Context: an optimization exercise on an open-source flow, tuned for small area and a short achievable clock period. The choices shown serve that exercise and are no tape-out recipe. RTL that was checked went through simulation tests only; none was proved equivalent to the original. The series may have gaps, and a smaller design here may also do less where the tests do not look. No functional check of the RTL was part of runs 2 to 5 and 8 to 11.

## design/flow/run.sh

```bash
#!/bin/bash
# synth_recipe.tcl (not shown) runs the flow's synth.tcl, then flattens the netlist and writes it again
# the make line also repeats each setting of config.mk as NAME=value (left out here)
make -C /OpenROAD-flow-scripts/flow DESIGN_CONFIG=/design/flow/config.mk WORK_HOME=/design/flow/orfs CLKGATE_MAP_FILE= SYNTH_SCRIPT=/design/flow/synth_recipe.tcl finish
```

## design/flow/config.mk

```make
export PLATFORM = sky130hd
export DESIGN_NAME = top_diannao_node_vMAX
export DESIGN_NICKNAME = top_diannao_node_vMAX
export VERILOG_FILES = /design/flow/design.v
export SDC_FILE = /design/flow/constraint.sdc
export NUM_CORES = 8
export LEC_CHECK = 0
export ABC_AREA = 1
export CAP_MARGIN = 80
export CORE_MARGIN = 2
export CORE_UTILIZATION = 40
export SETUP_SLACK_MARGIN = 5
export SLEW_MARGIN = 80
```

## design/flow/constraint.sdc

```tcl
create_clock -name core_clock -period 12.0 [get_ports {clk}]
set_input_delay 2.4000 -clock core_clock [delete_from_list [all_inputs] [get_ports {clk}]]
set_output_delay 2.4000 -clock core_clock [all_outputs]
set_load 0.01 [all_outputs]
```

## design/flow/design.v

```verilog
module nfu_booth_enc (
    input  [14:0] B,
    output [7:0]  one,
    output [7:0]  two,
    output [7:0]  neg,
    output [8:0]  ext
);
    wire [17:0] b = {2'b00, B, 1'b0};
    genvar i;
    generate
        for (i = 0; i < 8; i = i + 1) begin : dig
            assign one[i] = b[2*i+1] ^ b[2*i];
            assign two[i] = (b[2*i+2] & ~b[2*i+1] & ~b[2*i]) | (~b[2*i+2] & b[2*i+1] & b[2*i]);
            assign neg[i] = b[2*i+2];
        end
    endgenerate
    wire [8:0] negs = {neg[4], 1'b0, neg[3], 1'b0, neg[2], 1'b0, neg[1], 1'b0, neg[0]};
    assign ext = -negs;
endmodule
module nfu_mul_cs (
    input  [14:0] A,
    input  [7:0]  one,
    input  [7:0]  two,
    input  [7:0]  neg,
    input  [8:0]  ext,
    input         s,
    output [14:0] h0,
    output [14:0] h1
);
    wire pp1;
    wire pp2;
    wire pp3;
    wire pp4;
    wire pp5;
    wire pp6;
    wire pp7;
    wire pp8;
    wire pp9;
    wire pp10;
    wire pp11;
    wire pp12;
    wire pp13;
    wire pp14;
    wire pp15;
    wire pp16;
    wire pp17;
    wire pp18;
    wire pp19;
    wire pp20;
    wire pp21;
    wire pp22;
    wire pp23;
    wire pp24;
    wire pp25;
    wire pp26;
    wire pp27;
    wire pp28;
    wire pp29;
    wire pp30;
    wire pp31;
    wire pp32;
    wire pp33;
    wire pp34;
    wire pp35;
    wire pp36;
    wire pp37;
    wire pp38;
    wire pp39;
    wire pp40;
    wire pp41;
    wire pp42;
    wire pp43;
    wire pp44;
    wire pp45;
    wire pp46;
    wire pp47;
    wire pp48;
    wire pp49;
    wire pp50;
    wire pp51;
    wire pp52;
    wire pp53;
    wire pp54;
    wire pp55;
    wire pp56;
    wire pp57;
    wire pp58;
    wire pp59;
    wire pp60;
    wire pp61;
    wire pp62;
    wire pp63;
    wire pp64;
    wire pp65;
    wire pp66;
    wire pp67;
    wire pp68;
    wire pp69;
    wire pp70;
    wire pp71;
    wire pp72;
    wire pp73;
    wire pp74;
    wire pp75;
    wire pp76;
    wire pp77;
    wire pp78;
    wire pp79;
    wire pp80;
    wire pp81;
    wire pp82;
    wire pp83;
    wire pp84;
    wire pp85;
    wire pp86;
    wire pp87;
    wire pp88;
    wire pp89;
    wire pp90;
    wire pp91;
    wire pp92;
    wire pp93;
    wire pp94;
    wire pp95;
    wire pp96;
    wire pp97;
    wire pp98;
    wire pp99;
    wire pp100;
    wire pp101;
    wire pp102;
    wire pp103;
    wire pp104;
    wire pp105;
    wire pp106;
    wire pp107;
    wire pp108;
    wire pp109;
    wire pp110;
    wire pp111;
    wire pp112;
    wire pp113;
    wire pp114;
    wire pp115;
    wire pp116;
    wire pp117;
    wire pp118;
    wire pp119;
    wire s120;
    wire c121;
    wire s122;
    wire c123;
    wire x124;
    wire s125;
    wire c126;
    wire s127;
    wire c128;
    wire x129;
    wire s130;
    wire c131;
    wire s132;
    wire c133;
    wire x134;
    wire s135;
    wire c136;
    wire x137;
    wire s138;
    wire c139;
    wire s140;
    wire c141;
    wire x142;
    wire s143;
    wire c144;
    wire x145;
    wire s146;
    wire c147;
    wire s148;
    wire c149;
    wire x150;
    wire s151;
    wire c152;
    wire x153;
    wire s154;
    wire c155;
    wire x156;
    wire s157;
    wire c158;
    wire s159;
    wire c160;
    wire x161;
    wire s162;
    wire c163;
    wire x164;
    wire s165;
    wire c166;
    wire x167;
    wire s168;
    wire c169;
    wire s170;
    wire c171;
    wire x172;
    wire s173;
    wire c174;
    wire x175;
    wire s176;
    wire c177;
    wire x178;
    wire s179;
    wire c180;
    wire x181;
    wire s182;
    wire c183;
    wire s184;
    wire c185;
    wire x186;
    wire s187;
    wire c188;
    wire x189;
    wire s190;
    wire c191;
    wire x192;
    wire s193;
    wire c194;
    wire x195;
    wire s196;
    wire c197;
    wire s198;
    wire c199;
    wire x200;
    wire s201;
    wire c202;
    wire x203;
    wire s204;
    wire c205;
    wire x206;
    wire s207;
    wire c208;
    wire x209;
    wire s210;
    wire c211;
    wire x212;
    wire s213;
    wire c214;
    wire s215;
    wire c216;
    wire x217;
    wire s218;
    wire c219;
    wire x220;
    wire s221;
    wire c222;
    wire x223;
    wire s224;
    wire c225;
    wire x226;
    wire s227;
    wire c228;
    wire x229;
    wire s230;
    wire c231;
    wire x232;
    wire s233;
    wire c234;
    wire x235;
    wire s236;
    wire c237;
    wire x238;
    wire s239;
    wire c240;
    wire x241;
    wire s242;
    wire c243;
    wire x244;
    wire s245;
    wire c246;
    wire s247;
    wire c248;
    wire x249;
    wire s250;
    wire c251;
    wire x252;
    wire s253;
    wire c254;
    wire x255;
    wire s256;
    wire c257;
    wire x258;
    wire s259;
    wire c260;
    wire x261;
    wire s262;
    wire c263;
    wire s264;
    wire c265;
    wire x266;
    wire s267;
    wire c268;
    wire x269;
    wire s270;
    wire c271;
    wire x272;
    wire s273;
    wire c274;
    wire x275;
    wire s276;
    wire c277;
    wire x278;
    wire s279;
    wire c280;
    wire x281;
    wire s282;
    wire c283;
    wire s284;
    wire c285;
    wire x286;
    wire s287;
    wire c288;
    wire x289;
    wire s290;
    wire c291;
    wire x292;
    wire s293;
    wire c294;
    wire x295;
    wire s296;
    wire c297;
    wire x298;
    wire s299;
    wire c300;
    wire x301;
    wire s302;
    wire c303;
    wire s304;
    wire c305;
    wire x306;
    wire s307;
    wire c308;
    wire x309;
    wire s310;
    wire c311;
    wire x312;
    wire s313;
    wire c314;
    wire x315;
    wire s316;
    wire c317;
    wire x318;
    wire s319;
    wire c320;
    wire x321;
    wire s322;
    wire c323;
    wire s324;
    wire c325;
    wire x326;
    wire s327;
    wire c328;
    wire x329;
    wire s330;
    wire c331;
    wire x332;
    wire s333;
    wire c334;
    wire x335;
    wire s336;
    wire c337;
    wire x338;
    wire s339;
    wire c340;
    wire x341;
    wire s342;
    wire c343;
    wire s344;
    wire c345;
    wire x346;
    wire s347;
    wire c348;
    wire x349;
    wire s350;
    wire c351;
    wire x352;
    wire s353;
    wire c354;
    wire x355;
    wire s356;
    wire c357;
    wire x358;
    wire s359;
    wire c360;
    wire x361;
    wire s362;
    wire c363;
    wire x364;
    wire s365;
    wire c366;
    wire x367;
    wire s368;
    wire c369;
    wire x370;
    wire s371;
    wire c372;
    wire x373;
    wire s374;
    wire c375;
    wire x376;
    wire s377;
    wire c378;
    wire s379;
    wire c380;
    wire x381;
    wire s382;
    wire c383;
    wire x384;
    wire s385;
    wire c386;
    wire x387;
    wire s388;
    wire c389;
    wire x390;
    wire s391;
    wire c392;
    wire x393;
    wire s394;
    wire c395;
    wire x396;
    wire s397;
    wire c398;
    wire x399;
    wire s400;
    wire c401;
    wire x402;
    wire s403;
    wire c404;
    wire x405;
    wire s406;
    wire c407;
    wire s408;
    wire c409;
    wire x410;
    wire s411;
    wire c412;
    wire x413;
    wire s414;
    wire c415;
    wire x416;
    wire s417;
    wire c418;
    wire x419;
    wire s420;
    wire c421;
    wire x422;
    wire s423;
    wire c424;
    wire x425;
    wire s426;
    wire c427;
    wire x428;
    wire s429;
    wire c430;
    wire s431;
    wire c432;
    wire x433;
    wire s434;
    wire c435;
    wire x436;
    wire s437;
    wire c438;
    wire x439;
    wire s440;
    wire c441;
    assign pp1 = ((one[0] & A[0])) ^ neg[0];
    assign pp2 = ((one[0] & A[1]) | (two[0] & A[0])) ^ neg[0];
    assign pp3 = ((one[0] & A[2]) | (two[0] & A[1])) ^ neg[0];
    assign pp4 = ((one[0] & A[3]) | (two[0] & A[2])) ^ neg[0];
    assign pp5 = ((one[0] & A[4]) | (two[0] & A[3])) ^ neg[0];
    assign pp6 = ((one[0] & A[5]) | (two[0] & A[4])) ^ neg[0];
    assign pp7 = ((one[0] & A[6]) | (two[0] & A[5])) ^ neg[0];
    assign pp8 = ((one[0] & A[7]) | (two[0] & A[6])) ^ neg[0];
    assign pp9 = ((one[0] & A[8]) | (two[0] & A[7])) ^ neg[0];
    assign pp10 = ((one[0] & A[9]) | (two[0] & A[8])) ^ neg[0];
    assign pp11 = ((one[0] & A[10]) | (two[0] & A[9])) ^ neg[0];
    assign pp12 = ((one[0] & A[11]) | (two[0] & A[10])) ^ neg[0];
    assign pp13 = ((one[0] & A[12]) | (two[0] & A[11])) ^ neg[0];
    assign pp14 = ((one[0] & A[13]) | (two[0] & A[12])) ^ neg[0];
    assign pp15 = ((one[0] & A[14]) | (two[0] & A[13])) ^ neg[0];
    assign pp16 = ((two[0] & A[14])) ^ neg[0];
    assign pp17 = ((one[1] & A[0])) ^ neg[1];
    assign pp18 = ((one[1] & A[1]) | (two[1] & A[0])) ^ neg[1];
    assign pp19 = ((one[1] & A[2]) | (two[1] & A[1])) ^ neg[1];
    assign pp20 = ((one[1] & A[3]) | (two[1] & A[2])) ^ neg[1];
    assign pp21 = ((one[1] & A[4]) | (two[1] & A[3])) ^ neg[1];
    assign pp22 = ((one[1] & A[5]) | (two[1] & A[4])) ^ neg[1];
    assign pp23 = ((one[1] & A[6]) | (two[1] & A[5])) ^ neg[1];
    assign pp24 = ((one[1] & A[7]) | (two[1] & A[6])) ^ neg[1];
    assign pp25 = ((one[1] & A[8]) | (two[1] & A[7])) ^ neg[1];
    assign pp26 = ((one[1] & A[9]) | (two[1] & A[8])) ^ neg[1];
    assign pp27 = ((one[1] & A[10]) | (two[1] & A[9])) ^ neg[1];
    assign pp28 = ((one[1] & A[11]) | (two[1] & A[10])) ^ neg[1];
    assign pp29 = ((one[1] & A[12]) | (two[1] & A[11])) ^ neg[1];
    assign pp30 = ((one[1] & A[13]) | (two[1] & A[12])) ^ neg[1];
    assign pp31 = ((one[1] & A[14]) | (two[1] & A[13])) ^ neg[1];
    assign pp32 = ((two[1] & A[14])) ^ neg[1];
    assign pp33 = ((one[2] & A[0])) ^ neg[2];
    assign pp34 = ((one[2] & A[1]) | (two[2] & A[0])) ^ neg[2];
    assign pp35 = ((one[2] & A[2]) | (two[2] & A[1])) ^ neg[2];
    assign pp36 = ((one[2] & A[3]) | (two[2] & A[2])) ^ neg[2];
    assign pp37 = ((one[2] & A[4]) | (two[2] & A[3])) ^ neg[2];
    assign pp38 = ((one[2] & A[5]) | (two[2] & A[4])) ^ neg[2];
    assign pp39 = ((one[2] & A[6]) | (two[2] & A[5])) ^ neg[2];
    assign pp40 = ((one[2] & A[7]) | (two[2] & A[6])) ^ neg[2];
    assign pp41 = ((one[2] & A[8]) | (two[2] & A[7])) ^ neg[2];
    assign pp42 = ((one[2] & A[9]) | (two[2] & A[8])) ^ neg[2];
    assign pp43 = ((one[2] & A[10]) | (two[2] & A[9])) ^ neg[2];
    assign pp44 = ((one[2] & A[11]) | (two[2] & A[10])) ^ neg[2];
    assign pp45 = ((one[2] & A[12]) | (two[2] & A[11])) ^ neg[2];
    assign pp46 = ((one[2] & A[13]) | (two[2] & A[12])) ^ neg[2];
    assign pp47 = ((one[2] & A[14]) | (two[2] & A[13])) ^ neg[2];
    assign pp48 = ((two[2] & A[14])) ^ neg[2];
    assign pp49 = ((one[3] & A[0])) ^ neg[3];
    assign pp50 = ((one[3] & A[1]) | (two[3] & A[0])) ^ neg[3];
    assign pp51 = ((one[3] & A[2]) | (two[3] & A[1])) ^ neg[3];
    assign pp52 = ((one[3] & A[3]) | (two[3] & A[2])) ^ neg[3];
    assign pp53 = ((one[3] & A[4]) | (two[3] & A[3])) ^ neg[3];
    assign pp54 = ((one[3] & A[5]) | (two[3] & A[4])) ^ neg[3];
    assign pp55 = ((one[3] & A[6]) | (two[3] & A[5])) ^ neg[3];
    assign pp56 = ((one[3] & A[7]) | (two[3] & A[6])) ^ neg[3];
    assign pp57 = ((one[3] & A[8]) | (two[3] & A[7])) ^ neg[3];
    assign pp58 = ((one[3] & A[9]) | (two[3] & A[8])) ^ neg[3];
    assign pp59 = ((one[3] & A[10]) | (two[3] & A[9])) ^ neg[3];
    assign pp60 = ((one[3] & A[11]) | (two[3] & A[10])) ^ neg[3];
    assign pp61 = ((one[3] & A[12]) | (two[3] & A[11])) ^ neg[3];
    assign pp62 = ((one[3] & A[13]) | (two[3] & A[12])) ^ neg[3];
    assign pp63 = ((one[3] & A[14]) | (two[3] & A[13])) ^ neg[3];
    assign pp64 = ((two[3] & A[14])) ^ neg[3];
    assign pp65 = ((one[4] & A[0])) ^ neg[4];
    assign pp66 = ((one[4] & A[1]) | (two[4] & A[0])) ^ neg[4];
    assign pp67 = ((one[4] & A[2]) | (two[4] & A[1])) ^ neg[4];
    assign pp68 = ((one[4] & A[3]) | (two[4] & A[2])) ^ neg[4];
    assign pp69 = ((one[4] & A[4]) | (two[4] & A[3])) ^ neg[4];
    assign pp70 = ((one[4] & A[5]) | (two[4] & A[4])) ^ neg[4];
    assign pp71 = ((one[4] & A[6]) | (two[4] & A[5])) ^ neg[4];
    assign pp72 = ((one[4] & A[7]) | (two[4] & A[6])) ^ neg[4];
    assign pp73 = ((one[4] & A[8]) | (two[4] & A[7])) ^ neg[4];
    assign pp74 = ((one[4] & A[9]) | (two[4] & A[8])) ^ neg[4];
    assign pp75 = ((one[4] & A[10]) | (two[4] & A[9])) ^ neg[4];
    assign pp76 = ((one[4] & A[11]) | (two[4] & A[10])) ^ neg[4];
    assign pp77 = ((one[4] & A[12]) | (two[4] & A[11])) ^ neg[4];
    assign pp78 = ((one[4] & A[13]) | (two[4] & A[12])) ^ neg[4];
    assign pp79 = ((one[4] & A[14]) | (two[4] & A[13])) ^ neg[4];
    assign pp80 = ((two[4] & A[14])) ^ neg[4];
    assign pp81 = ((one[5] & A[0])) ^ neg[5];
    assign pp82 = ((one[5] & A[1]) | (two[5] & A[0])) ^ neg[5];
    assign pp83 = ((one[5] & A[2]) | (two[5] & A[1])) ^ neg[5];
    assign pp84 = ((one[5] & A[3]) | (two[5] & A[2])) ^ neg[5];
    assign pp85 = ((one[5] & A[4]) | (two[5] & A[3])) ^ neg[5];
    assign pp86 = ((one[5] & A[5]) | (two[5] & A[4])) ^ neg[5];
    assign pp87 = ((one[5] & A[6]) | (two[5] & A[5])) ^ neg[5];
    assign pp88 = ((one[5] & A[7]) | (two[5] & A[6])) ^ neg[5];
    assign pp89 = ((one[5] & A[8]) | (two[5] & A[7])) ^ neg[5];
    assign pp90 = ((one[5] & A[9]) | (two[5] & A[8])) ^ neg[5];
    assign pp91 = ((one[5] & A[10]) | (two[5] & A[9])) ^ neg[5];
    assign pp92 = ((one[5] & A[11]) | (two[5] & A[10])) ^ neg[5];
    assign pp93 = ((one[5] & A[12]) | (two[5] & A[11])) ^ neg[5];
    assign pp94 = ((one[5] & A[13]) | (two[5] & A[12])) ^ neg[5];
    assign pp95 = ((one[5] & A[14]) | (two[5] & A[13])) ^ neg[5];
    assign pp96 = ((one[6] & A[0])) ^ neg[6];
    assign pp97 = ((one[6] & A[1]) | (two[6] & A[0])) ^ neg[6];
    assign pp98 = ((one[6] & A[2]) | (two[6] & A[1])) ^ neg[6];
    assign pp99 = ((one[6] & A[3]) | (two[6] & A[2])) ^ neg[6];
    assign pp100 = ((one[6] & A[4]) | (two[6] & A[3])) ^ neg[6];
    assign pp101 = ((one[6] & A[5]) | (two[6] & A[4])) ^ neg[6];
    assign pp102 = ((one[6] & A[6]) | (two[6] & A[5])) ^ neg[6];
    assign pp103 = ((one[6] & A[7]) | (two[6] & A[6])) ^ neg[6];
    assign pp104 = ((one[6] & A[8]) | (two[6] & A[7])) ^ neg[6];
    assign pp105 = ((one[6] & A[9]) | (two[6] & A[8])) ^ neg[6];
    assign pp106 = ((one[6] & A[10]) | (two[6] & A[9])) ^ neg[6];
    assign pp107 = ((one[6] & A[11]) | (two[6] & A[10])) ^ neg[6];
    assign pp108 = ((one[6] & A[12]) | (two[6] & A[11])) ^ neg[6];
    assign pp109 = ((one[7] & A[0])) ^ neg[7];
    assign pp110 = ((one[7] & A[1]) | (two[7] & A[0])) ^ neg[7];
    assign pp111 = ((one[7] & A[2]) | (two[7] & A[1])) ^ neg[7];
    assign pp112 = ((one[7] & A[3]) | (two[7] & A[2])) ^ neg[7];
    assign pp113 = ((one[7] & A[4]) | (two[7] & A[3])) ^ neg[7];
    assign pp114 = ((one[7] & A[5]) | (two[7] & A[4])) ^ neg[7];
    assign pp115 = ((one[7] & A[6]) | (two[7] & A[5])) ^ neg[7];
    assign pp116 = ((one[7] & A[7]) | (two[7] & A[6])) ^ neg[7];
    assign pp117 = ((one[7] & A[8]) | (two[7] & A[7])) ^ neg[7];
    assign pp118 = ((one[7] & A[9]) | (two[7] & A[8])) ^ neg[7];
    assign pp119 = ((one[7] & A[10]) | (two[7] & A[9])) ^ neg[7];
    assign s120 = s ^ neg[0];
    assign c121 = s & neg[0];
    assign s122 = s ^ pp2;
    assign c123 = s & pp2;
    assign x124 = s ^ neg[1];
    assign s125 = x124 ^ pp3;
    assign c126 = (s & neg[1]) | (pp3 & x124);
    assign s127 = pp17 ^ c123;
    assign c128 = pp17 & c123;
    assign x129 = s ^ pp4;
    assign s130 = x129 ^ pp18;
    assign c131 = (s & pp4) | (pp18 & x129);
    assign s132 = c126 ^ c128;
    assign c133 = c126 & c128;
    assign x134 = s ^ neg[2];
    assign s135 = x134 ^ pp5;
    assign c136 = (s & neg[2]) | (pp5 & x134);
    assign x137 = pp19 ^ pp33;
    assign s138 = x137 ^ c131;
    assign c139 = (pp19 & pp33) | (c131 & x137);
    assign s140 = s135 ^ c133;
    assign c141 = s135 & c133;
    assign x142 = s ^ pp6;
    assign s143 = x142 ^ pp20;
    assign c144 = (s & pp6) | (pp20 & x142);
    assign x145 = pp34 ^ c136;
    assign s146 = x145 ^ s143;
    assign c147 = (pp34 & c136) | (s143 & x145);
    assign s148 = c139 ^ c141;
    assign c149 = c139 & c141;
    assign x150 = s ^ neg[3];
    assign s151 = x150 ^ pp7;
    assign c152 = (s & neg[3]) | (pp7 & x150);
    assign x153 = pp21 ^ pp35;
    assign s154 = x153 ^ pp49;
    assign c155 = (pp21 & pp35) | (pp49 & x153);
    assign x156 = c144 ^ s151;
    assign s157 = x156 ^ s154;
    assign c158 = (c144 & s151) | (s154 & x156);
    assign s159 = c147 ^ s157;
    assign c160 = c147 & s157;
    assign x161 = s ^ pp8;
    assign s162 = x161 ^ pp22;
    assign c163 = (s & pp8) | (pp22 & x161);
    assign x164 = pp36 ^ pp50;
    assign s165 = x164 ^ c152;
    assign c166 = (pp36 & pp50) | (c152 & x164);
    assign x167 = c155 ^ s162;
    assign s168 = x167 ^ c158;
    assign c169 = (c155 & s162) | (c158 & x167);
    assign s170 = s165 ^ c160;
    assign c171 = s165 & c160;
    assign x172 = s ^ neg[4];
    assign s173 = x172 ^ pp9;
    assign c174 = (s & neg[4]) | (pp9 & x172);
    assign x175 = pp23 ^ pp37;
    assign s176 = x175 ^ pp51;
    assign c177 = (pp23 & pp37) | (pp51 & x175);
    assign x178 = pp65 ^ c163;
    assign s179 = x178 ^ s173;
    assign c180 = (pp65 & c163) | (s173 & x178);
    assign x181 = s176 ^ c166;
    assign s182 = x181 ^ s179;
    assign c183 = (s176 & c166) | (s179 & x181);
    assign s184 = c169 ^ c171;
    assign c185 = c169 & c171;
    assign x186 = s ^ pp10;
    assign s187 = x186 ^ pp24;
    assign c188 = (s & pp10) | (pp24 & x186);
    assign x189 = pp38 ^ pp52;
    assign s190 = x189 ^ pp66;
    assign c191 = (pp38 & pp52) | (pp66 & x189);
    assign x192 = c174 ^ c177;
    assign s193 = x192 ^ s187;
    assign c194 = (c174 & c177) | (s187 & x192);
    assign x195 = s190 ^ c180;
    assign s196 = x195 ^ s193;
    assign c197 = (s190 & c180) | (s193 & x195);
    assign s198 = c183 ^ s196;
    assign c199 = c183 & s196;
    assign x200 = neg[5] ^ pp11;
    assign s201 = x200 ^ pp25;
    assign c202 = (neg[5] & pp11) | (pp25 & x200);
    assign x203 = pp39 ^ pp53;
    assign s204 = x203 ^ pp67;
    assign c205 = (pp39 & pp53) | (pp67 & x203);
    assign x206 = pp81 ^ c188;
    assign s207 = x206 ^ c191;
    assign c208 = (pp81 & c188) | (c191 & x206);
    assign x209 = s201 ^ s204;
    assign s210 = x209 ^ c194;
    assign c211 = (s201 & s204) | (c194 & x209);
    assign x212 = s207 ^ c197;
    assign s213 = x212 ^ s210;
    assign c214 = (s207 & c197) | (s210 & x212);
    assign s215 = c199 ^ s213;
    assign c216 = c199 & s213;
    assign x217 = pp12 ^ pp26;
    assign s218 = x217 ^ pp40;
    assign c219 = (pp12 & pp26) | (pp40 & x217);
    assign x220 = pp54 ^ pp68;
    assign s221 = x220 ^ pp82;
    assign c222 = (pp54 & pp68) | (pp82 & x220);
    assign x223 = c202 ^ c205;
    assign s224 = x223 ^ s218;
    assign c225 = (c202 & c205) | (s218 & x223);
    assign x226 = s221 ^ c208;
    assign s227 = x226 ^ s224;
    assign c228 = (s221 & c208) | (s224 & x226);
    assign x229 = c211 ^ s227;
    assign s230 = x229 ^ c214;
    assign c231 = (c211 & s227) | (c214 & x229);
    assign x232 = neg[6] ^ pp13;
    assign s233 = x232 ^ pp27;
    assign c234 = (neg[6] & pp13) | (pp27 & x232);
    assign x235 = pp41 ^ pp55;
    assign s236 = x235 ^ pp69;
    assign c237 = (pp41 & pp55) | (pp69 & x235);
    assign x238 = pp83 ^ pp96;
    assign s239 = x238 ^ c219;
    assign c240 = (pp83 & pp96) | (c219 & x238);
    assign x241 = c222 ^ s233;
    assign s242 = x241 ^ s236;
    assign c243 = (c222 & s233) | (s236 & x241);
    assign x244 = c225 ^ s239;
    assign s245 = x244 ^ s242;
    assign c246 = (c225 & s239) | (s242 & x244);
    assign s247 = c228 ^ s245;
    assign c248 = c228 & s245;
    assign x249 = pp14 ^ pp28;
    assign s250 = x249 ^ pp42;
    assign c251 = (pp14 & pp28) | (pp42 & x249);
    assign x252 = pp56 ^ pp70;
    assign s253 = x252 ^ pp84;
    assign c254 = (pp56 & pp70) | (pp84 & x252);
    assign x255 = pp97 ^ c234;
    assign s256 = x255 ^ c237;
    assign c257 = (pp97 & c234) | (c237 & x255);
    assign x258 = s250 ^ s253;
    assign s259 = x258 ^ c240;
    assign c260 = (s250 & s253) | (c240 & x258);
    assign x261 = c243 ^ s256;
    assign s262 = x261 ^ s259;
    assign c263 = (c243 & s256) | (s259 & x261);
    assign s264 = c246 ^ c248;
    assign c265 = c246 & c248;
    assign x266 = neg[7] ^ pp15;
    assign s267 = x266 ^ pp29;
    assign c268 = (neg[7] & pp15) | (pp29 & x266);
    assign x269 = pp43 ^ pp57;
    assign s270 = x269 ^ pp71;
    assign c271 = (pp43 & pp57) | (pp71 & x269);
    assign x272 = pp85 ^ pp98;
    assign s273 = x272 ^ pp109;
    assign c274 = (pp85 & pp98) | (pp109 & x272);
    assign x275 = c251 ^ c254;
    assign s276 = x275 ^ s267;
    assign c277 = (c251 & c254) | (s267 & x275);
    assign x278 = s270 ^ s273;
    assign s279 = x278 ^ c257;
    assign c280 = (s270 & s273) | (c257 & x278);
    assign x281 = s276 ^ c260;
    assign s282 = x281 ^ s279;
    assign c283 = (s276 & c260) | (s279 & x281);
    assign s284 = c263 ^ s282;
    assign c285 = c263 & s282;
    assign x286 = pp16 ^ pp30;
    assign s287 = x286 ^ pp44;
    assign c288 = (pp16 & pp30) | (pp44 & x286);
    assign x289 = pp58 ^ pp72;
    assign s290 = x289 ^ pp86;
    assign c291 = (pp58 & pp72) | (pp86 & x289);
    assign x292 = pp99 ^ pp110;
    assign s293 = x292 ^ c268;
    assign c294 = (pp99 & pp110) | (c268 & x292);
    assign x295 = c271 ^ c274;
    assign s296 = x295 ^ s287;
    assign c297 = (c271 & c274) | (s287 & x295);
    assign x298 = s290 ^ c277;
    assign s299 = x298 ^ s293;
    assign c300 = (s290 & c277) | (s293 & x298);
    assign x301 = s296 ^ c280;
    assign s302 = x301 ^ s299;
    assign c303 = (s296 & c280) | (s299 & x301);
    assign s304 = c283 ^ s302;
    assign c305 = c283 & s302;
    assign x306 = ext[0] ^ pp31;
    assign s307 = x306 ^ pp45;
    assign c308 = (ext[0] & pp31) | (pp45 & x306);
    assign x309 = pp59 ^ pp73;
    assign s310 = x309 ^ pp87;
    assign c311 = (pp59 & pp73) | (pp87 & x309);
    assign x312 = pp100 ^ pp111;
    assign s313 = x312 ^ c288;
    assign c314 = (pp100 & pp111) | (c288 & x312);
    assign x315 = c291 ^ s307;
    assign s316 = x315 ^ s310;
    assign c317 = (c291 & s307) | (s310 & x315);
    assign x318 = c294 ^ c297;
    assign s319 = x318 ^ s313;
    assign c320 = (c294 & c297) | (s313 & x318);
    assign x321 = s316 ^ c300;
    assign s322 = x321 ^ s319;
    assign c323 = (s316 & c300) | (s319 & x321);
    assign s324 = c303 ^ s322;
    assign c325 = c303 & s322;
    assign x326 = ext[1] ^ pp32;
    assign s327 = x326 ^ pp46;
    assign c328 = (ext[1] & pp32) | (pp46 & x326);
    assign x329 = pp60 ^ pp74;
    assign s330 = x329 ^ pp88;
    assign c331 = (pp60 & pp74) | (pp88 & x329);
    assign x332 = pp101 ^ pp112;
    assign s333 = x332 ^ c308;
    assign c334 = (pp101 & pp112) | (c308 & x332);
    assign x335 = c311 ^ s327;
    assign s336 = x335 ^ s330;
    assign c337 = (c311 & s327) | (s330 & x335);
    assign x338 = c314 ^ c317;
    assign s339 = x338 ^ s333;
    assign c340 = (c314 & c317) | (s333 & x338);
    assign x341 = s336 ^ c320;
    assign s342 = x341 ^ s339;
    assign c343 = (s336 & c320) | (s339 & x341);
    assign s344 = c323 ^ s342;
    assign c345 = c323 & s342;
    assign x346 = ext[2] ^ pp47;
    assign s347 = x346 ^ pp61;
    assign c348 = (ext[2] & pp47) | (pp61 & x346);
    assign x349 = pp75 ^ pp89;
    assign s350 = x349 ^ pp102;
    assign c351 = (pp75 & pp89) | (pp102 & x349);
    assign x352 = pp113 ^ c328;
    assign s353 = x352 ^ c331;
    assign c354 = (pp113 & c328) | (c331 & x352);
    assign x355 = s347 ^ s350;
    assign s356 = x355 ^ c334;
    assign c357 = (s347 & s350) | (c334 & x355);
    assign x358 = c337 ^ s353;
    assign s359 = x358 ^ c340;
    assign c360 = (c337 & s353) | (c340 & x358);
    assign x361 = s356 ^ c343;
    assign s362 = x361 ^ s359;
    assign c363 = (s356 & c343) | (s359 & x361);
    assign x364 = ext[3] ^ pp48;
    assign s365 = x364 ^ pp62;
    assign c366 = (ext[3] & pp48) | (pp62 & x364);
    assign x367 = pp76 ^ pp90;
    assign s368 = x367 ^ pp103;
    assign c369 = (pp76 & pp90) | (pp103 & x367);
    assign x370 = pp114 ^ c348;
    assign s371 = x370 ^ c351;
    assign c372 = (pp114 & c348) | (c351 & x370);
    assign x373 = s365 ^ s368;
    assign s374 = x373 ^ c354;
    assign c375 = (s365 & s368) | (c354 & x373);
    assign x376 = s371 ^ c357;
    assign s377 = x376 ^ s374;
    assign c378 = (s371 & c357) | (s374 & x376);
    assign s379 = c360 ^ s377;
    assign c380 = c360 & s377;
    assign x381 = ext[4] ^ pp63;
    assign s382 = x381 ^ pp77;
    assign c383 = (ext[4] & pp63) | (pp77 & x381);
    assign x384 = pp91 ^ pp104;
    assign s385 = x384 ^ pp115;
    assign c386 = (pp91 & pp104) | (pp115 & x384);
    assign x387 = c366 ^ c369;
    assign s388 = x387 ^ s382;
    assign c389 = (c366 & c369) | (s382 & x387);
    assign x390 = s385 ^ c372;
    assign s391 = x390 ^ s388;
    assign c392 = (s385 & c372) | (s388 & x390);
    assign x393 = c375 ^ s391;
    assign s394 = x393 ^ c378;
    assign c395 = (c375 & s391) | (c378 & x393);
    assign x396 = ext[5] ^ pp64;
    assign s397 = x396 ^ pp78;
    assign c398 = (ext[5] & pp64) | (pp78 & x396);
    assign x399 = pp92 ^ pp105;
    assign s400 = x399 ^ pp116;
    assign c401 = (pp92 & pp105) | (pp116 & x399);
    assign x402 = c383 ^ c386;
    assign s403 = x402 ^ s397;
    assign c404 = (c383 & c386) | (s397 & x402);
    assign x405 = s400 ^ c389;
    assign s406 = x405 ^ s403;
    assign c407 = (s400 & c389) | (s403 & x405);
    assign s408 = c392 ^ s406;
    assign c409 = c392 & s406;
    assign x410 = ext[6] ^ pp79;
    assign s411 = x410 ^ pp93;
    assign c412 = (ext[6] & pp79) | (pp93 & x410);
    assign x413 = pp106 ^ pp117;
    assign s414 = x413 ^ c398;
    assign c415 = (pp106 & pp117) | (c398 & x413);
    assign x416 = c401 ^ s411;
    assign s417 = x416 ^ c404;
    assign c418 = (c401 & s411) | (c404 & x416);
    assign x419 = s414 ^ c407;
    assign s420 = x419 ^ s417;
    assign c421 = (s414 & c407) | (s417 & x419);
    assign x422 = ext[7] ^ pp80;
    assign s423 = x422 ^ pp94;
    assign c424 = (ext[7] & pp80) | (pp94 & x422);
    assign x425 = pp107 ^ pp118;
    assign s426 = x425 ^ c412;
    assign c427 = (pp107 & pp118) | (c412 & x425);
    assign x428 = s423 ^ c415;
    assign s429 = x428 ^ s426;
    assign c430 = (s423 & c415) | (s426 & x428);
    assign s431 = c418 ^ s429;
    assign c432 = c418 & s429;
    assign x433 = ext[8] ^ pp95;
    assign s434 = x433 ^ pp108;
    assign c435 = (ext[8] & pp95) | (pp108 & x433);
    assign x436 = pp119 ^ c424;
    assign s437 = x436 ^ s434;
    assign c438 = (pp119 & c424) | (s434 & x436);
    assign x439 = c427 ^ s437;
    assign s440 = x439 ^ c430;
    assign c441 = (c427 & s437) | (c430 & x439);
    wire [10:0] low = {c185, s182, s168, c149, s146, s138, s130, s125, c121, pp1} + {s198, s184, s170, s159, s148, s140, s132, s127, s122, s120};
    assign h0 = {c432, c421, c409, c395, c380, c363, c345, c325, c305, c285, c265, s262, c231, c216, s215};
    assign h1 = {s440, s431, s420, s408, s394, s379, s362, s344, s324, s304, s284, s264, s247, s230, low[10]};
endmodule
module nfu_sum4 (
    input  [15:0] a,
    input  [15:0] b,
    input  [15:0] c,
    input  [15:0] d,
    output [15:0] y
);
    wire [15:0] x1 = a ^ b;
    wire [15:0] s1 = x1 ^ c;
    wire [15:0] c1 = {(a[14:0] & b[14:0]) | (c[14:0] & x1[14:0]), 1'b0};
    wire [15:0] x2 = s1 ^ c1;
    wire [15:0] s2 = x2 ^ d;
    wire [15:0] c2 = {(s1[14:0] & c1[14:0]) | (d[14:0] & x2[14:0]), 1'b0};
    assign y = s2 + c2;
endmodule
module nfu_max4 (
    input  [15:0] a,
    input  [15:0] b,
    input  [15:0] c,
    input  [15:0] d,
    output [15:0] y
);
    wire ab = a > b;
    wire ac = a > c;
    wire ad = a > d;
    wire bc = b > c;
    wire bd = b > d;
    wire cd = c > d;
    wire sa = ab & ac & ad;
    wire sb = ~ab & bc & bd;
    wire sc = ~ac & ~bc & cd;
    wire sd = ~ad & ~bd & ~cd;
    assign y = ({16{sa}} & a) | ({16{sb}} & b) | ({16{sc}} & c) | ({16{sd}} & d);
endmodule
module top_diannao_node_vMAX (
        clk,
        i_inputs,
        i_synapses,
        i_op,
        i_nbout,
        i_load,
        o_to_edram
    );
    input           clk;
    input  [255:0]  i_inputs;
    input  [255:0]  i_synapses;
    input  [0:0]    i_op;
    input  [15:0]   i_nbout;
    input           i_load;
    output [15:0]   o_to_edram;
    reg  [239:0] mag_a;
    reg  [127:0] one1, two1, neg1;
    reg  [15:0]  sgn1;
    reg  [239:0] cs0, cs1;
    reg  [15:0]  sgn2;
    reg  [63:0]  grp_sum, grp_max;
    reg  [15:0]  red_sum, red_max;
    reg  [15:0]  out_reg;
    assign o_to_edram = out_reg;
    wire [239:0] h0, h1;
    wire [255:0] prod;
    wire [63:0]  grp_sum_d, grp_max_d;
    genvar j, k;
    generate
        for (j = 0; j < 16; j = j + 1) begin : lane
            wire [7:0] one0, two0, neg0;
            wire [8:0] ext0, ext1;
            nfu_booth_enc ENC (
                .B   (i_synapses[16*j +: 15]),
                .one (one0),
                .two (two0),
                .neg (neg0),
                .ext (ext0)
            );
            always @(posedge clk) begin
                one1[8*j +: 8] <= one0;
                two1[8*j +: 8] <= two0;
                neg1[8*j +: 8] <= neg0;
            end
            assign ext1 = -{neg1[8*j+4], 1'b0, neg1[8*j+3], 1'b0, neg1[8*j+2], 1'b0, neg1[8*j+1], 1'b0, neg1[8*j]};
            always @(posedge clk) begin
                mag_a[15*j +: 15] <= i_inputs[16*j +: 15];
                sgn1[j]           <= i_inputs[16*j+15] ^ i_synapses[16*j+15];
            end
            nfu_mul_cs MUL (
                .A   (mag_a[15*j +: 15]),
                .one (one1[8*j +: 8]),
                .two (two1[8*j +: 8]),
                .neg (neg1[8*j +: 8]),
                .ext (ext1),
                .s   (sgn1[j]),
                .h0  (h0[15*j +: 15]),
                .h1  (h1[15*j +: 15])
            );
            assign prod[16*j +: 16] = {sgn2[j], cs0[15*j +: 15] + cs1[15*j +: 15]};
        end
        for (k = 0; k < 4; k = k + 1) begin : grp
            nfu_sum4 GS (prod[64*k +: 16], prod[64*k+16 +: 16], prod[64*k+32 +: 16], prod[64*k+48 +: 16], grp_sum_d[16*k +: 16]);
            nfu_max4 GM (prod[64*k +: 16], prod[64*k+16 +: 16], prod[64*k+32 +: 16], prod[64*k+48 +: 16], grp_max_d[16*k +: 16]);
        end
    endgenerate
    wire [15:0] ss, sm, ms, mm;
    nfu_sum4 SS (grp_sum[15:0], grp_sum[31:16], grp_sum[47:32], grp_sum[63:48], ss);
    nfu_max4 SM (grp_sum[15:0], grp_sum[31:16], grp_sum[47:32], grp_sum[63:48], sm);
    nfu_sum4 MS (grp_max[15:0], grp_max[31:16], grp_max[47:32], grp_max[63:48], ms);
    nfu_max4 MM (grp_max[15:0], grp_max[31:16], grp_max[47:32], grp_max[63:48], mm);
    wire        take = red_max > out_reg;
    wire [15:0] fin_sum = red_sum + out_reg;
    wire [15:0] fin_max = ({16{take}} & red_max) | ({16{~take}} & out_reg);
    wire [15:0] fin     = i_op[0] ? fin_max : fin_sum;
    always @(posedge clk) begin
        cs0     <= h0;
        cs1     <= h1;
        sgn2    <= sgn1;
        grp_sum <= grp_sum_d;
        grp_max <= grp_max_d;
        red_sum <= i_op[0] ? ms : ss;
        red_max <= i_op[0] ? mm : sm;
        out_reg <= i_load ? fin : i_nbout;
    end
endmodule
```

### Metal 3, run 1

Cells faint in the background.
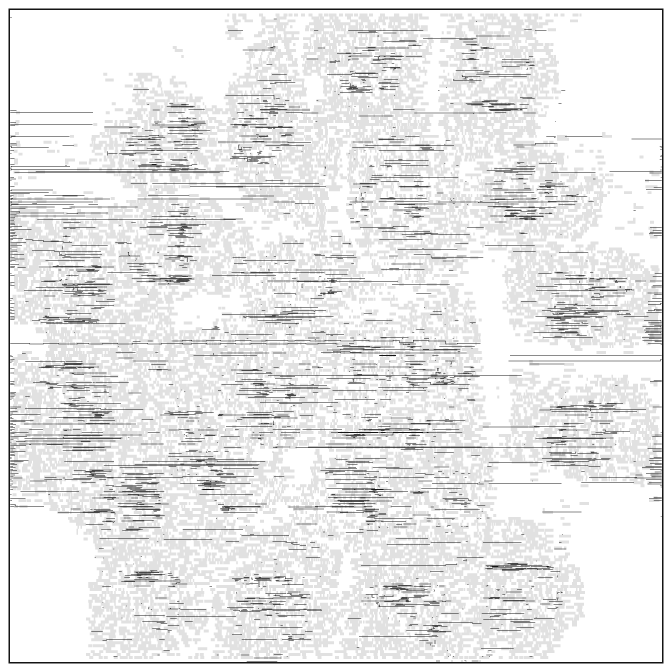
nets with wire on the layer: 1678
wire length on this layer: 32.6 mm
main direction: horizontal
longest straight run: 234 um
GR Util met3: 3.76%
routed via count: 113462
final wirelength: 431 mm

### Sequential cells grouped by signal name, run 1

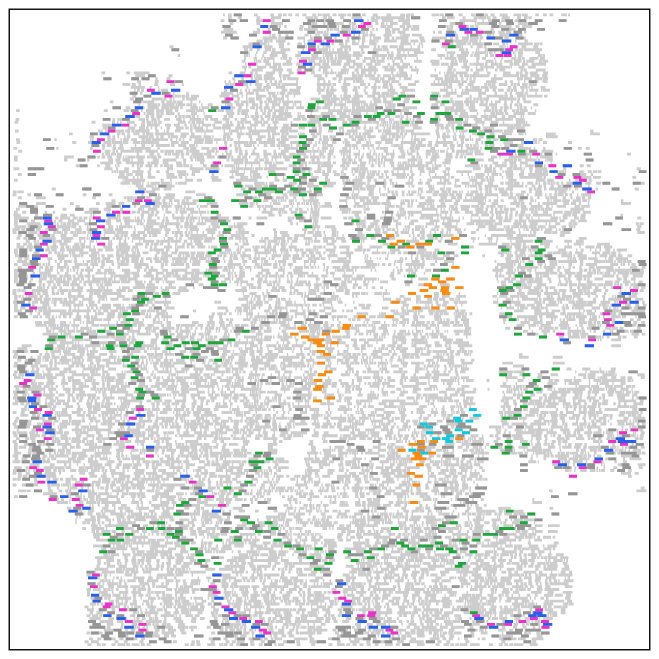
[cyan] red_sum | sequential cells: 16
[orange] grp_sum | sequential cells: 64
[blue] lane.MUL.neg | sequential cells: 112 | where: widely spread
[magenta] one1 | sequential cells: 128 | where: widely spread
[green] cs1 | sequential cells: 240
not colored: 736
Register Area: 26700 um^2

### Cells colored by class, run 1

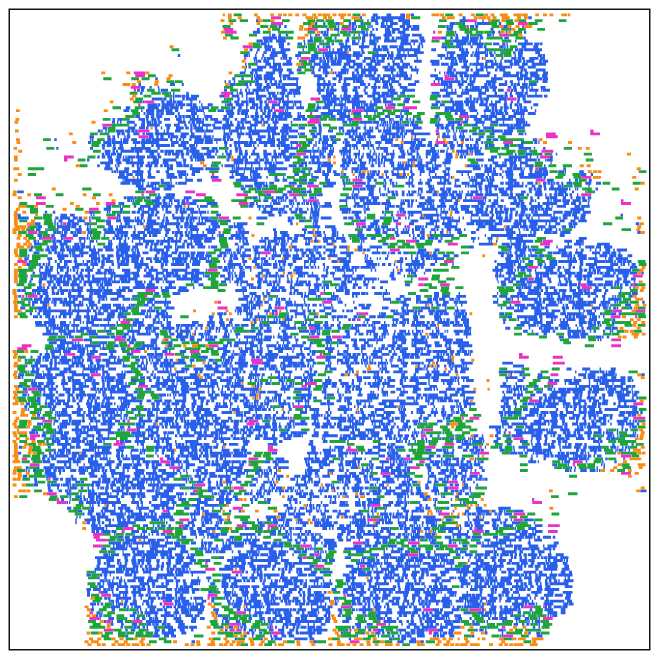
[orange] other buffers and delay cells | cells: 756 | share of their area: 4.2%
[magenta] clock drivers and dummy loads | cells: 306 | share of their area: 3.8%
[green] flops | cells: 1296 | share of their area: 17%
[blue] combinational and other logic | cells: 14370 | share of their area: 75%
fin util: 46.2%
row count: 218

==> results.toml, run 1 <==
[worst_setup_path]
critPathKind = "flop to flop"
r2r_setup_slack_ns = 7.18
startpoint_type = "flop"
cp.required_ns = 12.82
cp_data_arrival_time_ns = 5.64

[layout]
synthToLayoutAreaGrowth_pct = 14.9
n_fill_cell = 34234
num-nets-final = 20215
design_area_um2 = 163000
final_common_cell = "inv_1"

[global_routing]
track_usage_pct = 23.7
grt_max_degree = 38
antenna_found_initial = 27
grt_pass1_vias = 112844
grt_overflow_total = 0

[die]
die_y_um = 599
die_area_um2 = 359000
initial_core_util_pct = 40.2

[detailed_routing]
top_layer_used = "met5"
wl_met2_mm = 192
drt_iter0_markers = 9900
drt_pass1_iterations = 6
vias_per_cell = 5.28
ant_nets = 0

[clocking]
cts_hold_buf = 0
clk_latency_ns = 0.92
cts_tree = "done"
cts_buffers = 167
htreeDepth = 4
cts_resized = 0
cts.reportedPaths.clkPinSlew_ns = 0.07

[yosys]
synth_cells = 16325
ys.flop_type = "dfxtp_1"
synth_fp_nets = 19949
netlist-cell-type-count = 59
ys_ff_latch = 1296

[timing]
totalNegativeSetupSlack_ns = 0
fin_crit_sh_pct = 40.1
max_slew_margin_pct = 77.8
setup_ws_ns = 7.18
slew_violations = 0
hold_violations = 0
fin_crit_ns = 4.82
rsz0062_at_grt = "no"
max_freq_mhz = 208

[placement]
hpwl_mm = 341
globalplace.congestion = 0.944
port_buffers = 546
dpl_cell_area_um2 = 156000
place_ws_ns = 7.26

[outcome]
status = "complete, no violations"

[hold_path]
min-delay-path-class = "flop to flop"

[job]
maxCapViolCount = 0
[run 1: registers in the layout, summed over array words and instances, names as in the netlist, named ones only]
signal / cells
cs0: 240
cs1: 240
mag_a: 240
one1: 128
two1: 128
lane.MUL.neg: 112
grp_max: 64
grp_sum: 64
red_max: 16
red_sum: 16
sgn1: 16
sgn2: 16
[run 1: path summary, 6_finish.rpt]
path | from | end | cells after the start
min | sgn1[0]$_DFF_P_ | sgn2[0]$_DFF_P_ | 0
max | cs0[90]$_DFF_P_ | grp_sum[31]$_DFF_P_ | 23
max reg2reg | cs0[90]$_DFF_P_ | grp_sum[31]$_DFF_P_ | 23
min reg2reg | sgn1[0]$_DFF_P_ | sgn2[0]$_DFF_P_ | 0
[run 1: critical path, cell delays in order, from the launching register on]
cell	delay [ns]
dfxtp_1	0.34
ha_2	0.22
inv_1	0.07
fa_1	0.61
inv_1	0.14
fa_1	0.57
inv_1	0.05
fa_1	0.45
inv_1	0.07
ha_1	0.21
inv_1	0.08
fa_1	0.52
o21ai_1	0.26
nand2_1	0.08
o211ai_1	0.14
nand2_1	0.09
nand2_1	0.08
a21oi_1	0.08
o21ai_0	0.16
nand2_1	0.07
nand2_1	0.09
nand2_1	0.05
a21oi_1	0.15
xor2_1	0.15
[run 1: cells in the mapped netlist (all sizes together) (294+ instances only)]
library cell	count	area share, %
nand4	294	1.3
ha	1465	13
o22ai	1700	7.5
fa	1628	23
xor2	1954	12
inv	3005	8.0
nand3	348	1.3
clkbuf	506	1.3
nand2	1681	4.6
nor2	724	2.0
dfxtp	1280	18
a21oi	542	2.0
[run 1: metrics by stage]
stage / utilization [%] / hold slack [ns] / instances
floorplan: - / 0.483 / 16325
global placement: 42.8 / 0.505 / 21009
detailed placement: 44.2 / 0.456 / 21142
CTS: 45.9 / 0.423 / 21448
global route: 46.1 / 0.433 / 21464
finish: 46.2 / 0.432 / 21478
[run 1: layer usage]
metal | GRT usage [%] | up-vias
li1 | - | 53522
met1 | 33.4 | 54871
met2 | 37.0 | 4363
met3 | 3.76 | 696
met4 | 7.65 | 10
met5 | 0 | -
[run 1: cell families after synthesis]
group                    synth area share, %
XOR/XNOR                                13.2
buffers and inverters                   10.0
AO/OA/AOI/OAI                           11.9
flip-flops                              18.4
AND/OR/NAND/NOR                         9.59
adder cells (fa/ha/maj)                 36.0
multiplexers                           0.771
[run 1: final cells by class]
cell class                 instances  area, um^2  share of cell area (%)
multi-input combinational      11282      105000                    64.6
sequential                      1296       26700                    16.4
inverter                        3088       12400                    7.64
timing repair buffer             756        6600                    4.06
tap                             4730        5920                    3.64
clock buffer                     217        4850                    2.98
clock inverter                    89        1100                   0.675
antenna                           20        50.0                  0.0308
==> run 2: changes to the inputs <==
--- a/design/flow/design.v
+++ b/design/flow/design.v
@@ -913,20 +913,20 @@
     assign h0 = {c432, c421, c409, c395, c380, c363, c345, c325, c305, c285, c265, s262, c231, c216, s215};
     assign h1 = {s440, s431, s420, s408, s394, s379, s362, s344, s324, s304, s284, s264, s247, s230, low[10]};
 endmodule
-module nfu_sum4 (
+module nfu_csa4 (
     input  [15:0] a,
     input  [15:0] b,
     input  [15:0] c,
     input  [15:0] d,
-    output [15:0] y
+    output [15:0] y0,
+    output [15:0] y1
 );
     wire [15:0] x1 = a ^ b;
     wire [15:0] s1 = x1 ^ c;
     wire [15:0] c1 = {(a[14:0] & b[14:0]) | (c[14:0] & x1[14:0]), 1'b0};
     wire [15:0] x2 = s1 ^ c1;
-    wire [15:0] s2 = x2 ^ d;
-    wire [15:0] c2 = {(s1[14:0] & c1[14:0]) | (d[14:0] & x2[14:0]), 1'b0};
-    assign y = s2 + c2;
+    assign y0 = x2 ^ d;
+    assign y1 = {(s1[14:0] & c1[14:0]) | (d[14:0] & x2[14:0]), 1'b0};
 endmodule
 module nfu_max4 (
     input  [15:0] a,
@@ -968,13 +968,13 @@
     reg  [15:0]  sgn1;
     reg  [239:0] cs0, cs1;
     reg  [15:0]  sgn2;
-    reg  [63:0]  grp_sum, grp_max;
-    reg  [15:0]  red_sum, red_max;
+    reg  [63:0]  gsum0, gsum1, gmax;
+    reg  [15:0]  rsum0, rsum1, rmax;
     reg  [15:0]  out_reg;
     assign o_to_edram = out_reg;
     wire [239:0] h0, h1;
     wire [255:0] prod;
-    wire [63:0]  grp_sum_d, grp_max_d;
+    wire [63:0]  gsum0_d, gsum1_d, gmax_d;
     genvar j, k;
     generate
         for (j = 0; j < 16; j = j + 1) begin : lane
@@ -988,15 +988,13 @@
                 .ext (ext0)
             );
             always @(posedge clk) begin
-                one1[8*j +: 8] <= one0;
-                two1[8*j +: 8] <= two0;
-                neg1[8*j +: 8] <= neg0;
-            end
-            assign ext1 = -{neg1[8*j+4], 1'b0, neg1[8*j+3], 1'b0, neg1[8*j+2], 1'b0, neg1[8*j+1], 1'b0, neg1[8*j]};
-            always @(posedge clk) begin
                 mag_a[15*j +: 15] <= i_inputs[16*j +: 15];
                 sgn1[j]           <= i_inputs[16*j+15] ^ i_synapses[16*j+15];
+                one1[8*j +: 8]    <= one0;
+                two1[8*j +: 8]    <= two0;
+                neg1[8*j +: 8]    <= neg0;
             end
+            assign ext1 = -{neg1[8*j+4], 1'b0, neg1[8*j+3], 1'b0, neg1[8*j+2], 1'b0, neg1[8*j+1], 1'b0, neg1[8*j]};
             nfu_mul_cs MUL (
                 .A   (mag_a[15*j +: 15]),
                 .one (one1[8*j +: 8]),
@@ -1010,27 +1008,39 @@
             assign prod[16*j +: 16] = {sgn2[j], cs0[15*j +: 15] + cs1[15*j +: 15]};
         end
         for (k = 0; k < 4; k = k + 1) begin : grp
-            nfu_sum4 GS (prod[64*k +: 16], prod[64*k+16 +: 16], prod[64*k+32 +: 16], prod[64*k+48 +: 16], grp_sum_d[16*k +: 16]);
-            nfu_max4 GM (prod[64*k +: 16], prod[64*k+16 +: 16], prod[64*k+32 +: 16], prod[64*k+48 +: 16], grp_max_d[16*k +: 16]);
+            nfu_csa4 GS (prod[64*k +: 16], prod[64*k+16 +: 16], prod[64*k+32 +: 16], prod[64*k+48 +: 16],
+                         gsum0_d[16*k +: 16], gsum1_d[16*k +: 16]);
+            nfu_max4 GM (prod[64*k +: 16], prod[64*k+16 +: 16], prod[64*k+32 +: 16], prod[64*k+48 +: 16],
+                         gmax_d[16*k +: 16]);
         end
     endgenerate
-    wire [15:0] ss, sm, ms, mm;
-    nfu_sum4 SS (grp_sum[15:0], grp_sum[31:16], grp_sum[47:32], grp_sum[63:48], ss);
-    nfu_max4 SM (grp_sum[15:0], grp_sum[31:16], grp_sum[47:32], grp_sum[63:48], sm);
-    nfu_sum4 MS (grp_max[15:0], grp_max[31:16], grp_max[47:32], grp_max[63:48], ms);
-    nfu_max4 MM (grp_max[15:0], grp_max[31:16], grp_max[47:32], grp_max[63:48], mm);
-    wire        take = red_max > out_reg;
-    wire [15:0] fin_sum = red_sum + out_reg;
-    wire [15:0] fin_max = ({16{take}} & red_max) | ({16{~take}} & out_reg);
+    wire [63:0] gsum;
+    assign gsum[15:0]  = gsum0[15:0]  + gsum1[15:0];
+    assign gsum[31:16] = gsum0[31:16] + gsum1[31:16];
+    assign gsum[47:32] = gsum0[47:32] + gsum1[47:32];
+    assign gsum[63:48] = gsum0[63:48] + gsum1[63:48];
+    wire [15:0] ss0, ss1, sm, ms0, ms1, mm;
+    nfu_csa4 SS (gsum[15:0], gsum[31:16], gsum[47:32], gsum[63:48], ss0, ss1);
+    nfu_max4 SM (gsum[15:0], gsum[31:16], gsum[47:32], gsum[63:48], sm);
+    nfu_csa4 MS (gmax[15:0], gmax[31:16], gmax[47:32], gmax[63:48], ms0, ms1);
+    nfu_max4 MM (gmax[15:0], gmax[31:16], gmax[47:32], gmax[63:48], mm);
+    wire [15:0] fx  = rsum0 ^ rsum1;
+    wire [15:0] fs  = fx ^ out_reg;
+    wire [15:0] fc  = {(rsum0[14:0] & rsum1[14:0]) | (out_reg[14:0] & fx[14:0]), 1'b0};
+    wire [15:0] fin_sum = fs + fc;
+    wire        take = rmax > out_reg;
+    wire [15:0] fin_max = ({16{take}} & rmax) | ({16{~take}} & out_reg);
     wire [15:0] fin     = i_op[0] ? fin_max : fin_sum;
     always @(posedge clk) begin
         cs0     <= h0;
         cs1     <= h1;
         sgn2    <= sgn1;
-        grp_sum <= grp_sum_d;
-        grp_max <= grp_max_d;
-        red_sum <= i_op[0] ? ms : ss;
-        red_max <= i_op[0] ? mm : sm;
+        gsum0   <= gsum0_d;
+        gsum1   <= gsum1_d;
+        gmax    <= gmax_d;
+        rsum0   <= i_op[0] ? ms0 : ss0;
+        rsum1   <= i_op[0] ? ms1 : ss1;
+        rmax    <= i_op[0] ? mm : sm;
         out_reg <= i_load ? fin : i_nbout;
     end
 endmodule
### Wires at chosen ports, followed through buffers, run 2

The bar under the picture is 200 um long.
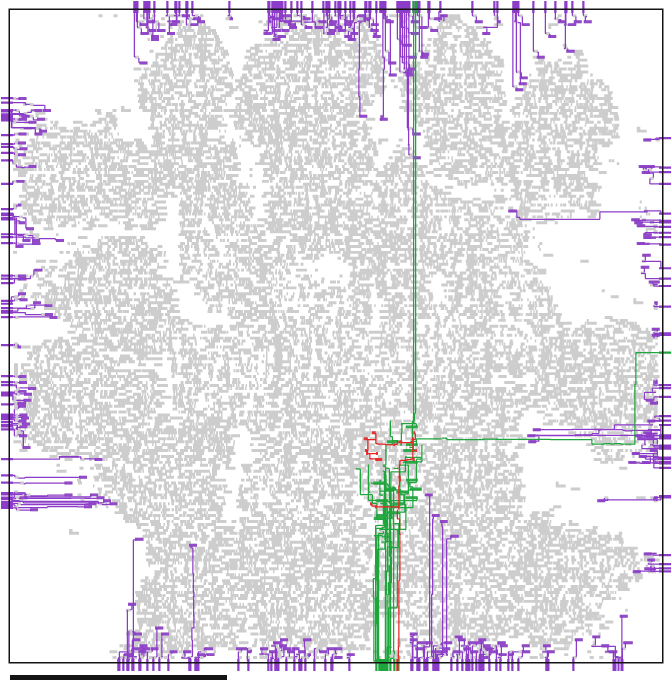
[purple] i_inputs | bits: 256 | direction: input | edge: 81 north, 75 south, 60 west, 40 east | end cells: 256 | buffers: 256 | wire: 7450 um
[red] i_op | bits: 1 | direction: input | edge: south | end cells: 16 | buffers: 1 | wire: 354 um
[green] o_to_edram | bits: 16 | direction: output | edge: 13 south, 2 north, 1 east | end cells: 16 | buffers: 20 | wire: 3980 um
PortBufs: 546
io pins: 547

### Sequential cells grouped by signal name, run 2

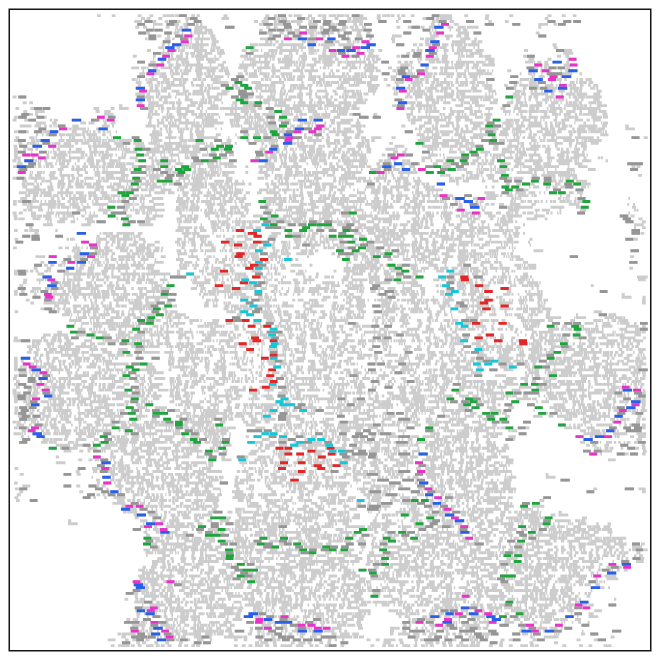
[magenta] one1 | sequential cells: 128 | where: widely spread
[cyan] gsum1 | sequential cells: 60
[red] gmax | sequential cells: 64
[blue] lane.MUL.neg | sequential cells: 112 | where: widely spread
[green] cs1 | sequential cells: 240 | where: widely spread
fin util: 46.6%
register share of the cell area: 17.1%

### Clock wiring as the flow saved it, run 2

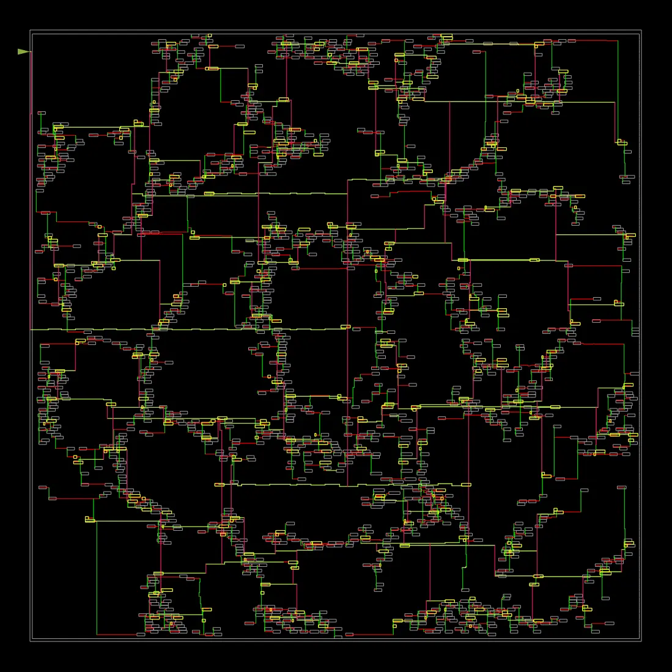
# clock sinks: 1371

### Metal 3, run 2

Cells faint in the background.
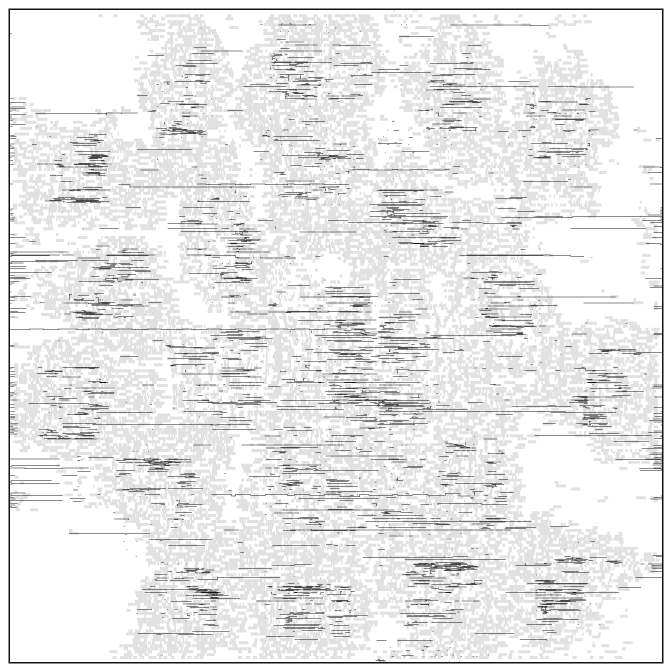
share of all routed wire: 6.6%
nets with wire on the layer: 1570
GR Util met3: 3.19%
final wirelength: 438 mm
routed via count: 112458

==> run 2 against run 1 <==
Against the previous run: cell count shrank 1.1%; critical endpoint is now gmax[47]$_DFF_P_; setup slack worse by 0.12 ns; highest routed layer unchanged; maximum frequency is 2.5% lower; register-to-register slack lost 0.12 ns; largest cell class unchanged; sequential cell count grew 75.
==> results.toml, run 2 <==
[layout]
final_cell_mix = "2311 x inv_1, 1806 x xor2_1, 1696 x o22ai_1, 1612 x fa_1, 1374 x ha_1"
reg_top3 = "cs0: 240 flops, cs1: 240 flops, mag_a: 240 flops"
drive_gt1_share_pct = 13.4
synthToLayoutAreaGrowth_pct = 16.0
regArea_um2 = 28100
final_common_cell = "inv_1"
num-nets-final = 19944
multi_input_area_um2 = 105000
n_fill_cell = 33879

[yosys]
synth_common_cells = "2813 x inv_1, 2011 x xor2_1, 1697 x o22ai_1, 1631 x fa_1, 1432 x ha_1"
ys.flop_type = "dfxtp_1"
synth-warning-count = 1
muxShareOfSynthArea_pct = 0.776
synth-adder-area-share_pct = 35.6
async_reset_ff_share_pct = 0
netlist_area_um2 = 142000
synth.most_common_cell = "inv_1"
post-synth-top-area-fraction_pct = 23.0
synth_fp_nets = 19614
ys_ff_latch = 1371
synthTopCellsByArea = "fa_1 23%, dfxtp_1 19%, ha_1 13%"
synth_top_cell_by_area = "fa_1"
syn_avg_cell_area_um2 = 8.86
synth_edf_count = 16
synth_top_family_by_area = "adder cells"
seq_area_frac_synth_pct = 19.5
netlist-cell-type-count = 74
synthXorXnorAreaFrac_pct = 13.4
synth_cells = 16020
synthSimpleGateAreaFrac_pct = 8.89
synth_compound_area_share_pct = 12.1

[timing]
hold_violations = 0
slew_violations = 0
tightestPinTransition_ns = 0.326
finalSetupViolations = 0
fin_crit_ns = 4.94
max_freq_mhz = 202
fin_skew_ns = 0.0480
totalNegativeSetupSlack_ns = 0
rsz0062_at_grt = "no"
max_slew_margin_pct = 78.2
setup_ws_ns = 7.06
fin_crit_sh_pct = 41.2

[die]
coreArea_um2 = 353000
die_area_um2 = 360000
die_w_um = 600
rows = 218
die_y_um = 600
initial_core_util_pct = 40.2

[clocking]
cts_resized = 0
cts.reportedPaths.clkPinSlew_ns = 0.07
clk_latency_ns = 0.91
ctsRootBufferMaster = "clkbuf_16"
cts_hold_buf = 0
cts_tree = "done"
cts_buffers = 176
cts_setup_buffers = 0
htreeDepth = 4
clockBufferDepth = 4

[detailed_routing]
drt_pass1_iterations = 8
vias_per_cell = 5.30
drt_iter0_markers = 9094
wl_per_cell_um = 20.6
drc = 0
ant_nets = 0

[placement]
globalplace.congestion = 0.962
hpwl_mm = 347
place_ws_ns = 7.13

[worst_setup_path]
cp_data_arrival_time_ns = 5.75
cp-end-kind = "flop"
cp.required_ns = 12.81
startpoint_type = "flop"
crit_fanout = 9
critPathKind = "flop to flop"

[global_routing]
grt_pass1_wl_mm = 677
track_usage_pct = 24.1
grt_pass1_vias = 113352
grt_overflow_total = 0
grt_max_degree = 36
antenna_found_initial = 38

[job]
maxCapViolCount = 0

[outcome]
status = "complete, no violations"

[hold_path]
min-delay-path-class = "flop to flop"
run 2: metal layers:
layer	vias to the layer above	part of all wire [%]	GRT usage (%)
li1	52667	-	-
met1	54578	41	31.4
met2	4280	47	40.0
met3	917	6.5	3.19
met4	16	5.2	10.6
met5	-	0.024	0
run 2: kinds of logic after synthesis:
kind of cell | Yosys count
compound gates | 2785
xor+xnor | 2160
fa+ha+maj | 3063
buf+inv | 3642
flops | 1371
mux | 98
simple gates | 2901
run 2: path summary, 6_finish.rpt:
| kind | end | slack, ns | cells past startpoint | startpoint |
|---|---|---|---|---|
| worst max-delay path | gmax[47]$_DFF_P_ | 7.06 | 25 | cs1[165]$_DFF_P_ |
| worst min-delay path | sgn2[7]$_DFF_P_ | 0.44 | 0 | sgn1[7]$_DFF_P_ |
| worst max register to register | gmax[47]$_DFF_P_ | 7.06 | 25 | cs1[165]$_DFF_P_ |
| worst min register to register | sgn2[7]$_DFF_P_ | 0.44 | 0 | sgn1[7]$_DFF_P_ |
run 2: through the flow:
stage | area (um^2) | hold slack [ns] | std cells
2_1_floorplan | 142000 | 0.481 | 16020
3_3_place_gp | 151000 | 0.570 | 20698
3_5_place_dp | 158000 | 0.454 | 20891
4_1_cts | 164000 | 0.435 | 21215
5_1_grt | 165000 | 0.445 | 21236
6_report | 165000 | 0.440 | 21238
run 2: critical path, cell delays in order (launching register included):
cell	delay (ns)
dfxtp_1	0.36
ha_4	0.15
inv_1	0.06
fa_4	0.48
inv_1	0.11
nand3_1	0.11
nand3_1	0.24
a21oi_1	0.11
o21ai_1	0.20
a21oi_1	0.09
o21bai_1	0.15
xor2_1	0.22
buf_4	0.26
inv_1	0.13
ha_1	0.32
nand4_1	0.21
nor2_1	0.17
nand2_1	0.06
nand3_1	0.11
o41ai_4	0.10
clkdlybuf4s50_1	0.47
nor2_4	0.20
nand3_2	0.25
nor2_1	0.15
nor2_1	0.06
nand3_1	0.07
run 2: layout make-up:
cell class | count | share of cell area [%]
Inverter | 2988 | 7.32
Clock buffer | 224 | 2.97
Tap cell | 4730 | 3.59
Multi-Input combinational cell | 11007 | 64.1
Antenna cell | 12 | 0.0182
Timing Repair Buffer | 806 | 4.28
Clock inverter | 100 | 0.679
Sequential cell | 1371 | 17.1
==> run 3: changes to the inputs <==
==> design/flow/flow/run.sh (new file) <==
#!/bin/bash
set -euo pipefail
bash standard.sh SETUP_SLACK_MARGIN=8.2 finish > standard.log 2>&1
==> design/flow/standard.sh (new file) <==
#!/bin/bash
# synth_recipe.tcl (not shown) runs the flow's synth.tcl, then flattens the netlist and writes it again
# the make line also repeats each setting of config.mk as NAME=value (left out here)
make -C /OpenROAD-flow-scripts/flow DESIGN_CONFIG=/design/flow/config.mk WORK_HOME=/design/flow/orfs CLKGATE_MAP_FILE= SYNTH_SCRIPT=/design/flow/synth_recipe.tcl "${@:-finish}"
removed: design/flow/run.sh
### Clock wiring as the flow saved it, run 3

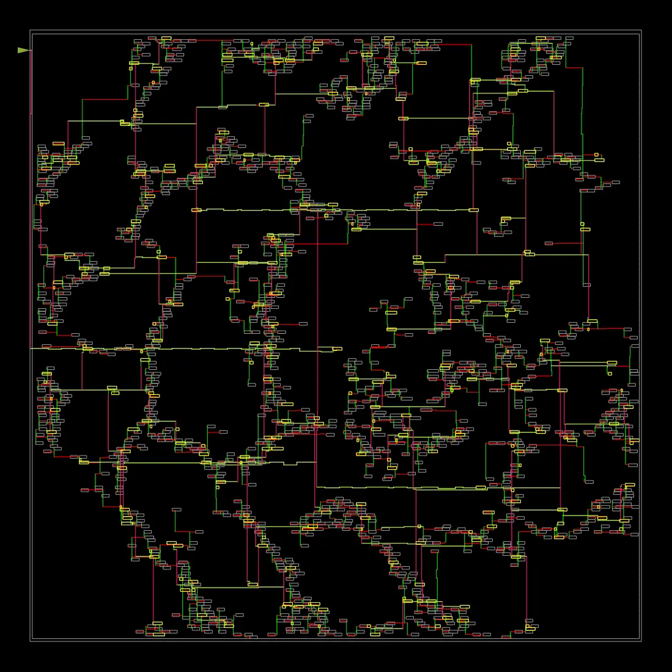
Clock buffer cells: 206

### Metal 3, run 3

Cells faint in the background.
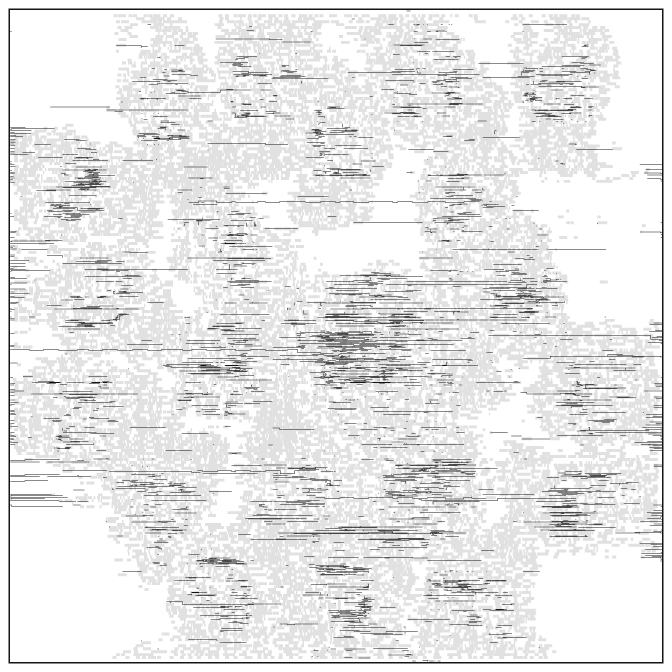
main direction: horizontal
share of all routed wire: 6.9%
nets with wire on the layer: 1675
GR Util met3: 3.28%
final wirelength: 445 mm

### Sequential cells grouped by signal name, run 3

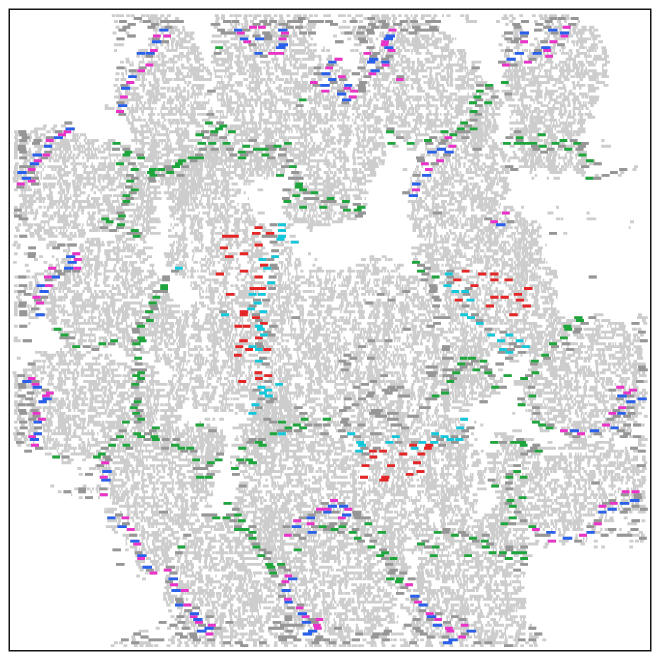
fin util: 48.7%
register share of the cell area: 16.4%
Register Area: 28200 um^2

### Wires at chosen ports, followed through buffers, run 3

The bar under the picture is 200 um long.
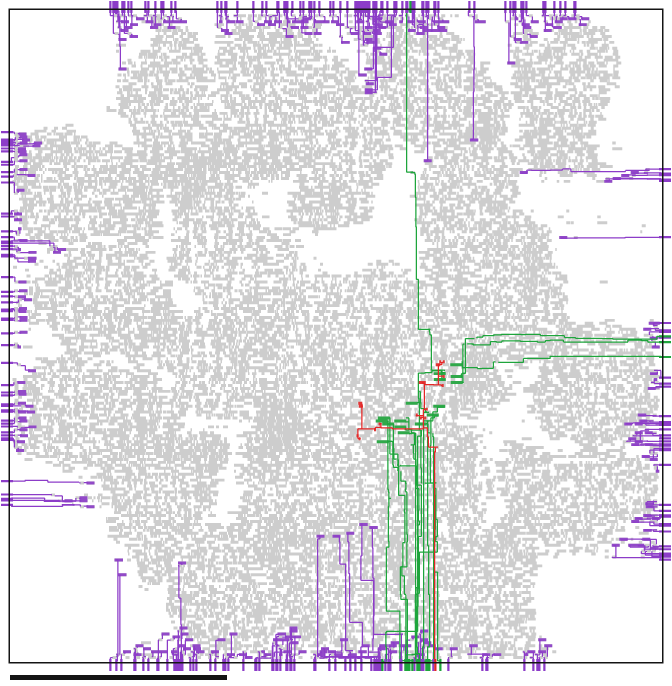
[green] o_to_edram | bits: 16 | direction: output | edge: 12 south, 3 east, 1 north | end cells: 16 | buffers: 18 | wire: 4110 um
[purple] i_inputs | bits: 256 | direction: input | edge: 89 north, 75 south, 53 west, 39 east | end cells: 256 | buffers: 256 | wire: 6730 um
[red] i_op | bits: 1 | direction: input | edge: south | end cells: 16 | buffers: 1 | wire: 438 um

==> run 3 against run 2 <==
Against the previous run: still clean; cell count up 1.4%; routed wire length up 1.7%; clock-buffer cell count down 18; die area unchanged; clock skew up 0.020 ns; setup slack better by 0.86 ns; synthesized area unchanged; critical endpoint is now o_to_edram[14].
==> results.toml, run 3 <==
[layout]
final_cell_mix = "2233 x inv_1, 1795 x xor2_1, 1697 x o22ai_1, 1609 x fa_1, 1264 x nand2_1"
final_common_cell = "inv_1"
final_cells = 21529
drive_gt1_share_pct = 19.1
design_area_um2 = 172000
n_fill_cell = 33170
reg_top3 = "cs0: 240 flops, cs1: 240 flops, mag_a: 240 flops"
synthToLayoutAreaGrowth_pct = 21.1

[yosys]
synth_edf_count = 16
synth-warning-count = 1
synthTopCellsByArea = "fa_1 23%, dfxtp_1 19%, ha_1 13%"
synth_top_cell_by_area = "fa_1"
seq_area_frac_synth_pct = 19.5
ys_ff_latch = 1371
post-synth-top-area-fraction_pct = 23.0
synth.most_common_cell = "inv_1"
netlist_area_um2 = 142000
async_reset_ff_share_pct = 0

[die]
die_area_um2 = 360000
io_pins = 547
coreArea_um2 = 353000
die_y_um = 600
rows = 218
die_w_um = 600

[worst_setup_path]
crit_chain = "buf_6, buf_6"
critPathKind = "flop to output port"
cp_num_buf_inv = 2
worst-path-stages = 2
startpoint_type = "flop"
cp.required_ns = 9.60
crit_slowest_cell = "edfxtp_1"

[placement]
port_buffers = 546
hpwl_mm = 343
dp_cells = 20889
dpl_cell_area_um2 = 158000

[hold_path]
min-delay-path-class = "flop to flop"
min_path_cells = 0

[global_routing]
grt_pass1_wl_mm = 684
antenna_found_initial = 16
track_usage_pct = 24.3
grt_pass1_vias = 116070
grt_overflow_total = 0

[clocking]
cts_buffers = 171
htreeDepth = 4
clk_latency_ns = 0.93
cts.sinks = 1371
clockBufferDepth = 4
cts.reportedPaths.clkPinSlew_ns = 0.06

[job]
maxCapViolCount = 0

[timing]
max_slew_margin_pct = 77.1
finalSetupViolations = 0
rsz0062_at_grt = "yes"
hold_violations = 0
totalNegativeSetupSlack_ns = 0
tightestPinTransition_ns = 0.342
fin_crit_ns = 4.08

[detailed_routing]
route.vias.total = 114902
wl_per_cell_um = 20.7
drt_pass1_iterations = 7
ant_nets = 0
vias_per_cell = 5.34

[outcome]
status = "complete, no violations"
## run 3: cell types whose count changed in the layout (fill, tap and decap cells not counted), moves of 86 or more
cell	before	now
nand3_1	373	249
ha_1	1374	1251
buf_4	105	355
nand2_1	1350	1264
nand3_2	23	125
ha_4	4	141
## run 3: repair_timing
item	in CTS	in global routing
gates cloned	11	2
gates resized for setup	558	534
buffers inserted	185	117
hold buffers	0	0
endpoints found under the setup margin	96	99
pin swaps	260	369
## run 3: kinds of logic after synthesis
kind of cell	Yosys count	synth area share (%)
xor+xnor	2160	13.4
compound gates	2785	12.1
fa+ha+maj	3063	35.6
flops	1371	19.5
simple gates	2901	8.89
buf+inv	3642	9.72
mux	98	0.776
## run 3: layout make-up
type	instances	area, um^2	area share, %
multi-input combinational	11016	110000	63.9
sequential	1371	28200	16.4
inverter	2988	12100	7.06
timing repair buffer	1105	9840	5.72
tap	4730	5920	3.44
clock buffer	206	4650	2.70
clock inverter	107	1300	0.754
antenna	5	12.5	0.00728
timing repair inverter	1	7.51	0.00437
## run 3: path summary, 6_finish.rpt
| kind | startpoint | end |
|---|---|---|
| worst max-delay path | flop | o_to_edram[14] |
| worst min-delay path | sgn1[8]$_DFF_P_ | sgn2[8]$_DFF_P_ |
| worst max register to register | cs1[75]$_DFF_P_ | gmax[24]$_DFF_P_ |
| worst min register to register | sgn1[8]$_DFF_P_ | sgn2[8]$_DFF_P_ |
## run 3: per-layer routing
layer  up-vias  share of wire [%]  track usage [%]  wire length [um]
li1      53275                  -                -                 -
met1     56092                 40             31.1            180000
met4        22                5.4             11.4             24100
met5         -              0.029                0               127
met2      4540                 47             40.5            210000
met3       973                6.9             3.28             30800
## run 3: stage by stage
step	hold WS, ns
global placement	0.589
CTS	0.437
floorplan	0.481
finish	0.401
detailed placement	0.461
global route	0.401
==> run 4: changes to the inputs <==
==> design/flow/flow/run.sh (replaced) <==
#!/bin/bash
# Standard ORFS layout (standard.sh, standard synthesis unchanged), with
# extra settings for timing repair, clock tree and port buffers.
set -euo pipefail
bash standard.sh SETUP_SLACK_MARGIN=8.2 CTS_CLUSTER_SIZE=30 CTS_CLUSTER_DIAMETER=80 finish > standard.log 2>&1
### Clock wiring as the flow saved it, run 4

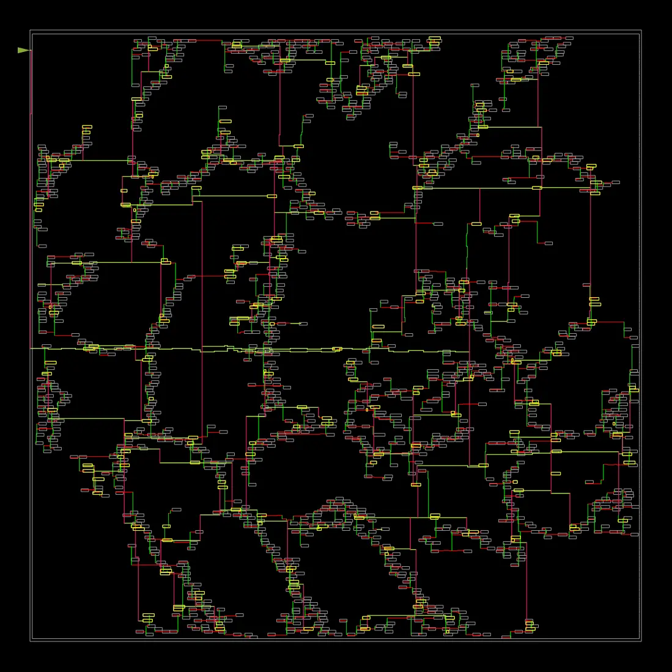
TritonCTS Buffers: 117
Final Skew: 0.0813 ns
FFs & Latches: 1371
Clock buffer cells: 121

### Sequential cells grouped by signal name, run 4

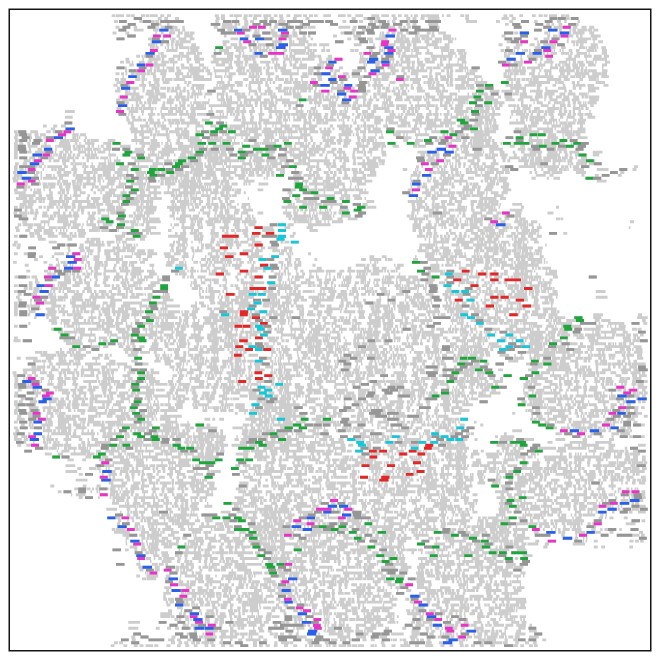
[red] gmax | sequential cells: 64 | where: center
[cyan] gsum1 | sequential cells: 60 | where: center
[green] cs1 | sequential cells: 240 | where: widely spread
[blue] lane.MUL.neg | sequential cells: 112 | where: widely spread
[magenta] one1 | sequential cells: 128 | where: widely spread
not colored: 767
register share of the cell area: 16.5%
fin util: 48.6%
Register Area: 28200 um^2

### Metal 3, run 4

Cells faint in the background.
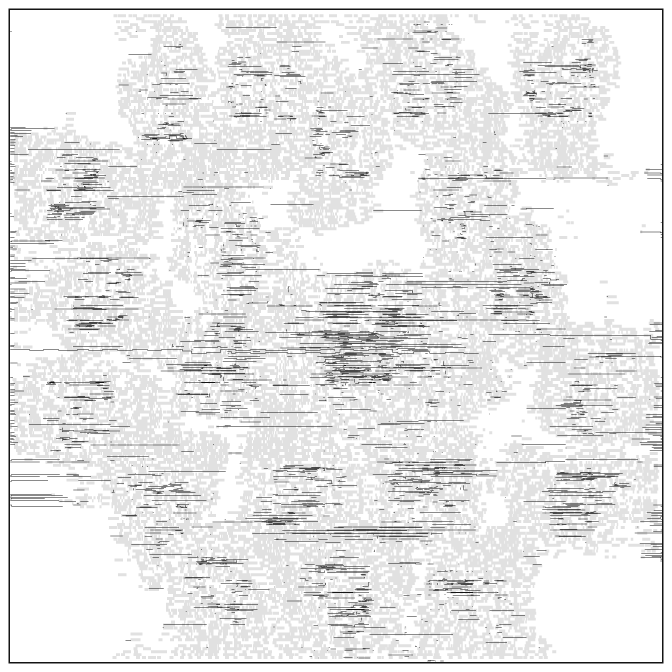
share of all routed wire: 6.5%
main direction: horizontal
routed via count: 114711
GR Util met3: 2.98%
final wirelength: 443 mm

### Cells colored by class, run 4

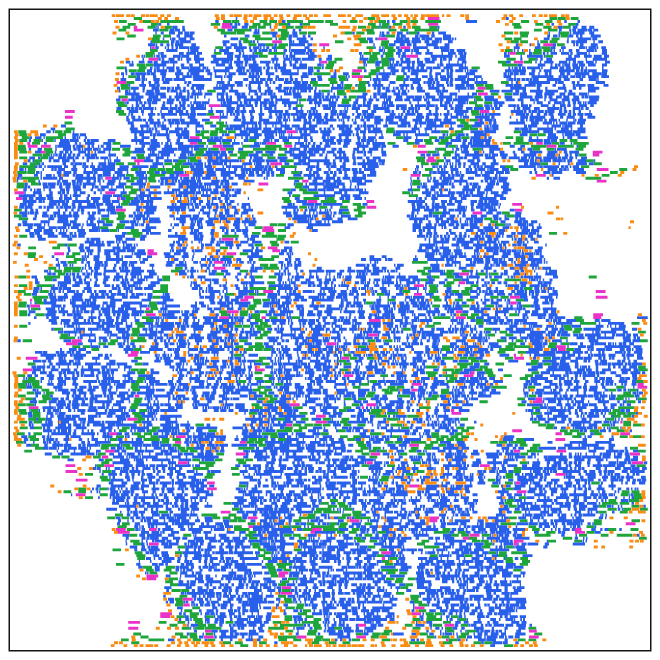
core area: 353000 um^2
post-route cell area: 171000 um^2

==> run 4 against run 3 <==
Against the previous run: still clean on timing, DRC and antenna; routed wire length is 0.56% lower; clock-buffer cell count decreased by 85; clock skew up 0.013 ns; sequential cell count stayed put; critical path depth did not move.
==> results.toml, run 4 <==
[outcome]
status = "complete, no violations"

[yosys]
post-synth-top-area-fraction_pct = 23.0
synth_fp_nets = 19614
syn_avg_cell_area_um2 = 8.86
netlist_area_um2 = 142000
seq_area_frac_synth_pct = 19.5
netlist-cell-type-count = 74
synthTopCellsByArea = "fa_1 23%, dfxtp_1 19%, ha_1 13%"
ys.flop_type = "dfxtp_1"
ys_ff_latch = 1371
synth.most_common_cell = "inv_1"
synth_edf_count = 16
synth_cells = 16020
synth-warning-count = 1
synth_common_cells = "2813 x inv_1, 2011 x xor2_1, 1697 x o22ai_1, 1631 x fa_1, 1432 x ha_1"
async_reset_ff_share_pct = 0
synth_top_cell_by_area = "fa_1"

[worst_setup_path]
crit_chain = "buf_6, buf_6"
critPathTopFamily = "flip-flops"
cp_data_arrival_time_ns = 1.72
max_stage_delay_ns = 0.47
cp-end-kind = "output port"
crit_fanout = 2
crit_slowest_cell = "edfxtp_1"
cp_common_cell = "buf_6"
r2r-end = "gmax[24]$_DFF_P_"
critPathKind = "flop to output port"
timing.rr.start = "cs1[75]$_DFF_P_"
r2r_cells = 23
cp_num_buf_inv = 2
cp.required_ns = 9.60
r2r_setup_slack_ns = 8.00
startpoint_type = "flop"

[timing]
tightestPinTransition_ns = 0.533
totalNegativeSetupSlack_ns = 0
finalSetupViolations = 0
max_slew_margin_pct = 64.3
max_freq_mhz = 243
slew_violations = 0
hold_violations = 0
fin_crit_sh_pct = 34.4
rsz0062_at_grt = "yes"
fin_crit_ns = 4.12

[clocking]
clockBufferDepth = 4
cts_hold_buf = 0
ctsRootBufferMaster = "clkbuf_16"
cts_tree = "done"
cts.reportedPaths.clkPinSlew_ns = 0.10
htreeDepth = 3
cts.sinks = 1371
clk_latency_ns = 0.95

[placement]
hpwl_mm = 343
port_buffers = 546
globalplace.congestion = 0.977

[die]
io_pins = 547
die_area_um2 = 360000
rows = 218
die_w_um = 600
die_y_um = 600
initial_core_util_pct = 40.2

[detailed_routing]
ant_nets = 0
drt_iter0_markers = 9567
wl_per_cell_um = 20.6
drt_pass1_iterations = 9
drc = 0
vias_per_cell = 5.34

[global_routing]
grt_pass1_wl_mm = 679
antenna_found_initial = 16
grt_max_degree = 36
grt_pass1_vias = 115221
grt_overflow_total = 0
track_usage_pct = 24.1

[layout]
num-nets-final = 20224
reg_top3 = "cs0: 240 flops, cs1: 240 flops, mag_a: 240 flops"
final_cell_mix = "2228 x inv_1, 1797 x xor2_1, 1697 x o22ai_1, 1609 x fa_1, 1251 x nand2_1"
final_common_cell = "inv_1"
n_fill_cell = 33243
synthToLayoutAreaGrowth_pct = 20.8
drive_gt1_share_pct = 19.3

[hold_path]
min_path_cells = 0
min_to = "sgn2[8]$_DFF_P_"
min-delay-path-class = "flop to flop"
worstHoldStart = "sgn1[8]$_DFF_P_"

[job]
maxCapViolCount = 0
==> run 4: cell counts after synthesis <==
No cell type changed its count.
==> run 4: routing by layer <==
layer,up-vias,global-route usage (%),wire (um),share of wire [%]
li1,53193,-,-,-
met3,1009,2.98,28900,6.5
met1,55988,31.0,179000,41
met5,-,0,133,0.030
met4,22,10.9,24100,5.4
met2,4499,40.3,210000,47
==> run 4: worst max path at each step <==
stage	start	to	cells after the start
3_3_place_gp	i_op[0]	flop	5
3_5_place_dp	cs0[60]$_DFF_P_	gmax[30]$_DFF_P_	26
2_1_floorplan	lane[10].MUL.neg[4]$_DFF_P_	cs1[158]$_DFF_P_	10
5_1_grt	cs0[68]$_DFF_P_	gmax[27]$_DFF_P_	25
4_1_cts	flop	o_to_edram[14]	2
6_report	flop	o_to_edram[14]	2
==> run 4: worst register-to-register path, delay by kind of cell, from the launching register on <==
family	cells	cell delay, ns
xor gates and xnor gates	1	0.23
AOI/OAI and AO/OA	3	0.51
DFF	1	0.33
buffers and inverters	3	0.42
adders and majority gates	3	0.92
and+or+nand+nor	13	1.53
==> run 4: cell families after synthesis <==
family                   synth area share (%)
buffers and inverters                    9.72
multiplexers                            0.776
AND/OR/NAND/NOR                          8.89
flip-flops                               19.5
adder cells (fa/ha/maj)                  35.6
AO/OA/AOI/OAI                            12.1
XOR/XNOR                                 13.4
==> run 4: area by class of cell <==
class	count	area (um^2)	share of cell area, %
diodes	5	12.5	0.00730
clock buffers	121	2990	1.74
clock inverters	95	1760	1.03
inverters	2988	12200	7.09
multi-input cells	11018	110000	64.3
flip-flops and latches	1371	28200	16.5
well taps	4730	5920	3.45
repair buffers	1132	10000	5.85
repair inverters	2	16.3	0.00949
==> run 4: repair_timing <==
action,CTS,global route
resized for setup,567,644
setup endpoints to repair,96,102
cloned,10,6
setup buffers,189,142
pin swaps,266,397
endpoints found under the hold margin,0,0
==> run 4: metrics by stage <==
step,cell area [um^2],setup slack (ns),hold WS [ns],std cells
after floorplan,142000,8.21,0.481,16020
after CTS,167000,7.81,0.465,21304
after global routing,171000,7.83,0.367,21461
final,171000,7.88,0.400,21462
after detailed placement,158000,6.68,0.461,20889
after global placement,151000,6.54,0.589,20693
==> run 5: changes to the inputs <==
==> design/flow/flow/run.sh (replaced) <==
#!/bin/bash
# Standard ORFS layout (standard.sh, standard synthesis unchanged), with
# extra settings for timing repair, clock tree and port buffers.
set -euo pipefail
bash standard.sh SETUP_SLACK_MARGIN=8.2 "BUFFER_PORTS_ARGS=-buffer_cell sky130_fd_sc_hd__buf_1" finish > standard.log 2>&1
### Sequential cells grouped by signal name, run 5

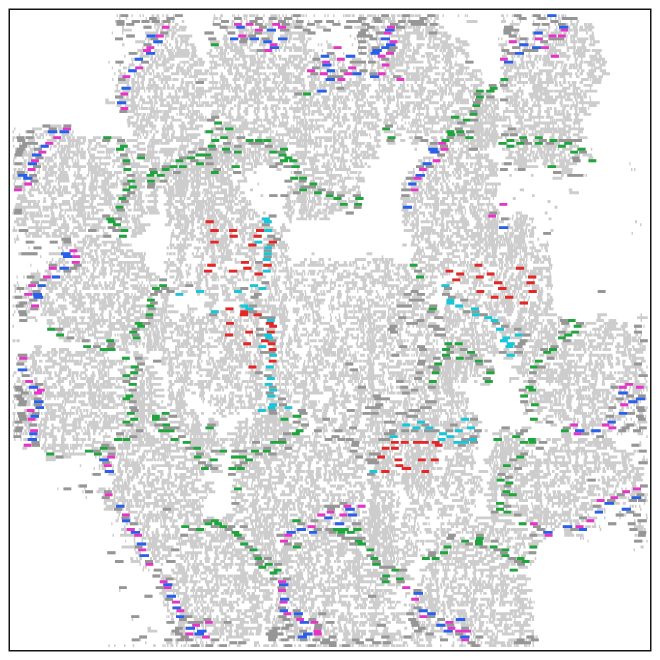
fin util: 47.7%

### Wires at chosen ports, followed through buffers, run 5

The bar under the picture is 200 um long.
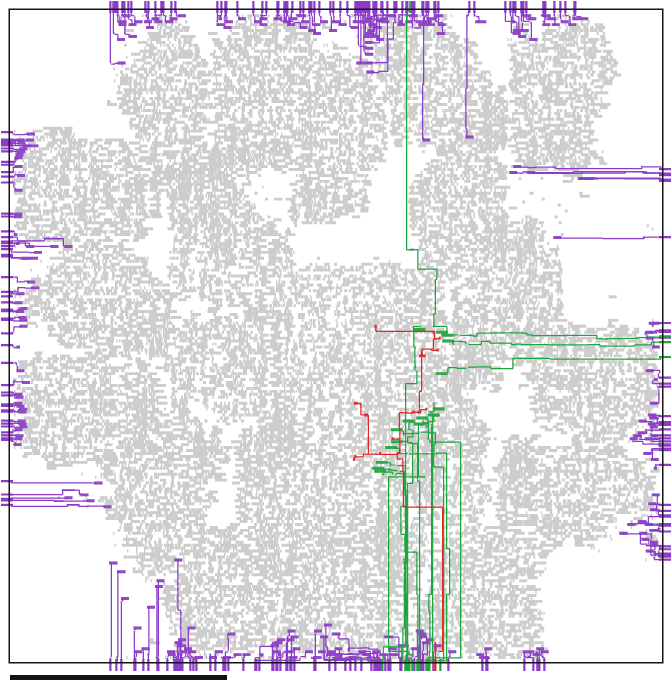
[red] i_op | bits: 1 | direction: input | edge: south | end cells: 16 | buffers: 2 | wire: 591 um
[green] o_to_edram | bits: 16 | direction: output | edge: 12 south, 3 east, 1 north | end cells: 16 | buffers: 18 | wire: 4030 um
[purple] i_inputs | bits: 256 | direction: input | edge: 89 north, 75 south, 53 west, 39 east | end cells: 256 | buffers: 256 | wire: 6200 um

### Clock wiring as the flow saved it, run 5

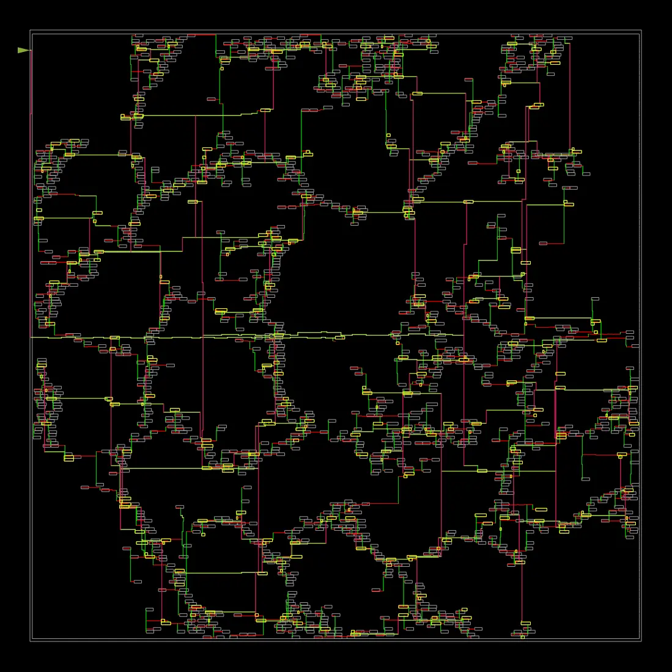
Clock buffer cells: 228
latest clock arrival within the worst-skew pair: 0.95 ns
TritonCTS Buffers: 169
Final Skew: 0.0971 ns

### Cells colored by class, run 5

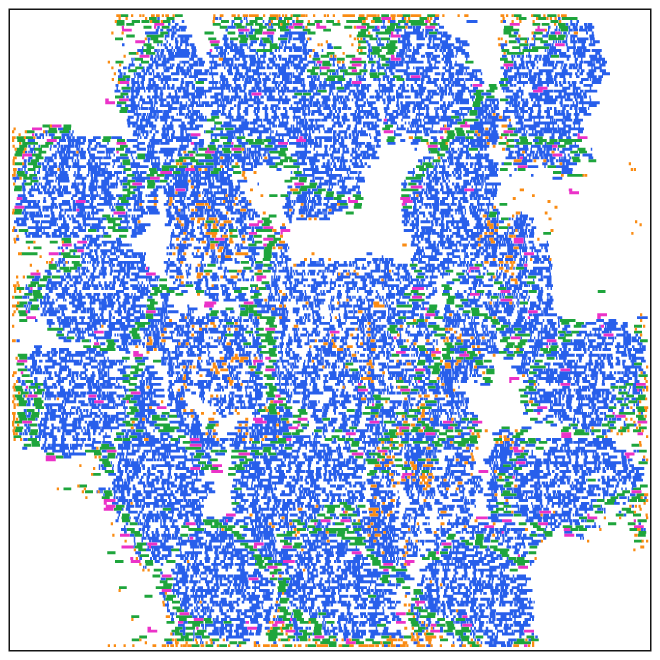
[blue] combinational and other logic | cells: 14004 | share of their area: 75%
[magenta] clock drivers and dummy loads | cells: 310 | share of their area: 3.6%
[green] flops | cells: 1371 | share of their area: 17%
[orange] other buffers and delay cells | cells: 1102 | share of their area: 4.1%
register share of the cell area: 16.8%
post-route cell area: 168000 um^2

==> run 5 against run 4 <==
Against the previous run: still clean on timing, DRC and antenna; register-to-register slack lost 0.32 ns; core utilization shrank 0.87 points; non-clock buffer count shrank 30; clock skew grew 0.016 ns; synthesized area is the same.
==> results.toml, run 5 <==
[timing]
max_slew_margin_pct = 77.1
tightestPinTransition_ns = 0.343
fin_crit_ns = 4.32
max_freq_mhz = 232
totalNegativeSetupSlack_ns = 0
finalSetupViolations = 0
whs_ns = 0.425
hold_violations = 0
slew_violations = 0
fin_crit_sh_pct = 36.0
rsz0062_at_grt = "yes"

[yosys]
synth_common_cells = "2813 x inv_1, 2011 x xor2_1, 1697 x o22ai_1, 1631 x fa_1, 1432 x ha_1"
synthTopCellsByArea = "fa_1 23%, dfxtp_1 19%, ha_1 13%"
synth-warning-count = 1
async_reset_ff_share_pct = 0
synth_fp_nets = 19614
synth_cells = 16020
ys.flop_type = "dfxtp_1"
seq_area_frac_synth_pct = 19.5
post-synth-top-area-fraction_pct = 23.0
netlist-cell-type-count = 74
syn_avg_cell_area_um2 = 8.86
netlist_area_um2 = 142000
synth.most_common_cell = "inv_1"
synth_top_cell_by_area = "fa_1"
ys_ff_latch = 1371
synth_edf_count = 16

[clocking]
clockBufferDepth = 4
htreeDepth = 4
cts.reportedPaths.clkPinSlew_ns = 0.06
ctsRootBufferMaster = "clkbuf_16"
cts.sinks = 1371
cts_tree = "done"

[worst_setup_path]
startpoint_type = "flop"
max_stage_delay_ns = 0.32
cp_data_arrival_time_ns = 5.12
crit_fanout = 5
critPathKind = "flop to flop"
crit_slowest_cell = "dfxtp_1"
cp-end-kind = "flop"
cp.required_ns = 12.81

[die]
rows = 218
die_w_um = 600
initial_core_util_pct = 40.2
coreArea_um2 = 353000
die_area_um2 = 360000
die_y_um = 600
io_pins = 547

[layout]
drive_gt1_share_pct = 18.8
synthToLayoutAreaGrowth_pct = 18.6
num-nets-final = 20242
final_common_cell = "inv_1"
reg_top3 = "cs0: 240 flops, cs1: 240 flops, mag_a: 240 flops"
final_cell_mix = "2244 x inv_1, 1795 x xor2_1, 1697 x o22ai_1, 1610 x fa_1, 1266 x ha_1"
final_cells = 21524

[placement]
port_buffers = 546
hpwl_mm = 344
dp_cells = 20886
globalplace.congestion = 0.962

[global_routing]
grt_overflow_total = 0
grt_pass1_vias = 114791
grt_max_degree = 33
grt_pass1_wl_mm = 681
antenna_found_initial = 25
track_usage_pct = 24.2

[detailed_routing]
wl_per_cell_um = 20.6
vias_per_cell = 5.31
wl_mm = 444
drt_iter0_markers = 9593
route.vias.total = 114352
ant_nets = 0
drc = 0
drt_pass1_iterations = 9

[hold_path]
min-delay-path-class = "flop to flop"

[outcome]
status = "complete, no violations"

[job]
maxCapViolCount = 0
## run 5: cell types whose count changed in the layout (fill, tap and decap cells not counted), moves of 21 or more
| cell | delta |
|---|---|
| buf_1 | +511 |
| buf_4 | -29 |
| clkbuf_1 | +26 |
| clkbuf_16 | +60 |
| clkbuf_8 | +22 |
| clkdlybuf4s50_1 | -505 |
| clkinv_2 | +22 |
| dfxtp_1 | +29 |
| dfxtp_2 | -30 |
| ha_1 | +27 |
| ha_4 | -27 |
| inv_2 | -21 |
## run 5: worst paths after layout
check / start / endpoint / slack, ns / cells past startpoint
hold / removal: sgn1[8]$_DFF_P_ / sgn2[8]$_DFF_P_ / 0.43 / 0
hold reg to reg: sgn1[8]$_DFF_P_ / sgn2[8]$_DFF_P_ / 0.43 / 0
setup reg to reg: cs0[81]$_DFF_P_ / gmax[22]$_DFF_P_ / 7.68 / 28
setup / recovery: cs0[81]$_DFF_P_ / gmax[22]$_DFF_P_ / 7.68 / 28
## run 5: layer usage
| metal | track usage (%) | up-vias | wire length [um] |
|---|---|---|---|
| li1 | - | 53275 | - |
| met1 | 30.9 | 55665 | 179000 |
| met2 | 40.3 | 4429 | 210000 |
| met3 | 3.37 | 965 | 29800 |
| met4 | 11.6 | 18 | 25000 |
| met5 | 0 | - | 108 |
## run 5: repair_timing
action,CTS,global route
pin swaps,253,348
buffers inserted,170,123
hold buffers,0,0
endpoints found under the setup margin,96,101
gates cloned,7,4
gates resized for setup,507,531
hold endpoints to repair,0,0
## run 5: metrics by stage
step	cell area [um^2]	setup WS (ns)
after floorplan	142000	8.21
after global placement	148000	6.88
after detailed placement	155000	6.26
after CTS	164000	7.70
after global routing	168000	7.49
final	168000	7.68
## run 5: cells by family (layout without fill, tap and decap cells)
family	count (synthesis)	in the layout	share of synthesized area (%)
buffers and inverters	3642	4401	9.72
adder cells (fa/ha/maj)	3063	3063	35.6
AND/OR/NAND/NOR	2901	2909	8.89
AO/OA/AOI/OAI	2785	2785	12.1
flip-flops	1371	1371	19.5
XOR/XNOR	2160	2160	13.4
multiplexers	98	98	0.776
other	0	7	0
## run 5: area by class of cell
class                      instances  area [um^2]
antenna                            7         17.5
timing repair inverter             1         7.51
tap                             4730         5920
inverter                        2988        12100
clock inverter                    82          925
timing repair buffer            1102         6630
fill                           33364       185000
sequential                      1371        28200
clock buffer                     228         4890
multi-input combinational      11015       110000
## run 5: worst max-delay path, delay by kind of cell, from the launching register on
| family | cells | cell delay [ns] |
|---|---|---|
| flops | 1 | 0.32 |
| buf+inv | 7 | 1.14 |
| compound gates | 8 | 1.20 |
| simple gates | 11 | 1.03 |
| fa+ha+maj | 2 | 0.55 |
--- run 6 (changed files replaced; the others as in run 5) ---
==> design/flow/design.v <==
module nfu_booth_enc (
    input  [14:0] B,
    output [7:0]  one,
    output [7:0]  two,
    output [7:0]  neg,
    output [8:0]  ext
);
    wire [17:0] b = {2'b00, B, 1'b0};
    genvar i;
    generate
        for (i = 0; i < 8; i = i + 1) begin : dig
            assign one[i] = b[2*i+1] ^ b[2*i];
            assign two[i] = (b[2*i+2] & ~b[2*i+1] & ~b[2*i]) | (~b[2*i+2] & b[2*i+1] & b[2*i]);
            assign neg[i] = b[2*i+2];
        end
    endgenerate
    wire [8:0] negs = {neg[4], 1'b0, neg[3], 1'b0, neg[2], 1'b0, neg[1], 1'b0, neg[0]};
    assign ext = -negs;
endmodule
module nfu_mul_cs (
    input  [14:0] A,
    input  [7:0]  one,
    input  [7:0]  two,
    input  [7:0]  neg,
    input  [8:0]  ext,
    input         s,
    output [14:0] h0,
    output [14:0] h1,
    output        ci
);
    wire pp1;
    wire pp2;
    wire pp3;
    wire pp4;
    wire pp5;
    wire pp6;
    wire pp7;
    wire pp8;
    wire pp9;
    wire pp10;
    wire pp11;
    wire pp12;
    wire pp13;
    wire pp14;
    wire pp15;
    wire pp16;
    wire pp17;
    wire pp18;
    wire pp19;
    wire pp20;
    wire pp21;
    wire pp22;
    wire pp23;
    wire pp24;
    wire pp25;
    wire pp26;
    wire pp27;
    wire pp28;
    wire pp29;
    wire pp30;
    wire pp31;
    wire pp32;
    wire pp33;
    wire pp34;
    wire pp35;
    wire pp36;
    wire pp37;
    wire pp38;
    wire pp39;
    wire pp40;
    wire pp41;
    wire pp42;
    wire pp43;
    wire pp44;
    wire pp45;
    wire pp46;
    wire pp47;
    wire pp48;
    wire pp49;
    wire pp50;
    wire pp51;
    wire pp52;
    wire pp53;
    wire pp54;
    wire pp55;
    wire pp56;
    wire pp57;
    wire pp58;
    wire pp59;
    wire pp60;
    wire pp61;
    wire pp62;
    wire pp63;
    wire pp64;
    wire pp65;
    wire pp66;
    wire pp67;
    wire pp68;
    wire pp69;
    wire pp70;
    wire pp71;
    wire pp72;
    wire pp73;
    wire pp74;
    wire pp75;
    wire pp76;
    wire pp77;
    wire pp78;
    wire pp79;
    wire pp80;
    wire pp81;
    wire pp82;
    wire pp83;
    wire pp84;
    wire pp85;
    wire pp86;
    wire pp87;
    wire pp88;
    wire pp89;
    wire pp90;
    wire pp91;
    wire pp92;
    wire pp93;
    wire pp94;
    wire pp95;
    wire pp96;
    wire pp97;
    wire pp98;
    wire pp99;
    wire pp100;
    wire pp101;
    wire pp102;
    wire pp103;
    wire pp104;
    wire pp105;
    wire pp106;
    wire pp107;
    wire pp108;
    wire pp109;
    wire pp110;
    wire pp111;
    wire pp112;
    wire pp113;
    wire pp114;
    wire pp115;
    wire pp116;
    wire pp117;
    wire pp118;
    wire pp119;
    wire s120;
    wire c121;
    wire s122;
    wire c123;
    wire x124;
    wire s125;
    wire c126;
    wire s127;
    wire c128;
    wire x129;
    wire s130;
    wire c131;
    wire s132;
    wire c133;
    wire x134;
    wire s135;
    wire c136;
    wire s137;
    wire c138;
    wire x139;
    wire s140;
    wire c141;
    wire x142;
    wire s143;
    wire c144;
    wire s145;
    wire c146;
    wire x147;
    wire s148;
    wire c149;
    wire x150;
    wire s151;
    wire c152;
    wire s153;
    wire c154;
    wire x155;
    wire s156;
    wire c157;
    wire x158;
    wire s159;
    wire c160;
    wire s161;
    wire c162;
    wire x163;
    wire s164;
    wire c165;
    wire x166;
    wire s167;
    wire c168;
    wire s169;
    wire c170;
    wire x171;
    wire s172;
    wire c173;
    wire x174;
    wire s175;
    wire c176;
    wire x177;
    wire s178;
    wire c179;
    wire s180;
    wire c181;
    wire x182;
    wire s183;
    wire c184;
    wire s185;
    wire c186;
    wire s187;
    wire c188;
    wire s189;
    wire c190;
    wire x191;
    wire s192;
    wire c193;
    wire s194;
    wire c195;
    wire x196;
    wire s197;
    wire c198;
    wire s199;
    wire c200;
    wire x201;
    wire s202;
    wire c203;
    wire x204;
    wire s205;
    wire c206;
    wire x207;
    wire s208;
    wire c209;
    wire x210;
    wire s211;
    wire c212;
    wire x213;
    wire s214;
    wire c215;
    wire x216;
    wire s217;
    wire c218;
    wire x219;
    wire s220;
    wire c221;
    wire x222;
    wire s223;
    wire c224;
    wire x225;
    wire s226;
    wire c227;
    wire x228;
    wire s229;
    wire c230;
    wire x231;
    wire s232;
    wire c233;
    wire x234;
    wire s235;
    wire c236;
    wire x237;
    wire s238;
    wire c239;
    wire x240;
    wire s241;
    wire c242;
    wire x243;
    wire s244;
    wire c245;
    wire x246;
    wire s247;
    wire c248;
    wire x249;
    wire s250;
    wire c251;
    wire x252;
    wire s253;
    wire c254;
    wire x255;
    wire s256;
    wire c257;
    wire x258;
    wire s259;
    wire c260;
    wire x261;
    wire s262;
    wire c263;
    wire x264;
    wire s265;
    wire c266;
    wire x267;
    wire s268;
    wire c269;
    wire x270;
    wire s271;
    wire c272;
    wire x273;
    wire s274;
    wire c275;
    wire x276;
    wire s277;
    wire c278;
    wire x279;
    wire s280;
    wire c281;
    wire x282;
    wire s283;
    wire c284;
    wire x285;
    wire s286;
    wire c287;
    wire x288;
    wire s289;
    wire c290;
    wire x291;
    wire s292;
    wire c293;
    wire s294;
    wire c295;
    wire x296;
    wire s297;
    wire c298;
    wire s299;
    wire c300;
    wire s301;
    wire c302;
    wire x303;
    wire s304;
    wire c305;
    wire x306;
    wire s307;
    wire c308;
    wire x309;
    wire s310;
    wire c311;
    wire x312;
    wire s313;
    wire c314;
    wire x315;
    wire s316;
    wire c317;
    wire x318;
    wire s319;
    wire c320;
    wire x321;
    wire s322;
    wire c323;
    wire x324;
    wire s325;
    wire c326;
    wire x327;
    wire s328;
    wire c329;
    wire x330;
    wire s331;
    wire c332;
    wire x333;
    wire s334;
    wire c335;
    wire x336;
    wire s337;
    wire c338;
    wire x339;
    wire s340;
    wire c341;
    wire x342;
    wire s343;
    wire c344;
    wire x345;
    wire s346;
    wire c347;
    wire x348;
    wire s349;
    wire c350;
    wire x351;
    wire s352;
    wire c353;
    wire x354;
    wire s355;
    wire c356;
    wire x357;
    wire s358;
    wire c359;
    wire x360;
    wire s361;
    wire c362;
    wire x363;
    wire s364;
    wire c365;
    wire s366;
    wire c367;
    wire s368;
    wire c369;
    wire x370;
    wire s371;
    wire c372;
    wire x373;
    wire s374;
    wire c375;
    wire x376;
    wire s377;
    wire c378;
    wire x379;
    wire s380;
    wire c381;
    wire x382;
    wire s383;
    wire c384;
    wire x385;
    wire s386;
    wire c387;
    wire x388;
    wire s389;
    wire c390;
    wire x391;
    wire s392;
    wire c393;
    wire x394;
    wire s395;
    wire c396;
    wire x397;
    wire s398;
    wire c399;
    wire x400;
    wire s401;
    wire c402;
    wire x403;
    wire s404;
    wire c405;
    wire x406;
    wire s407;
    wire c408;
    wire x409;
    wire s410;
    wire c411;
    wire x412;
    wire s413;
    wire c414;
    wire x415;
    wire s416;
    wire c417;
    wire x418;
    wire s419;
    wire c420;
    wire x421;
    wire s422;
    wire c423;
    wire x424;
    wire s425;
    wire c426;
    wire x427;
    wire s428;
    wire c429;
    wire x430;
    wire s431;
    wire c432;
    wire x433;
    wire s434;
    wire c435;
    wire x436;
    wire s437;
    wire c438;
    assign pp1 = ((one[0] & A[0])) ^ neg[0];
    assign pp2 = ((one[0] & A[1]) | (two[0] & A[0])) ^ neg[0];
    assign pp3 = ((one[0] & A[2]) | (two[0] & A[1])) ^ neg[0];
    assign pp4 = ((one[0] & A[3]) | (two[0] & A[2])) ^ neg[0];
    assign pp5 = ((one[0] & A[4]) | (two[0] & A[3])) ^ neg[0];
    assign pp6 = ((one[0] & A[5]) | (two[0] & A[4])) ^ neg[0];
    assign pp7 = ((one[0] & A[6]) | (two[0] & A[5])) ^ neg[0];
    assign pp8 = ((one[0] & A[7]) | (two[0] & A[6])) ^ neg[0];
    assign pp9 = ((one[0] & A[8]) | (two[0] & A[7])) ^ neg[0];
    assign pp10 = ((one[0] & A[9]) | (two[0] & A[8])) ^ neg[0];
    assign pp11 = ((one[0] & A[10]) | (two[0] & A[9])) ^ neg[0];
    assign pp12 = ((one[0] & A[11]) | (two[0] & A[10])) ^ neg[0];
    assign pp13 = ((one[0] & A[12]) | (two[0] & A[11])) ^ neg[0];
    assign pp14 = ((one[0] & A[13]) | (two[0] & A[12])) ^ neg[0];
    assign pp15 = ((one[0] & A[14]) | (two[0] & A[13])) ^ neg[0];
    assign pp16 = ((two[0] & A[14])) ^ neg[0];
    assign pp17 = ((one[1] & A[0])) ^ neg[1];
    assign pp18 = ((one[1] & A[1]) | (two[1] & A[0])) ^ neg[1];
    assign pp19 = ((one[1] & A[2]) | (two[1] & A[1])) ^ neg[1];
    assign pp20 = ((one[1] & A[3]) | (two[1] & A[2])) ^ neg[1];
    assign pp21 = ((one[1] & A[4]) | (two[1] & A[3])) ^ neg[1];
    assign pp22 = ((one[1] & A[5]) | (two[1] & A[4])) ^ neg[1];
    assign pp23 = ((one[1] & A[6]) | (two[1] & A[5])) ^ neg[1];
    assign pp24 = ((one[1] & A[7]) | (two[1] & A[6])) ^ neg[1];
    assign pp25 = ((one[1] & A[8]) | (two[1] & A[7])) ^ neg[1];
    assign pp26 = ((one[1] & A[9]) | (two[1] & A[8])) ^ neg[1];
    assign pp27 = ((one[1] & A[10]) | (two[1] & A[9])) ^ neg[1];
    assign pp28 = ((one[1] & A[11]) | (two[1] & A[10])) ^ neg[1];
    assign pp29 = ((one[1] & A[12]) | (two[1] & A[11])) ^ neg[1];
    assign pp30 = ((one[1] & A[13]) | (two[1] & A[12])) ^ neg[1];
    assign pp31 = ((one[1] & A[14]) | (two[1] & A[13])) ^ neg[1];
    assign pp32 = ((two[1] & A[14])) ^ neg[1];
    assign pp33 = ((one[2] & A[0])) ^ neg[2];
    assign pp34 = ((one[2] & A[1]) | (two[2] & A[0])) ^ neg[2];
    assign pp35 = ((one[2] & A[2]) | (two[2] & A[1])) ^ neg[2];
    assign pp36 = ((one[2] & A[3]) | (two[2] & A[2])) ^ neg[2];
    assign pp37 = ((one[2] & A[4]) | (two[2] & A[3])) ^ neg[2];
    assign pp38 = ((one[2] & A[5]) | (two[2] & A[4])) ^ neg[2];
    assign pp39 = ((one[2] & A[6]) | (two[2] & A[5])) ^ neg[2];
    assign pp40 = ((one[2] & A[7]) | (two[2] & A[6])) ^ neg[2];
    assign pp41 = ((one[2] & A[8]) | (two[2] & A[7])) ^ neg[2];
    assign pp42 = ((one[2] & A[9]) | (two[2] & A[8])) ^ neg[2];
    assign pp43 = ((one[2] & A[10]) | (two[2] & A[9])) ^ neg[2];
    assign pp44 = ((one[2] & A[11]) | (two[2] & A[10])) ^ neg[2];
    assign pp45 = ((one[2] & A[12]) | (two[2] & A[11])) ^ neg[2];
    assign pp46 = ((one[2] & A[13]) | (two[2] & A[12])) ^ neg[2];
    assign pp47 = ((one[2] & A[14]) | (two[2] & A[13])) ^ neg[2];
    assign pp48 = ((two[2] & A[14])) ^ neg[2];
    assign pp49 = ((one[3] & A[0])) ^ neg[3];
    assign pp50 = ((one[3] & A[1]) | (two[3] & A[0])) ^ neg[3];
    assign pp51 = ((one[3] & A[2]) | (two[3] & A[1])) ^ neg[3];
    assign pp52 = ((one[3] & A[3]) | (two[3] & A[2])) ^ neg[3];
    assign pp53 = ((one[3] & A[4]) | (two[3] & A[3])) ^ neg[3];
    assign pp54 = ((one[3] & A[5]) | (two[3] & A[4])) ^ neg[3];
    assign pp55 = ((one[3] & A[6]) | (two[3] & A[5])) ^ neg[3];
    assign pp56 = ((one[3] & A[7]) | (two[3] & A[6])) ^ neg[3];
    assign pp57 = ((one[3] & A[8]) | (two[3] & A[7])) ^ neg[3];
    assign pp58 = ((one[3] & A[9]) | (two[3] & A[8])) ^ neg[3];
    assign pp59 = ((one[3] & A[10]) | (two[3] & A[9])) ^ neg[3];
    assign pp60 = ((one[3] & A[11]) | (two[3] & A[10])) ^ neg[3];
    assign pp61 = ((one[3] & A[12]) | (two[3] & A[11])) ^ neg[3];
    assign pp62 = ((one[3] & A[13]) | (two[3] & A[12])) ^ neg[3];
    assign pp63 = ((one[3] & A[14]) | (two[3] & A[13])) ^ neg[3];
    assign pp64 = ((two[3] & A[14])) ^ neg[3];
    assign pp65 = ((one[4] & A[0])) ^ neg[4];
    assign pp66 = ((one[4] & A[1]) | (two[4] & A[0])) ^ neg[4];
    assign pp67 = ((one[4] & A[2]) | (two[4] & A[1])) ^ neg[4];
    assign pp68 = ((one[4] & A[3]) | (two[4] & A[2])) ^ neg[4];
    assign pp69 = ((one[4] & A[4]) | (two[4] & A[3])) ^ neg[4];
    assign pp70 = ((one[4] & A[5]) | (two[4] & A[4])) ^ neg[4];
    assign pp71 = ((one[4] & A[6]) | (two[4] & A[5])) ^ neg[4];
    assign pp72 = ((one[4] & A[7]) | (two[4] & A[6])) ^ neg[4];
    assign pp73 = ((one[4] & A[8]) | (two[4] & A[7])) ^ neg[4];
    assign pp74 = ((one[4] & A[9]) | (two[4] & A[8])) ^ neg[4];
    assign pp75 = ((one[4] & A[10]) | (two[4] & A[9])) ^ neg[4];
    assign pp76 = ((one[4] & A[11]) | (two[4] & A[10])) ^ neg[4];
    assign pp77 = ((one[4] & A[12]) | (two[4] & A[11])) ^ neg[4];
    assign pp78 = ((one[4] & A[13]) | (two[4] & A[12])) ^ neg[4];
    assign pp79 = ((one[4] & A[14]) | (two[4] & A[13])) ^ neg[4];
    assign pp80 = ((two[4] & A[14])) ^ neg[4];
    assign pp81 = ((one[5] & A[0])) ^ neg[5];
    assign pp82 = ((one[5] & A[1]) | (two[5] & A[0])) ^ neg[5];
    assign pp83 = ((one[5] & A[2]) | (two[5] & A[1])) ^ neg[5];
    assign pp84 = ((one[5] & A[3]) | (two[5] & A[2])) ^ neg[5];
    assign pp85 = ((one[5] & A[4]) | (two[5] & A[3])) ^ neg[5];
    assign pp86 = ((one[5] & A[5]) | (two[5] & A[4])) ^ neg[5];
    assign pp87 = ((one[5] & A[6]) | (two[5] & A[5])) ^ neg[5];
    assign pp88 = ((one[5] & A[7]) | (two[5] & A[6])) ^ neg[5];
    assign pp89 = ((one[5] & A[8]) | (two[5] & A[7])) ^ neg[5];
    assign pp90 = ((one[5] & A[9]) | (two[5] & A[8])) ^ neg[5];
    assign pp91 = ((one[5] & A[10]) | (two[5] & A[9])) ^ neg[5];
    assign pp92 = ((one[5] & A[11]) | (two[5] & A[10])) ^ neg[5];
    assign pp93 = ((one[5] & A[12]) | (two[5] & A[11])) ^ neg[5];
    assign pp94 = ((one[5] & A[13]) | (two[5] & A[12])) ^ neg[5];
    assign pp95 = ((one[5] & A[14]) | (two[5] & A[13])) ^ neg[5];
    assign pp96 = ((one[6] & A[0])) ^ neg[6];
    assign pp97 = ((one[6] & A[1]) | (two[6] & A[0])) ^ neg[6];
    assign pp98 = ((one[6] & A[2]) | (two[6] & A[1])) ^ neg[6];
    assign pp99 = ((one[6] & A[3]) | (two[6] & A[2])) ^ neg[6];
    assign pp100 = ((one[6] & A[4]) | (two[6] & A[3])) ^ neg[6];
    assign pp101 = ((one[6] & A[5]) | (two[6] & A[4])) ^ neg[6];
    assign pp102 = ((one[6] & A[6]) | (two[6] & A[5])) ^ neg[6];
    assign pp103 = ((one[6] & A[7]) | (two[6] & A[6])) ^ neg[6];
    assign pp104 = ((one[6] & A[8]) | (two[6] & A[7])) ^ neg[6];
    assign pp105 = ((one[6] & A[9]) | (two[6] & A[8])) ^ neg[6];
    assign pp106 = ((one[6] & A[10]) | (two[6] & A[9])) ^ neg[6];
    assign pp107 = ((one[6] & A[11]) | (two[6] & A[10])) ^ neg[6];
    assign pp108 = ((one[6] & A[12]) | (two[6] & A[11])) ^ neg[6];
    assign pp109 = ((one[7] & A[0])) ^ neg[7];
    assign pp110 = ((one[7] & A[1]) | (two[7] & A[0])) ^ neg[7];
    assign pp111 = ((one[7] & A[2]) | (two[7] & A[1])) ^ neg[7];
    assign pp112 = ((one[7] & A[3]) | (two[7] & A[2])) ^ neg[7];
    assign pp113 = ((one[7] & A[4]) | (two[7] & A[3])) ^ neg[7];
    assign pp114 = ((one[7] & A[5]) | (two[7] & A[4])) ^ neg[7];
    assign pp115 = ((one[7] & A[6]) | (two[7] & A[5])) ^ neg[7];
    assign pp116 = ((one[7] & A[7]) | (two[7] & A[6])) ^ neg[7];
    assign pp117 = ((one[7] & A[8]) | (two[7] & A[7])) ^ neg[7];
    assign pp118 = ((one[7] & A[9]) | (two[7] & A[8])) ^ neg[7];
    assign pp119 = ((one[7] & A[10]) | (two[7] & A[9])) ^ neg[7];
    assign s120 = s ^ neg[4];
    assign c121 = s & neg[4];
    assign s122 = s ^ pp10;
    assign c123 = s & pp10;
    assign x124 = neg[5] ^ pp11;
    assign s125 = x124 ^ pp25;
    assign c126 = (neg[5] & pp11) | (pp25 & x124);
    assign s127 = pp12 ^ pp26;
    assign c128 = pp12 & pp26;
    assign x129 = neg[6] ^ pp13;
    assign s130 = x129 ^ pp27;
    assign c131 = (neg[6] & pp13) | (pp27 & x129);
    assign s132 = pp41 ^ pp55;
    assign c133 = pp41 & pp55;
    assign x134 = pp14 ^ pp28;
    assign s135 = x134 ^ pp42;
    assign c136 = (pp14 & pp28) | (pp42 & x134);
    assign s137 = pp56 ^ pp70;
    assign c138 = pp56 & pp70;
    assign x139 = neg[7] ^ pp15;
    assign s140 = x139 ^ pp29;
    assign c141 = (neg[7] & pp15) | (pp29 & x139);
    assign x142 = pp43 ^ pp57;
    assign s143 = x142 ^ pp71;
    assign c144 = (pp43 & pp57) | (pp71 & x142);
    assign s145 = pp85 ^ pp98;
    assign c146 = pp85 & pp98;
    assign x147 = pp16 ^ pp30;
    assign s148 = x147 ^ pp44;
    assign c149 = (pp16 & pp30) | (pp44 & x147);
    assign x150 = pp58 ^ pp72;
    assign s151 = x150 ^ pp86;
    assign c152 = (pp58 & pp72) | (pp86 & x150);
    assign s153 = pp99 ^ pp110;
    assign c154 = pp99 & pp110;
    assign x155 = ext[0] ^ pp31;
    assign s156 = x155 ^ pp45;
    assign c157 = (ext[0] & pp31) | (pp45 & x155);
    assign x158 = pp59 ^ pp73;
    assign s159 = x158 ^ pp87;
    assign c160 = (pp59 & pp73) | (pp87 & x158);
    assign s161 = pp100 ^ pp111;
    assign c162 = pp100 & pp111;
    assign x163 = ext[1] ^ pp32;
    assign s164 = x163 ^ pp46;
    assign c165 = (ext[1] & pp32) | (pp46 & x163);
    assign x166 = pp60 ^ pp74;
    assign s167 = x166 ^ pp88;
    assign c168 = (pp60 & pp74) | (pp88 & x166);
    assign s169 = pp101 ^ pp112;
    assign c170 = pp101 & pp112;
    assign x171 = ext[2] ^ pp47;
    assign s172 = x171 ^ pp61;
    assign c173 = (ext[2] & pp47) | (pp61 & x171);
    assign x174 = pp75 ^ pp89;
    assign s175 = x174 ^ pp102;
    assign c176 = (pp75 & pp89) | (pp102 & x174);
    assign x177 = ext[3] ^ pp48;
    assign s178 = x177 ^ pp62;
    assign c179 = (ext[3] & pp48) | (pp62 & x177);
    assign s180 = pp76 ^ pp90;
    assign c181 = pp76 & pp90;
    assign x182 = ext[4] ^ pp63;
    assign s183 = x182 ^ pp77;
    assign c184 = (ext[4] & pp63) | (pp77 & x182);
    assign s185 = ext[5] ^ pp64;
    assign c186 = ext[5] & pp64;
    assign s187 = s ^ neg[2];
    assign c188 = s & neg[2];
    assign s189 = s ^ pp6;
    assign c190 = s & pp6;
    assign x191 = s ^ neg[3];
    assign s192 = x191 ^ pp7;
    assign c193 = (s & neg[3]) | (pp7 & x191);
    assign s194 = pp21 ^ pp35;
    assign c195 = pp21 & pp35;
    assign x196 = s ^ pp8;
    assign s197 = x196 ^ pp22;
    assign c198 = (s & pp8) | (pp22 & x196);
    assign s199 = pp36 ^ pp50;
    assign c200 = pp36 & pp50;
    assign x201 = pp9 ^ pp23;
    assign s202 = x201 ^ pp37;
    assign c203 = (pp9 & pp23) | (pp37 & x201);
    assign x204 = pp51 ^ pp65;
    assign s205 = x204 ^ s120;
    assign c206 = (pp51 & pp65) | (s120 & x204);
    assign x207 = pp24 ^ pp38;
    assign s208 = x207 ^ pp52;
    assign c209 = (pp24 & pp38) | (pp52 & x207);
    assign x210 = pp66 ^ c121;
    assign s211 = x210 ^ s122;
    assign c212 = (pp66 & c121) | (s122 & x210);
    assign x213 = pp39 ^ pp53;
    assign s214 = x213 ^ pp67;
    assign c215 = (pp39 & pp53) | (pp67 & x213);
    assign x216 = pp81 ^ c123;
    assign s217 = x216 ^ s125;
    assign c218 = (pp81 & c123) | (s125 & x216);
    assign x219 = pp40 ^ pp54;
    assign s220 = x219 ^ pp68;
    assign c221 = (pp40 & pp54) | (pp68 & x219);
    assign x222 = pp82 ^ s127;
    assign s223 = x222 ^ c126;
    assign c224 = (pp82 & s127) | (c126 & x222);
    assign x225 = pp69 ^ pp83;
    assign s226 = x225 ^ pp96;
    assign c227 = (pp69 & pp83) | (pp96 & x225);
    assign x228 = c128 ^ s132;
    assign s229 = x228 ^ s130;
    assign c230 = (c128 & s132) | (s130 & x228);
    assign x231 = pp84 ^ pp97;
    assign s232 = x231 ^ c133;
    assign c233 = (pp84 & pp97) | (c133 & x231);
    assign x234 = s137 ^ c131;
    assign s235 = x234 ^ s135;
    assign c236 = (s137 & c131) | (s135 & x234);
    assign x237 = pp109 ^ c138;
    assign s238 = x237 ^ s145;
    assign c239 = (pp109 & c138) | (s145 & x237);
    assign x240 = c136 ^ s140;
    assign s241 = x240 ^ s143;
    assign c242 = (c136 & s140) | (s143 & x240);
    assign x243 = c146 ^ s153;
    assign s244 = x243 ^ c141;
    assign c245 = (c146 & s153) | (c141 & x243);
    assign x246 = c144 ^ s148;
    assign s247 = x246 ^ s151;
    assign c248 = (c144 & s148) | (s151 & x246);
    assign x249 = c154 ^ s161;
    assign s250 = x249 ^ c149;
    assign c251 = (c154 & s161) | (c149 & x249);
    assign x252 = c152 ^ s156;
    assign s253 = x252 ^ s159;
    assign c254 = (c152 & s156) | (s159 & x252);
    assign x255 = c162 ^ s169;
    assign s256 = x255 ^ c157;
    assign c257 = (c162 & s169) | (c157 & x255);
    assign x258 = c160 ^ s164;
    assign s259 = x258 ^ s167;
    assign c260 = (c160 & s164) | (s167 & x258);
    assign x261 = pp113 ^ c170;
    assign s262 = x261 ^ c165;
    assign c263 = (pp113 & c170) | (c165 & x261);
    assign x264 = c168 ^ s172;
    assign s265 = x264 ^ s175;
    assign c266 = (c168 & s172) | (s175 & x264);
    assign x267 = pp103 ^ pp114;
    assign s268 = x267 ^ s180;
    assign c269 = (pp103 & pp114) | (s180 & x267);
    assign x270 = c173 ^ c176;
    assign s271 = x270 ^ s178;
    assign c272 = (c173 & c176) | (s178 & x270);
    assign x273 = pp91 ^ pp104;
    assign s274 = x273 ^ pp115;
    assign c275 = (pp91 & pp104) | (pp115 & x273);
    assign x276 = c181 ^ c179;
    assign s277 = x276 ^ s183;
    assign c278 = (c181 & c179) | (s183 & x276);
    assign x279 = pp78 ^ pp92;
    assign s280 = x279 ^ pp105;
    assign c281 = (pp78 & pp92) | (pp105 & x279);
    assign x282 = pp116 ^ s185;
    assign s283 = x282 ^ c184;
    assign c284 = (pp116 & s185) | (c184 & x282);
    assign x285 = ext[6] ^ pp79;
    assign s286 = x285 ^ pp93;
    assign c287 = (ext[6] & pp79) | (pp93 & x285);
    assign x288 = pp106 ^ pp117;
    assign s289 = x288 ^ c186;
    assign c290 = (pp106 & pp117) | (c186 & x288);
    assign x291 = ext[7] ^ pp80;
    assign s292 = x291 ^ pp94;
    assign c293 = (ext[7] & pp80) | (pp94 & x291);
    assign s294 = pp107 ^ pp118;
    assign c295 = pp107 & pp118;
    assign x296 = ext[8] ^ pp95;
    assign s297 = x296 ^ pp108;
    assign c298 = (ext[8] & pp95) | (pp108 & x296);
    assign s299 = s ^ neg[1];
    assign c300 = s & neg[1];
    assign s301 = s ^ pp4;
    assign c302 = s & pp4;
    assign x303 = pp5 ^ pp19;
    assign s304 = x303 ^ pp33;
    assign c305 = (pp5 & pp19) | (pp33 & x303);
    assign x306 = pp20 ^ pp34;
    assign s307 = x306 ^ c188;
    assign c308 = (pp20 & pp34) | (c188 & x306);
    assign x309 = pp49 ^ c190;
    assign s310 = x309 ^ s194;
    assign c311 = (pp49 & c190) | (s194 & x309);
    assign x312 = c195 ^ s199;
    assign s313 = x312 ^ c193;
    assign c314 = (c195 & s199) | (c193 & x312);
    assign x315 = c200 ^ c198;
    assign s316 = x315 ^ s202;
    assign c317 = (c200 & c198) | (s202 & x315);
    assign x318 = c203 ^ c206;
    assign s319 = x318 ^ s208;
    assign c320 = (c203 & c206) | (s208 & x318);
    assign x321 = c209 ^ s214;
    assign s322 = x321 ^ c212;
    assign c323 = (c209 & s214) | (c212 & x321);
    assign x324 = c215 ^ s220;
    assign s325 = x324 ^ s223;
    assign c326 = (c215 & s220) | (s223 & x324);
    assign x327 = c221 ^ s226;
    assign s328 = x327 ^ c224;
    assign c329 = (c221 & s226) | (c224 & x327);
    assign x330 = c227 ^ s232;
    assign s331 = x330 ^ c230;
    assign c332 = (c227 & s232) | (c230 & x330);
    assign x333 = c233 ^ s238;
    assign s334 = x333 ^ c236;
    assign c335 = (c233 & s238) | (c236 & x333);
    assign x336 = c239 ^ s244;
    assign s337 = x336 ^ c242;
    assign c338 = (c239 & s244) | (c242 & x336);
    assign x339 = c245 ^ s250;
    assign s340 = x339 ^ c248;
    assign c341 = (c245 & s250) | (c248 & x339);
    assign x342 = c251 ^ s256;
    assign s343 = x342 ^ c254;
    assign c344 = (c251 & s256) | (c254 & x342);
    assign x345 = c257 ^ s262;
    assign s346 = x345 ^ c260;
    assign c347 = (c257 & s262) | (c260 & x345);
    assign x348 = c263 ^ s268;
    assign s349 = x348 ^ c266;
    assign c350 = (c263 & s268) | (c266 & x348);
    assign x351 = s274 ^ c269;
    assign s352 = x351 ^ c272;
    assign c353 = (s274 & c269) | (c272 & x351);
    assign x354 = c275 ^ s280;
    assign s355 = x354 ^ s283;
    assign c356 = (c275 & s280) | (s283 & x354);
    assign x357 = c281 ^ s286;
    assign s358 = x357 ^ s289;
    assign c359 = (c281 & s286) | (s289 & x357);
    assign x360 = s294 ^ c287;
    assign s361 = x360 ^ s292;
    assign c362 = (s294 & c287) | (s292 & x360);
    assign x363 = pp119 ^ c295;
    assign s364 = x363 ^ c293;
    assign c365 = (pp119 & c295) | (c293 & x363);
    assign s366 = s ^ neg[0];
    assign c367 = s & neg[0];
    assign s368 = s ^ pp2;
    assign c369 = s & pp2;
    assign x370 = pp3 ^ pp17;
    assign s371 = x370 ^ s299;
    assign c372 = (pp3 & pp17) | (s299 & x370);
    assign x373 = pp18 ^ c300;
    assign s374 = x373 ^ s301;
    assign c375 = (pp18 & c300) | (s301 & x373);
    assign x376 = s187 ^ c302;
    assign s377 = x376 ^ s304;
    assign c378 = (s187 & c302) | (s304 & x376);
    assign x379 = s189 ^ c305;
    assign s380 = x379 ^ s307;
    assign c381 = (s189 & c305) | (s307 & x379);
    assign x382 = c308 ^ s192;
    assign s383 = x382 ^ s310;
    assign c384 = (c308 & s192) | (s310 & x382);
    assign x385 = s197 ^ c311;
    assign s386 = x385 ^ s313;
    assign c387 = (s197 & c311) | (s313 & x385);
    assign x388 = s205 ^ c314;
    assign s389 = x388 ^ s316;
    assign c390 = (s205 & c314) | (s316 & x388);
    assign x391 = s211 ^ c317;
    assign s392 = x391 ^ s319;
    assign c393 = (s211 & c317) | (s319 & x391);
    assign x394 = c320 ^ s217;
    assign s395 = x394 ^ s322;
    assign c396 = (c320 & s217) | (s322 & x394);
    assign x397 = c218 ^ c323;
    assign s398 = x397 ^ s325;
    assign c399 = (c218 & c323) | (s325 & x397);
    assign x400 = s229 ^ s328;
    assign s401 = x400 ^ c326;
    assign c402 = (s229 & s328) | (c326 & x400);
    assign x403 = s235 ^ c329;
    assign s404 = x403 ^ s331;
    assign c405 = (s235 & c329) | (s331 & x403);
    assign x406 = s241 ^ c332;
    assign s407 = x406 ^ s334;
    assign c408 = (s241 & c332) | (s334 & x406);
    assign x409 = s247 ^ c335;
    assign s410 = x409 ^ s337;
    assign c411 = (s247 & c335) | (s337 & x409);
    assign x412 = s253 ^ c338;
    assign s413 = x412 ^ s340;
    assign c414 = (s253 & c338) | (s340 & x412);
    assign x415 = s259 ^ c341;
    assign s416 = x415 ^ s343;
    assign c417 = (s259 & c341) | (s343 & x415);
    assign x418 = s265 ^ c344;
    assign s419 = x418 ^ s346;
    assign c420 = (s265 & c344) | (s346 & x418);
    assign x421 = s271 ^ c347;
    assign s422 = x421 ^ s349;
    assign c423 = (s271 & c347) | (s349 & x421);
    assign x424 = s277 ^ c350;
    assign s425 = x424 ^ s352;
    assign c426 = (s277 & c350) | (s352 & x424);
    assign x427 = c278 ^ c353;
    assign s428 = x427 ^ s355;
    assign c429 = (c278 & c353) | (s355 & x427);
    assign x430 = c284 ^ s358;
    assign s431 = x430 ^ c356;
    assign c432 = (c284 & s358) | (c356 & x430);
    assign x433 = c290 ^ s361;
    assign s434 = x433 ^ c359;
    assign c435 = (c290 & s361) | (c359 & x433);
    assign x436 = s297 ^ s364;
    assign s437 = x436 ^ c362;
    assign c438 = (s297 & s364) | (c362 & x436);
    wire [10:0] low = {s392, s389, s386, s383, s380, s377, s374, s371, s368, s366} + {c390, c387, c384, c381, c378, c375, c372, c369, c367, pp1};
    assign ci = low[10];
    assign h0 = {s437, s434, s431, s428, s425, s422, s419, s416, s413, s410, s407, s404, s401, s398, s395};
    assign h1 = {c435, c432, c429, c426, c423, c420, c417, c414, c411, c408, c405, c402, c399, c396, c393};
endmodule
module nfu_gt16 (
    input  [15:0] a,
    input  [15:0] b,
    output        y
);
    wire [15:0] g0 = a & ~b;
    wire [15:0] l0 = ~a & b;
    wire [7:0]  g1, l1;
    wire [3:0]  g2, l2;
    wire [1:0]  g3, l3;
    genvar i;
    generate
        for (i = 0; i < 8; i = i + 1) begin : m1
            assign g1[i] = g0[2*i+1] | (~l0[2*i+1] & g0[2*i]);
            assign l1[i] = l0[2*i+1] | (~g0[2*i+1] & l0[2*i]);
        end
        for (i = 0; i < 4; i = i + 1) begin : m2
            assign g2[i] = g1[2*i+1] | (~l1[2*i+1] & g1[2*i]);
            assign l2[i] = l1[2*i+1] | (~g1[2*i+1] & l1[2*i]);
        end
        for (i = 0; i < 2; i = i + 1) begin : m3
            assign g3[i] = g2[2*i+1] | (~l2[2*i+1] & g2[2*i]);
            assign l3[i] = l2[2*i+1] | (~g2[2*i+1] & l2[2*i]);
        end
    endgenerate
    assign y = g3[1] | (~l3[1] & g3[0]);
endmodule
module nfu_csa4 (
    input  [15:0] a,
    input  [15:0] b,
    input  [15:0] c,
    input  [15:0] d,
    output [15:0] y0,
    output [15:0] y1
);
    wire [15:0] x1 = a ^ b;
    wire [15:0] s1 = x1 ^ c;
    wire [15:0] c1 = {(a[14:0] & b[14:0]) | (c[14:0] & x1[14:0]), 1'b0};
    wire [15:0] x2 = s1 ^ c1;
    assign y0 = x2 ^ d;
    assign y1 = {(s1[14:0] & c1[14:0]) | (d[14:0] & x2[14:0]), 1'b0};
endmodule
module nfu_max4 (
    input  [15:0] a,
    input  [15:0] b,
    input  [15:0] c,
    input  [15:0] d,
    output [15:0] y
);
    wire ab, ac, ad, bc, bd, cd;
    nfu_gt16 C0 (a, b, ab);
    nfu_gt16 C1 (a, c, ac);
    nfu_gt16 C2 (a, d, ad);
    nfu_gt16 C3 (b, c, bc);
    nfu_gt16 C4 (b, d, bd);
    nfu_gt16 C5 (c, d, cd);
    wire sa = ab & ac & ad;
    wire sb = ~ab & bc & bd;
    wire sc = ~ac & ~bc & cd;
    wire sd = ~ad & ~bd & ~cd;
    assign y = ({16{sa}} & a) | ({16{sb}} & b) | ({16{sc}} & c) | ({16{sd}} & d);
endmodule
module top_diannao_node_vMAX (
        clk,
        i_inputs,
        i_synapses,
        i_op,
        i_nbout,
        i_load,
        o_to_edram
    );
    input           clk;
    input  [255:0]  i_inputs;
    input  [255:0]  i_synapses;
    input  [0:0]    i_op;
    input  [15:0]   i_nbout;
    input           i_load;
    output [15:0]   o_to_edram;
    reg  [239:0] mag_a;
    reg  [127:0] one1, two1, neg1;
    reg  [15:0]  sgn1;
    reg  [239:0] cs0, cs1;
    reg  [15:0]  csc;
    reg  [15:0]  sgn2;
    reg  [63:0]  gsum0, gsum1, gmax;
    reg  [15:0]  rsum0, rsum1, rmax;
    reg  [15:0]  out_reg;
    assign o_to_edram = out_reg;
    wire [239:0] h0, h1;
    wire [15:0]  hc;
    wire [255:0] prod;
    wire [63:0]  gsum0_d, gsum1_d, gmax_d;
    genvar j, k;
    generate
        for (j = 0; j < 16; j = j + 1) begin : lane
            wire [7:0] one0, two0, neg0;
            wire [8:0] ext0, ext1;
            nfu_booth_enc ENC (
                .B   (i_synapses[16*j +: 15]),
                .one (one0),
                .two (two0),
                .neg (neg0),
                .ext (ext0)
            );
            always @(posedge clk) begin
                mag_a[15*j +: 15] <= i_inputs[16*j +: 15];
                sgn1[j]           <= i_inputs[16*j+15] ^ i_synapses[16*j+15];
                one1[8*j +: 8]    <= one0;
                two1[8*j +: 8]    <= two0;
                neg1[8*j +: 8]    <= neg0;
            end
            assign ext1 = -{neg1[8*j+4], 1'b0, neg1[8*j+3], 1'b0, neg1[8*j+2], 1'b0, neg1[8*j+1], 1'b0, neg1[8*j]};
            nfu_mul_cs MUL (
                .A   (mag_a[15*j +: 15]),
                .one (one1[8*j +: 8]),
                .two (two1[8*j +: 8]),
                .neg (neg1[8*j +: 8]),
                .ext (ext1),
                .s   (sgn1[j]),
                .h0  (h0[15*j +: 15]),
                .h1  (h1[15*j +: 15]),
                .ci  (hc[j])
            );
            wire [15:0] psum = {cs0[15*j +: 15], 1'b1} + {cs1[15*j +: 15], csc[j]};
            assign prod[16*j +: 16] = {sgn2[j], psum[15:1]};
        end
        for (k = 0; k < 4; k = k + 1) begin : grp
            nfu_csa4 GS (prod[64*k +: 16], prod[64*k+16 +: 16], prod[64*k+32 +: 16], prod[64*k+48 +: 16],
                         gsum0_d[16*k +: 16], gsum1_d[16*k +: 16]);
            nfu_max4 GM (prod[64*k +: 16], prod[64*k+16 +: 16], prod[64*k+32 +: 16], prod[64*k+48 +: 16],
                         gmax_d[16*k +: 16]);
        end
    endgenerate
    wire [63:0] gsum;
    assign gsum[15:0]  = gsum0[15:0]  + gsum1[15:0];
    assign gsum[31:16] = gsum0[31:16] + gsum1[31:16];
    assign gsum[47:32] = gsum0[47:32] + gsum1[47:32];
    assign gsum[63:48] = gsum0[63:48] + gsum1[63:48];
    wire [15:0] ss0, ss1, sm, ms0, ms1, mm;
    nfu_csa4 SS (gsum[15:0], gsum[31:16], gsum[47:32], gsum[63:48], ss0, ss1);
    nfu_max4 SM (gsum[15:0], gsum[31:16], gsum[47:32], gsum[63:48], sm);
    nfu_csa4 MS (gmax[15:0], gmax[31:16], gmax[47:32], gmax[63:48], ms0, ms1);
    nfu_max4 MM (gmax[15:0], gmax[31:16], gmax[47:32], gmax[63:48], mm);
    wire [15:0] fx  = rsum0 ^ rsum1;
    wire [15:0] fs  = fx ^ out_reg;
    wire [15:0] fc  = {(rsum0[14:0] & rsum1[14:0]) | (out_reg[14:0] & fx[14:0]), 1'b0};
    wire [15:0] fin_sum = fs + fc;
    wire        take;
    nfu_gt16 FC (rmax, out_reg, take);
    wire [15:0] fin_max = ({16{take}} & rmax) | ({16{~take}} & out_reg);
    wire [15:0] fin     = i_op[0] ? fin_max : fin_sum;
    always @(posedge clk) begin
        cs0     <= h0;
        cs1     <= h1;
        csc     <= hc;
        sgn2    <= sgn1;
        gsum0   <= gsum0_d;
        gsum1   <= gsum1_d;
        gmax    <= gmax_d;
        rsum0   <= i_op[0] ? ms0 : ss0;
        rsum1   <= i_op[0] ? ms1 : ss1;
        rmax    <= i_op[0] ? mm : sm;
        out_reg <= i_load ? fin : i_nbout;
    end
endmodule
==> design/flow/flow/run.sh <==
#!/bin/bash
# Standard ORFS layout (standard.sh, standard synthesis unchanged), with
# extra settings for timing repair, clock tree and port buffers.
set -euo pipefail
bash standard.sh SETUP_SLACK_MARGIN=8.3 CTS_CLUSTER_SIZE=30 CTS_CLUSTER_DIAMETER=80 "BUFFER_PORTS_ARGS=-buffer_cell sky130_fd_sc_hd__buf_1" finish > standard.log 2>&1
### Wires at chosen ports, followed through buffers, run 6

The bar under the picture is 200 um long.
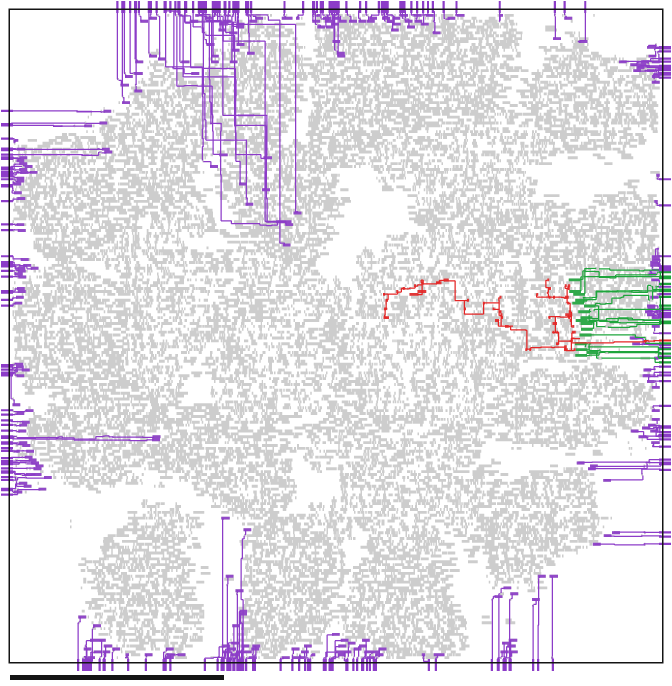
[red] i_op | bits: 1 | direction: input | edge: east | end cells: 54 | buffers: 4 | wire: 667 um
[green] o_to_edram | bits: 16 | direction: output | edge: east | end cells: 16 | buffers: 16 | wire: 1330 um
[purple] i_inputs | bits: 256 | direction: input | edge: 78 north, 68 south, 61 west, 49 east | end cells: 256 | buffers: 256 | wire: 8850 um

### Cells colored by class, run 6

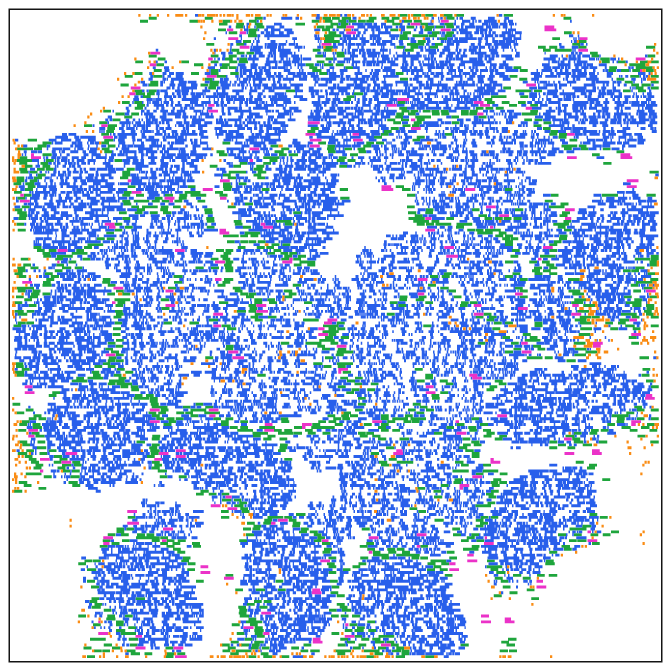
fin util: 44.4%
register share of the cell area: 17.6%
row count: 222
post-route cell area: 162000 um^2
core area: 366000 um^2

### Metal 3, run 6

Cells faint in the background.
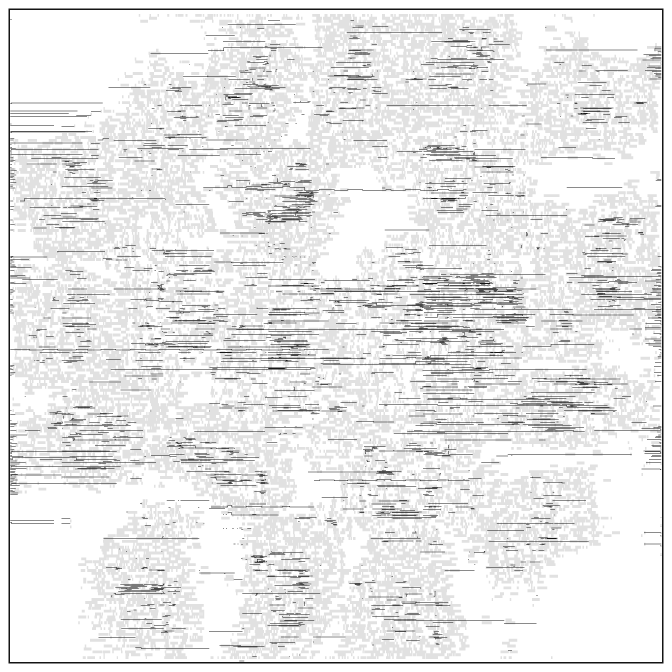
wire length on this layer: 31.6 mm
longest straight run: 251 um
nets with wire on the layer: 1733
main direction: horizontal
routed via count: 124243
final wirelength: 453 mm
GR Util met3: 3.21%

### Clock wiring as the flow saved it, run 6

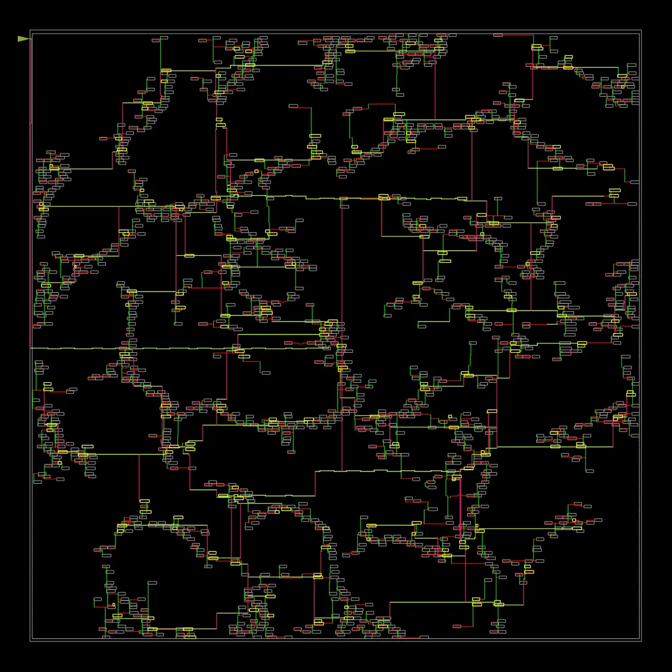
TritonCTS Buffers: 116
latest clock arrival within the worst-skew pair: 0.94 ns

==> run 6 against run 5 <==
Against the previous run: maximum frequency up 9.0%; routed wire length increased by 2.1%; critical path depth is 27 lower; clock skew fell by 0.032 ns; largest cell class unchanged; global-route usage fell by 0.28 points; still clean; critical path type is now flop to output port; via count up 8.6%.
==> results.toml, run 6 <==
[placement]
place_ws_ns = 8.24
port_buffers = 546
globalplace.congestion = 0.963
hpwl_mm = 366

[timing]
tightestPinTransition_ns = 0.313
setup_ws_ns = 8.04
rsz0062_at_grt = "yes"
fin_skew_ns = 0.0652
max_freq_mhz = 252
slew_violations = 0
max_slew_margin_pct = 78.8
totalNegativeSetupSlack_ns = 0
hold_violations = 0
finalSetupViolations = 0
fin_crit_ns = 3.96
fin_crit_sh_pct = 33.0

[yosys]
synth_edf_count = 16
muxShareOfSynthArea_pct = 0.776
seq_area_frac_synth_pct = 19.0
async_reset_ff_share_pct = 0
synth_fp_nets = 21746
ys.flop_type = "dfxtp_1"
synthXorXnorAreaFrac_pct = 11.9
synth.most_common_cell = "inv_1"
netlist_area_um2 = 147000
synth_cells = 18598
synth_compound_area_share_pct = 11.2
synth-adder-area-share_pct = 30.4
synth_common_cells = "3561 x inv_1, 3148 x nand2_1, 1875 x xor2_1, 1706 x o22ai_1, 1599 x fa_1"
netlist-cell-type-count = 64
synthTopCellsByArea = "fa_1 22%, dfxtp_1 19%, xor2_1 11%"
syn_avg_cell_area_um2 = 7.91
post-synth-top-area-fraction_pct = 21.8
synth-warning-count = 1
synth_top_family_by_area = "adder cells"
synthSimpleGateAreaFrac_pct = 15.2
synth_top_cell_by_area = "fa_1"
ys_ff_latch = 1387

[layout]
synthToLayoutAreaGrowth_pct = 10.4
drive_gt1_share_pct = 10.4
final_common_cell = "inv_1"
n_fill_cell = 36536
num-nets-final = 21859
reg_top3 = "cs0: 240 flops, cs1: 240 flops, mag_a: 240 flops"
final_cell_mix = "3070 x inv_1, 3018 x nand2_1, 1794 x xor2_1, 1704 x o22ai_1, 1567 x fa_1"

[worst_setup_path]
crit_chain = "buf_1"
cp-end-kind = "output port"
cp_num_buf_inv = 1
r2r_cells = 23
cp_data_arrival_time_ns = 1.56
critPathKind = "flop to output port"
critPathTopFamily = "flip-flops"
max_stage_delay_ns = 0.49
crit_slowest_cell = "edfxtp_1"
cp.required_ns = 9.60
worst-path-stages = 1
startpoint_type = "flop"
crit_fanout = 2

[die]
die_area_um2 = 372000
die_y_um = 610
initial_core_util_pct = 40.2
io_pins = 547
die_w_um = 610

[global_routing]
grt_overflow_total = 0
grt_max_degree = 38
grt_pass1_wl_mm = 706
antenna_found_initial = 45
grt_pass1_vias = 120455
track_usage_pct = 23.9

[hold_path]
min_path_cells = 0
min-delay-path-class = "flop to flop"

[clocking]
cts_tree = "done"
htreeDepth = 3
clockBufferDepth = 4
cts.sinks = 1387
cts_hold_buf = 0
ctsRootBufferMaster = "clkbuf_16"
cts.reportedPaths.clkPinSlew_ns = 0.09

[detailed_routing]
ant_nets = 0
drc = 0
wl_per_cell_um = 19.2
drt_iter0_markers = 11040
vias_per_cell = 5.26
drt_pass1_iterations = 6

[job]
maxCapViolCount = 0

[outcome]
status = "complete, no violations"
==> run 6: layer usage <==
metal	track usage, %	share of wire (%)	routed length, um
met1	33.1	44	199000
met2	38.5	45	206000
met3	3.21	7.0	31600
met4	7.84	3.7	16600
met5	0	0.036	161
==> run 6: cells by family after synthesis <==
group,Yosys count
AND/OR/NAND/NOR,5332
buffers and inverters,4433
AO/OA/AOI/OAI,2736
adder cells (fa/ha/maj),2619
XOR/XNOR,1989
flip-flops,1387
multiplexers,102
==> run 6: layout make-up <==
| class | count | area, um^2 | share of cell area [%] |
|---|---|---|---|
| inverter | 3713 | 14700 | 9.04 |
| tap | 4816 | 6030 | 3.71 |
| antenna | 12 | 30.0 | 0.0185 |
| multi-input combinational | 12780 | 105000 | 64.8 |
| clock buffer | 119 | 2960 | 1.82 |
| timing repair buffer | 713 | 3400 | 2.10 |
| sequential | 1387 | 28500 | 17.6 |
| clock inverter | 95 | 1600 | 0.985 |
==> run 6: path summary, 6_finish.rpt <==
kind / startpoint / endpoint / slack, ns
worst min-delay path: sgn1[15]$_DFF_P_ / sgn2[15]$_DFF_P_ / 0.44
worst max-delay path: flop / o_to_edram[11] / 8.04
worst max register to register: flop / flop / 8.31
worst min register to register: sgn1[15]$_DFF_P_ / sgn2[15]$_DFF_P_ / 0.44
==> run 6: per-stage QoR <==
stage / hold WS (ns) / util [%] / area, um^2 / std cells
3_5_place_dp: 0.455 / 42.7 / 156000 / 23345
3_3_place_gp: 0.597 / 41.7 / 152000 / 23256
4_1_cts: 0.444 / 44.0 / 161000 / 23574
2_1_floorplan: 0.498 / - / 147000 / 18598
5_1_grt: 0.452 / 44.4 / 162000 / 23626
6_report: 0.439 / 44.4 / 162000 / 23635
==> run 6: what timing repair did <==
item,in CTS,in global routing
setup endpoints to repair,30,83
gates cloned,0,2
gates resized for setup,25,87
setup buffers,15,27
pin swaps,0,23
==> run 7: changes to the inputs <==
==> design/flow/flow/run.sh (replaced) <==
#!/bin/bash
# The standard layout (standard.sh: the standard synthesis and ORFS steps,
# unchanged), with a larger setup margin for timing repair, a clock tree with
# larger sink clusters and plain buffers on the ports.  The make output goes to
# standard.log; each ORFS step logs to orfs/logs/.
set -euo pipefail
bash standard.sh SETUP_SLACK_MARGIN=8.3 CTS_CLUSTER_SIZE=30 CTS_CLUSTER_DIAMETER=80 "BUFFER_PORTS_ARGS=-buffer_cell sky130_fd_sc_hd__buf_1" finish > standard.log 2>&1
### Sequential cells grouped by signal name, run 7

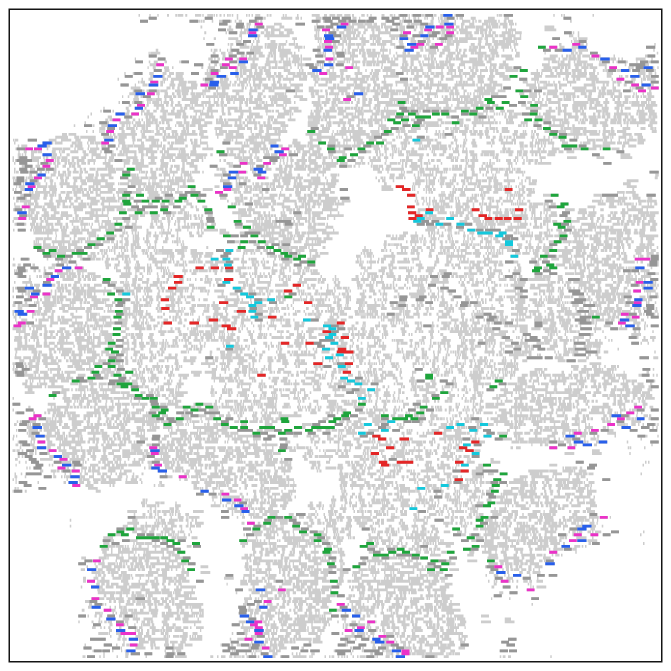
[green] cs1 | sequential cells: 240 | where: widely spread
[red] gmax | sequential cells: 64
[blue] lane.MUL.neg | sequential cells: 112 | where: widely spread
[magenta] one1 | sequential cells: 128 | where: widely spread
[cyan] gsum1 | sequential cells: 60
not colored: 783
Register Area: 28500 um^2

==> run 7 against run 6 <==
Against the previous run: clock-buffer cell count stayed put; still clean; global-route usage stayed put; non-clock buffer count stayed put; largest cell class unchanged.
==> results.toml, run 7 <==
[yosys]
synth_cells = 18598
synth_fp_nets = 21746
netlist_area_um2 = 147000
ys_ff_latch = 1387
post-synth-top-area-fraction_pct = 21.8
synth_common_cells = "3561 x inv_1, 3148 x nand2_1, 1875 x xor2_1, 1706 x o22ai_1, 1599 x fa_1"
netlist-cell-type-count = 64
synth-warning-count = 1
ys.flop_type = "dfxtp_1"
synth_top_cell_by_area = "fa_1"
synth_edf_count = 16
async_reset_ff_share_pct = 0
seq_area_frac_synth_pct = 19.0
synth.most_common_cell = "inv_1"
syn_avg_cell_area_um2 = 7.91
synthTopCellsByArea = "fa_1 22%, dfxtp_1 19%, xor2_1 11%"

[clocking]
cts_buffers = 116
cts_hold_buf = 0
htreeDepth = 3
cts_tree = "done"
clk_latency_ns = 0.94
clockBufferDepth = 4
cts.reportedPaths.clkPinSlew_ns = 0.09
cts.sinks = 1387
ctsRootBufferMaster = "clkbuf_16"

[worst_setup_path]
crit_chain = "buf_1"
cp_num_buf_inv = 1
cp.required_ns = 9.60
crit_slowest_cell = "edfxtp_1"
cp_data_arrival_time_ns = 1.56
max_stage_delay_ns = 0.49
critPathKind = "flop to output port"
cp-end-kind = "output port"
startpoint_type = "flop"
crit_fanout = 2
critPathTopFamily = "flip-flops"

[global_routing]
busiest_layer = "met2"
grt_max_degree = 38
grt_pass1_wl_mm = 706
grtUsageMet2_pct = 38.5
antenna_found_initial = 45
grt_overflow_total = 0
grtUsageMet3_pct = 3.21
grt_pass1_vias = 120455
track_usage_pct = 23.9
met1_usage_pct = 33.1

[timing]
hold_violations = 0
tightestPinTransition_ns = 0.313
finalSetupViolations = 0
rsz0062_at_grt = "yes"
fin_crit_sh_pct = 33.0
fin_skew_ns = 0.0652
totalNegativeSetupSlack_ns = 0
fin_crit_ns = 3.96
max_freq_mhz = 252
max_slew_margin_pct = 78.8
slew_violations = 0

[detailed_routing]
vias_per_cell = 5.26
wl_per_cell_um = 19.2
drt_iter0_markers = 11040
wl_mm = 453
drt_pass1_iterations = 6
drc = 0
ant_nets = 0
route.vias.total = 124243

[hold_path]
min-delay-path-class = "flop to flop"

[die]
die_area_um2 = 372000
coreArea_um2 = 366000
rows = 222
initial_core_util_pct = 40.2
io_pins = 547
die_w_um = 610
die_y_um = 610

[outcome]
status = "complete, no violations"

[layout]
final_cell_mix = "3070 x inv_1, 3018 x nand2_1, 1794 x xor2_1, 1704 x o22ai_1, 1567 x fa_1"
reg_top3 = "cs0: 240 flops, cs1: 240 flops, mag_a: 240 flops"
final_common_cell = "inv_1"
num-nets-final = 21859
synthToLayoutAreaGrowth_pct = 10.4
drive_gt1_share_pct = 10.4
design_area_um2 = 162000
final_cells = 23635

[placement]
port_buffers = 546
dpl_cell_area_um2 = 156000
hpwl_mm = 366
dp_cells = 23345
globalplace.congestion = 0.963

[job]
maxCapViolCount = 0
-- run 7: worst paths after layout --
check / depth (start not counted) / slack, ns / to / start
max reg2reg: 23 / 8.31 / flop / flop
max: 1 / 8.04 / o_to_edram[11] / flop
min: 0 / 0.44 / sgn2[15]$_DFF_P_ / sgn1[15]$_DFF_P_
min reg2reg: 0 / 0.44 / sgn2[15]$_DFF_P_ / sgn1[15]$_DFF_P_
-- run 7: layer usage --
metal,up-vias,part of all wire [%],routed length (um)
li1,59088,-,-
met1,60029,44,199000
met5,-,0.036,161
met3,691,7.0,31600
met2,4405,45,206000
met4,30,3.7,16600
-- run 7: cells by family (layout without fill, tap and decap cells) --
logic type                 count (synthesis)  after routing  synth area share (%)
and+or+nand+nor                         5332           5334                  15.2
buffers and inverters                   4433           4640                  11.4
AOI/OAI and AO/OA                       2736           2736                  11.2
adders and majority gates               2619           2619                  30.4
xor gates and xnor gates                1989           1989                  11.9
DFF                                     1387           1387                  19.0
muxes                                    102            102                 0.776
other                                      0             12                     0
-- run 7: worst reg2reg max path: cells and delay by family, from the launching register on --
family | cells | cell delay [ns]
buf+inv | 8 | 0.71
compound gates | 5 | 0.78
simple gates | 7 | 0.52
fa+ha+maj | 3 | 1.03
flops | 1 | 0.42
-- run 7: timing repair --
item                                    in CTS  in global routing
endpoints found under the hold margin        0                  0
pin swaps                                    0                 23
gates cloned                                 0                  2
resized for setup                           25                 87
buffers inserted                            15                 27
endpoints found under the setup margin      30                 83
-- run 7: stage by stage --
step	utilization [%]	setup WS, ns	hold WS (ns)
after floorplan	-	8.30	0.498
after global routing	44.4	7.97	0.452
after global placement	41.7	7.62	0.597
after detailed placement	42.7	8.24	0.455
after CTS	44.0	7.96	0.444
final	44.4	8.04	0.439
-- run 7: area by class of cell --
class / instances / area [um^2]
inverter: 3713 / 14700
timing repair buffer: 713 / 3400
tap: 4816 / 6030
clock inverter: 95 / 1600
sequential: 1387 / 28500
multi-input combinational: 12780 / 105000
clock buffer: 119 / 2960
antenna: 12 / 30.0
fill: 36536 / 203000
==> run 8: changes to the inputs <==
--- a/design/flow/design.v
+++ b/design/flow/design.v
@@ -951,6 +951,35 @@
     assign y0 = x2 ^ d;
     assign y1 = {(s1[14:0] & c1[14:0]) | (d[14:0] & x2[14:0]), 1'b0};
 endmodule
+module nfu_cmp4 (
+    input  [15:0] a,
+    input  [15:0] b,
+    input  [15:0] c,
+    input  [15:0] d,
+    output [5:0]  g
+);
+    nfu_gt16 C0 (a, b, g[0]);
+    nfu_gt16 C1 (a, c, g[1]);
+    nfu_gt16 C2 (a, d, g[2]);
+    nfu_gt16 C3 (b, c, g[3]);
+    nfu_gt16 C4 (b, d, g[4]);
+    nfu_gt16 C5 (c, d, g[5]);
+endmodule
+module nfu_sel4 (
+    input  [15:0] a,
+    input  [15:0] b,
+    input  [15:0] c,
+    input  [15:0] d,
+    input  [5:0]  g,
+    output [15:0] y
+);
+    wire ab = g[0], ac = g[1], ad = g[2], bc = g[3], bd = g[4], cd = g[5];
+    wire sa = ab & ac & ad;
+    wire sb = ~ab & bc & bd;
+    wire sc = ~ac & ~bc & cd;
+    wire sd = ~ad & ~bd & ~cd;
+    assign y = ({16{sa}} & a) | ({16{sb}} & b) | ({16{sc}} & c) | ({16{sd}} & d);
+endmodule
 module nfu_max4 (
     input  [15:0] a,
     input  [15:0] b,
@@ -993,14 +1022,18 @@
     reg  [239:0] cs0, cs1;
     reg  [15:0]  csc;
     reg  [15:0]  sgn2;
-    reg  [63:0]  gsum0, gsum1, gmax;
+    reg  [255:0] prod3;
+    reg  [23:0]  gcmp;
+    reg  [63:0]  gsum;
     reg  [15:0]  rsum0, rsum1, rmax;
     reg  [15:0]  out_reg;
     assign o_to_edram = out_reg;
     wire [239:0] h0, h1;
     wire [15:0]  hc;
     wire [255:0] prod;
-    wire [63:0]  gsum0_d, gsum1_d, gmax_d;
+    wire [63:0]  gsum0_d, gsum1_d, gsum_d;
+    wire [23:0]  gcmp_d;
+    wire [63:0]  gmax;
     genvar j, k;
     generate
         for (j = 0; j < 16; j = j + 1) begin : lane
@@ -1038,15 +1071,13 @@
         for (k = 0; k < 4; k = k + 1) begin : grp
             nfu_csa4 GS (prod[64*k +: 16], prod[64*k+16 +: 16], prod[64*k+32 +: 16], prod[64*k+48 +: 16],
                          gsum0_d[16*k +: 16], gsum1_d[16*k +: 16]);
-            nfu_max4 GM (prod[64*k +: 16], prod[64*k+16 +: 16], prod[64*k+32 +: 16], prod[64*k+48 +: 16],
-                         gmax_d[16*k +: 16]);
+            assign gsum_d[16*k +: 16] = gsum0_d[16*k +: 16] + gsum1_d[16*k +: 16];
+            nfu_cmp4 GC (prod[64*k +: 16], prod[64*k+16 +: 16], prod[64*k+32 +: 16], prod[64*k+48 +: 16],
+                         gcmp_d[6*k +: 6]);
+            nfu_sel4 GM (prod3[64*k +: 16], prod3[64*k+16 +: 16], prod3[64*k+32 +: 16], prod3[64*k+48 +: 16],
+                         gcmp[6*k +: 6], gmax[16*k +: 16]);
         end
     endgenerate
-    wire [63:0] gsum;
-    assign gsum[15:0]  = gsum0[15:0]  + gsum1[15:0];
-    assign gsum[31:16] = gsum0[31:16] + gsum1[31:16];
-    assign gsum[47:32] = gsum0[47:32] + gsum1[47:32];
-    assign gsum[63:48] = gsum0[63:48] + gsum1[63:48];
     wire [15:0] ss0, ss1, sm, ms0, ms1, mm;
     nfu_csa4 SS (gsum[15:0], gsum[31:16], gsum[47:32], gsum[63:48], ss0, ss1);
     nfu_max4 SM (gsum[15:0], gsum[31:16], gsum[47:32], gsum[63:48], sm);
@@ -1065,9 +1096,9 @@
         cs1     <= h1;
         csc     <= hc;
         sgn2    <= sgn1;
-        gsum0   <= gsum0_d;
-        gsum1   <= gsum1_d;
-        gmax    <= gmax_d;
+        prod3   <= prod;
+        gcmp    <= gcmp_d;
+        gsum    <= gsum_d;
         rsum0   <= i_op[0] ? ms0 : ss0;
         rsum1   <= i_op[0] ? ms1 : ss1;
         rmax    <= i_op[0] ? mm : sm;
==> design/flow/flow/run.sh (replaced) <==
#!/bin/bash
# Standard ORFS layout (standard.sh, standard synthesis unchanged), with
# extra settings for timing repair, clock tree and port buffers.
set -euo pipefail
bash standard.sh SETUP_SLACK_MARGIN=8.3 CTS_CLUSTER_SIZE=30 CTS_CLUSTER_DIAMETER=80 "BUFFER_PORTS_ARGS=-buffer_cell sky130_fd_sc_hd__buf_1" finish > standard.log 2>&1
### Cells colored by class, run 8

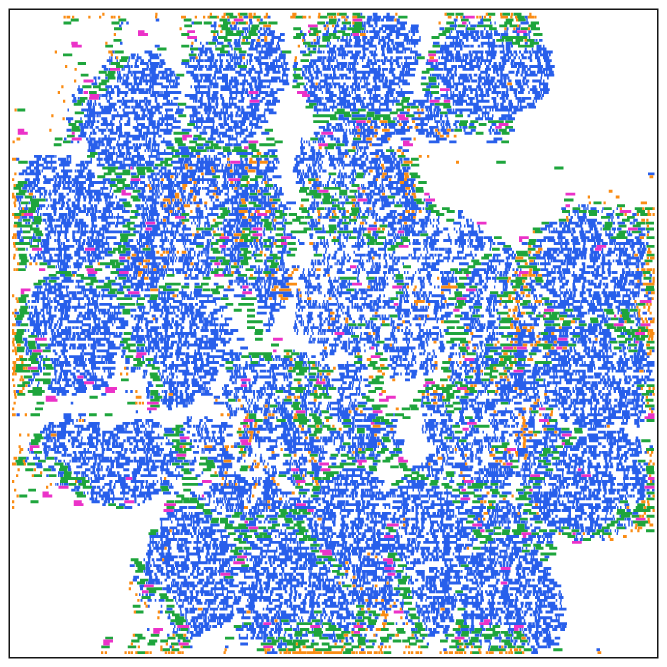
[magenta] clock drivers and dummy loads | cells: 243 | share of their area: 3.1%
[orange] other buffers and delay cells | cells: 1111 | share of their area: 4.1%
[blue] combinational and other logic | cells: 14943 | share of their area: 73%
[green] flops | cells: 1543 | share of their area: 19%
row count: 221
register share of the cell area: 18.7%
post-route cell area: 169000 um^2
core area: 362000 um^2

### Clock wiring as the flow saved it, run 8

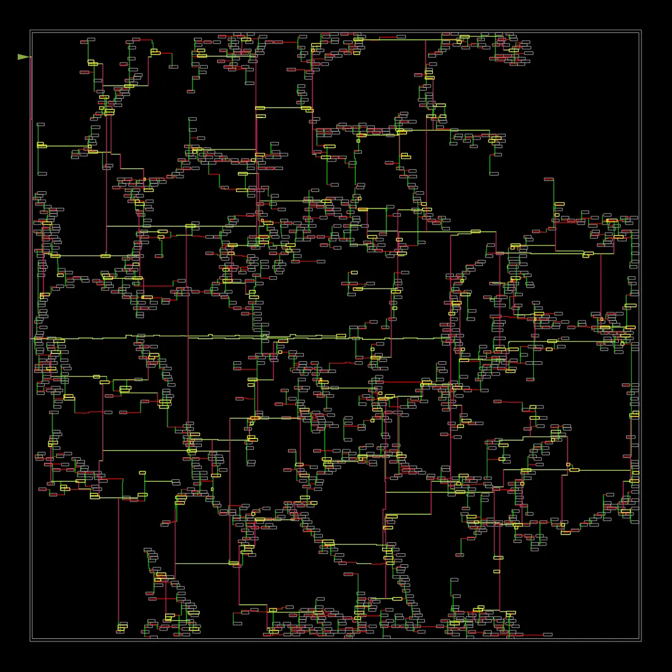
Clock buffer cells: 147
Final Skew: 0.0656 ns
latest clock arrival within the worst-skew pair: 0.91 ns

### Metal 3, run 8

Cells faint in the background.
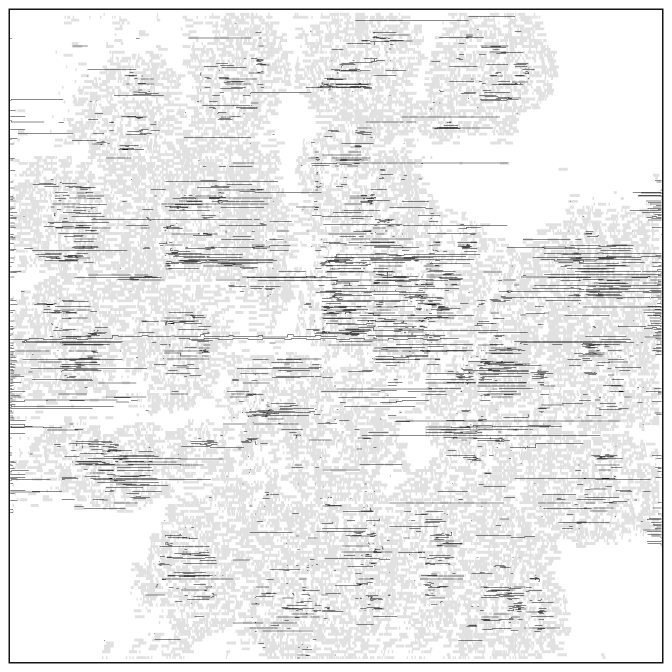
share of all routed wire: 7.0%
longest straight run: 222 um
wire length on this layer: 31.3 mm
nets with wire on the layer: 1737
routed via count: 118664
final wirelength: 444 mm

### Wires at chosen ports, followed through buffers, run 8

The bar under the picture is 200 um long.
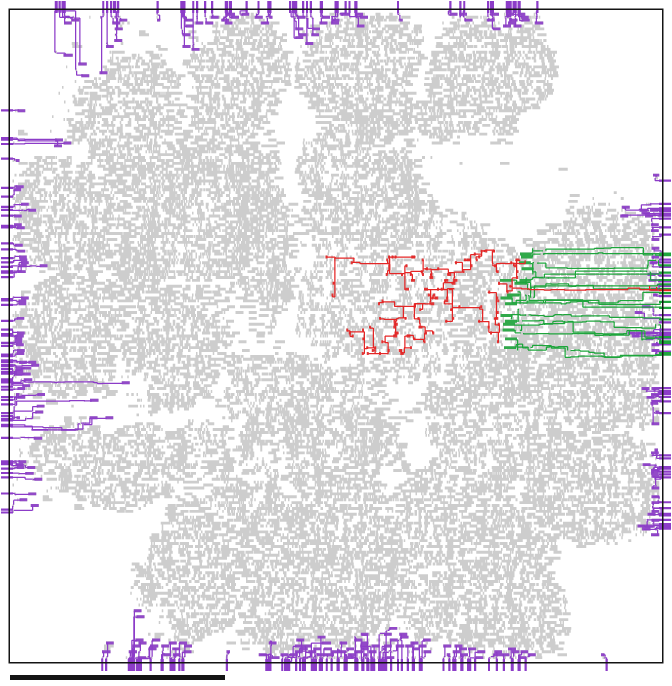
[green] o_to_edram | bits: 16 | direction: output | edge: east | end cells: 16 | buffers: 22 | wire: 2400 um
[red] i_op | bits: 1 | direction: input | edge: east | end cells: 115 | buffers: 5 | wire: 1310 um
[purple] i_inputs | bits: 256 | direction: input | edge: 86 south, 62 west, 59 north, 49 east | end cells: 256 | buffers: 256 | wire: 4600 um

==> run 8 against run 7 <==
Against the previous run: sequential share of layout area increased by 1.2 points; non-clock buffer count is 398 higher; synthesized area fell by 1.3%; die area down 1.3%; largest cell class unchanged.
==> results.toml, run 8 <==
[clocking]
cts_hold_buf = 0
cts.reportedPaths.clkPinSlew_ns = 0.09
cts_tree = "done"
clockBufferDepth = 4
ctsRootBufferMaster = "clkbuf_16"
cts_buffers = 134
cts.sinks = 1543
htreeDepth = 4

[die]
io_pins = 547
die_y_um = 606
die_w_um = 606
initial_core_util_pct = 40.1
die_area_um2 = 368000

[global_routing]
grt_overflow_total = 0
grt_max_degree = 54
antenna_found_initial = 24
track_usage_pct = 23.8
grt_pass1_vias = 117941
grt_pass1_wl_mm = 690

[yosys]
async_reset_ff_share_pct = 0
netlist-cell-type-count = 67
synthXorXnorAreaFrac_pct = 13.2
syn_avg_cell_area_um2 = 8.44
muxShareOfSynthArea_pct = 0.745
netlist_area_um2 = 145000
synth_edf_count = 16
synthTopCellsByArea = "fa_1 22%, dfxtp_1 21%, xor2_1 12%"
synth_cells = 17204
synth-adder-area-share_pct = 30.8
synth_fp_nets = 20351
post-synth-top-area-fraction_pct = 22.1
ys_ff_latch = 1543
synthSimpleGateAreaFrac_pct = 9.87
synth_compound_area_share_pct = 12.8
synth_top_cell_by_area = "fa_1"
synth_top_family_by_area = "adder cells"
ys.flop_type = "dfxtp_1"
seq_area_frac_synth_pct = 21.4
synth-warning-count = 1
synth_common_cells = "3414 x inv_1, 2020 x xor2_1, 1797 x nand2_1, 1724 x o22ai_1, 1599 x fa_1"
synth.most_common_cell = "inv_1"

[timing]
fin_crit_ns = 4.30
whs_ns = 0.415
max_freq_mhz = 232
totalNegativeSetupSlack_ns = 0
tightestPinTransition_ns = 0.361
finalSetupViolations = 0
rsz0062_at_grt = "yes"
max_slew_margin_pct = 76.0
fin_crit_sh_pct = 35.9
hold_violations = 0
slew_violations = 0

[placement]
port_buffers = 546
hpwl_mm = 352
globalplace.congestion = 0.966
dpl_cell_area_um2 = 158000

[worst_setup_path]
cp-end-kind = "flop"
startpoint_type = "flop"
critPathKind = "flop to flop"
cp.required_ns = 12.78
cp_data_arrival_time_ns = 5.08
crit_fanout = 3

[outcome]
status = "complete, no violations"

[layout]
largest-register = "prod3"
drive_gt1_share_pct = 16.2
final_common_cell = "inv_1"
final_util_pct = 46.9
final_cell_mix = "2843 x inv_1, 1817 x xor2_1, 1720 x o22ai_1, 1688 x nand2_1, 1559 x fa_1"
synthToLayoutAreaGrowth_pct = 16.7
largest_reg_flops = 256
num-nets-final = 20880

[detailed_routing]
drt_pass1_iterations = 6
vias_per_cell = 5.24
drt_iter0_markers = 9891
wl_per_cell_um = 19.6
ant_nets = 0
drc = 0

[job]
maxCapViolCount = 0

[hold_path]
min-delay-path-class = "flop to flop"
run 8: changes by cell type in the layout (fill, tap and decap cells not counted), sizes merged, moves of 135 or more:
| cell | before | now |
|---|---|---|
| buf | 686 | 1080 |
| dfxtp | 1371 | 1527 |
| inv | 3610 | 3443 |
| nand2 | 3230 | 1810 |
| nand3 | 794 | 552 |
| nor2 | 959 | 780 |
| o21ai | 336 | 478 |
| xor2 | 1885 | 2020 |
run 8: layer usage:
metal | part of all wire, % | track usage (%) | vias to the layer above | wire length (um)
li1 | - | - | 55854 | -
met3 | 7.0 | 3.38 | 704 | 31300
met5 | 0.017 | 0 | - | 77
met1 | 43 | 32.1 | 57787 | 191000
met4 | 3.4 | 7.46 | 12 | 15300
met2 | 47 | 39.1 | 4307 | 207000
run 8: stage by stage:
stage / instances / setup WS, ns
CTS: 22497 / 7.74
finish: 22643 / 7.70
global placement: 21869 / 7.19
floorplan: 17204 / 7.90
global route: 22635 / 7.52
detailed placement: 22075 / 7.27
run 8: path summary, 6_finish.rpt:
kind	slack, ns	startpoint	cells past startpoint	endpoint
setup / recovery	7.70	cs1[180]$_DFF_P_	25	gsum[63]$_DFF_P_
hold reg to reg	0.41	sgn1[9]$_DFF_P_	0	sgn2[9]$_DFF_P_
setup reg to reg	7.70	cs1[180]$_DFF_P_	25	gsum[63]$_DFF_P_
hold / removal	0.41	sgn1[9]$_DFF_P_	0	sgn2[9]$_DFF_P_
run 8: kinds of logic (layout without fill, tap and decap cells):
logic type,count (synthesis),in the layout
mux,96,96
fa+ha+maj,2618,2618
other cells,0,9
buf+inv,4258,4893
xor+xnor,2190,2190
compound gates,3102,3102
simple gates,3397,3398
flops,1543,1543
run 8: critical path, cell delays in order (launching register included):
cell and delay [ns]:
dfxtp_2 0.35, inv_2 0.04, fa_2 0.44, o21ai_4 0.23, buf_6 0.14, buf_12 0.09, xor2_4 0.17, buf_6 0.16
fa_2 0.43, fa_1 0.53, inv_2 0.05, ha_4 0.27, nand2_2 0.05, o21ai_2 0.15, nand3_1 0.13, nand2_2 0.10
nand3_1 0.11, nand2_2 0.12, nand3_2 0.07, nand2_2 0.09, nand3_2 0.07, nand2_2 0.08, a21oi_1 0.06, nor2_1 0.10
nor2_1 0.06, xnor2_1 0.11
run 8: layout make-up:
class	instances	area, um^2
clock buffers	147	3530
fillers	34893	192000
inverters	3539	14000
flip-flops and latches	1543	31700
diodes	9	22.5
clock inverters	96	1490
multi-input cells	11404	106000
well taps	4794	6000
repair buffers	1111	6650
run 8: repair_timing:
action	in CTS	in global routing
resized for setup	416	281
cloned	0	1
endpoints found under the setup margin	64	76
pin swaps	196	190
buffers inserted	179	107
## Run 9: files that changed since run 8, shown whole
==> design/flow/design.v <==
module nfu_fa (input a, input b, input c, output s, output co);
    wire x = a ^ b;
    assign s = x ^ c;
    assign co = (a & b) | (c & x);
endmodule
module nfu_ha (input a, input b, output s, output co);
    assign s = a ^ b;
    assign co = a & b;
endmodule
module top_diannao_node_vMAX (
        clk,
        i_inputs,
        i_synapses,
        i_op,
        i_nbout,
        i_load,
        o_to_edram
    );
    input           clk;
    input  [255:0]  i_inputs;
    input  [255:0]  i_synapses;
    input  [0:0]    i_op;
    input  [15:0]   i_nbout;
    input           i_load;
    output [15:0]   o_to_edram;
    function gt16;
        input [15:0] a, b;
        reg [15:0] g0, l0;
        reg [7:0] g1, l1;
        reg [3:0] g2, l2;
        reg [1:0] g3, l3;
        integer i;
        begin
            g0 = a & ~b;
            l0 = ~a & b;
            for (i = 0; i < 8; i = i + 1) begin
                g1[i] = g0[2*i+1] | (~l0[2*i+1] & g0[2*i]);
                l1[i] = l0[2*i+1] | (~g0[2*i+1] & l0[2*i]);
            end
            for (i = 0; i < 4; i = i + 1) begin
                g2[i] = g1[2*i+1] | (~l1[2*i+1] & g1[2*i]);
                l2[i] = l1[2*i+1] | (~g1[2*i+1] & l1[2*i]);
            end
            for (i = 0; i < 2; i = i + 1) begin
                g3[i] = g2[2*i+1] | (~l2[2*i+1] & g2[2*i]);
                l3[i] = l2[2*i+1] | (~g2[2*i+1] & l2[2*i]);
            end
            gt16 = g3[1] | (~l3[1] & g3[0]);
        end
    endfunction
    function [15:0] max4;
        input [15:0] a, b, c, d;
        reg ab, ac, ad, bc, bd, cd;
        begin
            ab = gt16(a, b);
            ac = gt16(a, c);
            ad = gt16(a, d);
            bc = gt16(b, c);
            bd = gt16(b, d);
            cd = gt16(c, d);
            max4 = ({16{ab & ac & ad}} & a) | ({16{~ab & bc & bd}} & b) |
                   ({16{~ac & ~bc & cd}} & c) | ({16{~ad & ~bd & ~cd}} & d);
        end
    endfunction
    function [31:0] csa4;
        input [15:0] a, b, c, d;
        reg [15:0] x1, s1, c1, x2;
        begin
            x1 = a ^ b;
            s1 = x1 ^ c;
            c1 = {(a[14:0] & b[14:0]) | (c[14:0] & x1[14:0]), 1'b0};
            x2 = s1 ^ c1;
            csa4 = {(s1[14:0] & c1[14:0]) | (d[14:0] & x2[14:0]), 1'b0, x2 ^ d};
        end
    endfunction
    reg  [239:0] mag_a;
    reg  [127:0] one1, two1;
    reg  [111:0] neg1;
    reg  [15:0]  sgn1;
    reg  [239:0] cs0, cs1;
    reg  [15:0]  csc;
    reg  [15:0]  sgn2;
    reg  [63:0]  gsum0, gmax;
    reg  [59:0]  gsum1;       
    reg  [15:0]  rsum0, rmax;
    reg  [15:1]  rsum1;
    reg  [15:0]  out_reg;
    assign o_to_edram = out_reg;
    wire [239:0] h0_all, h1_all;
    wire [15:0]  ci_all;
    wire [255:0] prod;
    genvar j, k;
    generate
        for (j = 0; j < 16; j = j + 1) begin : lane
            wire [17:0] bq = {2'b00, i_synapses[16*j +: 15], 1'b0};
            wire [7:0]  one0, two0, neg0;
            genvar i;
            for (i = 0; i < 8; i = i + 1) begin : dig
                assign one0[i] = bq[2*i+1] ^ bq[2*i];
                assign two0[i] = (bq[2*i+2] & ~bq[2*i+1] & ~bq[2*i]) | (~bq[2*i+2] & bq[2*i+1] & bq[2*i]);
                assign neg0[i] = bq[2*i+2];
            end
            always @(posedge clk) begin
                mag_a[15*j +: 15] <= i_inputs[16*j +: 15];
                sgn1[j]           <= i_inputs[16*j+15] ^ i_synapses[16*j+15];
                one1[8*j +: 8]    <= one0;
                two1[8*j +: 8]    <= two0;
                neg1[7*j +: 7]    <= neg0[6:0];    
            end
            wire [8:0]  ext = -{neg1[7*j+4], 1'b0, neg1[7*j+3], 1'b0, neg1[7*j+2], 1'b0, neg1[7*j+1], 1'b0, neg1[7*j]};
            wire [14:0] h0, h1;
            wire        ci;
            wire pp1;
            wire pp2;
            wire pp3;
            wire pp4;
            wire pp5;
            wire pp6;
            wire pp7;
            wire pp8;
            wire pp9;
            wire pp10;
            wire pp11;
            wire pp12;
            wire pp13;
            wire pp14;
            wire pp15;
            wire pp16;
            wire pp17;
            wire pp18;
            wire pp19;
            wire pp20;
            wire pp21;
            wire pp22;
            wire pp23;
            wire pp24;
            wire pp25;
            wire pp26;
            wire pp27;
            wire pp28;
            wire pp29;
            wire pp30;
            wire pp31;
            wire pp32;
            wire pp33;
            wire pp34;
            wire pp35;
            wire pp36;
            wire pp37;
            wire pp38;
            wire pp39;
            wire pp40;
            wire pp41;
            wire pp42;
            wire pp43;
            wire pp44;
            wire pp45;
            wire pp46;
            wire pp47;
            wire pp48;
            wire pp49;
            wire pp50;
            wire pp51;
            wire pp52;
            wire pp53;
            wire pp54;
            wire pp55;
            wire pp56;
            wire pp57;
            wire pp58;
            wire pp59;
            wire pp60;
            wire pp61;
            wire pp62;
            wire pp63;
            wire pp64;
            wire pp65;
            wire pp66;
            wire pp67;
            wire pp68;
            wire pp69;
            wire pp70;
            wire pp71;
            wire pp72;
            wire pp73;
            wire pp74;
            wire pp75;
            wire pp76;
            wire pp77;
            wire pp78;
            wire pp79;
            wire pp80;
            wire pp81;
            wire pp82;
            wire pp83;
            wire pp84;
            wire pp85;
            wire pp86;
            wire pp87;
            wire pp88;
            wire pp89;
            wire pp90;
            wire pp91;
            wire pp92;
            wire pp93;
            wire pp94;
            wire pp95;
            wire pp96;
            wire pp97;
            wire pp98;
            wire pp99;
            wire pp100;
            wire pp101;
            wire pp102;
            wire pp103;
            wire pp104;
            wire pp105;
            wire pp106;
            wire pp107;
            wire pp108;
            wire pp109;
            wire pp110;
            wire pp111;
            wire pp112;
            wire pp113;
            wire pp114;
            wire pp115;
            wire pp116;
            wire pp117;
            wire pp118;
            wire pp119;
            wire s120;
            wire c121;
            wire s122;
            wire c123;
            wire s124;
            wire c125;
            wire s126;
            wire c127;
            wire s128;
            wire c129;
            wire s130;
            wire c131;
            wire s132;
            wire c133;
            wire s134;
            wire c135;
            wire s136;
            wire c137;
            wire s138;
            wire c139;
            wire s140;
            wire c141;
            wire s142;
            wire c143;
            wire s144;
            wire c145;
            wire s146;
            wire c147;
            wire s148;
            wire c149;
            wire s150;
            wire c151;
            wire s152;
            wire c153;
            wire s154;
            wire c155;
            wire s156;
            wire c157;
            wire s158;
            wire c159;
            wire s160;
            wire c161;
            wire s162;
            wire c163;
            wire s164;
            wire c165;
            wire s166;
            wire c167;
            wire s168;
            wire c169;
            wire s170;
            wire c171;
            wire s172;
            wire c173;
            wire s174;
            wire c175;
            wire s176;
            wire c177;
            wire s178;
            wire c179;
            wire s180;
            wire c181;
            wire s182;
            wire c183;
            wire s184;
            wire c185;
            wire s186;
            wire c187;
            wire s188;
            wire c189;
            wire s190;
            wire c191;
            wire s192;
            wire c193;
            wire s194;
            wire c195;
            wire s196;
            wire c197;
            wire s198;
            wire c199;
            wire s200;
            wire c201;
            wire s202;
            wire c203;
            wire s204;
            wire c205;
            wire s206;
            wire c207;
            wire s208;
            wire c209;
            wire s210;
            wire c211;
            wire s212;
            wire c213;
            wire s214;
            wire c215;
            wire s216;
            wire c217;
            wire s218;
            wire c219;
            wire s220;
            wire c221;
            wire s222;
            wire c223;
            wire s224;
            wire c225;
            wire s226;
            wire c227;
            wire s228;
            wire c229;
            wire s230;
            wire c231;
            wire s232;
            wire c233;
            wire s234;
            wire c235;
            wire s236;
            wire c237;
            wire s238;
            wire c239;
            wire s240;
            wire c241;
            wire s242;
            wire c243;
            wire s244;
            wire c245;
            wire s246;
            wire c247;
            wire s248;
            wire c249;
            wire s250;
            wire c251;
            wire s252;
            wire c253;
            wire s254;
            wire c255;
            wire s256;
            wire c257;
            wire s258;
            wire c259;
            wire s260;
            wire c261;
            wire s262;
            wire c263;
            wire s264;
            wire c265;
            wire s266;
            wire c267;
            wire s268;
            wire c269;
            wire s270;
            wire c271;
            wire s272;
            wire c273;
            wire s274;
            wire c275;
            wire s276;
            wire c277;
            wire s278;
            wire c279;
            wire s280;
            wire c281;
            wire s282;
            wire c283;
            wire s284;
            wire c285;
            wire s286;
            wire c287;
            wire s288;
            wire c289;
            wire s290;
            wire c291;
            wire s292;
            wire c293;
            wire s294;
            wire c295;
            wire s296;
            wire c297;
            wire s298;
            wire c299;
            wire s300;
            wire c301;
            wire s302;
            wire c303;
            wire s304;
            wire c305;
            wire s306;
            wire c307;
            wire s308;
            wire c309;
            wire s310;
            wire c311;
            wire s312;
            wire c313;
            wire s314;
            wire c315;
            wire s316;
            wire c317;
            wire s318;
            wire c319;
            wire s320;
            wire c321;
            wire s322;
            wire c323;
            wire s324;
            wire c325;
            wire s326;
            wire c327;
            wire s328;
            wire c329;
            wire s330;
            wire c331;
            wire s332;
            wire c333;
            wire s334;
            wire c335;
            wire s336;
            wire c337;
            assign pp1 = ((one1[8*j+0] & mag_a[15*j+0])) ^ neg1[7*j+0];
            assign pp2 = ((one1[8*j+0] & mag_a[15*j+1]) | (two1[8*j+0] & mag_a[15*j+0])) ^ neg1[7*j+0];
            assign pp3 = ((one1[8*j+0] & mag_a[15*j+2]) | (two1[8*j+0] & mag_a[15*j+1])) ^ neg1[7*j+0];
            assign pp4 = ((one1[8*j+0] & mag_a[15*j+3]) | (two1[8*j+0] & mag_a[15*j+2])) ^ neg1[7*j+0];
            assign pp5 = ((one1[8*j+0] & mag_a[15*j+4]) | (two1[8*j+0] & mag_a[15*j+3])) ^ neg1[7*j+0];
            assign pp6 = ((one1[8*j+0] & mag_a[15*j+5]) | (two1[8*j+0] & mag_a[15*j+4])) ^ neg1[7*j+0];
            assign pp7 = ((one1[8*j+0] & mag_a[15*j+6]) | (two1[8*j+0] & mag_a[15*j+5])) ^ neg1[7*j+0];
            assign pp8 = ((one1[8*j+0] & mag_a[15*j+7]) | (two1[8*j+0] & mag_a[15*j+6])) ^ neg1[7*j+0];
            assign pp9 = ((one1[8*j+0] & mag_a[15*j+8]) | (two1[8*j+0] & mag_a[15*j+7])) ^ neg1[7*j+0];
            assign pp10 = ((one1[8*j+0] & mag_a[15*j+9]) | (two1[8*j+0] & mag_a[15*j+8])) ^ neg1[7*j+0];
            assign pp11 = ((one1[8*j+0] & mag_a[15*j+10]) | (two1[8*j+0] & mag_a[15*j+9])) ^ neg1[7*j+0];
            assign pp12 = ((one1[8*j+0] & mag_a[15*j+11]) | (two1[8*j+0] & mag_a[15*j+10])) ^ neg1[7*j+0];
            assign pp13 = ((one1[8*j+0] & mag_a[15*j+12]) | (two1[8*j+0] & mag_a[15*j+11])) ^ neg1[7*j+0];
            assign pp14 = ((one1[8*j+0] & mag_a[15*j+13]) | (two1[8*j+0] & mag_a[15*j+12])) ^ neg1[7*j+0];
            assign pp15 = ((one1[8*j+0] & mag_a[15*j+14]) | (two1[8*j+0] & mag_a[15*j+13])) ^ neg1[7*j+0];
            assign pp16 = ((two1[8*j+0] & mag_a[15*j+14])) ^ neg1[7*j+0];
            assign pp17 = ((one1[8*j+1] & mag_a[15*j+0])) ^ neg1[7*j+1];
            assign pp18 = ((one1[8*j+1] & mag_a[15*j+1]) | (two1[8*j+1] & mag_a[15*j+0])) ^ neg1[7*j+1];
            assign pp19 = ((one1[8*j+1] & mag_a[15*j+2]) | (two1[8*j+1] & mag_a[15*j+1])) ^ neg1[7*j+1];
            assign pp20 = ((one1[8*j+1] & mag_a[15*j+3]) | (two1[8*j+1] & mag_a[15*j+2])) ^ neg1[7*j+1];
            assign pp21 = ((one1[8*j+1] & mag_a[15*j+4]) | (two1[8*j+1] & mag_a[15*j+3])) ^ neg1[7*j+1];
            assign pp22 = ((one1[8*j+1] & mag_a[15*j+5]) | (two1[8*j+1] & mag_a[15*j+4])) ^ neg1[7*j+1];
            assign pp23 = ((one1[8*j+1] & mag_a[15*j+6]) | (two1[8*j+1] & mag_a[15*j+5])) ^ neg1[7*j+1];
            assign pp24 = ((one1[8*j+1] & mag_a[15*j+7]) | (two1[8*j+1] & mag_a[15*j+6])) ^ neg1[7*j+1];
            assign pp25 = ((one1[8*j+1] & mag_a[15*j+8]) | (two1[8*j+1] & mag_a[15*j+7])) ^ neg1[7*j+1];
            assign pp26 = ((one1[8*j+1] & mag_a[15*j+9]) | (two1[8*j+1] & mag_a[15*j+8])) ^ neg1[7*j+1];
            assign pp27 = ((one1[8*j+1] & mag_a[15*j+10]) | (two1[8*j+1] & mag_a[15*j+9])) ^ neg1[7*j+1];
            assign pp28 = ((one1[8*j+1] & mag_a[15*j+11]) | (two1[8*j+1] & mag_a[15*j+10])) ^ neg1[7*j+1];
            assign pp29 = ((one1[8*j+1] & mag_a[15*j+12]) | (two1[8*j+1] & mag_a[15*j+11])) ^ neg1[7*j+1];
            assign pp30 = ((one1[8*j+1] & mag_a[15*j+13]) | (two1[8*j+1] & mag_a[15*j+12])) ^ neg1[7*j+1];
            assign pp31 = ((one1[8*j+1] & mag_a[15*j+14]) | (two1[8*j+1] & mag_a[15*j+13])) ^ neg1[7*j+1];
            assign pp32 = ((two1[8*j+1] & mag_a[15*j+14])) ^ neg1[7*j+1];
            assign pp33 = ((one1[8*j+2] & mag_a[15*j+0])) ^ neg1[7*j+2];
            assign pp34 = ((one1[8*j+2] & mag_a[15*j+1]) | (two1[8*j+2] & mag_a[15*j+0])) ^ neg1[7*j+2];
            assign pp35 = ((one1[8*j+2] & mag_a[15*j+2]) | (two1[8*j+2] & mag_a[15*j+1])) ^ neg1[7*j+2];
            assign pp36 = ((one1[8*j+2] & mag_a[15*j+3]) | (two1[8*j+2] & mag_a[15*j+2])) ^ neg1[7*j+2];
            assign pp37 = ((one1[8*j+2] & mag_a[15*j+4]) | (two1[8*j+2] & mag_a[15*j+3])) ^ neg1[7*j+2];
            assign pp38 = ((one1[8*j+2] & mag_a[15*j+5]) | (two1[8*j+2] & mag_a[15*j+4])) ^ neg1[7*j+2];
            assign pp39 = ((one1[8*j+2] & mag_a[15*j+6]) | (two1[8*j+2] & mag_a[15*j+5])) ^ neg1[7*j+2];
            assign pp40 = ((one1[8*j+2] & mag_a[15*j+7]) | (two1[8*j+2] & mag_a[15*j+6])) ^ neg1[7*j+2];
            assign pp41 = ((one1[8*j+2] & mag_a[15*j+8]) | (two1[8*j+2] & mag_a[15*j+7])) ^ neg1[7*j+2];
            assign pp42 = ((one1[8*j+2] & mag_a[15*j+9]) | (two1[8*j+2] & mag_a[15*j+8])) ^ neg1[7*j+2];
            assign pp43 = ((one1[8*j+2] & mag_a[15*j+10]) | (two1[8*j+2] & mag_a[15*j+9])) ^ neg1[7*j+2];
            assign pp44 = ((one1[8*j+2] & mag_a[15*j+11]) | (two1[8*j+2] & mag_a[15*j+10])) ^ neg1[7*j+2];
            assign pp45 = ((one1[8*j+2] & mag_a[15*j+12]) | (two1[8*j+2] & mag_a[15*j+11])) ^ neg1[7*j+2];
            assign pp46 = ((one1[8*j+2] & mag_a[15*j+13]) | (two1[8*j+2] & mag_a[15*j+12])) ^ neg1[7*j+2];
            assign pp47 = ((one1[8*j+2] & mag_a[15*j+14]) | (two1[8*j+2] & mag_a[15*j+13])) ^ neg1[7*j+2];
            assign pp48 = ((two1[8*j+2] & mag_a[15*j+14])) ^ neg1[7*j+2];
            assign pp49 = ((one1[8*j+3] & mag_a[15*j+0])) ^ neg1[7*j+3];
            assign pp50 = ((one1[8*j+3] & mag_a[15*j+1]) | (two1[8*j+3] & mag_a[15*j+0])) ^ neg1[7*j+3];
            assign pp51 = ((one1[8*j+3] & mag_a[15*j+2]) | (two1[8*j+3] & mag_a[15*j+1])) ^ neg1[7*j+3];
            assign pp52 = ((one1[8*j+3] & mag_a[15*j+3]) | (two1[8*j+3] & mag_a[15*j+2])) ^ neg1[7*j+3];
            assign pp53 = ((one1[8*j+3] & mag_a[15*j+4]) | (two1[8*j+3] & mag_a[15*j+3])) ^ neg1[7*j+3];
            assign pp54 = ((one1[8*j+3] & mag_a[15*j+5]) | (two1[8*j+3] & mag_a[15*j+4])) ^ neg1[7*j+3];
            assign pp55 = ((one1[8*j+3] & mag_a[15*j+6]) | (two1[8*j+3] & mag_a[15*j+5])) ^ neg1[7*j+3];
            assign pp56 = ((one1[8*j+3] & mag_a[15*j+7]) | (two1[8*j+3] & mag_a[15*j+6])) ^ neg1[7*j+3];
            assign pp57 = ((one1[8*j+3] & mag_a[15*j+8]) | (two1[8*j+3] & mag_a[15*j+7])) ^ neg1[7*j+3];
            assign pp58 = ((one1[8*j+3] & mag_a[15*j+9]) | (two1[8*j+3] & mag_a[15*j+8])) ^ neg1[7*j+3];
            assign pp59 = ((one1[8*j+3] & mag_a[15*j+10]) | (two1[8*j+3] & mag_a[15*j+9])) ^ neg1[7*j+3];
            assign pp60 = ((one1[8*j+3] & mag_a[15*j+11]) | (two1[8*j+3] & mag_a[15*j+10])) ^ neg1[7*j+3];
            assign pp61 = ((one1[8*j+3] & mag_a[15*j+12]) | (two1[8*j+3] & mag_a[15*j+11])) ^ neg1[7*j+3];
            assign pp62 = ((one1[8*j+3] & mag_a[15*j+13]) | (two1[8*j+3] & mag_a[15*j+12])) ^ neg1[7*j+3];
            assign pp63 = ((one1[8*j+3] & mag_a[15*j+14]) | (two1[8*j+3] & mag_a[15*j+13])) ^ neg1[7*j+3];
            assign pp64 = ((two1[8*j+3] & mag_a[15*j+14])) ^ neg1[7*j+3];
            assign pp65 = ((one1[8*j+4] & mag_a[15*j+0])) ^ neg1[7*j+4];
            assign pp66 = ((one1[8*j+4] & mag_a[15*j+1]) | (two1[8*j+4] & mag_a[15*j+0])) ^ neg1[7*j+4];
            assign pp67 = ((one1[8*j+4] & mag_a[15*j+2]) | (two1[8*j+4] & mag_a[15*j+1])) ^ neg1[7*j+4];
            assign pp68 = ((one1[8*j+4] & mag_a[15*j+3]) | (two1[8*j+4] & mag_a[15*j+2])) ^ neg1[7*j+4];
            assign pp69 = ((one1[8*j+4] & mag_a[15*j+4]) | (two1[8*j+4] & mag_a[15*j+3])) ^ neg1[7*j+4];
            assign pp70 = ((one1[8*j+4] & mag_a[15*j+5]) | (two1[8*j+4] & mag_a[15*j+4])) ^ neg1[7*j+4];
            assign pp71 = ((one1[8*j+4] & mag_a[15*j+6]) | (two1[8*j+4] & mag_a[15*j+5])) ^ neg1[7*j+4];
            assign pp72 = ((one1[8*j+4] & mag_a[15*j+7]) | (two1[8*j+4] & mag_a[15*j+6])) ^ neg1[7*j+4];
            assign pp73 = ((one1[8*j+4] & mag_a[15*j+8]) | (two1[8*j+4] & mag_a[15*j+7])) ^ neg1[7*j+4];
            assign pp74 = ((one1[8*j+4] & mag_a[15*j+9]) | (two1[8*j+4] & mag_a[15*j+8])) ^ neg1[7*j+4];
            assign pp75 = ((one1[8*j+4] & mag_a[15*j+10]) | (two1[8*j+4] & mag_a[15*j+9])) ^ neg1[7*j+4];
            assign pp76 = ((one1[8*j+4] & mag_a[15*j+11]) | (two1[8*j+4] & mag_a[15*j+10])) ^ neg1[7*j+4];
            assign pp77 = ((one1[8*j+4] & mag_a[15*j+12]) | (two1[8*j+4] & mag_a[15*j+11])) ^ neg1[7*j+4];
            assign pp78 = ((one1[8*j+4] & mag_a[15*j+13]) | (two1[8*j+4] & mag_a[15*j+12])) ^ neg1[7*j+4];
            assign pp79 = ((one1[8*j+4] & mag_a[15*j+14]) | (two1[8*j+4] & mag_a[15*j+13])) ^ neg1[7*j+4];
            assign pp80 = ((two1[8*j+4] & mag_a[15*j+14])) ^ neg1[7*j+4];
            assign pp81 = ((one1[8*j+5] & mag_a[15*j+0])) ^ neg1[7*j+5];
            assign pp82 = ((one1[8*j+5] & mag_a[15*j+1]) | (two1[8*j+5] & mag_a[15*j+0])) ^ neg1[7*j+5];
            assign pp83 = ((one1[8*j+5] & mag_a[15*j+2]) | (two1[8*j+5] & mag_a[15*j+1])) ^ neg1[7*j+5];
            assign pp84 = ((one1[8*j+5] & mag_a[15*j+3]) | (two1[8*j+5] & mag_a[15*j+2])) ^ neg1[7*j+5];
            assign pp85 = ((one1[8*j+5] & mag_a[15*j+4]) | (two1[8*j+5] & mag_a[15*j+3])) ^ neg1[7*j+5];
            assign pp86 = ((one1[8*j+5] & mag_a[15*j+5]) | (two1[8*j+5] & mag_a[15*j+4])) ^ neg1[7*j+5];
            assign pp87 = ((one1[8*j+5] & mag_a[15*j+6]) | (two1[8*j+5] & mag_a[15*j+5])) ^ neg1[7*j+5];
            assign pp88 = ((one1[8*j+5] & mag_a[15*j+7]) | (two1[8*j+5] & mag_a[15*j+6])) ^ neg1[7*j+5];
            assign pp89 = ((one1[8*j+5] & mag_a[15*j+8]) | (two1[8*j+5] & mag_a[15*j+7])) ^ neg1[7*j+5];
            assign pp90 = ((one1[8*j+5] & mag_a[15*j+9]) | (two1[8*j+5] & mag_a[15*j+8])) ^ neg1[7*j+5];
            assign pp91 = ((one1[8*j+5] & mag_a[15*j+10]) | (two1[8*j+5] & mag_a[15*j+9])) ^ neg1[7*j+5];
            assign pp92 = ((one1[8*j+5] & mag_a[15*j+11]) | (two1[8*j+5] & mag_a[15*j+10])) ^ neg1[7*j+5];
            assign pp93 = ((one1[8*j+5] & mag_a[15*j+12]) | (two1[8*j+5] & mag_a[15*j+11])) ^ neg1[7*j+5];
            assign pp94 = ((one1[8*j+5] & mag_a[15*j+13]) | (two1[8*j+5] & mag_a[15*j+12])) ^ neg1[7*j+5];
            assign pp95 = ((one1[8*j+5] & mag_a[15*j+14]) | (two1[8*j+5] & mag_a[15*j+13])) ^ neg1[7*j+5];
            assign pp96 = ((one1[8*j+6] & mag_a[15*j+0])) ^ neg1[7*j+6];
            assign pp97 = ((one1[8*j+6] & mag_a[15*j+1]) | (two1[8*j+6] & mag_a[15*j+0])) ^ neg1[7*j+6];
            assign pp98 = ((one1[8*j+6] & mag_a[15*j+2]) | (two1[8*j+6] & mag_a[15*j+1])) ^ neg1[7*j+6];
            assign pp99 = ((one1[8*j+6] & mag_a[15*j+3]) | (two1[8*j+6] & mag_a[15*j+2])) ^ neg1[7*j+6];
            assign pp100 = ((one1[8*j+6] & mag_a[15*j+4]) | (two1[8*j+6] & mag_a[15*j+3])) ^ neg1[7*j+6];
            assign pp101 = ((one1[8*j+6] & mag_a[15*j+5]) | (two1[8*j+6] & mag_a[15*j+4])) ^ neg1[7*j+6];
            assign pp102 = ((one1[8*j+6] & mag_a[15*j+6]) | (two1[8*j+6] & mag_a[15*j+5])) ^ neg1[7*j+6];
            assign pp103 = ((one1[8*j+6] & mag_a[15*j+7]) | (two1[8*j+6] & mag_a[15*j+6])) ^ neg1[7*j+6];
            assign pp104 = ((one1[8*j+6] & mag_a[15*j+8]) | (two1[8*j+6] & mag_a[15*j+7])) ^ neg1[7*j+6];
            assign pp105 = ((one1[8*j+6] & mag_a[15*j+9]) | (two1[8*j+6] & mag_a[15*j+8])) ^ neg1[7*j+6];
            assign pp106 = ((one1[8*j+6] & mag_a[15*j+10]) | (two1[8*j+6] & mag_a[15*j+9])) ^ neg1[7*j+6];
            assign pp107 = ((one1[8*j+6] & mag_a[15*j+11]) | (two1[8*j+6] & mag_a[15*j+10])) ^ neg1[7*j+6];
            assign pp108 = ((one1[8*j+6] & mag_a[15*j+12]) | (two1[8*j+6] & mag_a[15*j+11])) ^ neg1[7*j+6];
            assign pp109 = ((one1[8*j+7] & mag_a[15*j+0])) ^ 1'b0;
            assign pp110 = ((one1[8*j+7] & mag_a[15*j+1]) | (two1[8*j+7] & mag_a[15*j+0])) ^ 1'b0;
            assign pp111 = ((one1[8*j+7] & mag_a[15*j+2]) | (two1[8*j+7] & mag_a[15*j+1])) ^ 1'b0;
            assign pp112 = ((one1[8*j+7] & mag_a[15*j+3]) | (two1[8*j+7] & mag_a[15*j+2])) ^ 1'b0;
            assign pp113 = ((one1[8*j+7] & mag_a[15*j+4]) | (two1[8*j+7] & mag_a[15*j+3])) ^ 1'b0;
            assign pp114 = ((one1[8*j+7] & mag_a[15*j+5]) | (two1[8*j+7] & mag_a[15*j+4])) ^ 1'b0;
            assign pp115 = ((one1[8*j+7] & mag_a[15*j+6]) | (two1[8*j+7] & mag_a[15*j+5])) ^ 1'b0;
            assign pp116 = ((one1[8*j+7] & mag_a[15*j+7]) | (two1[8*j+7] & mag_a[15*j+6])) ^ 1'b0;
            assign pp117 = ((one1[8*j+7] & mag_a[15*j+8]) | (two1[8*j+7] & mag_a[15*j+7])) ^ 1'b0;
            assign pp118 = ((one1[8*j+7] & mag_a[15*j+9]) | (two1[8*j+7] & mag_a[15*j+8])) ^ 1'b0;
            assign pp119 = ((one1[8*j+7] & mag_a[15*j+10]) | (two1[8*j+7] & mag_a[15*j+9])) ^ 1'b0;
            nfu_ha HA121 (.a(sgn1[j]), .b(neg1[7*j+4]), .s(s120), .co(c121));
            nfu_ha HA123 (.a(sgn1[j]), .b(pp10), .s(s122), .co(c123));
            nfu_fa FA125 (.a(neg1[7*j+5]), .b(pp11), .c(pp25), .s(s124), .co(c125));
            nfu_ha HA127 (.a(pp12), .b(pp26), .s(s126), .co(c127));
            nfu_fa FA129 (.a(neg1[7*j+6]), .b(pp13), .c(pp27), .s(s128), .co(c129));
            nfu_ha HA131 (.a(pp41), .b(pp55), .s(s130), .co(c131));
            nfu_fa FA133 (.a(pp14), .b(pp28), .c(pp42), .s(s132), .co(c133));
            nfu_ha HA135 (.a(pp56), .b(pp70), .s(s134), .co(c135));
            nfu_fa FA137 (.a(pp15), .b(pp29), .c(pp43), .s(s136), .co(c137));
            nfu_fa FA139 (.a(pp57), .b(pp71), .c(pp85), .s(s138), .co(c139));
            nfu_fa FA141 (.a(pp16), .b(pp30), .c(pp44), .s(s140), .co(c141));
            nfu_fa FA143 (.a(pp58), .b(pp72), .c(pp86), .s(s142), .co(c143));
            nfu_fa FA145 (.a(ext[0]), .b(pp31), .c(pp45), .s(s144), .co(c145));
            nfu_fa FA147 (.a(pp59), .b(pp73), .c(pp87), .s(s146), .co(c147));
            nfu_fa FA149 (.a(ext[1]), .b(pp32), .c(pp46), .s(s148), .co(c149));
            nfu_fa FA151 (.a(pp60), .b(pp74), .c(pp88), .s(s150), .co(c151));
            nfu_fa FA153 (.a(ext[2]), .b(pp47), .c(pp61), .s(s152), .co(c153));
            nfu_ha HA155 (.a(pp75), .b(pp89), .s(s154), .co(c155));
            nfu_fa FA157 (.a(ext[3]), .b(pp48), .c(pp62), .s(s156), .co(c157));
            nfu_ha HA159 (.a(pp76), .b(pp90), .s(s158), .co(c159));
            nfu_fa FA161 (.a(ext[4]), .b(pp63), .c(pp77), .s(s160), .co(c161));
            nfu_ha HA163 (.a(ext[5]), .b(pp64), .s(s162), .co(c163));
            nfu_ha HA165 (.a(sgn1[j]), .b(neg1[7*j+2]), .s(s164), .co(c165));
            nfu_ha HA167 (.a(sgn1[j]), .b(pp6), .s(s166), .co(c167));
            nfu_fa FA169 (.a(sgn1[j]), .b(neg1[7*j+3]), .c(pp7), .s(s168), .co(c169));
            nfu_ha HA171 (.a(pp21), .b(pp35), .s(s170), .co(c171));
            nfu_fa FA173 (.a(sgn1[j]), .b(pp8), .c(pp22), .s(s172), .co(c173));
            nfu_ha HA175 (.a(pp36), .b(pp50), .s(s174), .co(c175));
            nfu_fa FA177 (.a(pp9), .b(pp23), .c(pp37), .s(s176), .co(c177));
            nfu_fa FA179 (.a(pp51), .b(pp65), .c(s120), .s(s178), .co(c179));
            nfu_fa FA181 (.a(pp24), .b(pp38), .c(pp52), .s(s180), .co(c181));
            nfu_fa FA183 (.a(pp66), .b(c121), .c(s122), .s(s182), .co(c183));
            nfu_fa FA185 (.a(pp39), .b(pp53), .c(pp67), .s(s184), .co(c185));
            nfu_fa FA187 (.a(pp81), .b(c123), .c(s124), .s(s186), .co(c187));
            nfu_fa FA189 (.a(pp40), .b(pp54), .c(pp68), .s(s188), .co(c189));
            nfu_fa FA191 (.a(pp82), .b(s126), .c(c125), .s(s190), .co(c191));
            nfu_fa FA193 (.a(pp69), .b(pp83), .c(pp96), .s(s192), .co(c193));
            nfu_fa FA195 (.a(c127), .b(s130), .c(s128), .s(s194), .co(c195));
            nfu_fa FA197 (.a(pp84), .b(pp97), .c(c131), .s(s196), .co(c197));
            nfu_fa FA199 (.a(s134), .b(c129), .c(s132), .s(s198), .co(c199));
            nfu_fa FA201 (.a(pp98), .b(pp109), .c(c135), .s(s200), .co(c201));
            nfu_fa FA203 (.a(c133), .b(s136), .c(s138), .s(s202), .co(c203));
            nfu_fa FA205 (.a(pp99), .b(pp110), .c(c137), .s(s204), .co(c205));
            nfu_fa FA207 (.a(c139), .b(s140), .c(s142), .s(s206), .co(c207));
            nfu_fa FA209 (.a(pp100), .b(pp111), .c(c141), .s(s208), .co(c209));
            nfu_fa FA211 (.a(c143), .b(s144), .c(s146), .s(s210), .co(c211));
            nfu_fa FA213 (.a(pp101), .b(pp112), .c(c145), .s(s212), .co(c213));
            nfu_fa FA215 (.a(c147), .b(s148), .c(s150), .s(s214), .co(c215));
            nfu_fa FA217 (.a(pp102), .b(pp113), .c(s154), .s(s216), .co(c217));
            nfu_fa FA219 (.a(c149), .b(c151), .c(s152), .s(s218), .co(c219));
            nfu_fa FA221 (.a(pp103), .b(pp114), .c(c155), .s(s220), .co(c221));
            nfu_fa FA223 (.a(s158), .b(c153), .c(s156), .s(s222), .co(c223));
            nfu_fa FA225 (.a(pp91), .b(pp104), .c(pp115), .s(s224), .co(c225));
            nfu_fa FA227 (.a(c159), .b(c157), .c(s160), .s(s226), .co(c227));
            nfu_fa FA229 (.a(pp78), .b(pp92), .c(pp105), .s(s228), .co(c229));
            nfu_fa FA231 (.a(pp116), .b(s162), .c(c161), .s(s230), .co(c231));
            nfu_fa FA233 (.a(ext[6]), .b(pp79), .c(pp93), .s(s232), .co(c233));
            nfu_fa FA235 (.a(pp106), .b(pp117), .c(c163), .s(s234), .co(c235));
            nfu_fa FA237 (.a(ext[7]), .b(pp80), .c(pp94), .s(s236), .co(c237));
            nfu_ha HA239 (.a(pp107), .b(pp118), .s(s238), .co(c239));
            nfu_fa FA241 (.a(ext[8]), .b(pp95), .c(pp108), .s(s240), .co(c241));
            nfu_ha HA243 (.a(sgn1[j]), .b(neg1[7*j+1]), .s(s242), .co(c243));
            nfu_ha HA245 (.a(sgn1[j]), .b(pp4), .s(s244), .co(c245));
            nfu_fa FA247 (.a(pp5), .b(pp19), .c(pp33), .s(s246), .co(c247));
            nfu_fa FA249 (.a(pp20), .b(pp34), .c(c165), .s(s248), .co(c249));
            nfu_fa FA251 (.a(pp49), .b(c167), .c(s170), .s(s250), .co(c251));
            nfu_fa FA253 (.a(c171), .b(s174), .c(c169), .s(s252), .co(c253));
            nfu_fa FA255 (.a(c175), .b(c173), .c(s176), .s(s254), .co(c255));
            nfu_fa FA257 (.a(c177), .b(c179), .c(s180), .s(s256), .co(c257));
            nfu_fa FA259 (.a(c181), .b(s184), .c(c183), .s(s258), .co(c259));
            nfu_fa FA261 (.a(c185), .b(s188), .c(s190), .s(s260), .co(c261));
            nfu_fa FA263 (.a(c189), .b(s192), .c(c191), .s(s262), .co(c263));
            nfu_fa FA265 (.a(c193), .b(s196), .c(c195), .s(s264), .co(c265));
            nfu_fa FA267 (.a(c197), .b(s200), .c(c199), .s(s266), .co(c267));
            nfu_fa FA269 (.a(c201), .b(s204), .c(c203), .s(s268), .co(c269));
            nfu_fa FA271 (.a(c205), .b(s208), .c(c207), .s(s270), .co(c271));
            nfu_fa FA273 (.a(c209), .b(s212), .c(c211), .s(s272), .co(c273));
            nfu_fa FA275 (.a(c213), .b(s216), .c(c215), .s(s274), .co(c275));
            nfu_fa FA277 (.a(c217), .b(s220), .c(c219), .s(s276), .co(c277));
            nfu_fa FA279 (.a(s224), .b(c221), .c(c223), .s(s278), .co(c279));
            nfu_fa FA281 (.a(c225), .b(s228), .c(s230), .s(s280), .co(c281));
            nfu_fa FA283 (.a(c229), .b(s232), .c(s234), .s(s282), .co(c283));
            nfu_fa FA285 (.a(s238), .b(c233), .c(s236), .s(s284), .co(c285));
            nfu_fa FA287 (.a(pp119), .b(c239), .c(c237), .s(s286), .co(c287));
            nfu_ha HA289 (.a(sgn1[j]), .b(neg1[7*j+0]), .s(s288), .co(c289));
            nfu_ha HA291 (.a(sgn1[j]), .b(pp2), .s(s290), .co(c291));
            nfu_fa FA293 (.a(pp3), .b(pp17), .c(s242), .s(s292), .co(c293));
            nfu_fa FA295 (.a(pp18), .b(c243), .c(s244), .s(s294), .co(c295));
            nfu_fa FA297 (.a(s164), .b(c245), .c(s246), .s(s296), .co(c297));
            nfu_fa FA299 (.a(s166), .b(c247), .c(s248), .s(s298), .co(c299));
            nfu_fa FA301 (.a(c249), .b(s168), .c(s250), .s(s300), .co(c301));
            nfu_fa FA303 (.a(s172), .b(c251), .c(s252), .s(s302), .co(c303));
            nfu_fa FA305 (.a(s178), .b(c253), .c(s254), .s(s304), .co(c305));
            nfu_fa FA307 (.a(s182), .b(c255), .c(s256), .s(s306), .co(c307));
            nfu_fa FA309 (.a(c257), .b(s186), .c(s258), .s(s308), .co(c309));
            nfu_fa FA311 (.a(c187), .b(c259), .c(s260), .s(s310), .co(c311));
            nfu_fa FA313 (.a(s194), .b(s262), .c(c261), .s(s312), .co(c313));
            nfu_fa FA315 (.a(s198), .b(c263), .c(s264), .s(s314), .co(c315));
            nfu_fa FA317 (.a(s202), .b(c265), .c(s266), .s(s316), .co(c317));
            nfu_fa FA319 (.a(s206), .b(c267), .c(s268), .s(s318), .co(c319));
            nfu_fa FA321 (.a(s210), .b(c269), .c(s270), .s(s320), .co(c321));
            nfu_fa FA323 (.a(s214), .b(c271), .c(s272), .s(s322), .co(c323));
            nfu_fa FA325 (.a(s218), .b(c273), .c(s274), .s(s324), .co(c325));
            nfu_fa FA327 (.a(s222), .b(c275), .c(s276), .s(s326), .co(c327));
            nfu_fa FA329 (.a(s226), .b(c277), .c(s278), .s(s328), .co(c329));
            nfu_fa FA331 (.a(c227), .b(c279), .c(s280), .s(s330), .co(c331));
            nfu_fa FA333 (.a(c231), .b(s282), .c(c281), .s(s332), .co(c333));
            nfu_fa FA335 (.a(c235), .b(s284), .c(c283), .s(s334), .co(c335));
            nfu_fa FA337 (.a(s240), .b(s286), .c(c285), .s(s336), .co(c337));
            wire [9:0] la = {s306, s304, s302, s300, s298, s296, s294, s292, s290, s288};
            wire [9:0] lb = {c305, c303, c301, c299, c297, c295, c293, c291, c289, pp1};
            wire [9:0] lg = la & lb;
            wire [9:0] lp = la | lb;
            wire g10 = lg[1] | (lp[1] & lg[0]);
            wire g32 = lg[3] | (lp[3] & lg[2]), p32 = lp[3] & lp[2];
            wire g54 = lg[5] | (lp[5] & lg[4]), p54 = lp[5] & lp[4];
            wire g76 = lg[7] | (lp[7] & lg[6]), p76 = lp[7] & lp[6];
            wire g98 = lg[9] | (lp[9] & lg[8]), p98 = lp[9] & lp[8];
            wire g30 = g32 | (p32 & g10);
            wire g74 = g76 | (p76 & g54), p74 = p76 & p54;
            wire g70 = g74 | (p74 & g30);
            assign ci = g98 | (p98 & g70);
            assign h0 = {s336, s334, s332, s330, s328, s326, s324, s322, s320, s318, s316, s314, s312, s310, s308};
            assign h1 = {c335, c333, c331, c329, c327, c325, c323, c321, c319, c317, c315, c313, c311, c309, c307};
            assign h0_all[15*j +: 15] = h0;
            assign h1_all[15*j +: 15] = h1;
            assign ci_all[j] = ci;
            wire [15:0] psum = {cs0[15*j +: 15], 1'b1} + {cs1[15*j +: 15], csc[j]};
            assign prod[16*j +: 16] = {sgn2[j], psum[15:1]};
        end
    endgenerate
    wire [63:0] gsum0_d, gsum1_d, gmax_d;
    generate
        for (k = 0; k < 4; k = k + 1) begin : grp
            wire [15:0] p0 = prod[64*k +: 16];
            wire [15:0] p1 = prod[64*k+16 +: 16];
            wire [15:0] p2 = prod[64*k+32 +: 16];
            wire [15:0] p3 = prod[64*k+48 +: 16];
            assign {gsum1_d[16*k +: 16], gsum0_d[16*k +: 16]} = csa4(p0, p1, p2, p3);
            assign gmax_d[16*k +: 16] = max4(p0, p1, p2, p3);
        end
    endgenerate
    wire [15:0] gs0 = gsum0[15:0]  + {gsum1[14:0],  1'b0};
    wire [15:0] gs1 = gsum0[31:16] + {gsum1[29:15], 1'b0};
    wire [15:0] gs2 = gsum0[47:32] + {gsum1[44:30], 1'b0};
    wire [15:0] gs3 = gsum0[63:48] + {gsum1[59:45], 1'b0};
    wire [31:0] ss = csa4(gs0, gs1, gs2, gs3);
    wire [15:0] sm = max4(gs0, gs1, gs2, gs3);
    wire [31:0] ms = csa4(gmax[15:0], gmax[31:16], gmax[47:32], gmax[63:48]);
    wire [15:0] mm = max4(gmax[15:0], gmax[31:16], gmax[47:32], gmax[63:48]);
    wire [15:0] rs1 = {rsum1, 1'b0};
    wire [15:0] fx  = rsum0 ^ rs1;
    wire [15:0] fs  = fx ^ out_reg;
    wire [15:0] fc  = {(rsum0[14:0] & rs1[14:0]) | (out_reg[14:0] & fx[14:0]), 1'b0};
    wire [15:0] fin_sum = fs + fc;
    wire        take = gt16(rmax, out_reg);
    wire [15:0] fin_max = take ? rmax : out_reg;
    wire [15:0] fin     = i_op[0] ? fin_max : fin_sum;
    always @(posedge clk) begin
        cs0     <= h0_all;
        cs1     <= h1_all;
        csc     <= ci_all;
        sgn2    <= sgn1;
        gsum0   <= gsum0_d;
        gsum1   <= {gsum1_d[63:49], gsum1_d[47:33], gsum1_d[31:17], gsum1_d[15:1]};
        gmax    <= gmax_d;
        rsum0   <= i_op[0] ? ms[15:0]  : ss[15:0];
        rsum1   <= i_op[0] ? ms[31:17] : ss[31:17];
        rmax    <= i_op[0] ? mm : sm;
        out_reg <= i_load ? fin : i_nbout;
    end
endmodule
==> design/flow/config.mk <==
export PLATFORM = sky130hd
export DESIGN_NAME = top_diannao_node_vMAX
export DESIGN_NICKNAME = top_diannao_node_vMAX
export VERILOG_FILES = /design/flow/design.v
export SDC_FILE = /design/flow/constraint.sdc
export NUM_CORES = 8
export LEC_CHECK = 0
export ABC_AREA = 1
export CAP_MARGIN = 80
export CORE_MARGIN = 2
export CORE_UTILIZATION = 40
export SETUP_SLACK_MARGIN = 5
export SLEW_MARGIN = 80
export SYNTH_HIERARCHICAL = 1
### Metal 3, run 9

Cells faint in the background.
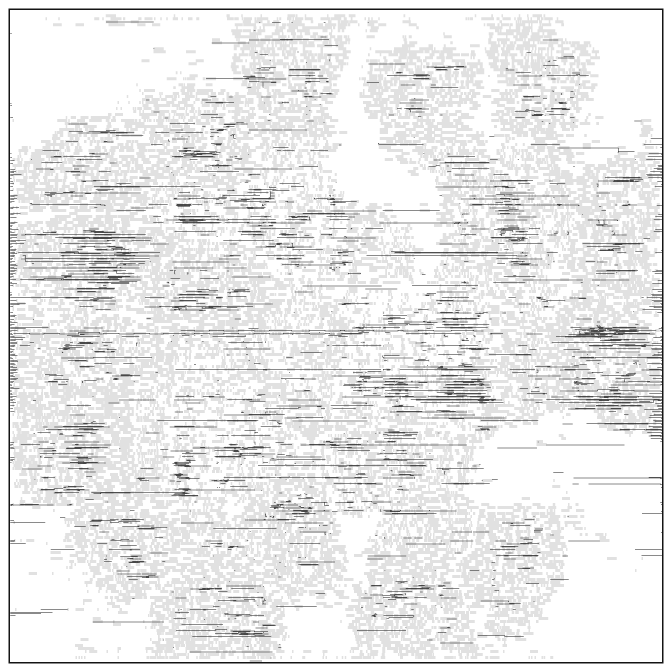
wire length on this layer: 28.2 mm
nets with wire on the layer: 1655
share of all routed wire: 6.5%
longest straight run: 186 um
main direction: horizontal
GR Util met3: 2.98%
routed via count: 115427
final wirelength: 435 mm

### Cells colored by class, run 9

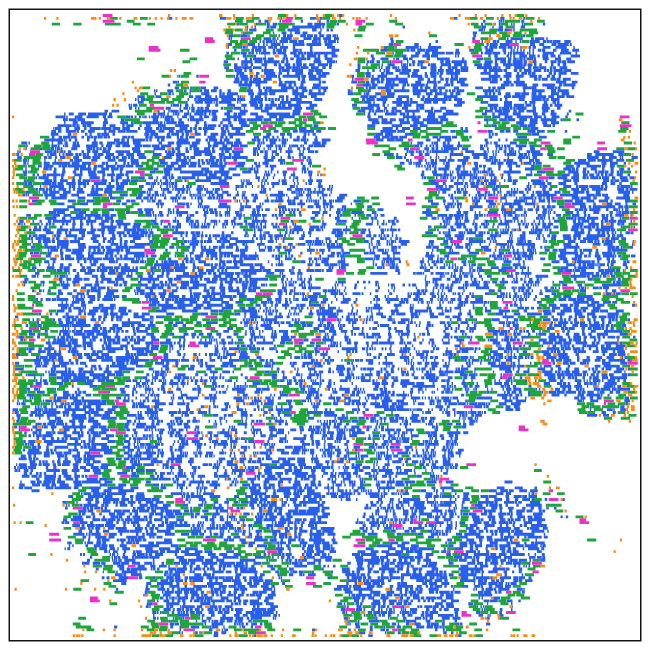
[green] flops | cells: 1387 | share of their area: 19%
[orange] other buffers and delay cells | cells: 830 | share of their area: 3.1%
[blue] combinational and other logic | cells: 14335 | share of their area: 75%
[magenta] clock drivers and dummy loads | cells: 201 | share of their area: 2.9%
fin util: 44.9%
row count: 215
core area: 343000 um^2
post-route cell area: 154000 um^2
register share of the cell area: 18.5%

### Clock wiring as the flow saved it, run 9

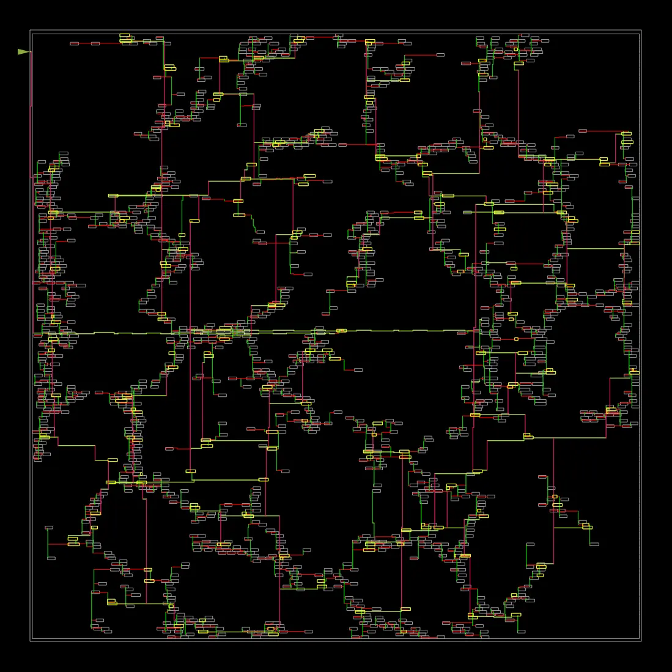
TritonCTS Buffers: 110
# clock sinks: 1387
latest clock arrival within the worst-skew pair: 0.95 ns
Final Skew: 0.0844 ns

### Sequential cells grouped by signal name, run 9

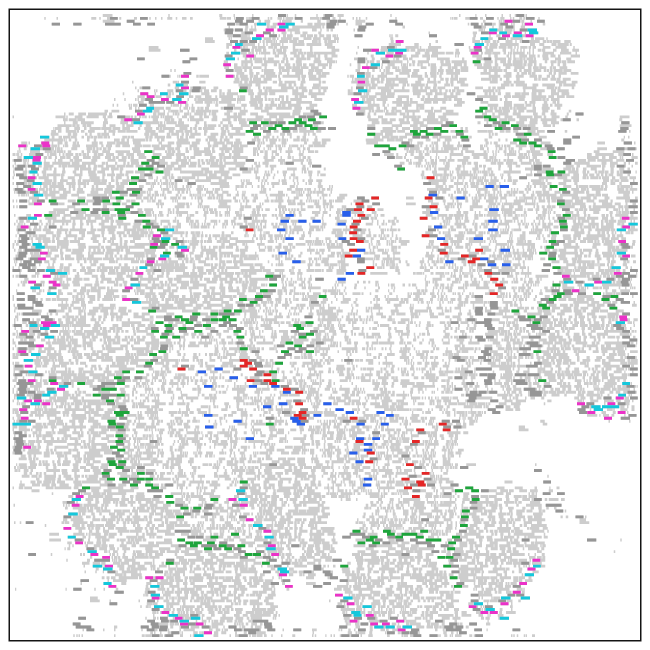
[green] cs1 | sequential cells: 240 | where: widely spread
[cyan] neg1 | sequential cells: 112 | where: widely spread
[red] gsum1 | sequential cells: 60
[blue] gmax | sequential cells: 64 | where: center
[magenta] one1 | sequential cells: 128 | where: widely spread
Register Area: 28500 um^2

==> run 9 against run 8 <==
Against the previous run: still clean; clock-buffer cell count decreased by 27; critical path depth fell by 24; die area down 4.9%; highest routed layer unchanged.
==> results.toml, run 9 <==
[worst_setup_path]
startpoint_type = "flop"
cp_data_arrival_time_ns = 1.61
crit_chain = "buf_1"
crit_fanout = 2
r2r_setup_slack_ns = 8.41
critPathTopFamily = "flip-flops"
max_stage_delay_ns = 0.52
r2r_cells = 19
cp.required_ns = 9.60
timing.rr.start = "cs0[9]$_DFF_P_"
critPathKind = "flop to output port"
crit_slowest_cell = "edfxtp_1"
r2r-end = "gmax[9]$_DFF_P_"
cp-end-kind = "output port"
cp_num_buf_inv = 1

[die]
die_w_um = 591
initial_core_util_pct = 40.2
die_area_um2 = 350000
die_y_um = 591
io_pins = 547

[yosys]
netlist_area_um2 = 138000
syn_avg_cell_area_um2 = 8.38
synthTopCellsByArea = "fa_1 24%, dfxtp_1 20%, xor2_1 11%"
ys.flop_type = "dfxtp_1"
synth_fp_nets = 19450
synth_cells = 16462
async_reset_ff_share_pct = 0
ys_ff_latch = 1387
seq_area_frac_synth_pct = 20.2
synth-warning-count = 7
post-synth-top-area-fraction_pct = 23.9
netlist-cell-type-count = 64
synth_common_cells = "2861 x nand2_1, 1844 x inv_1, 1794 x xor2_1, 1729 x o22ai_1, 1647 x fa_1"
synth_edf_count = 16
synth_top_cell_by_area = "fa_1"
synth.most_common_cell = "nand2_1"

[timing]
hold_violations = 0
slew_violations = 0
tightestPinTransition_ns = 0.344
max_freq_mhz = 249
totalNegativeSetupSlack_ns = 0
fin_crit_sh_pct = 33.4
rsz0062_at_grt = "yes"
finalSetupViolations = 0
fin_crit_ns = 4.01
setup_ws_ns = 7.99

[global_routing]
grt_max_degree = 41
grt_pass1_vias = 112765
grt_overflow_total = 0
grt_pass1_wl_mm = 673
grtUsageMet2_pct = 39.4
met1_usage_pct = 33.8
track_usage_pct = 24.4
antenna_found_initial = 18
busiest_layer = "met2"

[clocking]
cts.reportedPaths.clkPinSlew_ns = 0.10
cts_hold_buf = 0
ctsRootBufferMaster = "clkbuf_16"
htreeDepth = 3
clockBufferDepth = 4
cts_tree = "done"

[detailed_routing]
vias_per_cell = 5.41
ant_nets = 0
drt_iter0_markers = 9938
drt_pass1_iterations = 9
drc = 0
wl_per_cell_um = 20.4

[hold_path]
min_to = "sgn2[2]$_DFF_P_"
worstHoldStart = "sgn1[2]$_DFF_P_"
min-delay-path-class = "flop to flop"
min_path_cells = 0

[job]
maxCapViolCount = 0

[layout]
final_cell_mix = "2728 x nand2_1, 1726 x o22ai_1, 1716 x xor2_1, 1622 x fa_1, 1374 x inv_1"
final_common_cell = "nand2_1"
drive_gt1_share_pct = 11.9
reg_top3 = "cs0: 240 flops, cs1: 240 flops, mag_a: 240 flops"
synthToLayoutAreaGrowth_pct = 11.8
n_fill_cell = 33871
num-nets-final = 19652

[placement]
port_buffers = 546
place_ws_ns = 7.65
hpwl_mm = 352
globalplace.congestion = 0.961

[outcome]
status = "complete, no violations"
## run 9: changes by cell type after synthesis, sizes merged, moves of 207 or more
cell	delta
nand2	+1146
xor2	-210
inv	-1593
nand3	+309
nor2	+252
ha	-207
## run 9: logic make-up after synthesis
logic type / count (synthesis) / share of synthesized area (%)
AOI/OAI and AO/OA: 2815 / 12.4
and+or+nand+nor: 5140 / 15.6
adders and majority gates: 2458 / 31.3
muxes: 102 / 0.827
buffers and inverters: 2641 / 7.33
DFF: 1387 / 20.2
xor gates and xnor gates: 1919 / 12.3
## run 9: layout make-up
| cell class | instances | area [um^2] | area share, % |
|---|---|---|---|
| Multi-Input combinational cell | 12436 | 103000 | 67.0 |
| Sequential cell | 1387 | 28500 | 18.5 |
| Inverter | 1899 | 7680 | 4.98 |
| Tap cell | 4557 | 5700 | 3.70 |
| Timing Repair Buffer | 830 | 4610 | 2.99 |
| Clock buffer | 120 | 2890 | 1.88 |
| Clock inverter | 81 | 1460 | 0.946 |
| Antenna cell | 7 | 17.5 | 0.0114 |
## run 9: per-module statistics from Yosys, one instance, submodules excluded
module | flops+latches | times used | area [um^2] | cells inside
nfu_fa | 0 | 1472 | 20.0 | 1
nfu_ha | 0 | 272 | 12.5 | 1
top_diannao_node_vMAX | 1387 | 1 | 105000 | 14718
## run 9: how the worst max path moves through the flow
stage | endpoint | cells after the start | slack [ns] | from
2_1_floorplan | out_reg[0]$_DFFE_PP_ | 5 | 8.35 | i_op[0]
3_3_place_gp | out_reg[7]$_DFFE_PP_ | 5 | 7.66 | i_load
3_5_place_dp | out_reg[0]$_DFFE_PP_ | 10 | 7.65 | i_op[0]
4_1_cts | o_to_edram[14] | 1 | 7.96 | out_reg[14]$_DFFE_PP_
5_1_grt | o_to_edram[14] | 1 | 7.95 | out_reg[14]$_DFFE_PP_
6_report | o_to_edram[14] | 1 | 7.99 | out_reg[14]$_DFFE_PP_
## run 9: per-layer routing
metal | vias to the layer above | part of all wire (%)
met5 | - | 0.015
met4 | 12 | 3.7
met3 | 593 | 6.5
met2 | 4049 | 46
met1 | 56351 | 44
li1 | 54422 | -
## run 9: repair_timing
item	CTS	global route
buffers inserted	17	17
pin swaps	1	15
setup endpoints to repair	62	98
cloned	1	2
gates resized for setup	53	125
## run 9: stage by stage
stage	cell area (um^2)	hold WS (ns)	cells
final	154000	0.410	21317
after CTS	153000	0.417	21257
after global placement	143000	0.588	20858
after detailed placement	148000	0.437	21038
after floorplan	138000	0.511	16462
after global routing	154000	0.414	21315
==> run 10: changes to the inputs <==
--- a/design/flow/design.v
+++ b/design/flow/design.v
@@ -84,8 +84,9 @@
     reg  [59:0]  gsum1;       
     reg  [15:0]  rsum0, rmax;
     reg  [15:1]  rsum1;
-    reg  [15:0]  out_reg;
-    assign o_to_edram = out_reg;
+    reg  [15:0]  out_reg;     
+    reg  [15:0]  out_copy;    
+    assign o_to_edram = out_copy;
     wire [239:0] h0_all, h1_all;
     wire [15:0]  ci_all;
     wire [255:0] prod;
@@ -724,6 +725,8 @@
     wire        take = gt16(rmax, out_reg);
     wire [15:0] fin_max = take ? rmax : out_reg;
     wire [15:0] fin     = i_op[0] ? fin_max : fin_sum;
+    wire [15:0] fin_max_c = ({16{take}} & rmax) | ({16{~take}} & out_reg);
+    wire [15:0] fin_c     = i_op[0] ? fin_max_c : fin_sum;
     always @(posedge clk) begin
         cs0     <= h0_all;
         cs1     <= h1_all;
@@ -736,5 +739,6 @@
         rsum1   <= i_op[0] ? ms[31:17] : ss[31:17];
         rmax    <= i_op[0] ? mm : sm;
         out_reg <= i_load ? fin : i_nbout;
+        out_copy <= i_load ? fin_c : i_nbout;
     end
 endmodule
### Wires at chosen ports, followed through buffers, run 10

The bar under the picture is 200 um long.
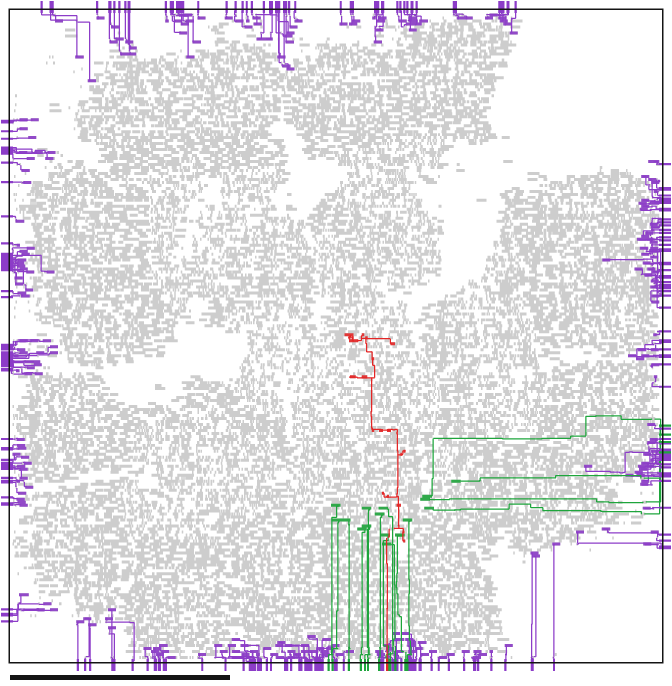
[green] o_to_edram | bits: 16 | direction: output | edge: 12 south, 4 east | end cells: 16 | buffers: 16 | wire: 2680 um
[purple] i_inputs | bits: 256 | direction: input | edge: 74 south, 62 west, 61 east, 59 north | end cells: 256 | buffers: 256 | wire: 5820 um
[red] i_op | bits: 1 | direction: input | edge: south | end cells: 20 | buffers: 2 | wire: 464 um

### Metal 3, run 10

Cells faint in the background.
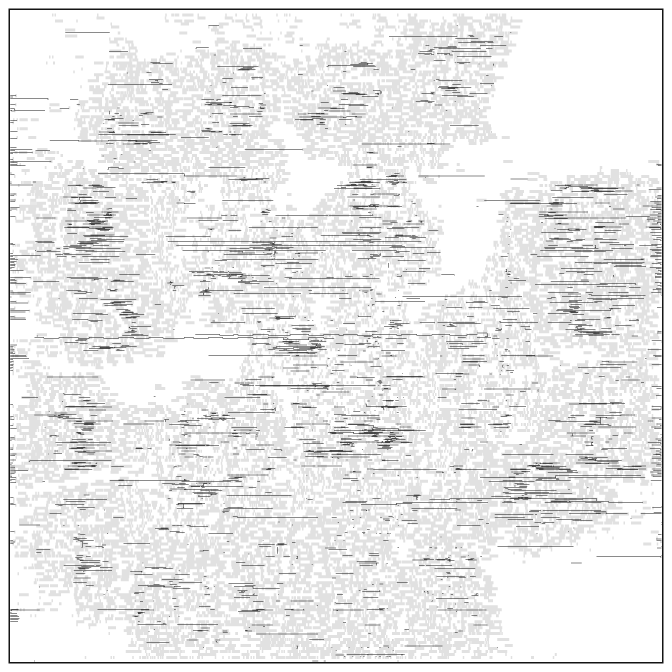
final wirelength: 427 mm
GR Util met3: 2.64%
routed via count: 116446

### Clock wiring as the flow saved it, run 10

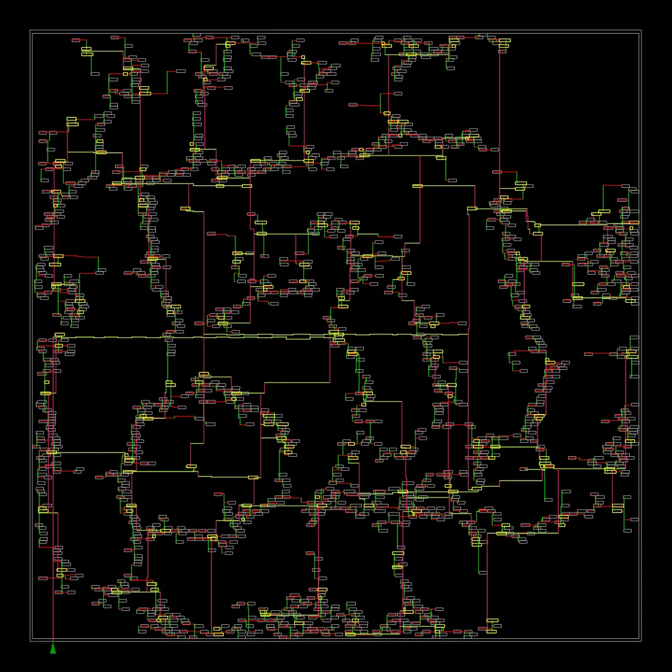
TritonCTS Buffers: 116
# clock sinks: 1403
latest clock arrival within the worst-skew pair: 0.96 ns
Clock buffer cells: 119

### Sequential cells grouped by signal name, run 10

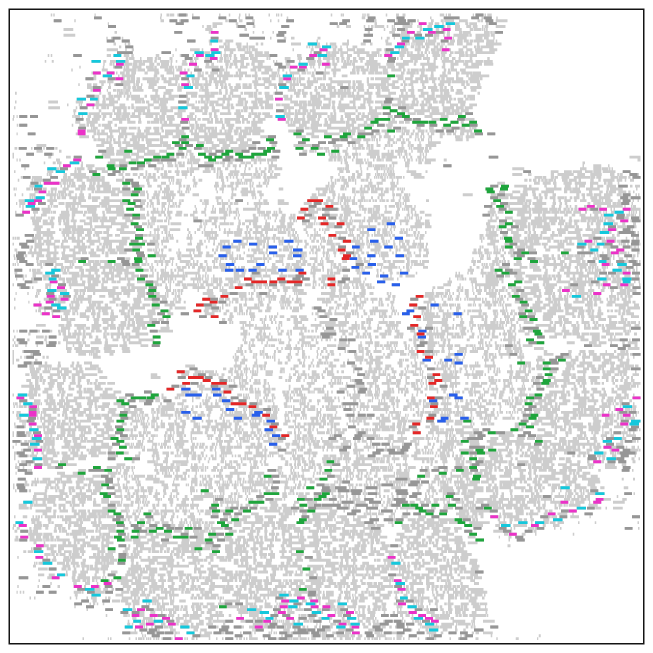
[green] cs1 | sequential cells: 240 | where: widely spread
[blue] gmax | sequential cells: 64 | where: center
[magenta] one1 | sequential cells: 128 | where: widely spread
[cyan] neg1 | sequential cells: 112 | where: widely spread
[red] gsum1 | sequential cells: 60 | where: center
fin util: 45.1%
register share of the cell area: 18.5%

==> run 10 against run 9 <==
Against the previous run: synthesized area rose by 0.77%; routed wire length is 2.0% lower; sequential cell count up 16; first-iteration DRC count is 6.3% lower; clock skew shrank 0.016 ns; die area grew 0.76%; maximum frequency grew 2.2%; cell count up 1.3%; via count grew 0.88%; sequential share of layout area about the same.
==> results.toml, run 10 <==
[clocking]
cts.reportedPaths.clkPinSlew_ns = 0.09
clockBufferDepth = 4
htreeDepth = 3
cts_tree = "done"
ctsRootBufferMaster = "clkbuf_16"

[yosys]
synthTopCellsByArea = "fa_1 24%, dfxtp_1 20%, xor2_1 11%"
synth-warning-count = 7
ys_ff_latch = 1403
synth_top_cell_by_area = "fa_1"
async_reset_ff_share_pct = 0
post-synth-top-area-fraction_pct = 23.7
netlist_area_um2 = 139000
synth_edf_count = 16
synth_fp_nets = 19682
synth.most_common_cell = "nand2_1"
seq_area_frac_synth_pct = 20.3
syn_avg_cell_area_um2 = 8.33
netlist-cell-type-count = 65
synth_cells = 16694
ys.flop_type = "dfxtp_1"
synth_common_cells = "2979 x nand2_1, 1924 x inv_1, 1802 x xor2_1, 1735 x o22ai_1, 1647 x fa_1"

[worst_setup_path]
crit_slowest_cell = "dfxtp_4"
crit_fanout = 1
max_stage_delay_ns = 0.44
critPathTopFamily = "flip-flops"
cp-end-kind = "output port"
crit_chain = "buf_6"
cp_num_buf_inv = 1
startpoint_type = "flop"
critPathKind = "flop to output port"
cp.required_ns = 9.60
cp_data_arrival_time_ns = 1.52

[detailed_routing]
drt_iter0_markers = 9307
drt_pass1_iterations = 9
ant_nets = 0
vias_per_cell = 5.39
drc = 0
wl_per_cell_um = 19.8

[timing]
slew_violations = 0
max_freq_mhz = 255
finalSetupViolations = 0
tightestPinTransition_ns = 0.332
hold_violations = 0
fin_crit_sh_pct = 32.7
max_slew_margin_pct = 77.9
totalNegativeSetupSlack_ns = 0
fin_skew_ns = 0.0682
rsz0062_at_grt = "yes"
fin_crit_ns = 3.92

[global_routing]
grt_pass1_vias = 115278
grt_pass1_wl_mm = 672
grt_overflow_total = 0
track_usage_pct = 23.8
grt_max_degree = 45
antenna_found_initial = 9

[layout]
drive_gt1_share_pct = 12.0
n_fill_cell = 34085
synthToLayoutAreaGrowth_pct = 12.1
reg_top3 = "cs0: 240 flops, cs1: 240 flops, mag_a: 240 flops"
final_cell_mix = "2818 x nand2_1, 1732 x o22ai_1, 1708 x xor2_1, 1628 x fa_1, 1461 x inv_1"
final_cells = 21588
num-nets-final = 19897
final_common_cell = "nand2_1"

[placement]
dp_cells = 21284
globalplace.congestion = 0.975
port_buffers = 546
hpwl_mm = 342

[die]
coreArea_um2 = 346000
die_area_um2 = 352000
die_y_um = 594
die_w_um = 594
rows = 216
io_pins = 547
initial_core_util_pct = 40.2

[hold_path]
min-delay-path-class = "flop to flop"

[outcome]
status = "complete, no violations"

[job]
maxCapViolCount = 0
[run 10: changes by cell type after synthesis, moves of 15 or more]
cell,before,now
nand4_1,171,224
nor2_1,1010,969
nand3_1,848,823
dfxtp_1,1371,1387
nor3_1,52,67
inv_1,1844,1924
nand2_2,89,73
nand2_1,2861,2979
[run 10: worst paths after layout]
path / to / slack, ns / startpoint / depth (start not counted)
max: o_to_edram[1] / 8.08 / out_copy[1]$_DFF_P_ / 1
min: sgn2[9]$_DFF_P_ / 0.42 / sgn1[9]$_DFF_P_ / 0
max reg2reg: gmax[33]$_DFF_P_ / 8.48 / cs1[142]$_DFF_P_ / 23
min reg2reg: sgn2[9]$_DFF_P_ / 0.42 / sgn1[9]$_DFF_P_ / 0
[run 10: logic make-up (layout without fill, tap and decap cells)]
logic type               after synthesis  count (layout)  synth area share, %
multiplexers                         102             102                0.821
adder cells (fa/ha/maj)             2458            2458                 31.0
AO/OA/AOI/OAI                       2817            2817                 12.3
AND/OR/NAND/NOR                     5243            5244                 15.8
buffers and inverters               2744            3053                 7.54
XOR/XNOR                            1927            1927                 12.2
other                                  0               6                    0
flip-flops                          1403            1403                 20.3
[run 10: per-stage QoR]
stage / instance area (um^2) / utilization [%] / setup slack, ns / hold WS (ns)
after floorplan: 139000 / - / 8.45 / 0.500
after global placement: 144000 / 41.6 / 7.85 / 0.602
after detailed placement: 149000 / 43.2 / 7.72 / 0.460
after CTS: 154000 / 44.6 / 8.01 / 0.456
after global routing: 156000 / 45.1 / 8.02 / 0.429
final: 156000 / 45.1 / 8.08 / 0.418
[run 10: modules after synthesis (local to each module, per instance)]
module	cells inside	area, um^2
nfu_fa	1	20.0
top_diannao_node_vMAX	14950	106000
nfu_ha	1	12.5
[run 10: final cells by class]
type | count | area [um^2] | share of cell area (%)
multi-input cells | 12548 | 104000 | 66.7
flip-flops and latches | 1403 | 28900 | 18.5
inverters | 1992 | 8050 | 5.16
well taps | 4578 | 5730 | 3.67
repair buffers | 848 | 4670 | 2.99
clock buffers | 119 | 2940 | 1.88
clock inverters | 94 | 1610 | 1.03
diodes | 6 | 15.0 | 0.00963
[run 10: repair_timing]
action                                  4_1_cts  5_1_grt
endpoints found under the setup margin       49       99
resized for setup                           110      123
cloned                                        0        1
setup buffers                                 8       38
pin swaps                                     6       29
hold buffers                                  0        0
[run 10: metal layers]
layer | share of wire [%] | up-vias | GRT usage, %
li1 | - | 55081 | -
met1 | 43 | 56766 | 31.9
met2 | 47 | 3915 | 39.5
met3 | 5.8 | 676 | 2.64
met4 | 4.2 | 8 | 8.99
met5 | 0.016 | - | 0
==> run 11: changes to the inputs <==
--- a/design/flow/design.v
+++ b/design/flow/design.v
@@ -62,6 +62,15 @@
                    ({16{~ac & ~bc & cd}} & c) | ({16{~ad & ~bd & ~cd}} & d);
         end
     endfunction
+    function [15:0] max4t;
+        input [15:0] a, b, c, d;
+        reg [15:0] m0, m1;
+        begin
+            m0 = gt16(a, b) ? a : b;
+            m1 = gt16(c, d) ? c : d;
+            max4t = gt16(m0, m1) ? m0 : m1;
+        end
+    endfunction
     function [31:0] csa4;
         input [15:0] a, b, c, d;
         reg [15:0] x1, s1, c1, x2;
@@ -73,21 +82,94 @@
             csa4 = {(s1[14:0] & c1[14:0]) | (d[14:0] & x2[14:0]), 1'b0, x2 ^ d};
         end
     endfunction
+    function [29:0] add15_pre;
+        input [14:0] a, b;
+        input        cin;
+        reg [14:0] g, p, G1;
+        integer i;
+        begin
+            g = a & b;
+            p = a ^ b;
+            G1[0] = g[0] | (p[0] & cin);
+            for (i = 1; i < 15; i = i + 1)
+                G1[i] = g[i] | (p[i] & g[i-1]);
+            add15_pre = {G1, p};
+        end
+    endfunction
+    function [14:0] add15_post;
+        input [14:0] G1, p;
+        input        cin;
+        reg [15:0] G, P, Gn, Pn;
+        integer k, d;
+        begin
+            G = {G1, cin};
+            P = {p[14:1] & p[13:0], 1'b0, 1'b0};
+            for (d = 2; d < 16; d = d * 2) begin
+                for (k = 0; k < 16; k = k + 1) begin
+                    if (k >= d) begin
+                        Gn[k] = G[k] | (P[k] & G[k-d]);
+                        Pn[k] = P[k] & P[k-d];
+                    end else begin
+                        Gn[k] = G[k];
+                        Pn[k] = P[k];
+                    end
+                end
+                G = Gn;
+                P = Pn;
+            end
+            add15_post = p ^ G[14:0];
+        end
+    endfunction
+    function [31:0] add16_pre;
+        input [15:0] a, b;
+        reg [15:0] g, p, G1;
+        integer i;
+        begin
+            g = a & b;
+            p = a ^ b;
+            G1[0] = g[0];
+            for (i = 1; i < 16; i = i + 1)
+                G1[i] = g[i] | (p[i] & g[i-1]);
+            add16_pre = {G1, p};
+        end
+    endfunction
+    function [15:0] add16_post;
+        input [15:0] G1, p;
+        reg [15:0] G, P, Gn, Pn;
+        integer k, d;
+        begin
+            G = G1;
+            P = {p[15:1] & p[14:0], 1'b0};
+            for (d = 2; d < 16; d = d * 2) begin
+                for (k = 0; k < 16; k = k + 1) begin
+                    if (k >= d) begin
+                        Gn[k] = G[k] | (P[k] & G[k-d]);
+                        Pn[k] = P[k] & P[k-d];
+                    end else begin
+                        Gn[k] = G[k];
+                        Pn[k] = P[k];
+                    end
+                end
+                G = Gn;
+                P = Pn;
+            end
+            add16_post = p ^ {G[14:0], 1'b0};
+        end
+    endfunction
     reg  [239:0] mag_a;
     reg  [127:0] one1, two1;
     reg  [111:0] neg1;
     reg  [15:0]  sgn1;
-    reg  [239:0] cs0, cs1;
-    reg  [15:0]  csc;
+    reg  [239:0] pg_g, pg_p;     
+    reg  [15:0]  pg_c;
     reg  [15:0]  sgn2;
-    reg  [63:0]  gsum0, gmax;
-    reg  [59:0]  gsum1;       
+    reg  [63:0]  gs_g, gs_p, gmax;    
     reg  [15:0]  rsum0, rmax;
     reg  [15:1]  rsum1;
     reg  [15:0]  out_reg;     
     reg  [15:0]  out_copy;    
     assign o_to_edram = out_copy;
-    wire [239:0] h0_all, h1_all;
+    wire [479:0] pre_all;
     wire [15:0]  ci_all;
     wire [255:0] prod;
     genvar j, k;
@@ -691,14 +773,12 @@
             assign ci = g98 | (p98 & g70);
             assign h0 = {s336, s334, s332, s330, s328, s326, s324, s322, s320, s318, s316, s314, s312, s310, s308};
             assign h1 = {c335, c333, c331, c329, c327, c325, c323, c321, c319, c317, c315, c313, c311, c309, c307};
-            assign h0_all[15*j +: 15] = h0;
-            assign h1_all[15*j +: 15] = h1;
+            assign pre_all[30*j +: 30] = add15_pre(h0, h1, ci);
             assign ci_all[j] = ci;
-            wire [15:0] psum = {cs0[15*j +: 15], 1'b1} + {cs1[15*j +: 15], csc[j]};
-            assign prod[16*j +: 16] = {sgn2[j], psum[15:1]};
+            assign prod[16*j +: 16] = {sgn2[j], add15_post(pg_g[15*j +: 15], pg_p[15*j +: 15], pg_c[j])};
         end
     endgenerate
-    wire [63:0] gsum0_d, gsum1_d, gmax_d;
+    wire [63:0] gsum0_d, gsum1_d, gs_g_d, gs_p_d, gmax_d;
     generate
         for (k = 0; k < 4; k = k + 1) begin : grp
             wire [15:0] p0 = prod[64*k +: 16];
@@ -706,17 +786,18 @@
             wire [15:0] p2 = prod[64*k+32 +: 16];
             wire [15:0] p3 = prod[64*k+48 +: 16];
             assign {gsum1_d[16*k +: 16], gsum0_d[16*k +: 16]} = csa4(p0, p1, p2, p3);
-            assign gmax_d[16*k +: 16] = max4(p0, p1, p2, p3);
+            assign {gs_g_d[16*k +: 16], gs_p_d[16*k +: 16]} = add16_pre(gsum0_d[16*k +: 16], gsum1_d[16*k +: 16]);
+            assign gmax_d[16*k +: 16] = max4t(p0, p1, p2, p3);
         end
     endgenerate
-    wire [15:0] gs0 = gsum0[15:0]  + {gsum1[14:0],  1'b0};
-    wire [15:0] gs1 = gsum0[31:16] + {gsum1[29:15], 1'b0};
-    wire [15:0] gs2 = gsum0[47:32] + {gsum1[44:30], 1'b0};
-    wire [15:0] gs3 = gsum0[63:48] + {gsum1[59:45], 1'b0};
+    wire [15:0] gs0 = add16_post(gs_g[15:0],  gs_p[15:0]);
+    wire [15:0] gs1 = add16_post(gs_g[31:16], gs_p[31:16]);
+    wire [15:0] gs2 = add16_post(gs_g[47:32], gs_p[47:32]);
+    wire [15:0] gs3 = add16_post(gs_g[63:48], gs_p[63:48]);
     wire [31:0] ss = csa4(gs0, gs1, gs2, gs3);
     wire [15:0] sm = max4(gs0, gs1, gs2, gs3);
     wire [31:0] ms = csa4(gmax[15:0], gmax[31:16], gmax[47:32], gmax[63:48]);
-    wire [15:0] mm = max4(gmax[15:0], gmax[31:16], gmax[47:32], gmax[63:48]);
+    wire [15:0] mm = max4t(gmax[15:0], gmax[31:16], gmax[47:32], gmax[63:48]);
     wire [15:0] rs1 = {rsum1, 1'b0};
     wire [15:0] fx  = rsum0 ^ rs1;
     wire [15:0] fs  = fx ^ out_reg;
@@ -727,13 +808,19 @@
     wire [15:0] fin     = i_op[0] ? fin_max : fin_sum;
     wire [15:0] fin_max_c = ({16{take}} & rmax) | ({16{~take}} & out_reg);
     wire [15:0] fin_c     = i_op[0] ? fin_max_c : fin_sum;
+    generate
+        for (j = 0; j < 16; j = j + 1) begin : pgreg
+            always @(posedge clk) begin
+                pg_p[15*j +: 15] <= pre_all[30*j +: 15];
+                pg_g[15*j +: 15] <= pre_all[30*j+15 +: 15];
+            end
+        end
+    endgenerate
     always @(posedge clk) begin
-        cs0     <= h0_all;
-        cs1     <= h1_all;
-        csc     <= ci_all;
+        pg_c    <= ci_all;
         sgn2    <= sgn1;
-        gsum0   <= gsum0_d;
-        gsum1   <= {gsum1_d[63:49], gsum1_d[47:33], gsum1_d[31:17], gsum1_d[15:1]};
+        gs_g    <= gs_g_d;
+        gs_p    <= gs_p_d;
         gmax    <= gmax_d;
         rsum0   <= i_op[0] ? ms[15:0]  : ss[15:0];
         rsum1   <= i_op[0] ? ms[31:17] : ss[31:17];
==> design/flow/flow/run.sh (replaced) <==
#!/bin/bash
# Standard ORFS layout (standard.sh, standard synthesis unchanged), with
# extra settings for timing repair, clock tree and port buffers.
set -euo pipefail
bash standard.sh SETUP_SLACK_MARGIN=8.4 CTS_CLUSTER_SIZE=30 CTS_CLUSTER_DIAMETER=80 "BUFFER_PORTS_ARGS=-buffer_cell sky130_fd_sc_hd__buf_1" finish > standard.log 2>&1
### Sequential cells grouped by signal name, run 11

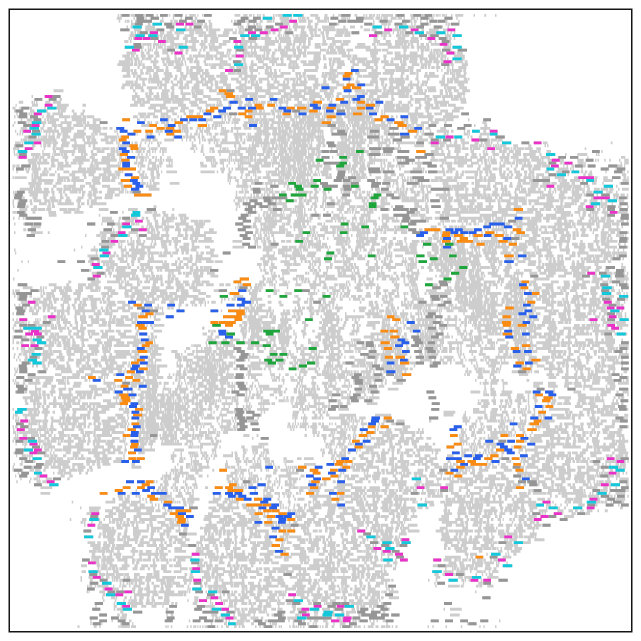
register share of the cell area: 18.1%
Register Area: 28800 um^2
fin util: 47.7%

### Metal 3, run 11

Cells faint in the background.
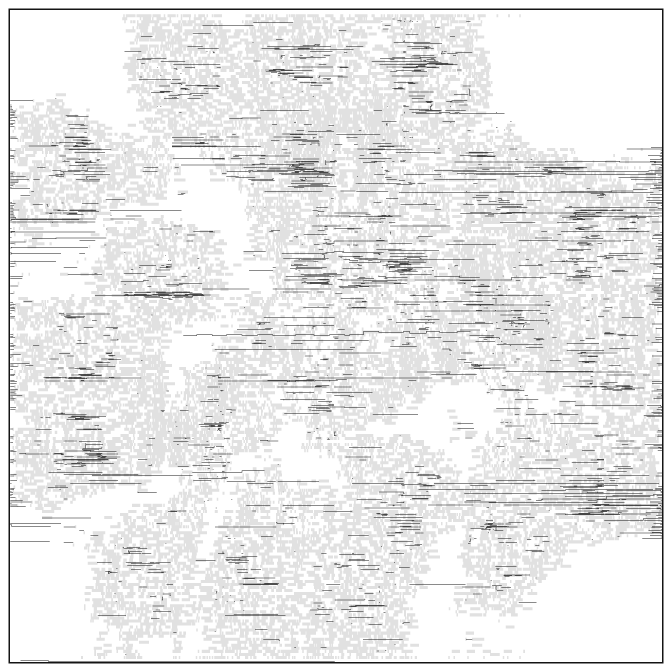
share of all routed wire: 6.1%
nets with wire on the layer: 1449
main direction: horizontal
wire length on this layer: 24.9 mm
routed via count: 109160
GR Util met3: 3.33%

### Wires at chosen ports, followed through buffers, run 11

The bar under the picture is 200 um long.
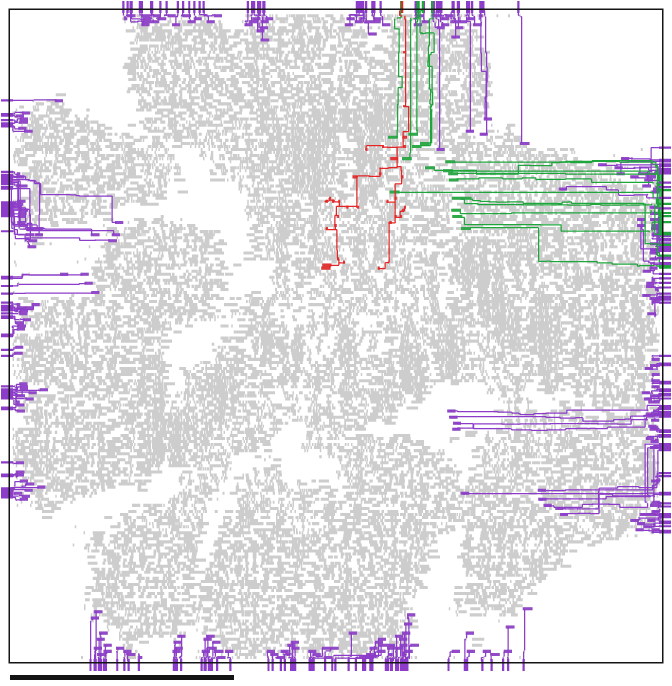

### Clock wiring as the flow saved it, run 11

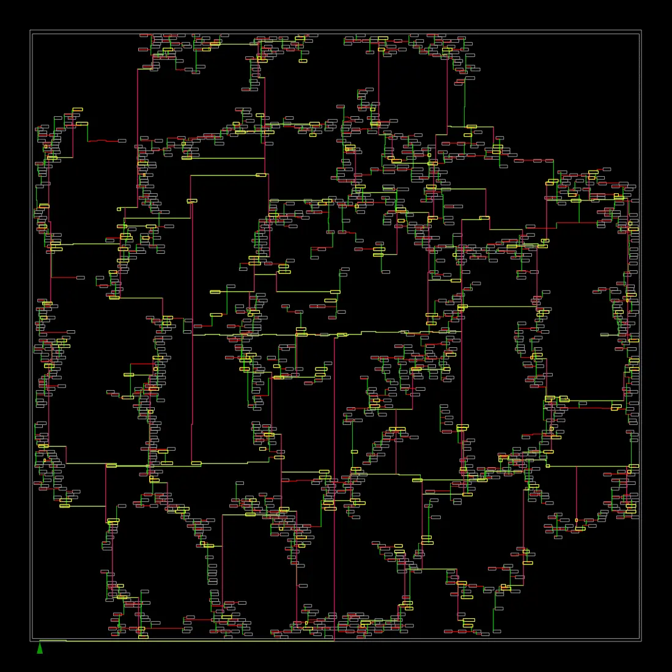
TritonCTS Buffers: 117
latest clock arrival within the worst-skew pair: 0.94 ns

==> run 11 against run 10 <==
Against the previous run: sequential cell count is 20 lower; synthesized cell count is 6.2% lower; via count is 6.3% lower; setup slack better by 0.015 ns.
==> results.toml, run 11 <==
[outcome]
status = "complete, no violations"

[placement]
hpwl_mm = 321
place_ws_ns = 7.27
globalplace.congestion = 0.943
dp_cells = 20025
port_buffers = 546

[layout]
reg_top3 = "mag_a: 240 flops, pg_p: 240 flops, pg_g: 224 flops"
n_fill_cell = 31648
synthToLayoutAreaGrowth_pct = 18.8
drive_gt1_share_pct = 18.8
final_cell_mix = "2371 x nand2_1, 1725 x xor2_1, 1689 x o22ai_1, 1650 x fa_1, 1584 x inv_1"
multi_input_area_um2 = 104000

[detailed_routing]
drt_pass1_iterations = 5
ant_nets = 0
drt_iter0_markers = 8362
vias_per_cell = 5.27
wl_mm = 409

[die]
coreArea_um2 = 334000
die_y_um = 583
initial_core_util_pct = 40.2
rows = 212
io_pins = 547
die_w_um = 583

[global_routing]
grt_overflow_total = 0
track_usage_pct = 23.6
antenna_found_initial = 28
grt_pass1_vias = 109045
grt_pass1_wl_mm = 638

[yosys]
syn_avg_cell_area_um2 = 8.56
synth_top_cell_by_area = "fa_1"
netlist_area_um2 = 134000
ys_ff_latch = 1383
ys.flop_type = "dfxtp_1"
synthTopCellsByArea = "fa_1 25%, dfxtp_1 20%, xor2_1 13%"
synth.most_common_cell = "nand2_1"
async_reset_ff_share_pct = 0
netlist-cell-type-count = 57
synth_fp_nets = 18636
seq_area_frac_synth_pct = 20.8
synth_common_cells = "2689 x nand2_1, 2139 x inv_1, 1927 x xor2_1, 1702 x o22ai_1, 1657 x fa_1"
synth-warning-count = 7

[worst_setup_path]
crit_chain = "buf_6"
cp.required_ns = 9.60
critPathTopFamily = "flip-flops"
crit_fanout = 1
startpoint_type = "flop"
crit_slowest_cell = "dfxtp_4"
cp-end-kind = "output port"
max_stage_delay_ns = 0.44
cp_num_buf_inv = 1

[clocking]
ctsRootBufferMaster = "clkbuf_16"
cts.reportedPaths.clkPinSlew_ns = 0.10
cts.sinks = 1383
cts_hold_buf = 0
cts_tree = "done"
htreeDepth = 3
clockBufferDepth = 4

[timing]
finalSetupViolations = 0
max_slew_margin_pct = 77.1
max_freq_mhz = 256
slew_violations = 0
tightestPinTransition_ns = 0.344
setup_ws_ns = 8.09
fin_crit_ns = 3.91
fin_crit_sh_pct = 32.6
hold_violations = 0
totalNegativeSetupSlack_ns = 0
rsz0062_at_grt = "yes"

[job]
maxCapViolCount = 0
-- run 11: cell count changes in the layout (fill, tap and decap cells not counted), moves of 65 or more --
cell	before	now
a21oi_1	435	150
buf_4	98	398
dfxtp_1	1169	983
dfxtp_2	85	191
inv_1	1461	1584
nand2_1	2818	2371
nand3_1	813	532
nand3_2	8	93
nand4_1	224	65
nor2_1	952	625
o21ai_0	267	144
o21ai_2	5	78
xor2_4	53	118
-- run 11: stage by stage --
step / hold WS, ns / instance area, um^2
final: 0.468 / 159000
after global routing: 0.477 / 159000
after global placement: 0.588 / 139000
after detailed placement: 0.463 / 145000
after CTS: 0.473 / 155000
after floorplan: 0.496 / 134000
-- run 11: final cells by class --
cell class	instances	area share, %
diodes	10	0.0157
clock buffers	121	1.87
clock inverters	95	1.09
inverters	2175	5.54
multi-input cells	11372	65.1
flip-flops and latches	1383	18.1
well taps	4387	3.44
repair buffers	1176	4.90
-- run 11: final timing paths --
path	startpoint	slack (ns)	cells after the start	endpoint
setup / recovery	out_copy[8]$_DFF_P_	8.09	1	o_to_edram[8]
hold / removal	sgn1[1]$_DFF_P_	0.47	0	sgn2[1]$_DFF_P_
setup reg to reg	pg_p[182]$_DFF_P_	8.10	29	gmax[63]$_DFF_P_
hold reg to reg	sgn1[1]$_DFF_P_	0.47	0	sgn2[1]$_DFF_P_
-- run 11: kinds of logic after synthesis --
logic type,share of synthesized area (%)
AOI/OAI and AO/OA,11.6
xor gates and xnor gates,13.5
buffers and inverters,8.28
adders and majority gates,32.1
muxes,0.821
and+or+nand+nor,12.9
DFF,20.8
-- run 11: per-module statistics from Yosys, one instance, submodules excluded --
module | cells | flip-flops and latches | area (um^2)
top_diannao_node_vMAX | 13917 | 1383 | 101000
nfu_ha | 1 | 0 | 12.5
nfu_fa | 1 | 0 | 20.0
-- run 11: repair_timing --
item / in CTS / in global routing
endpoints found under the setup margin: 116 / 214
gates resized for setup: 775 / 605
pin swaps: 260 / 298
buffers inserted: 270 / 142
gates cloned: 21 / 0
-- run 11: metal layers --
| metal | GRT usage (%) | share of wire (%) |
|---|---|---|
| met3 | 3.33 | 6.1 |
| met2 | 38.7 | 47 |
| met4 | 6.80 | 3.3 |
| met5 | 0 | 0.022 |
| met1 | 32.4 | 44 |

[separate check: timing with driven ports]
Ports are ideal in the flow. The routed layouts listed here were re-timed in OpenROAD. Step 1: set_driving_cell puts a clkbuf_16 on clk and a buf_2 on each other input, an assumption about the parent block. Step 2 moves the port delays by t, midway between the first and last clock arrival at a register: inputs arrive t later, outputs are due t later. That takes back most of the time a late clock gives input paths. a / b / c = no drivers / after step 1 / after step 2; a / b = the first two.
run	t, ns	slack for setup (ns)	worst setup path at the end	cell pins on the clock port's net
run 1	0.994	7.182 / 7.182 / 7.182	register to register	1
run 2	0.996	7.059 / 7.059 / 7.059	register to register	1
run 3	0.995	7.920 / 7.812 / 7.932	input to register	1
run 4	1.022	7.878 / 7.770 / 7.968	input to register	1
run 5	1.007	7.684 / 7.684 / 7.684	register to register	1
run 6	1.015	8.039 / 7.928 / 8.299	input to register	1
run 7	1.015	8.039 / 7.928 / 8.299	input to register	1
run 8	0.985	7.696 / 7.696 / 7.696	register to register	1
run 9	1.018	7.991 / 7.878 / 7.573	input to register	1
run 10	1.030	8.078 / 7.964 / 8.201	input to register	1
run 11	1.011	8.093 / 7.988 / 8.101	register to register	1
After both steps setup and hold are still met in every run listed. The setup slack of run 9, which loses most, moves by -0.113 ns with the drivers and by -0.418 ns with both steps.
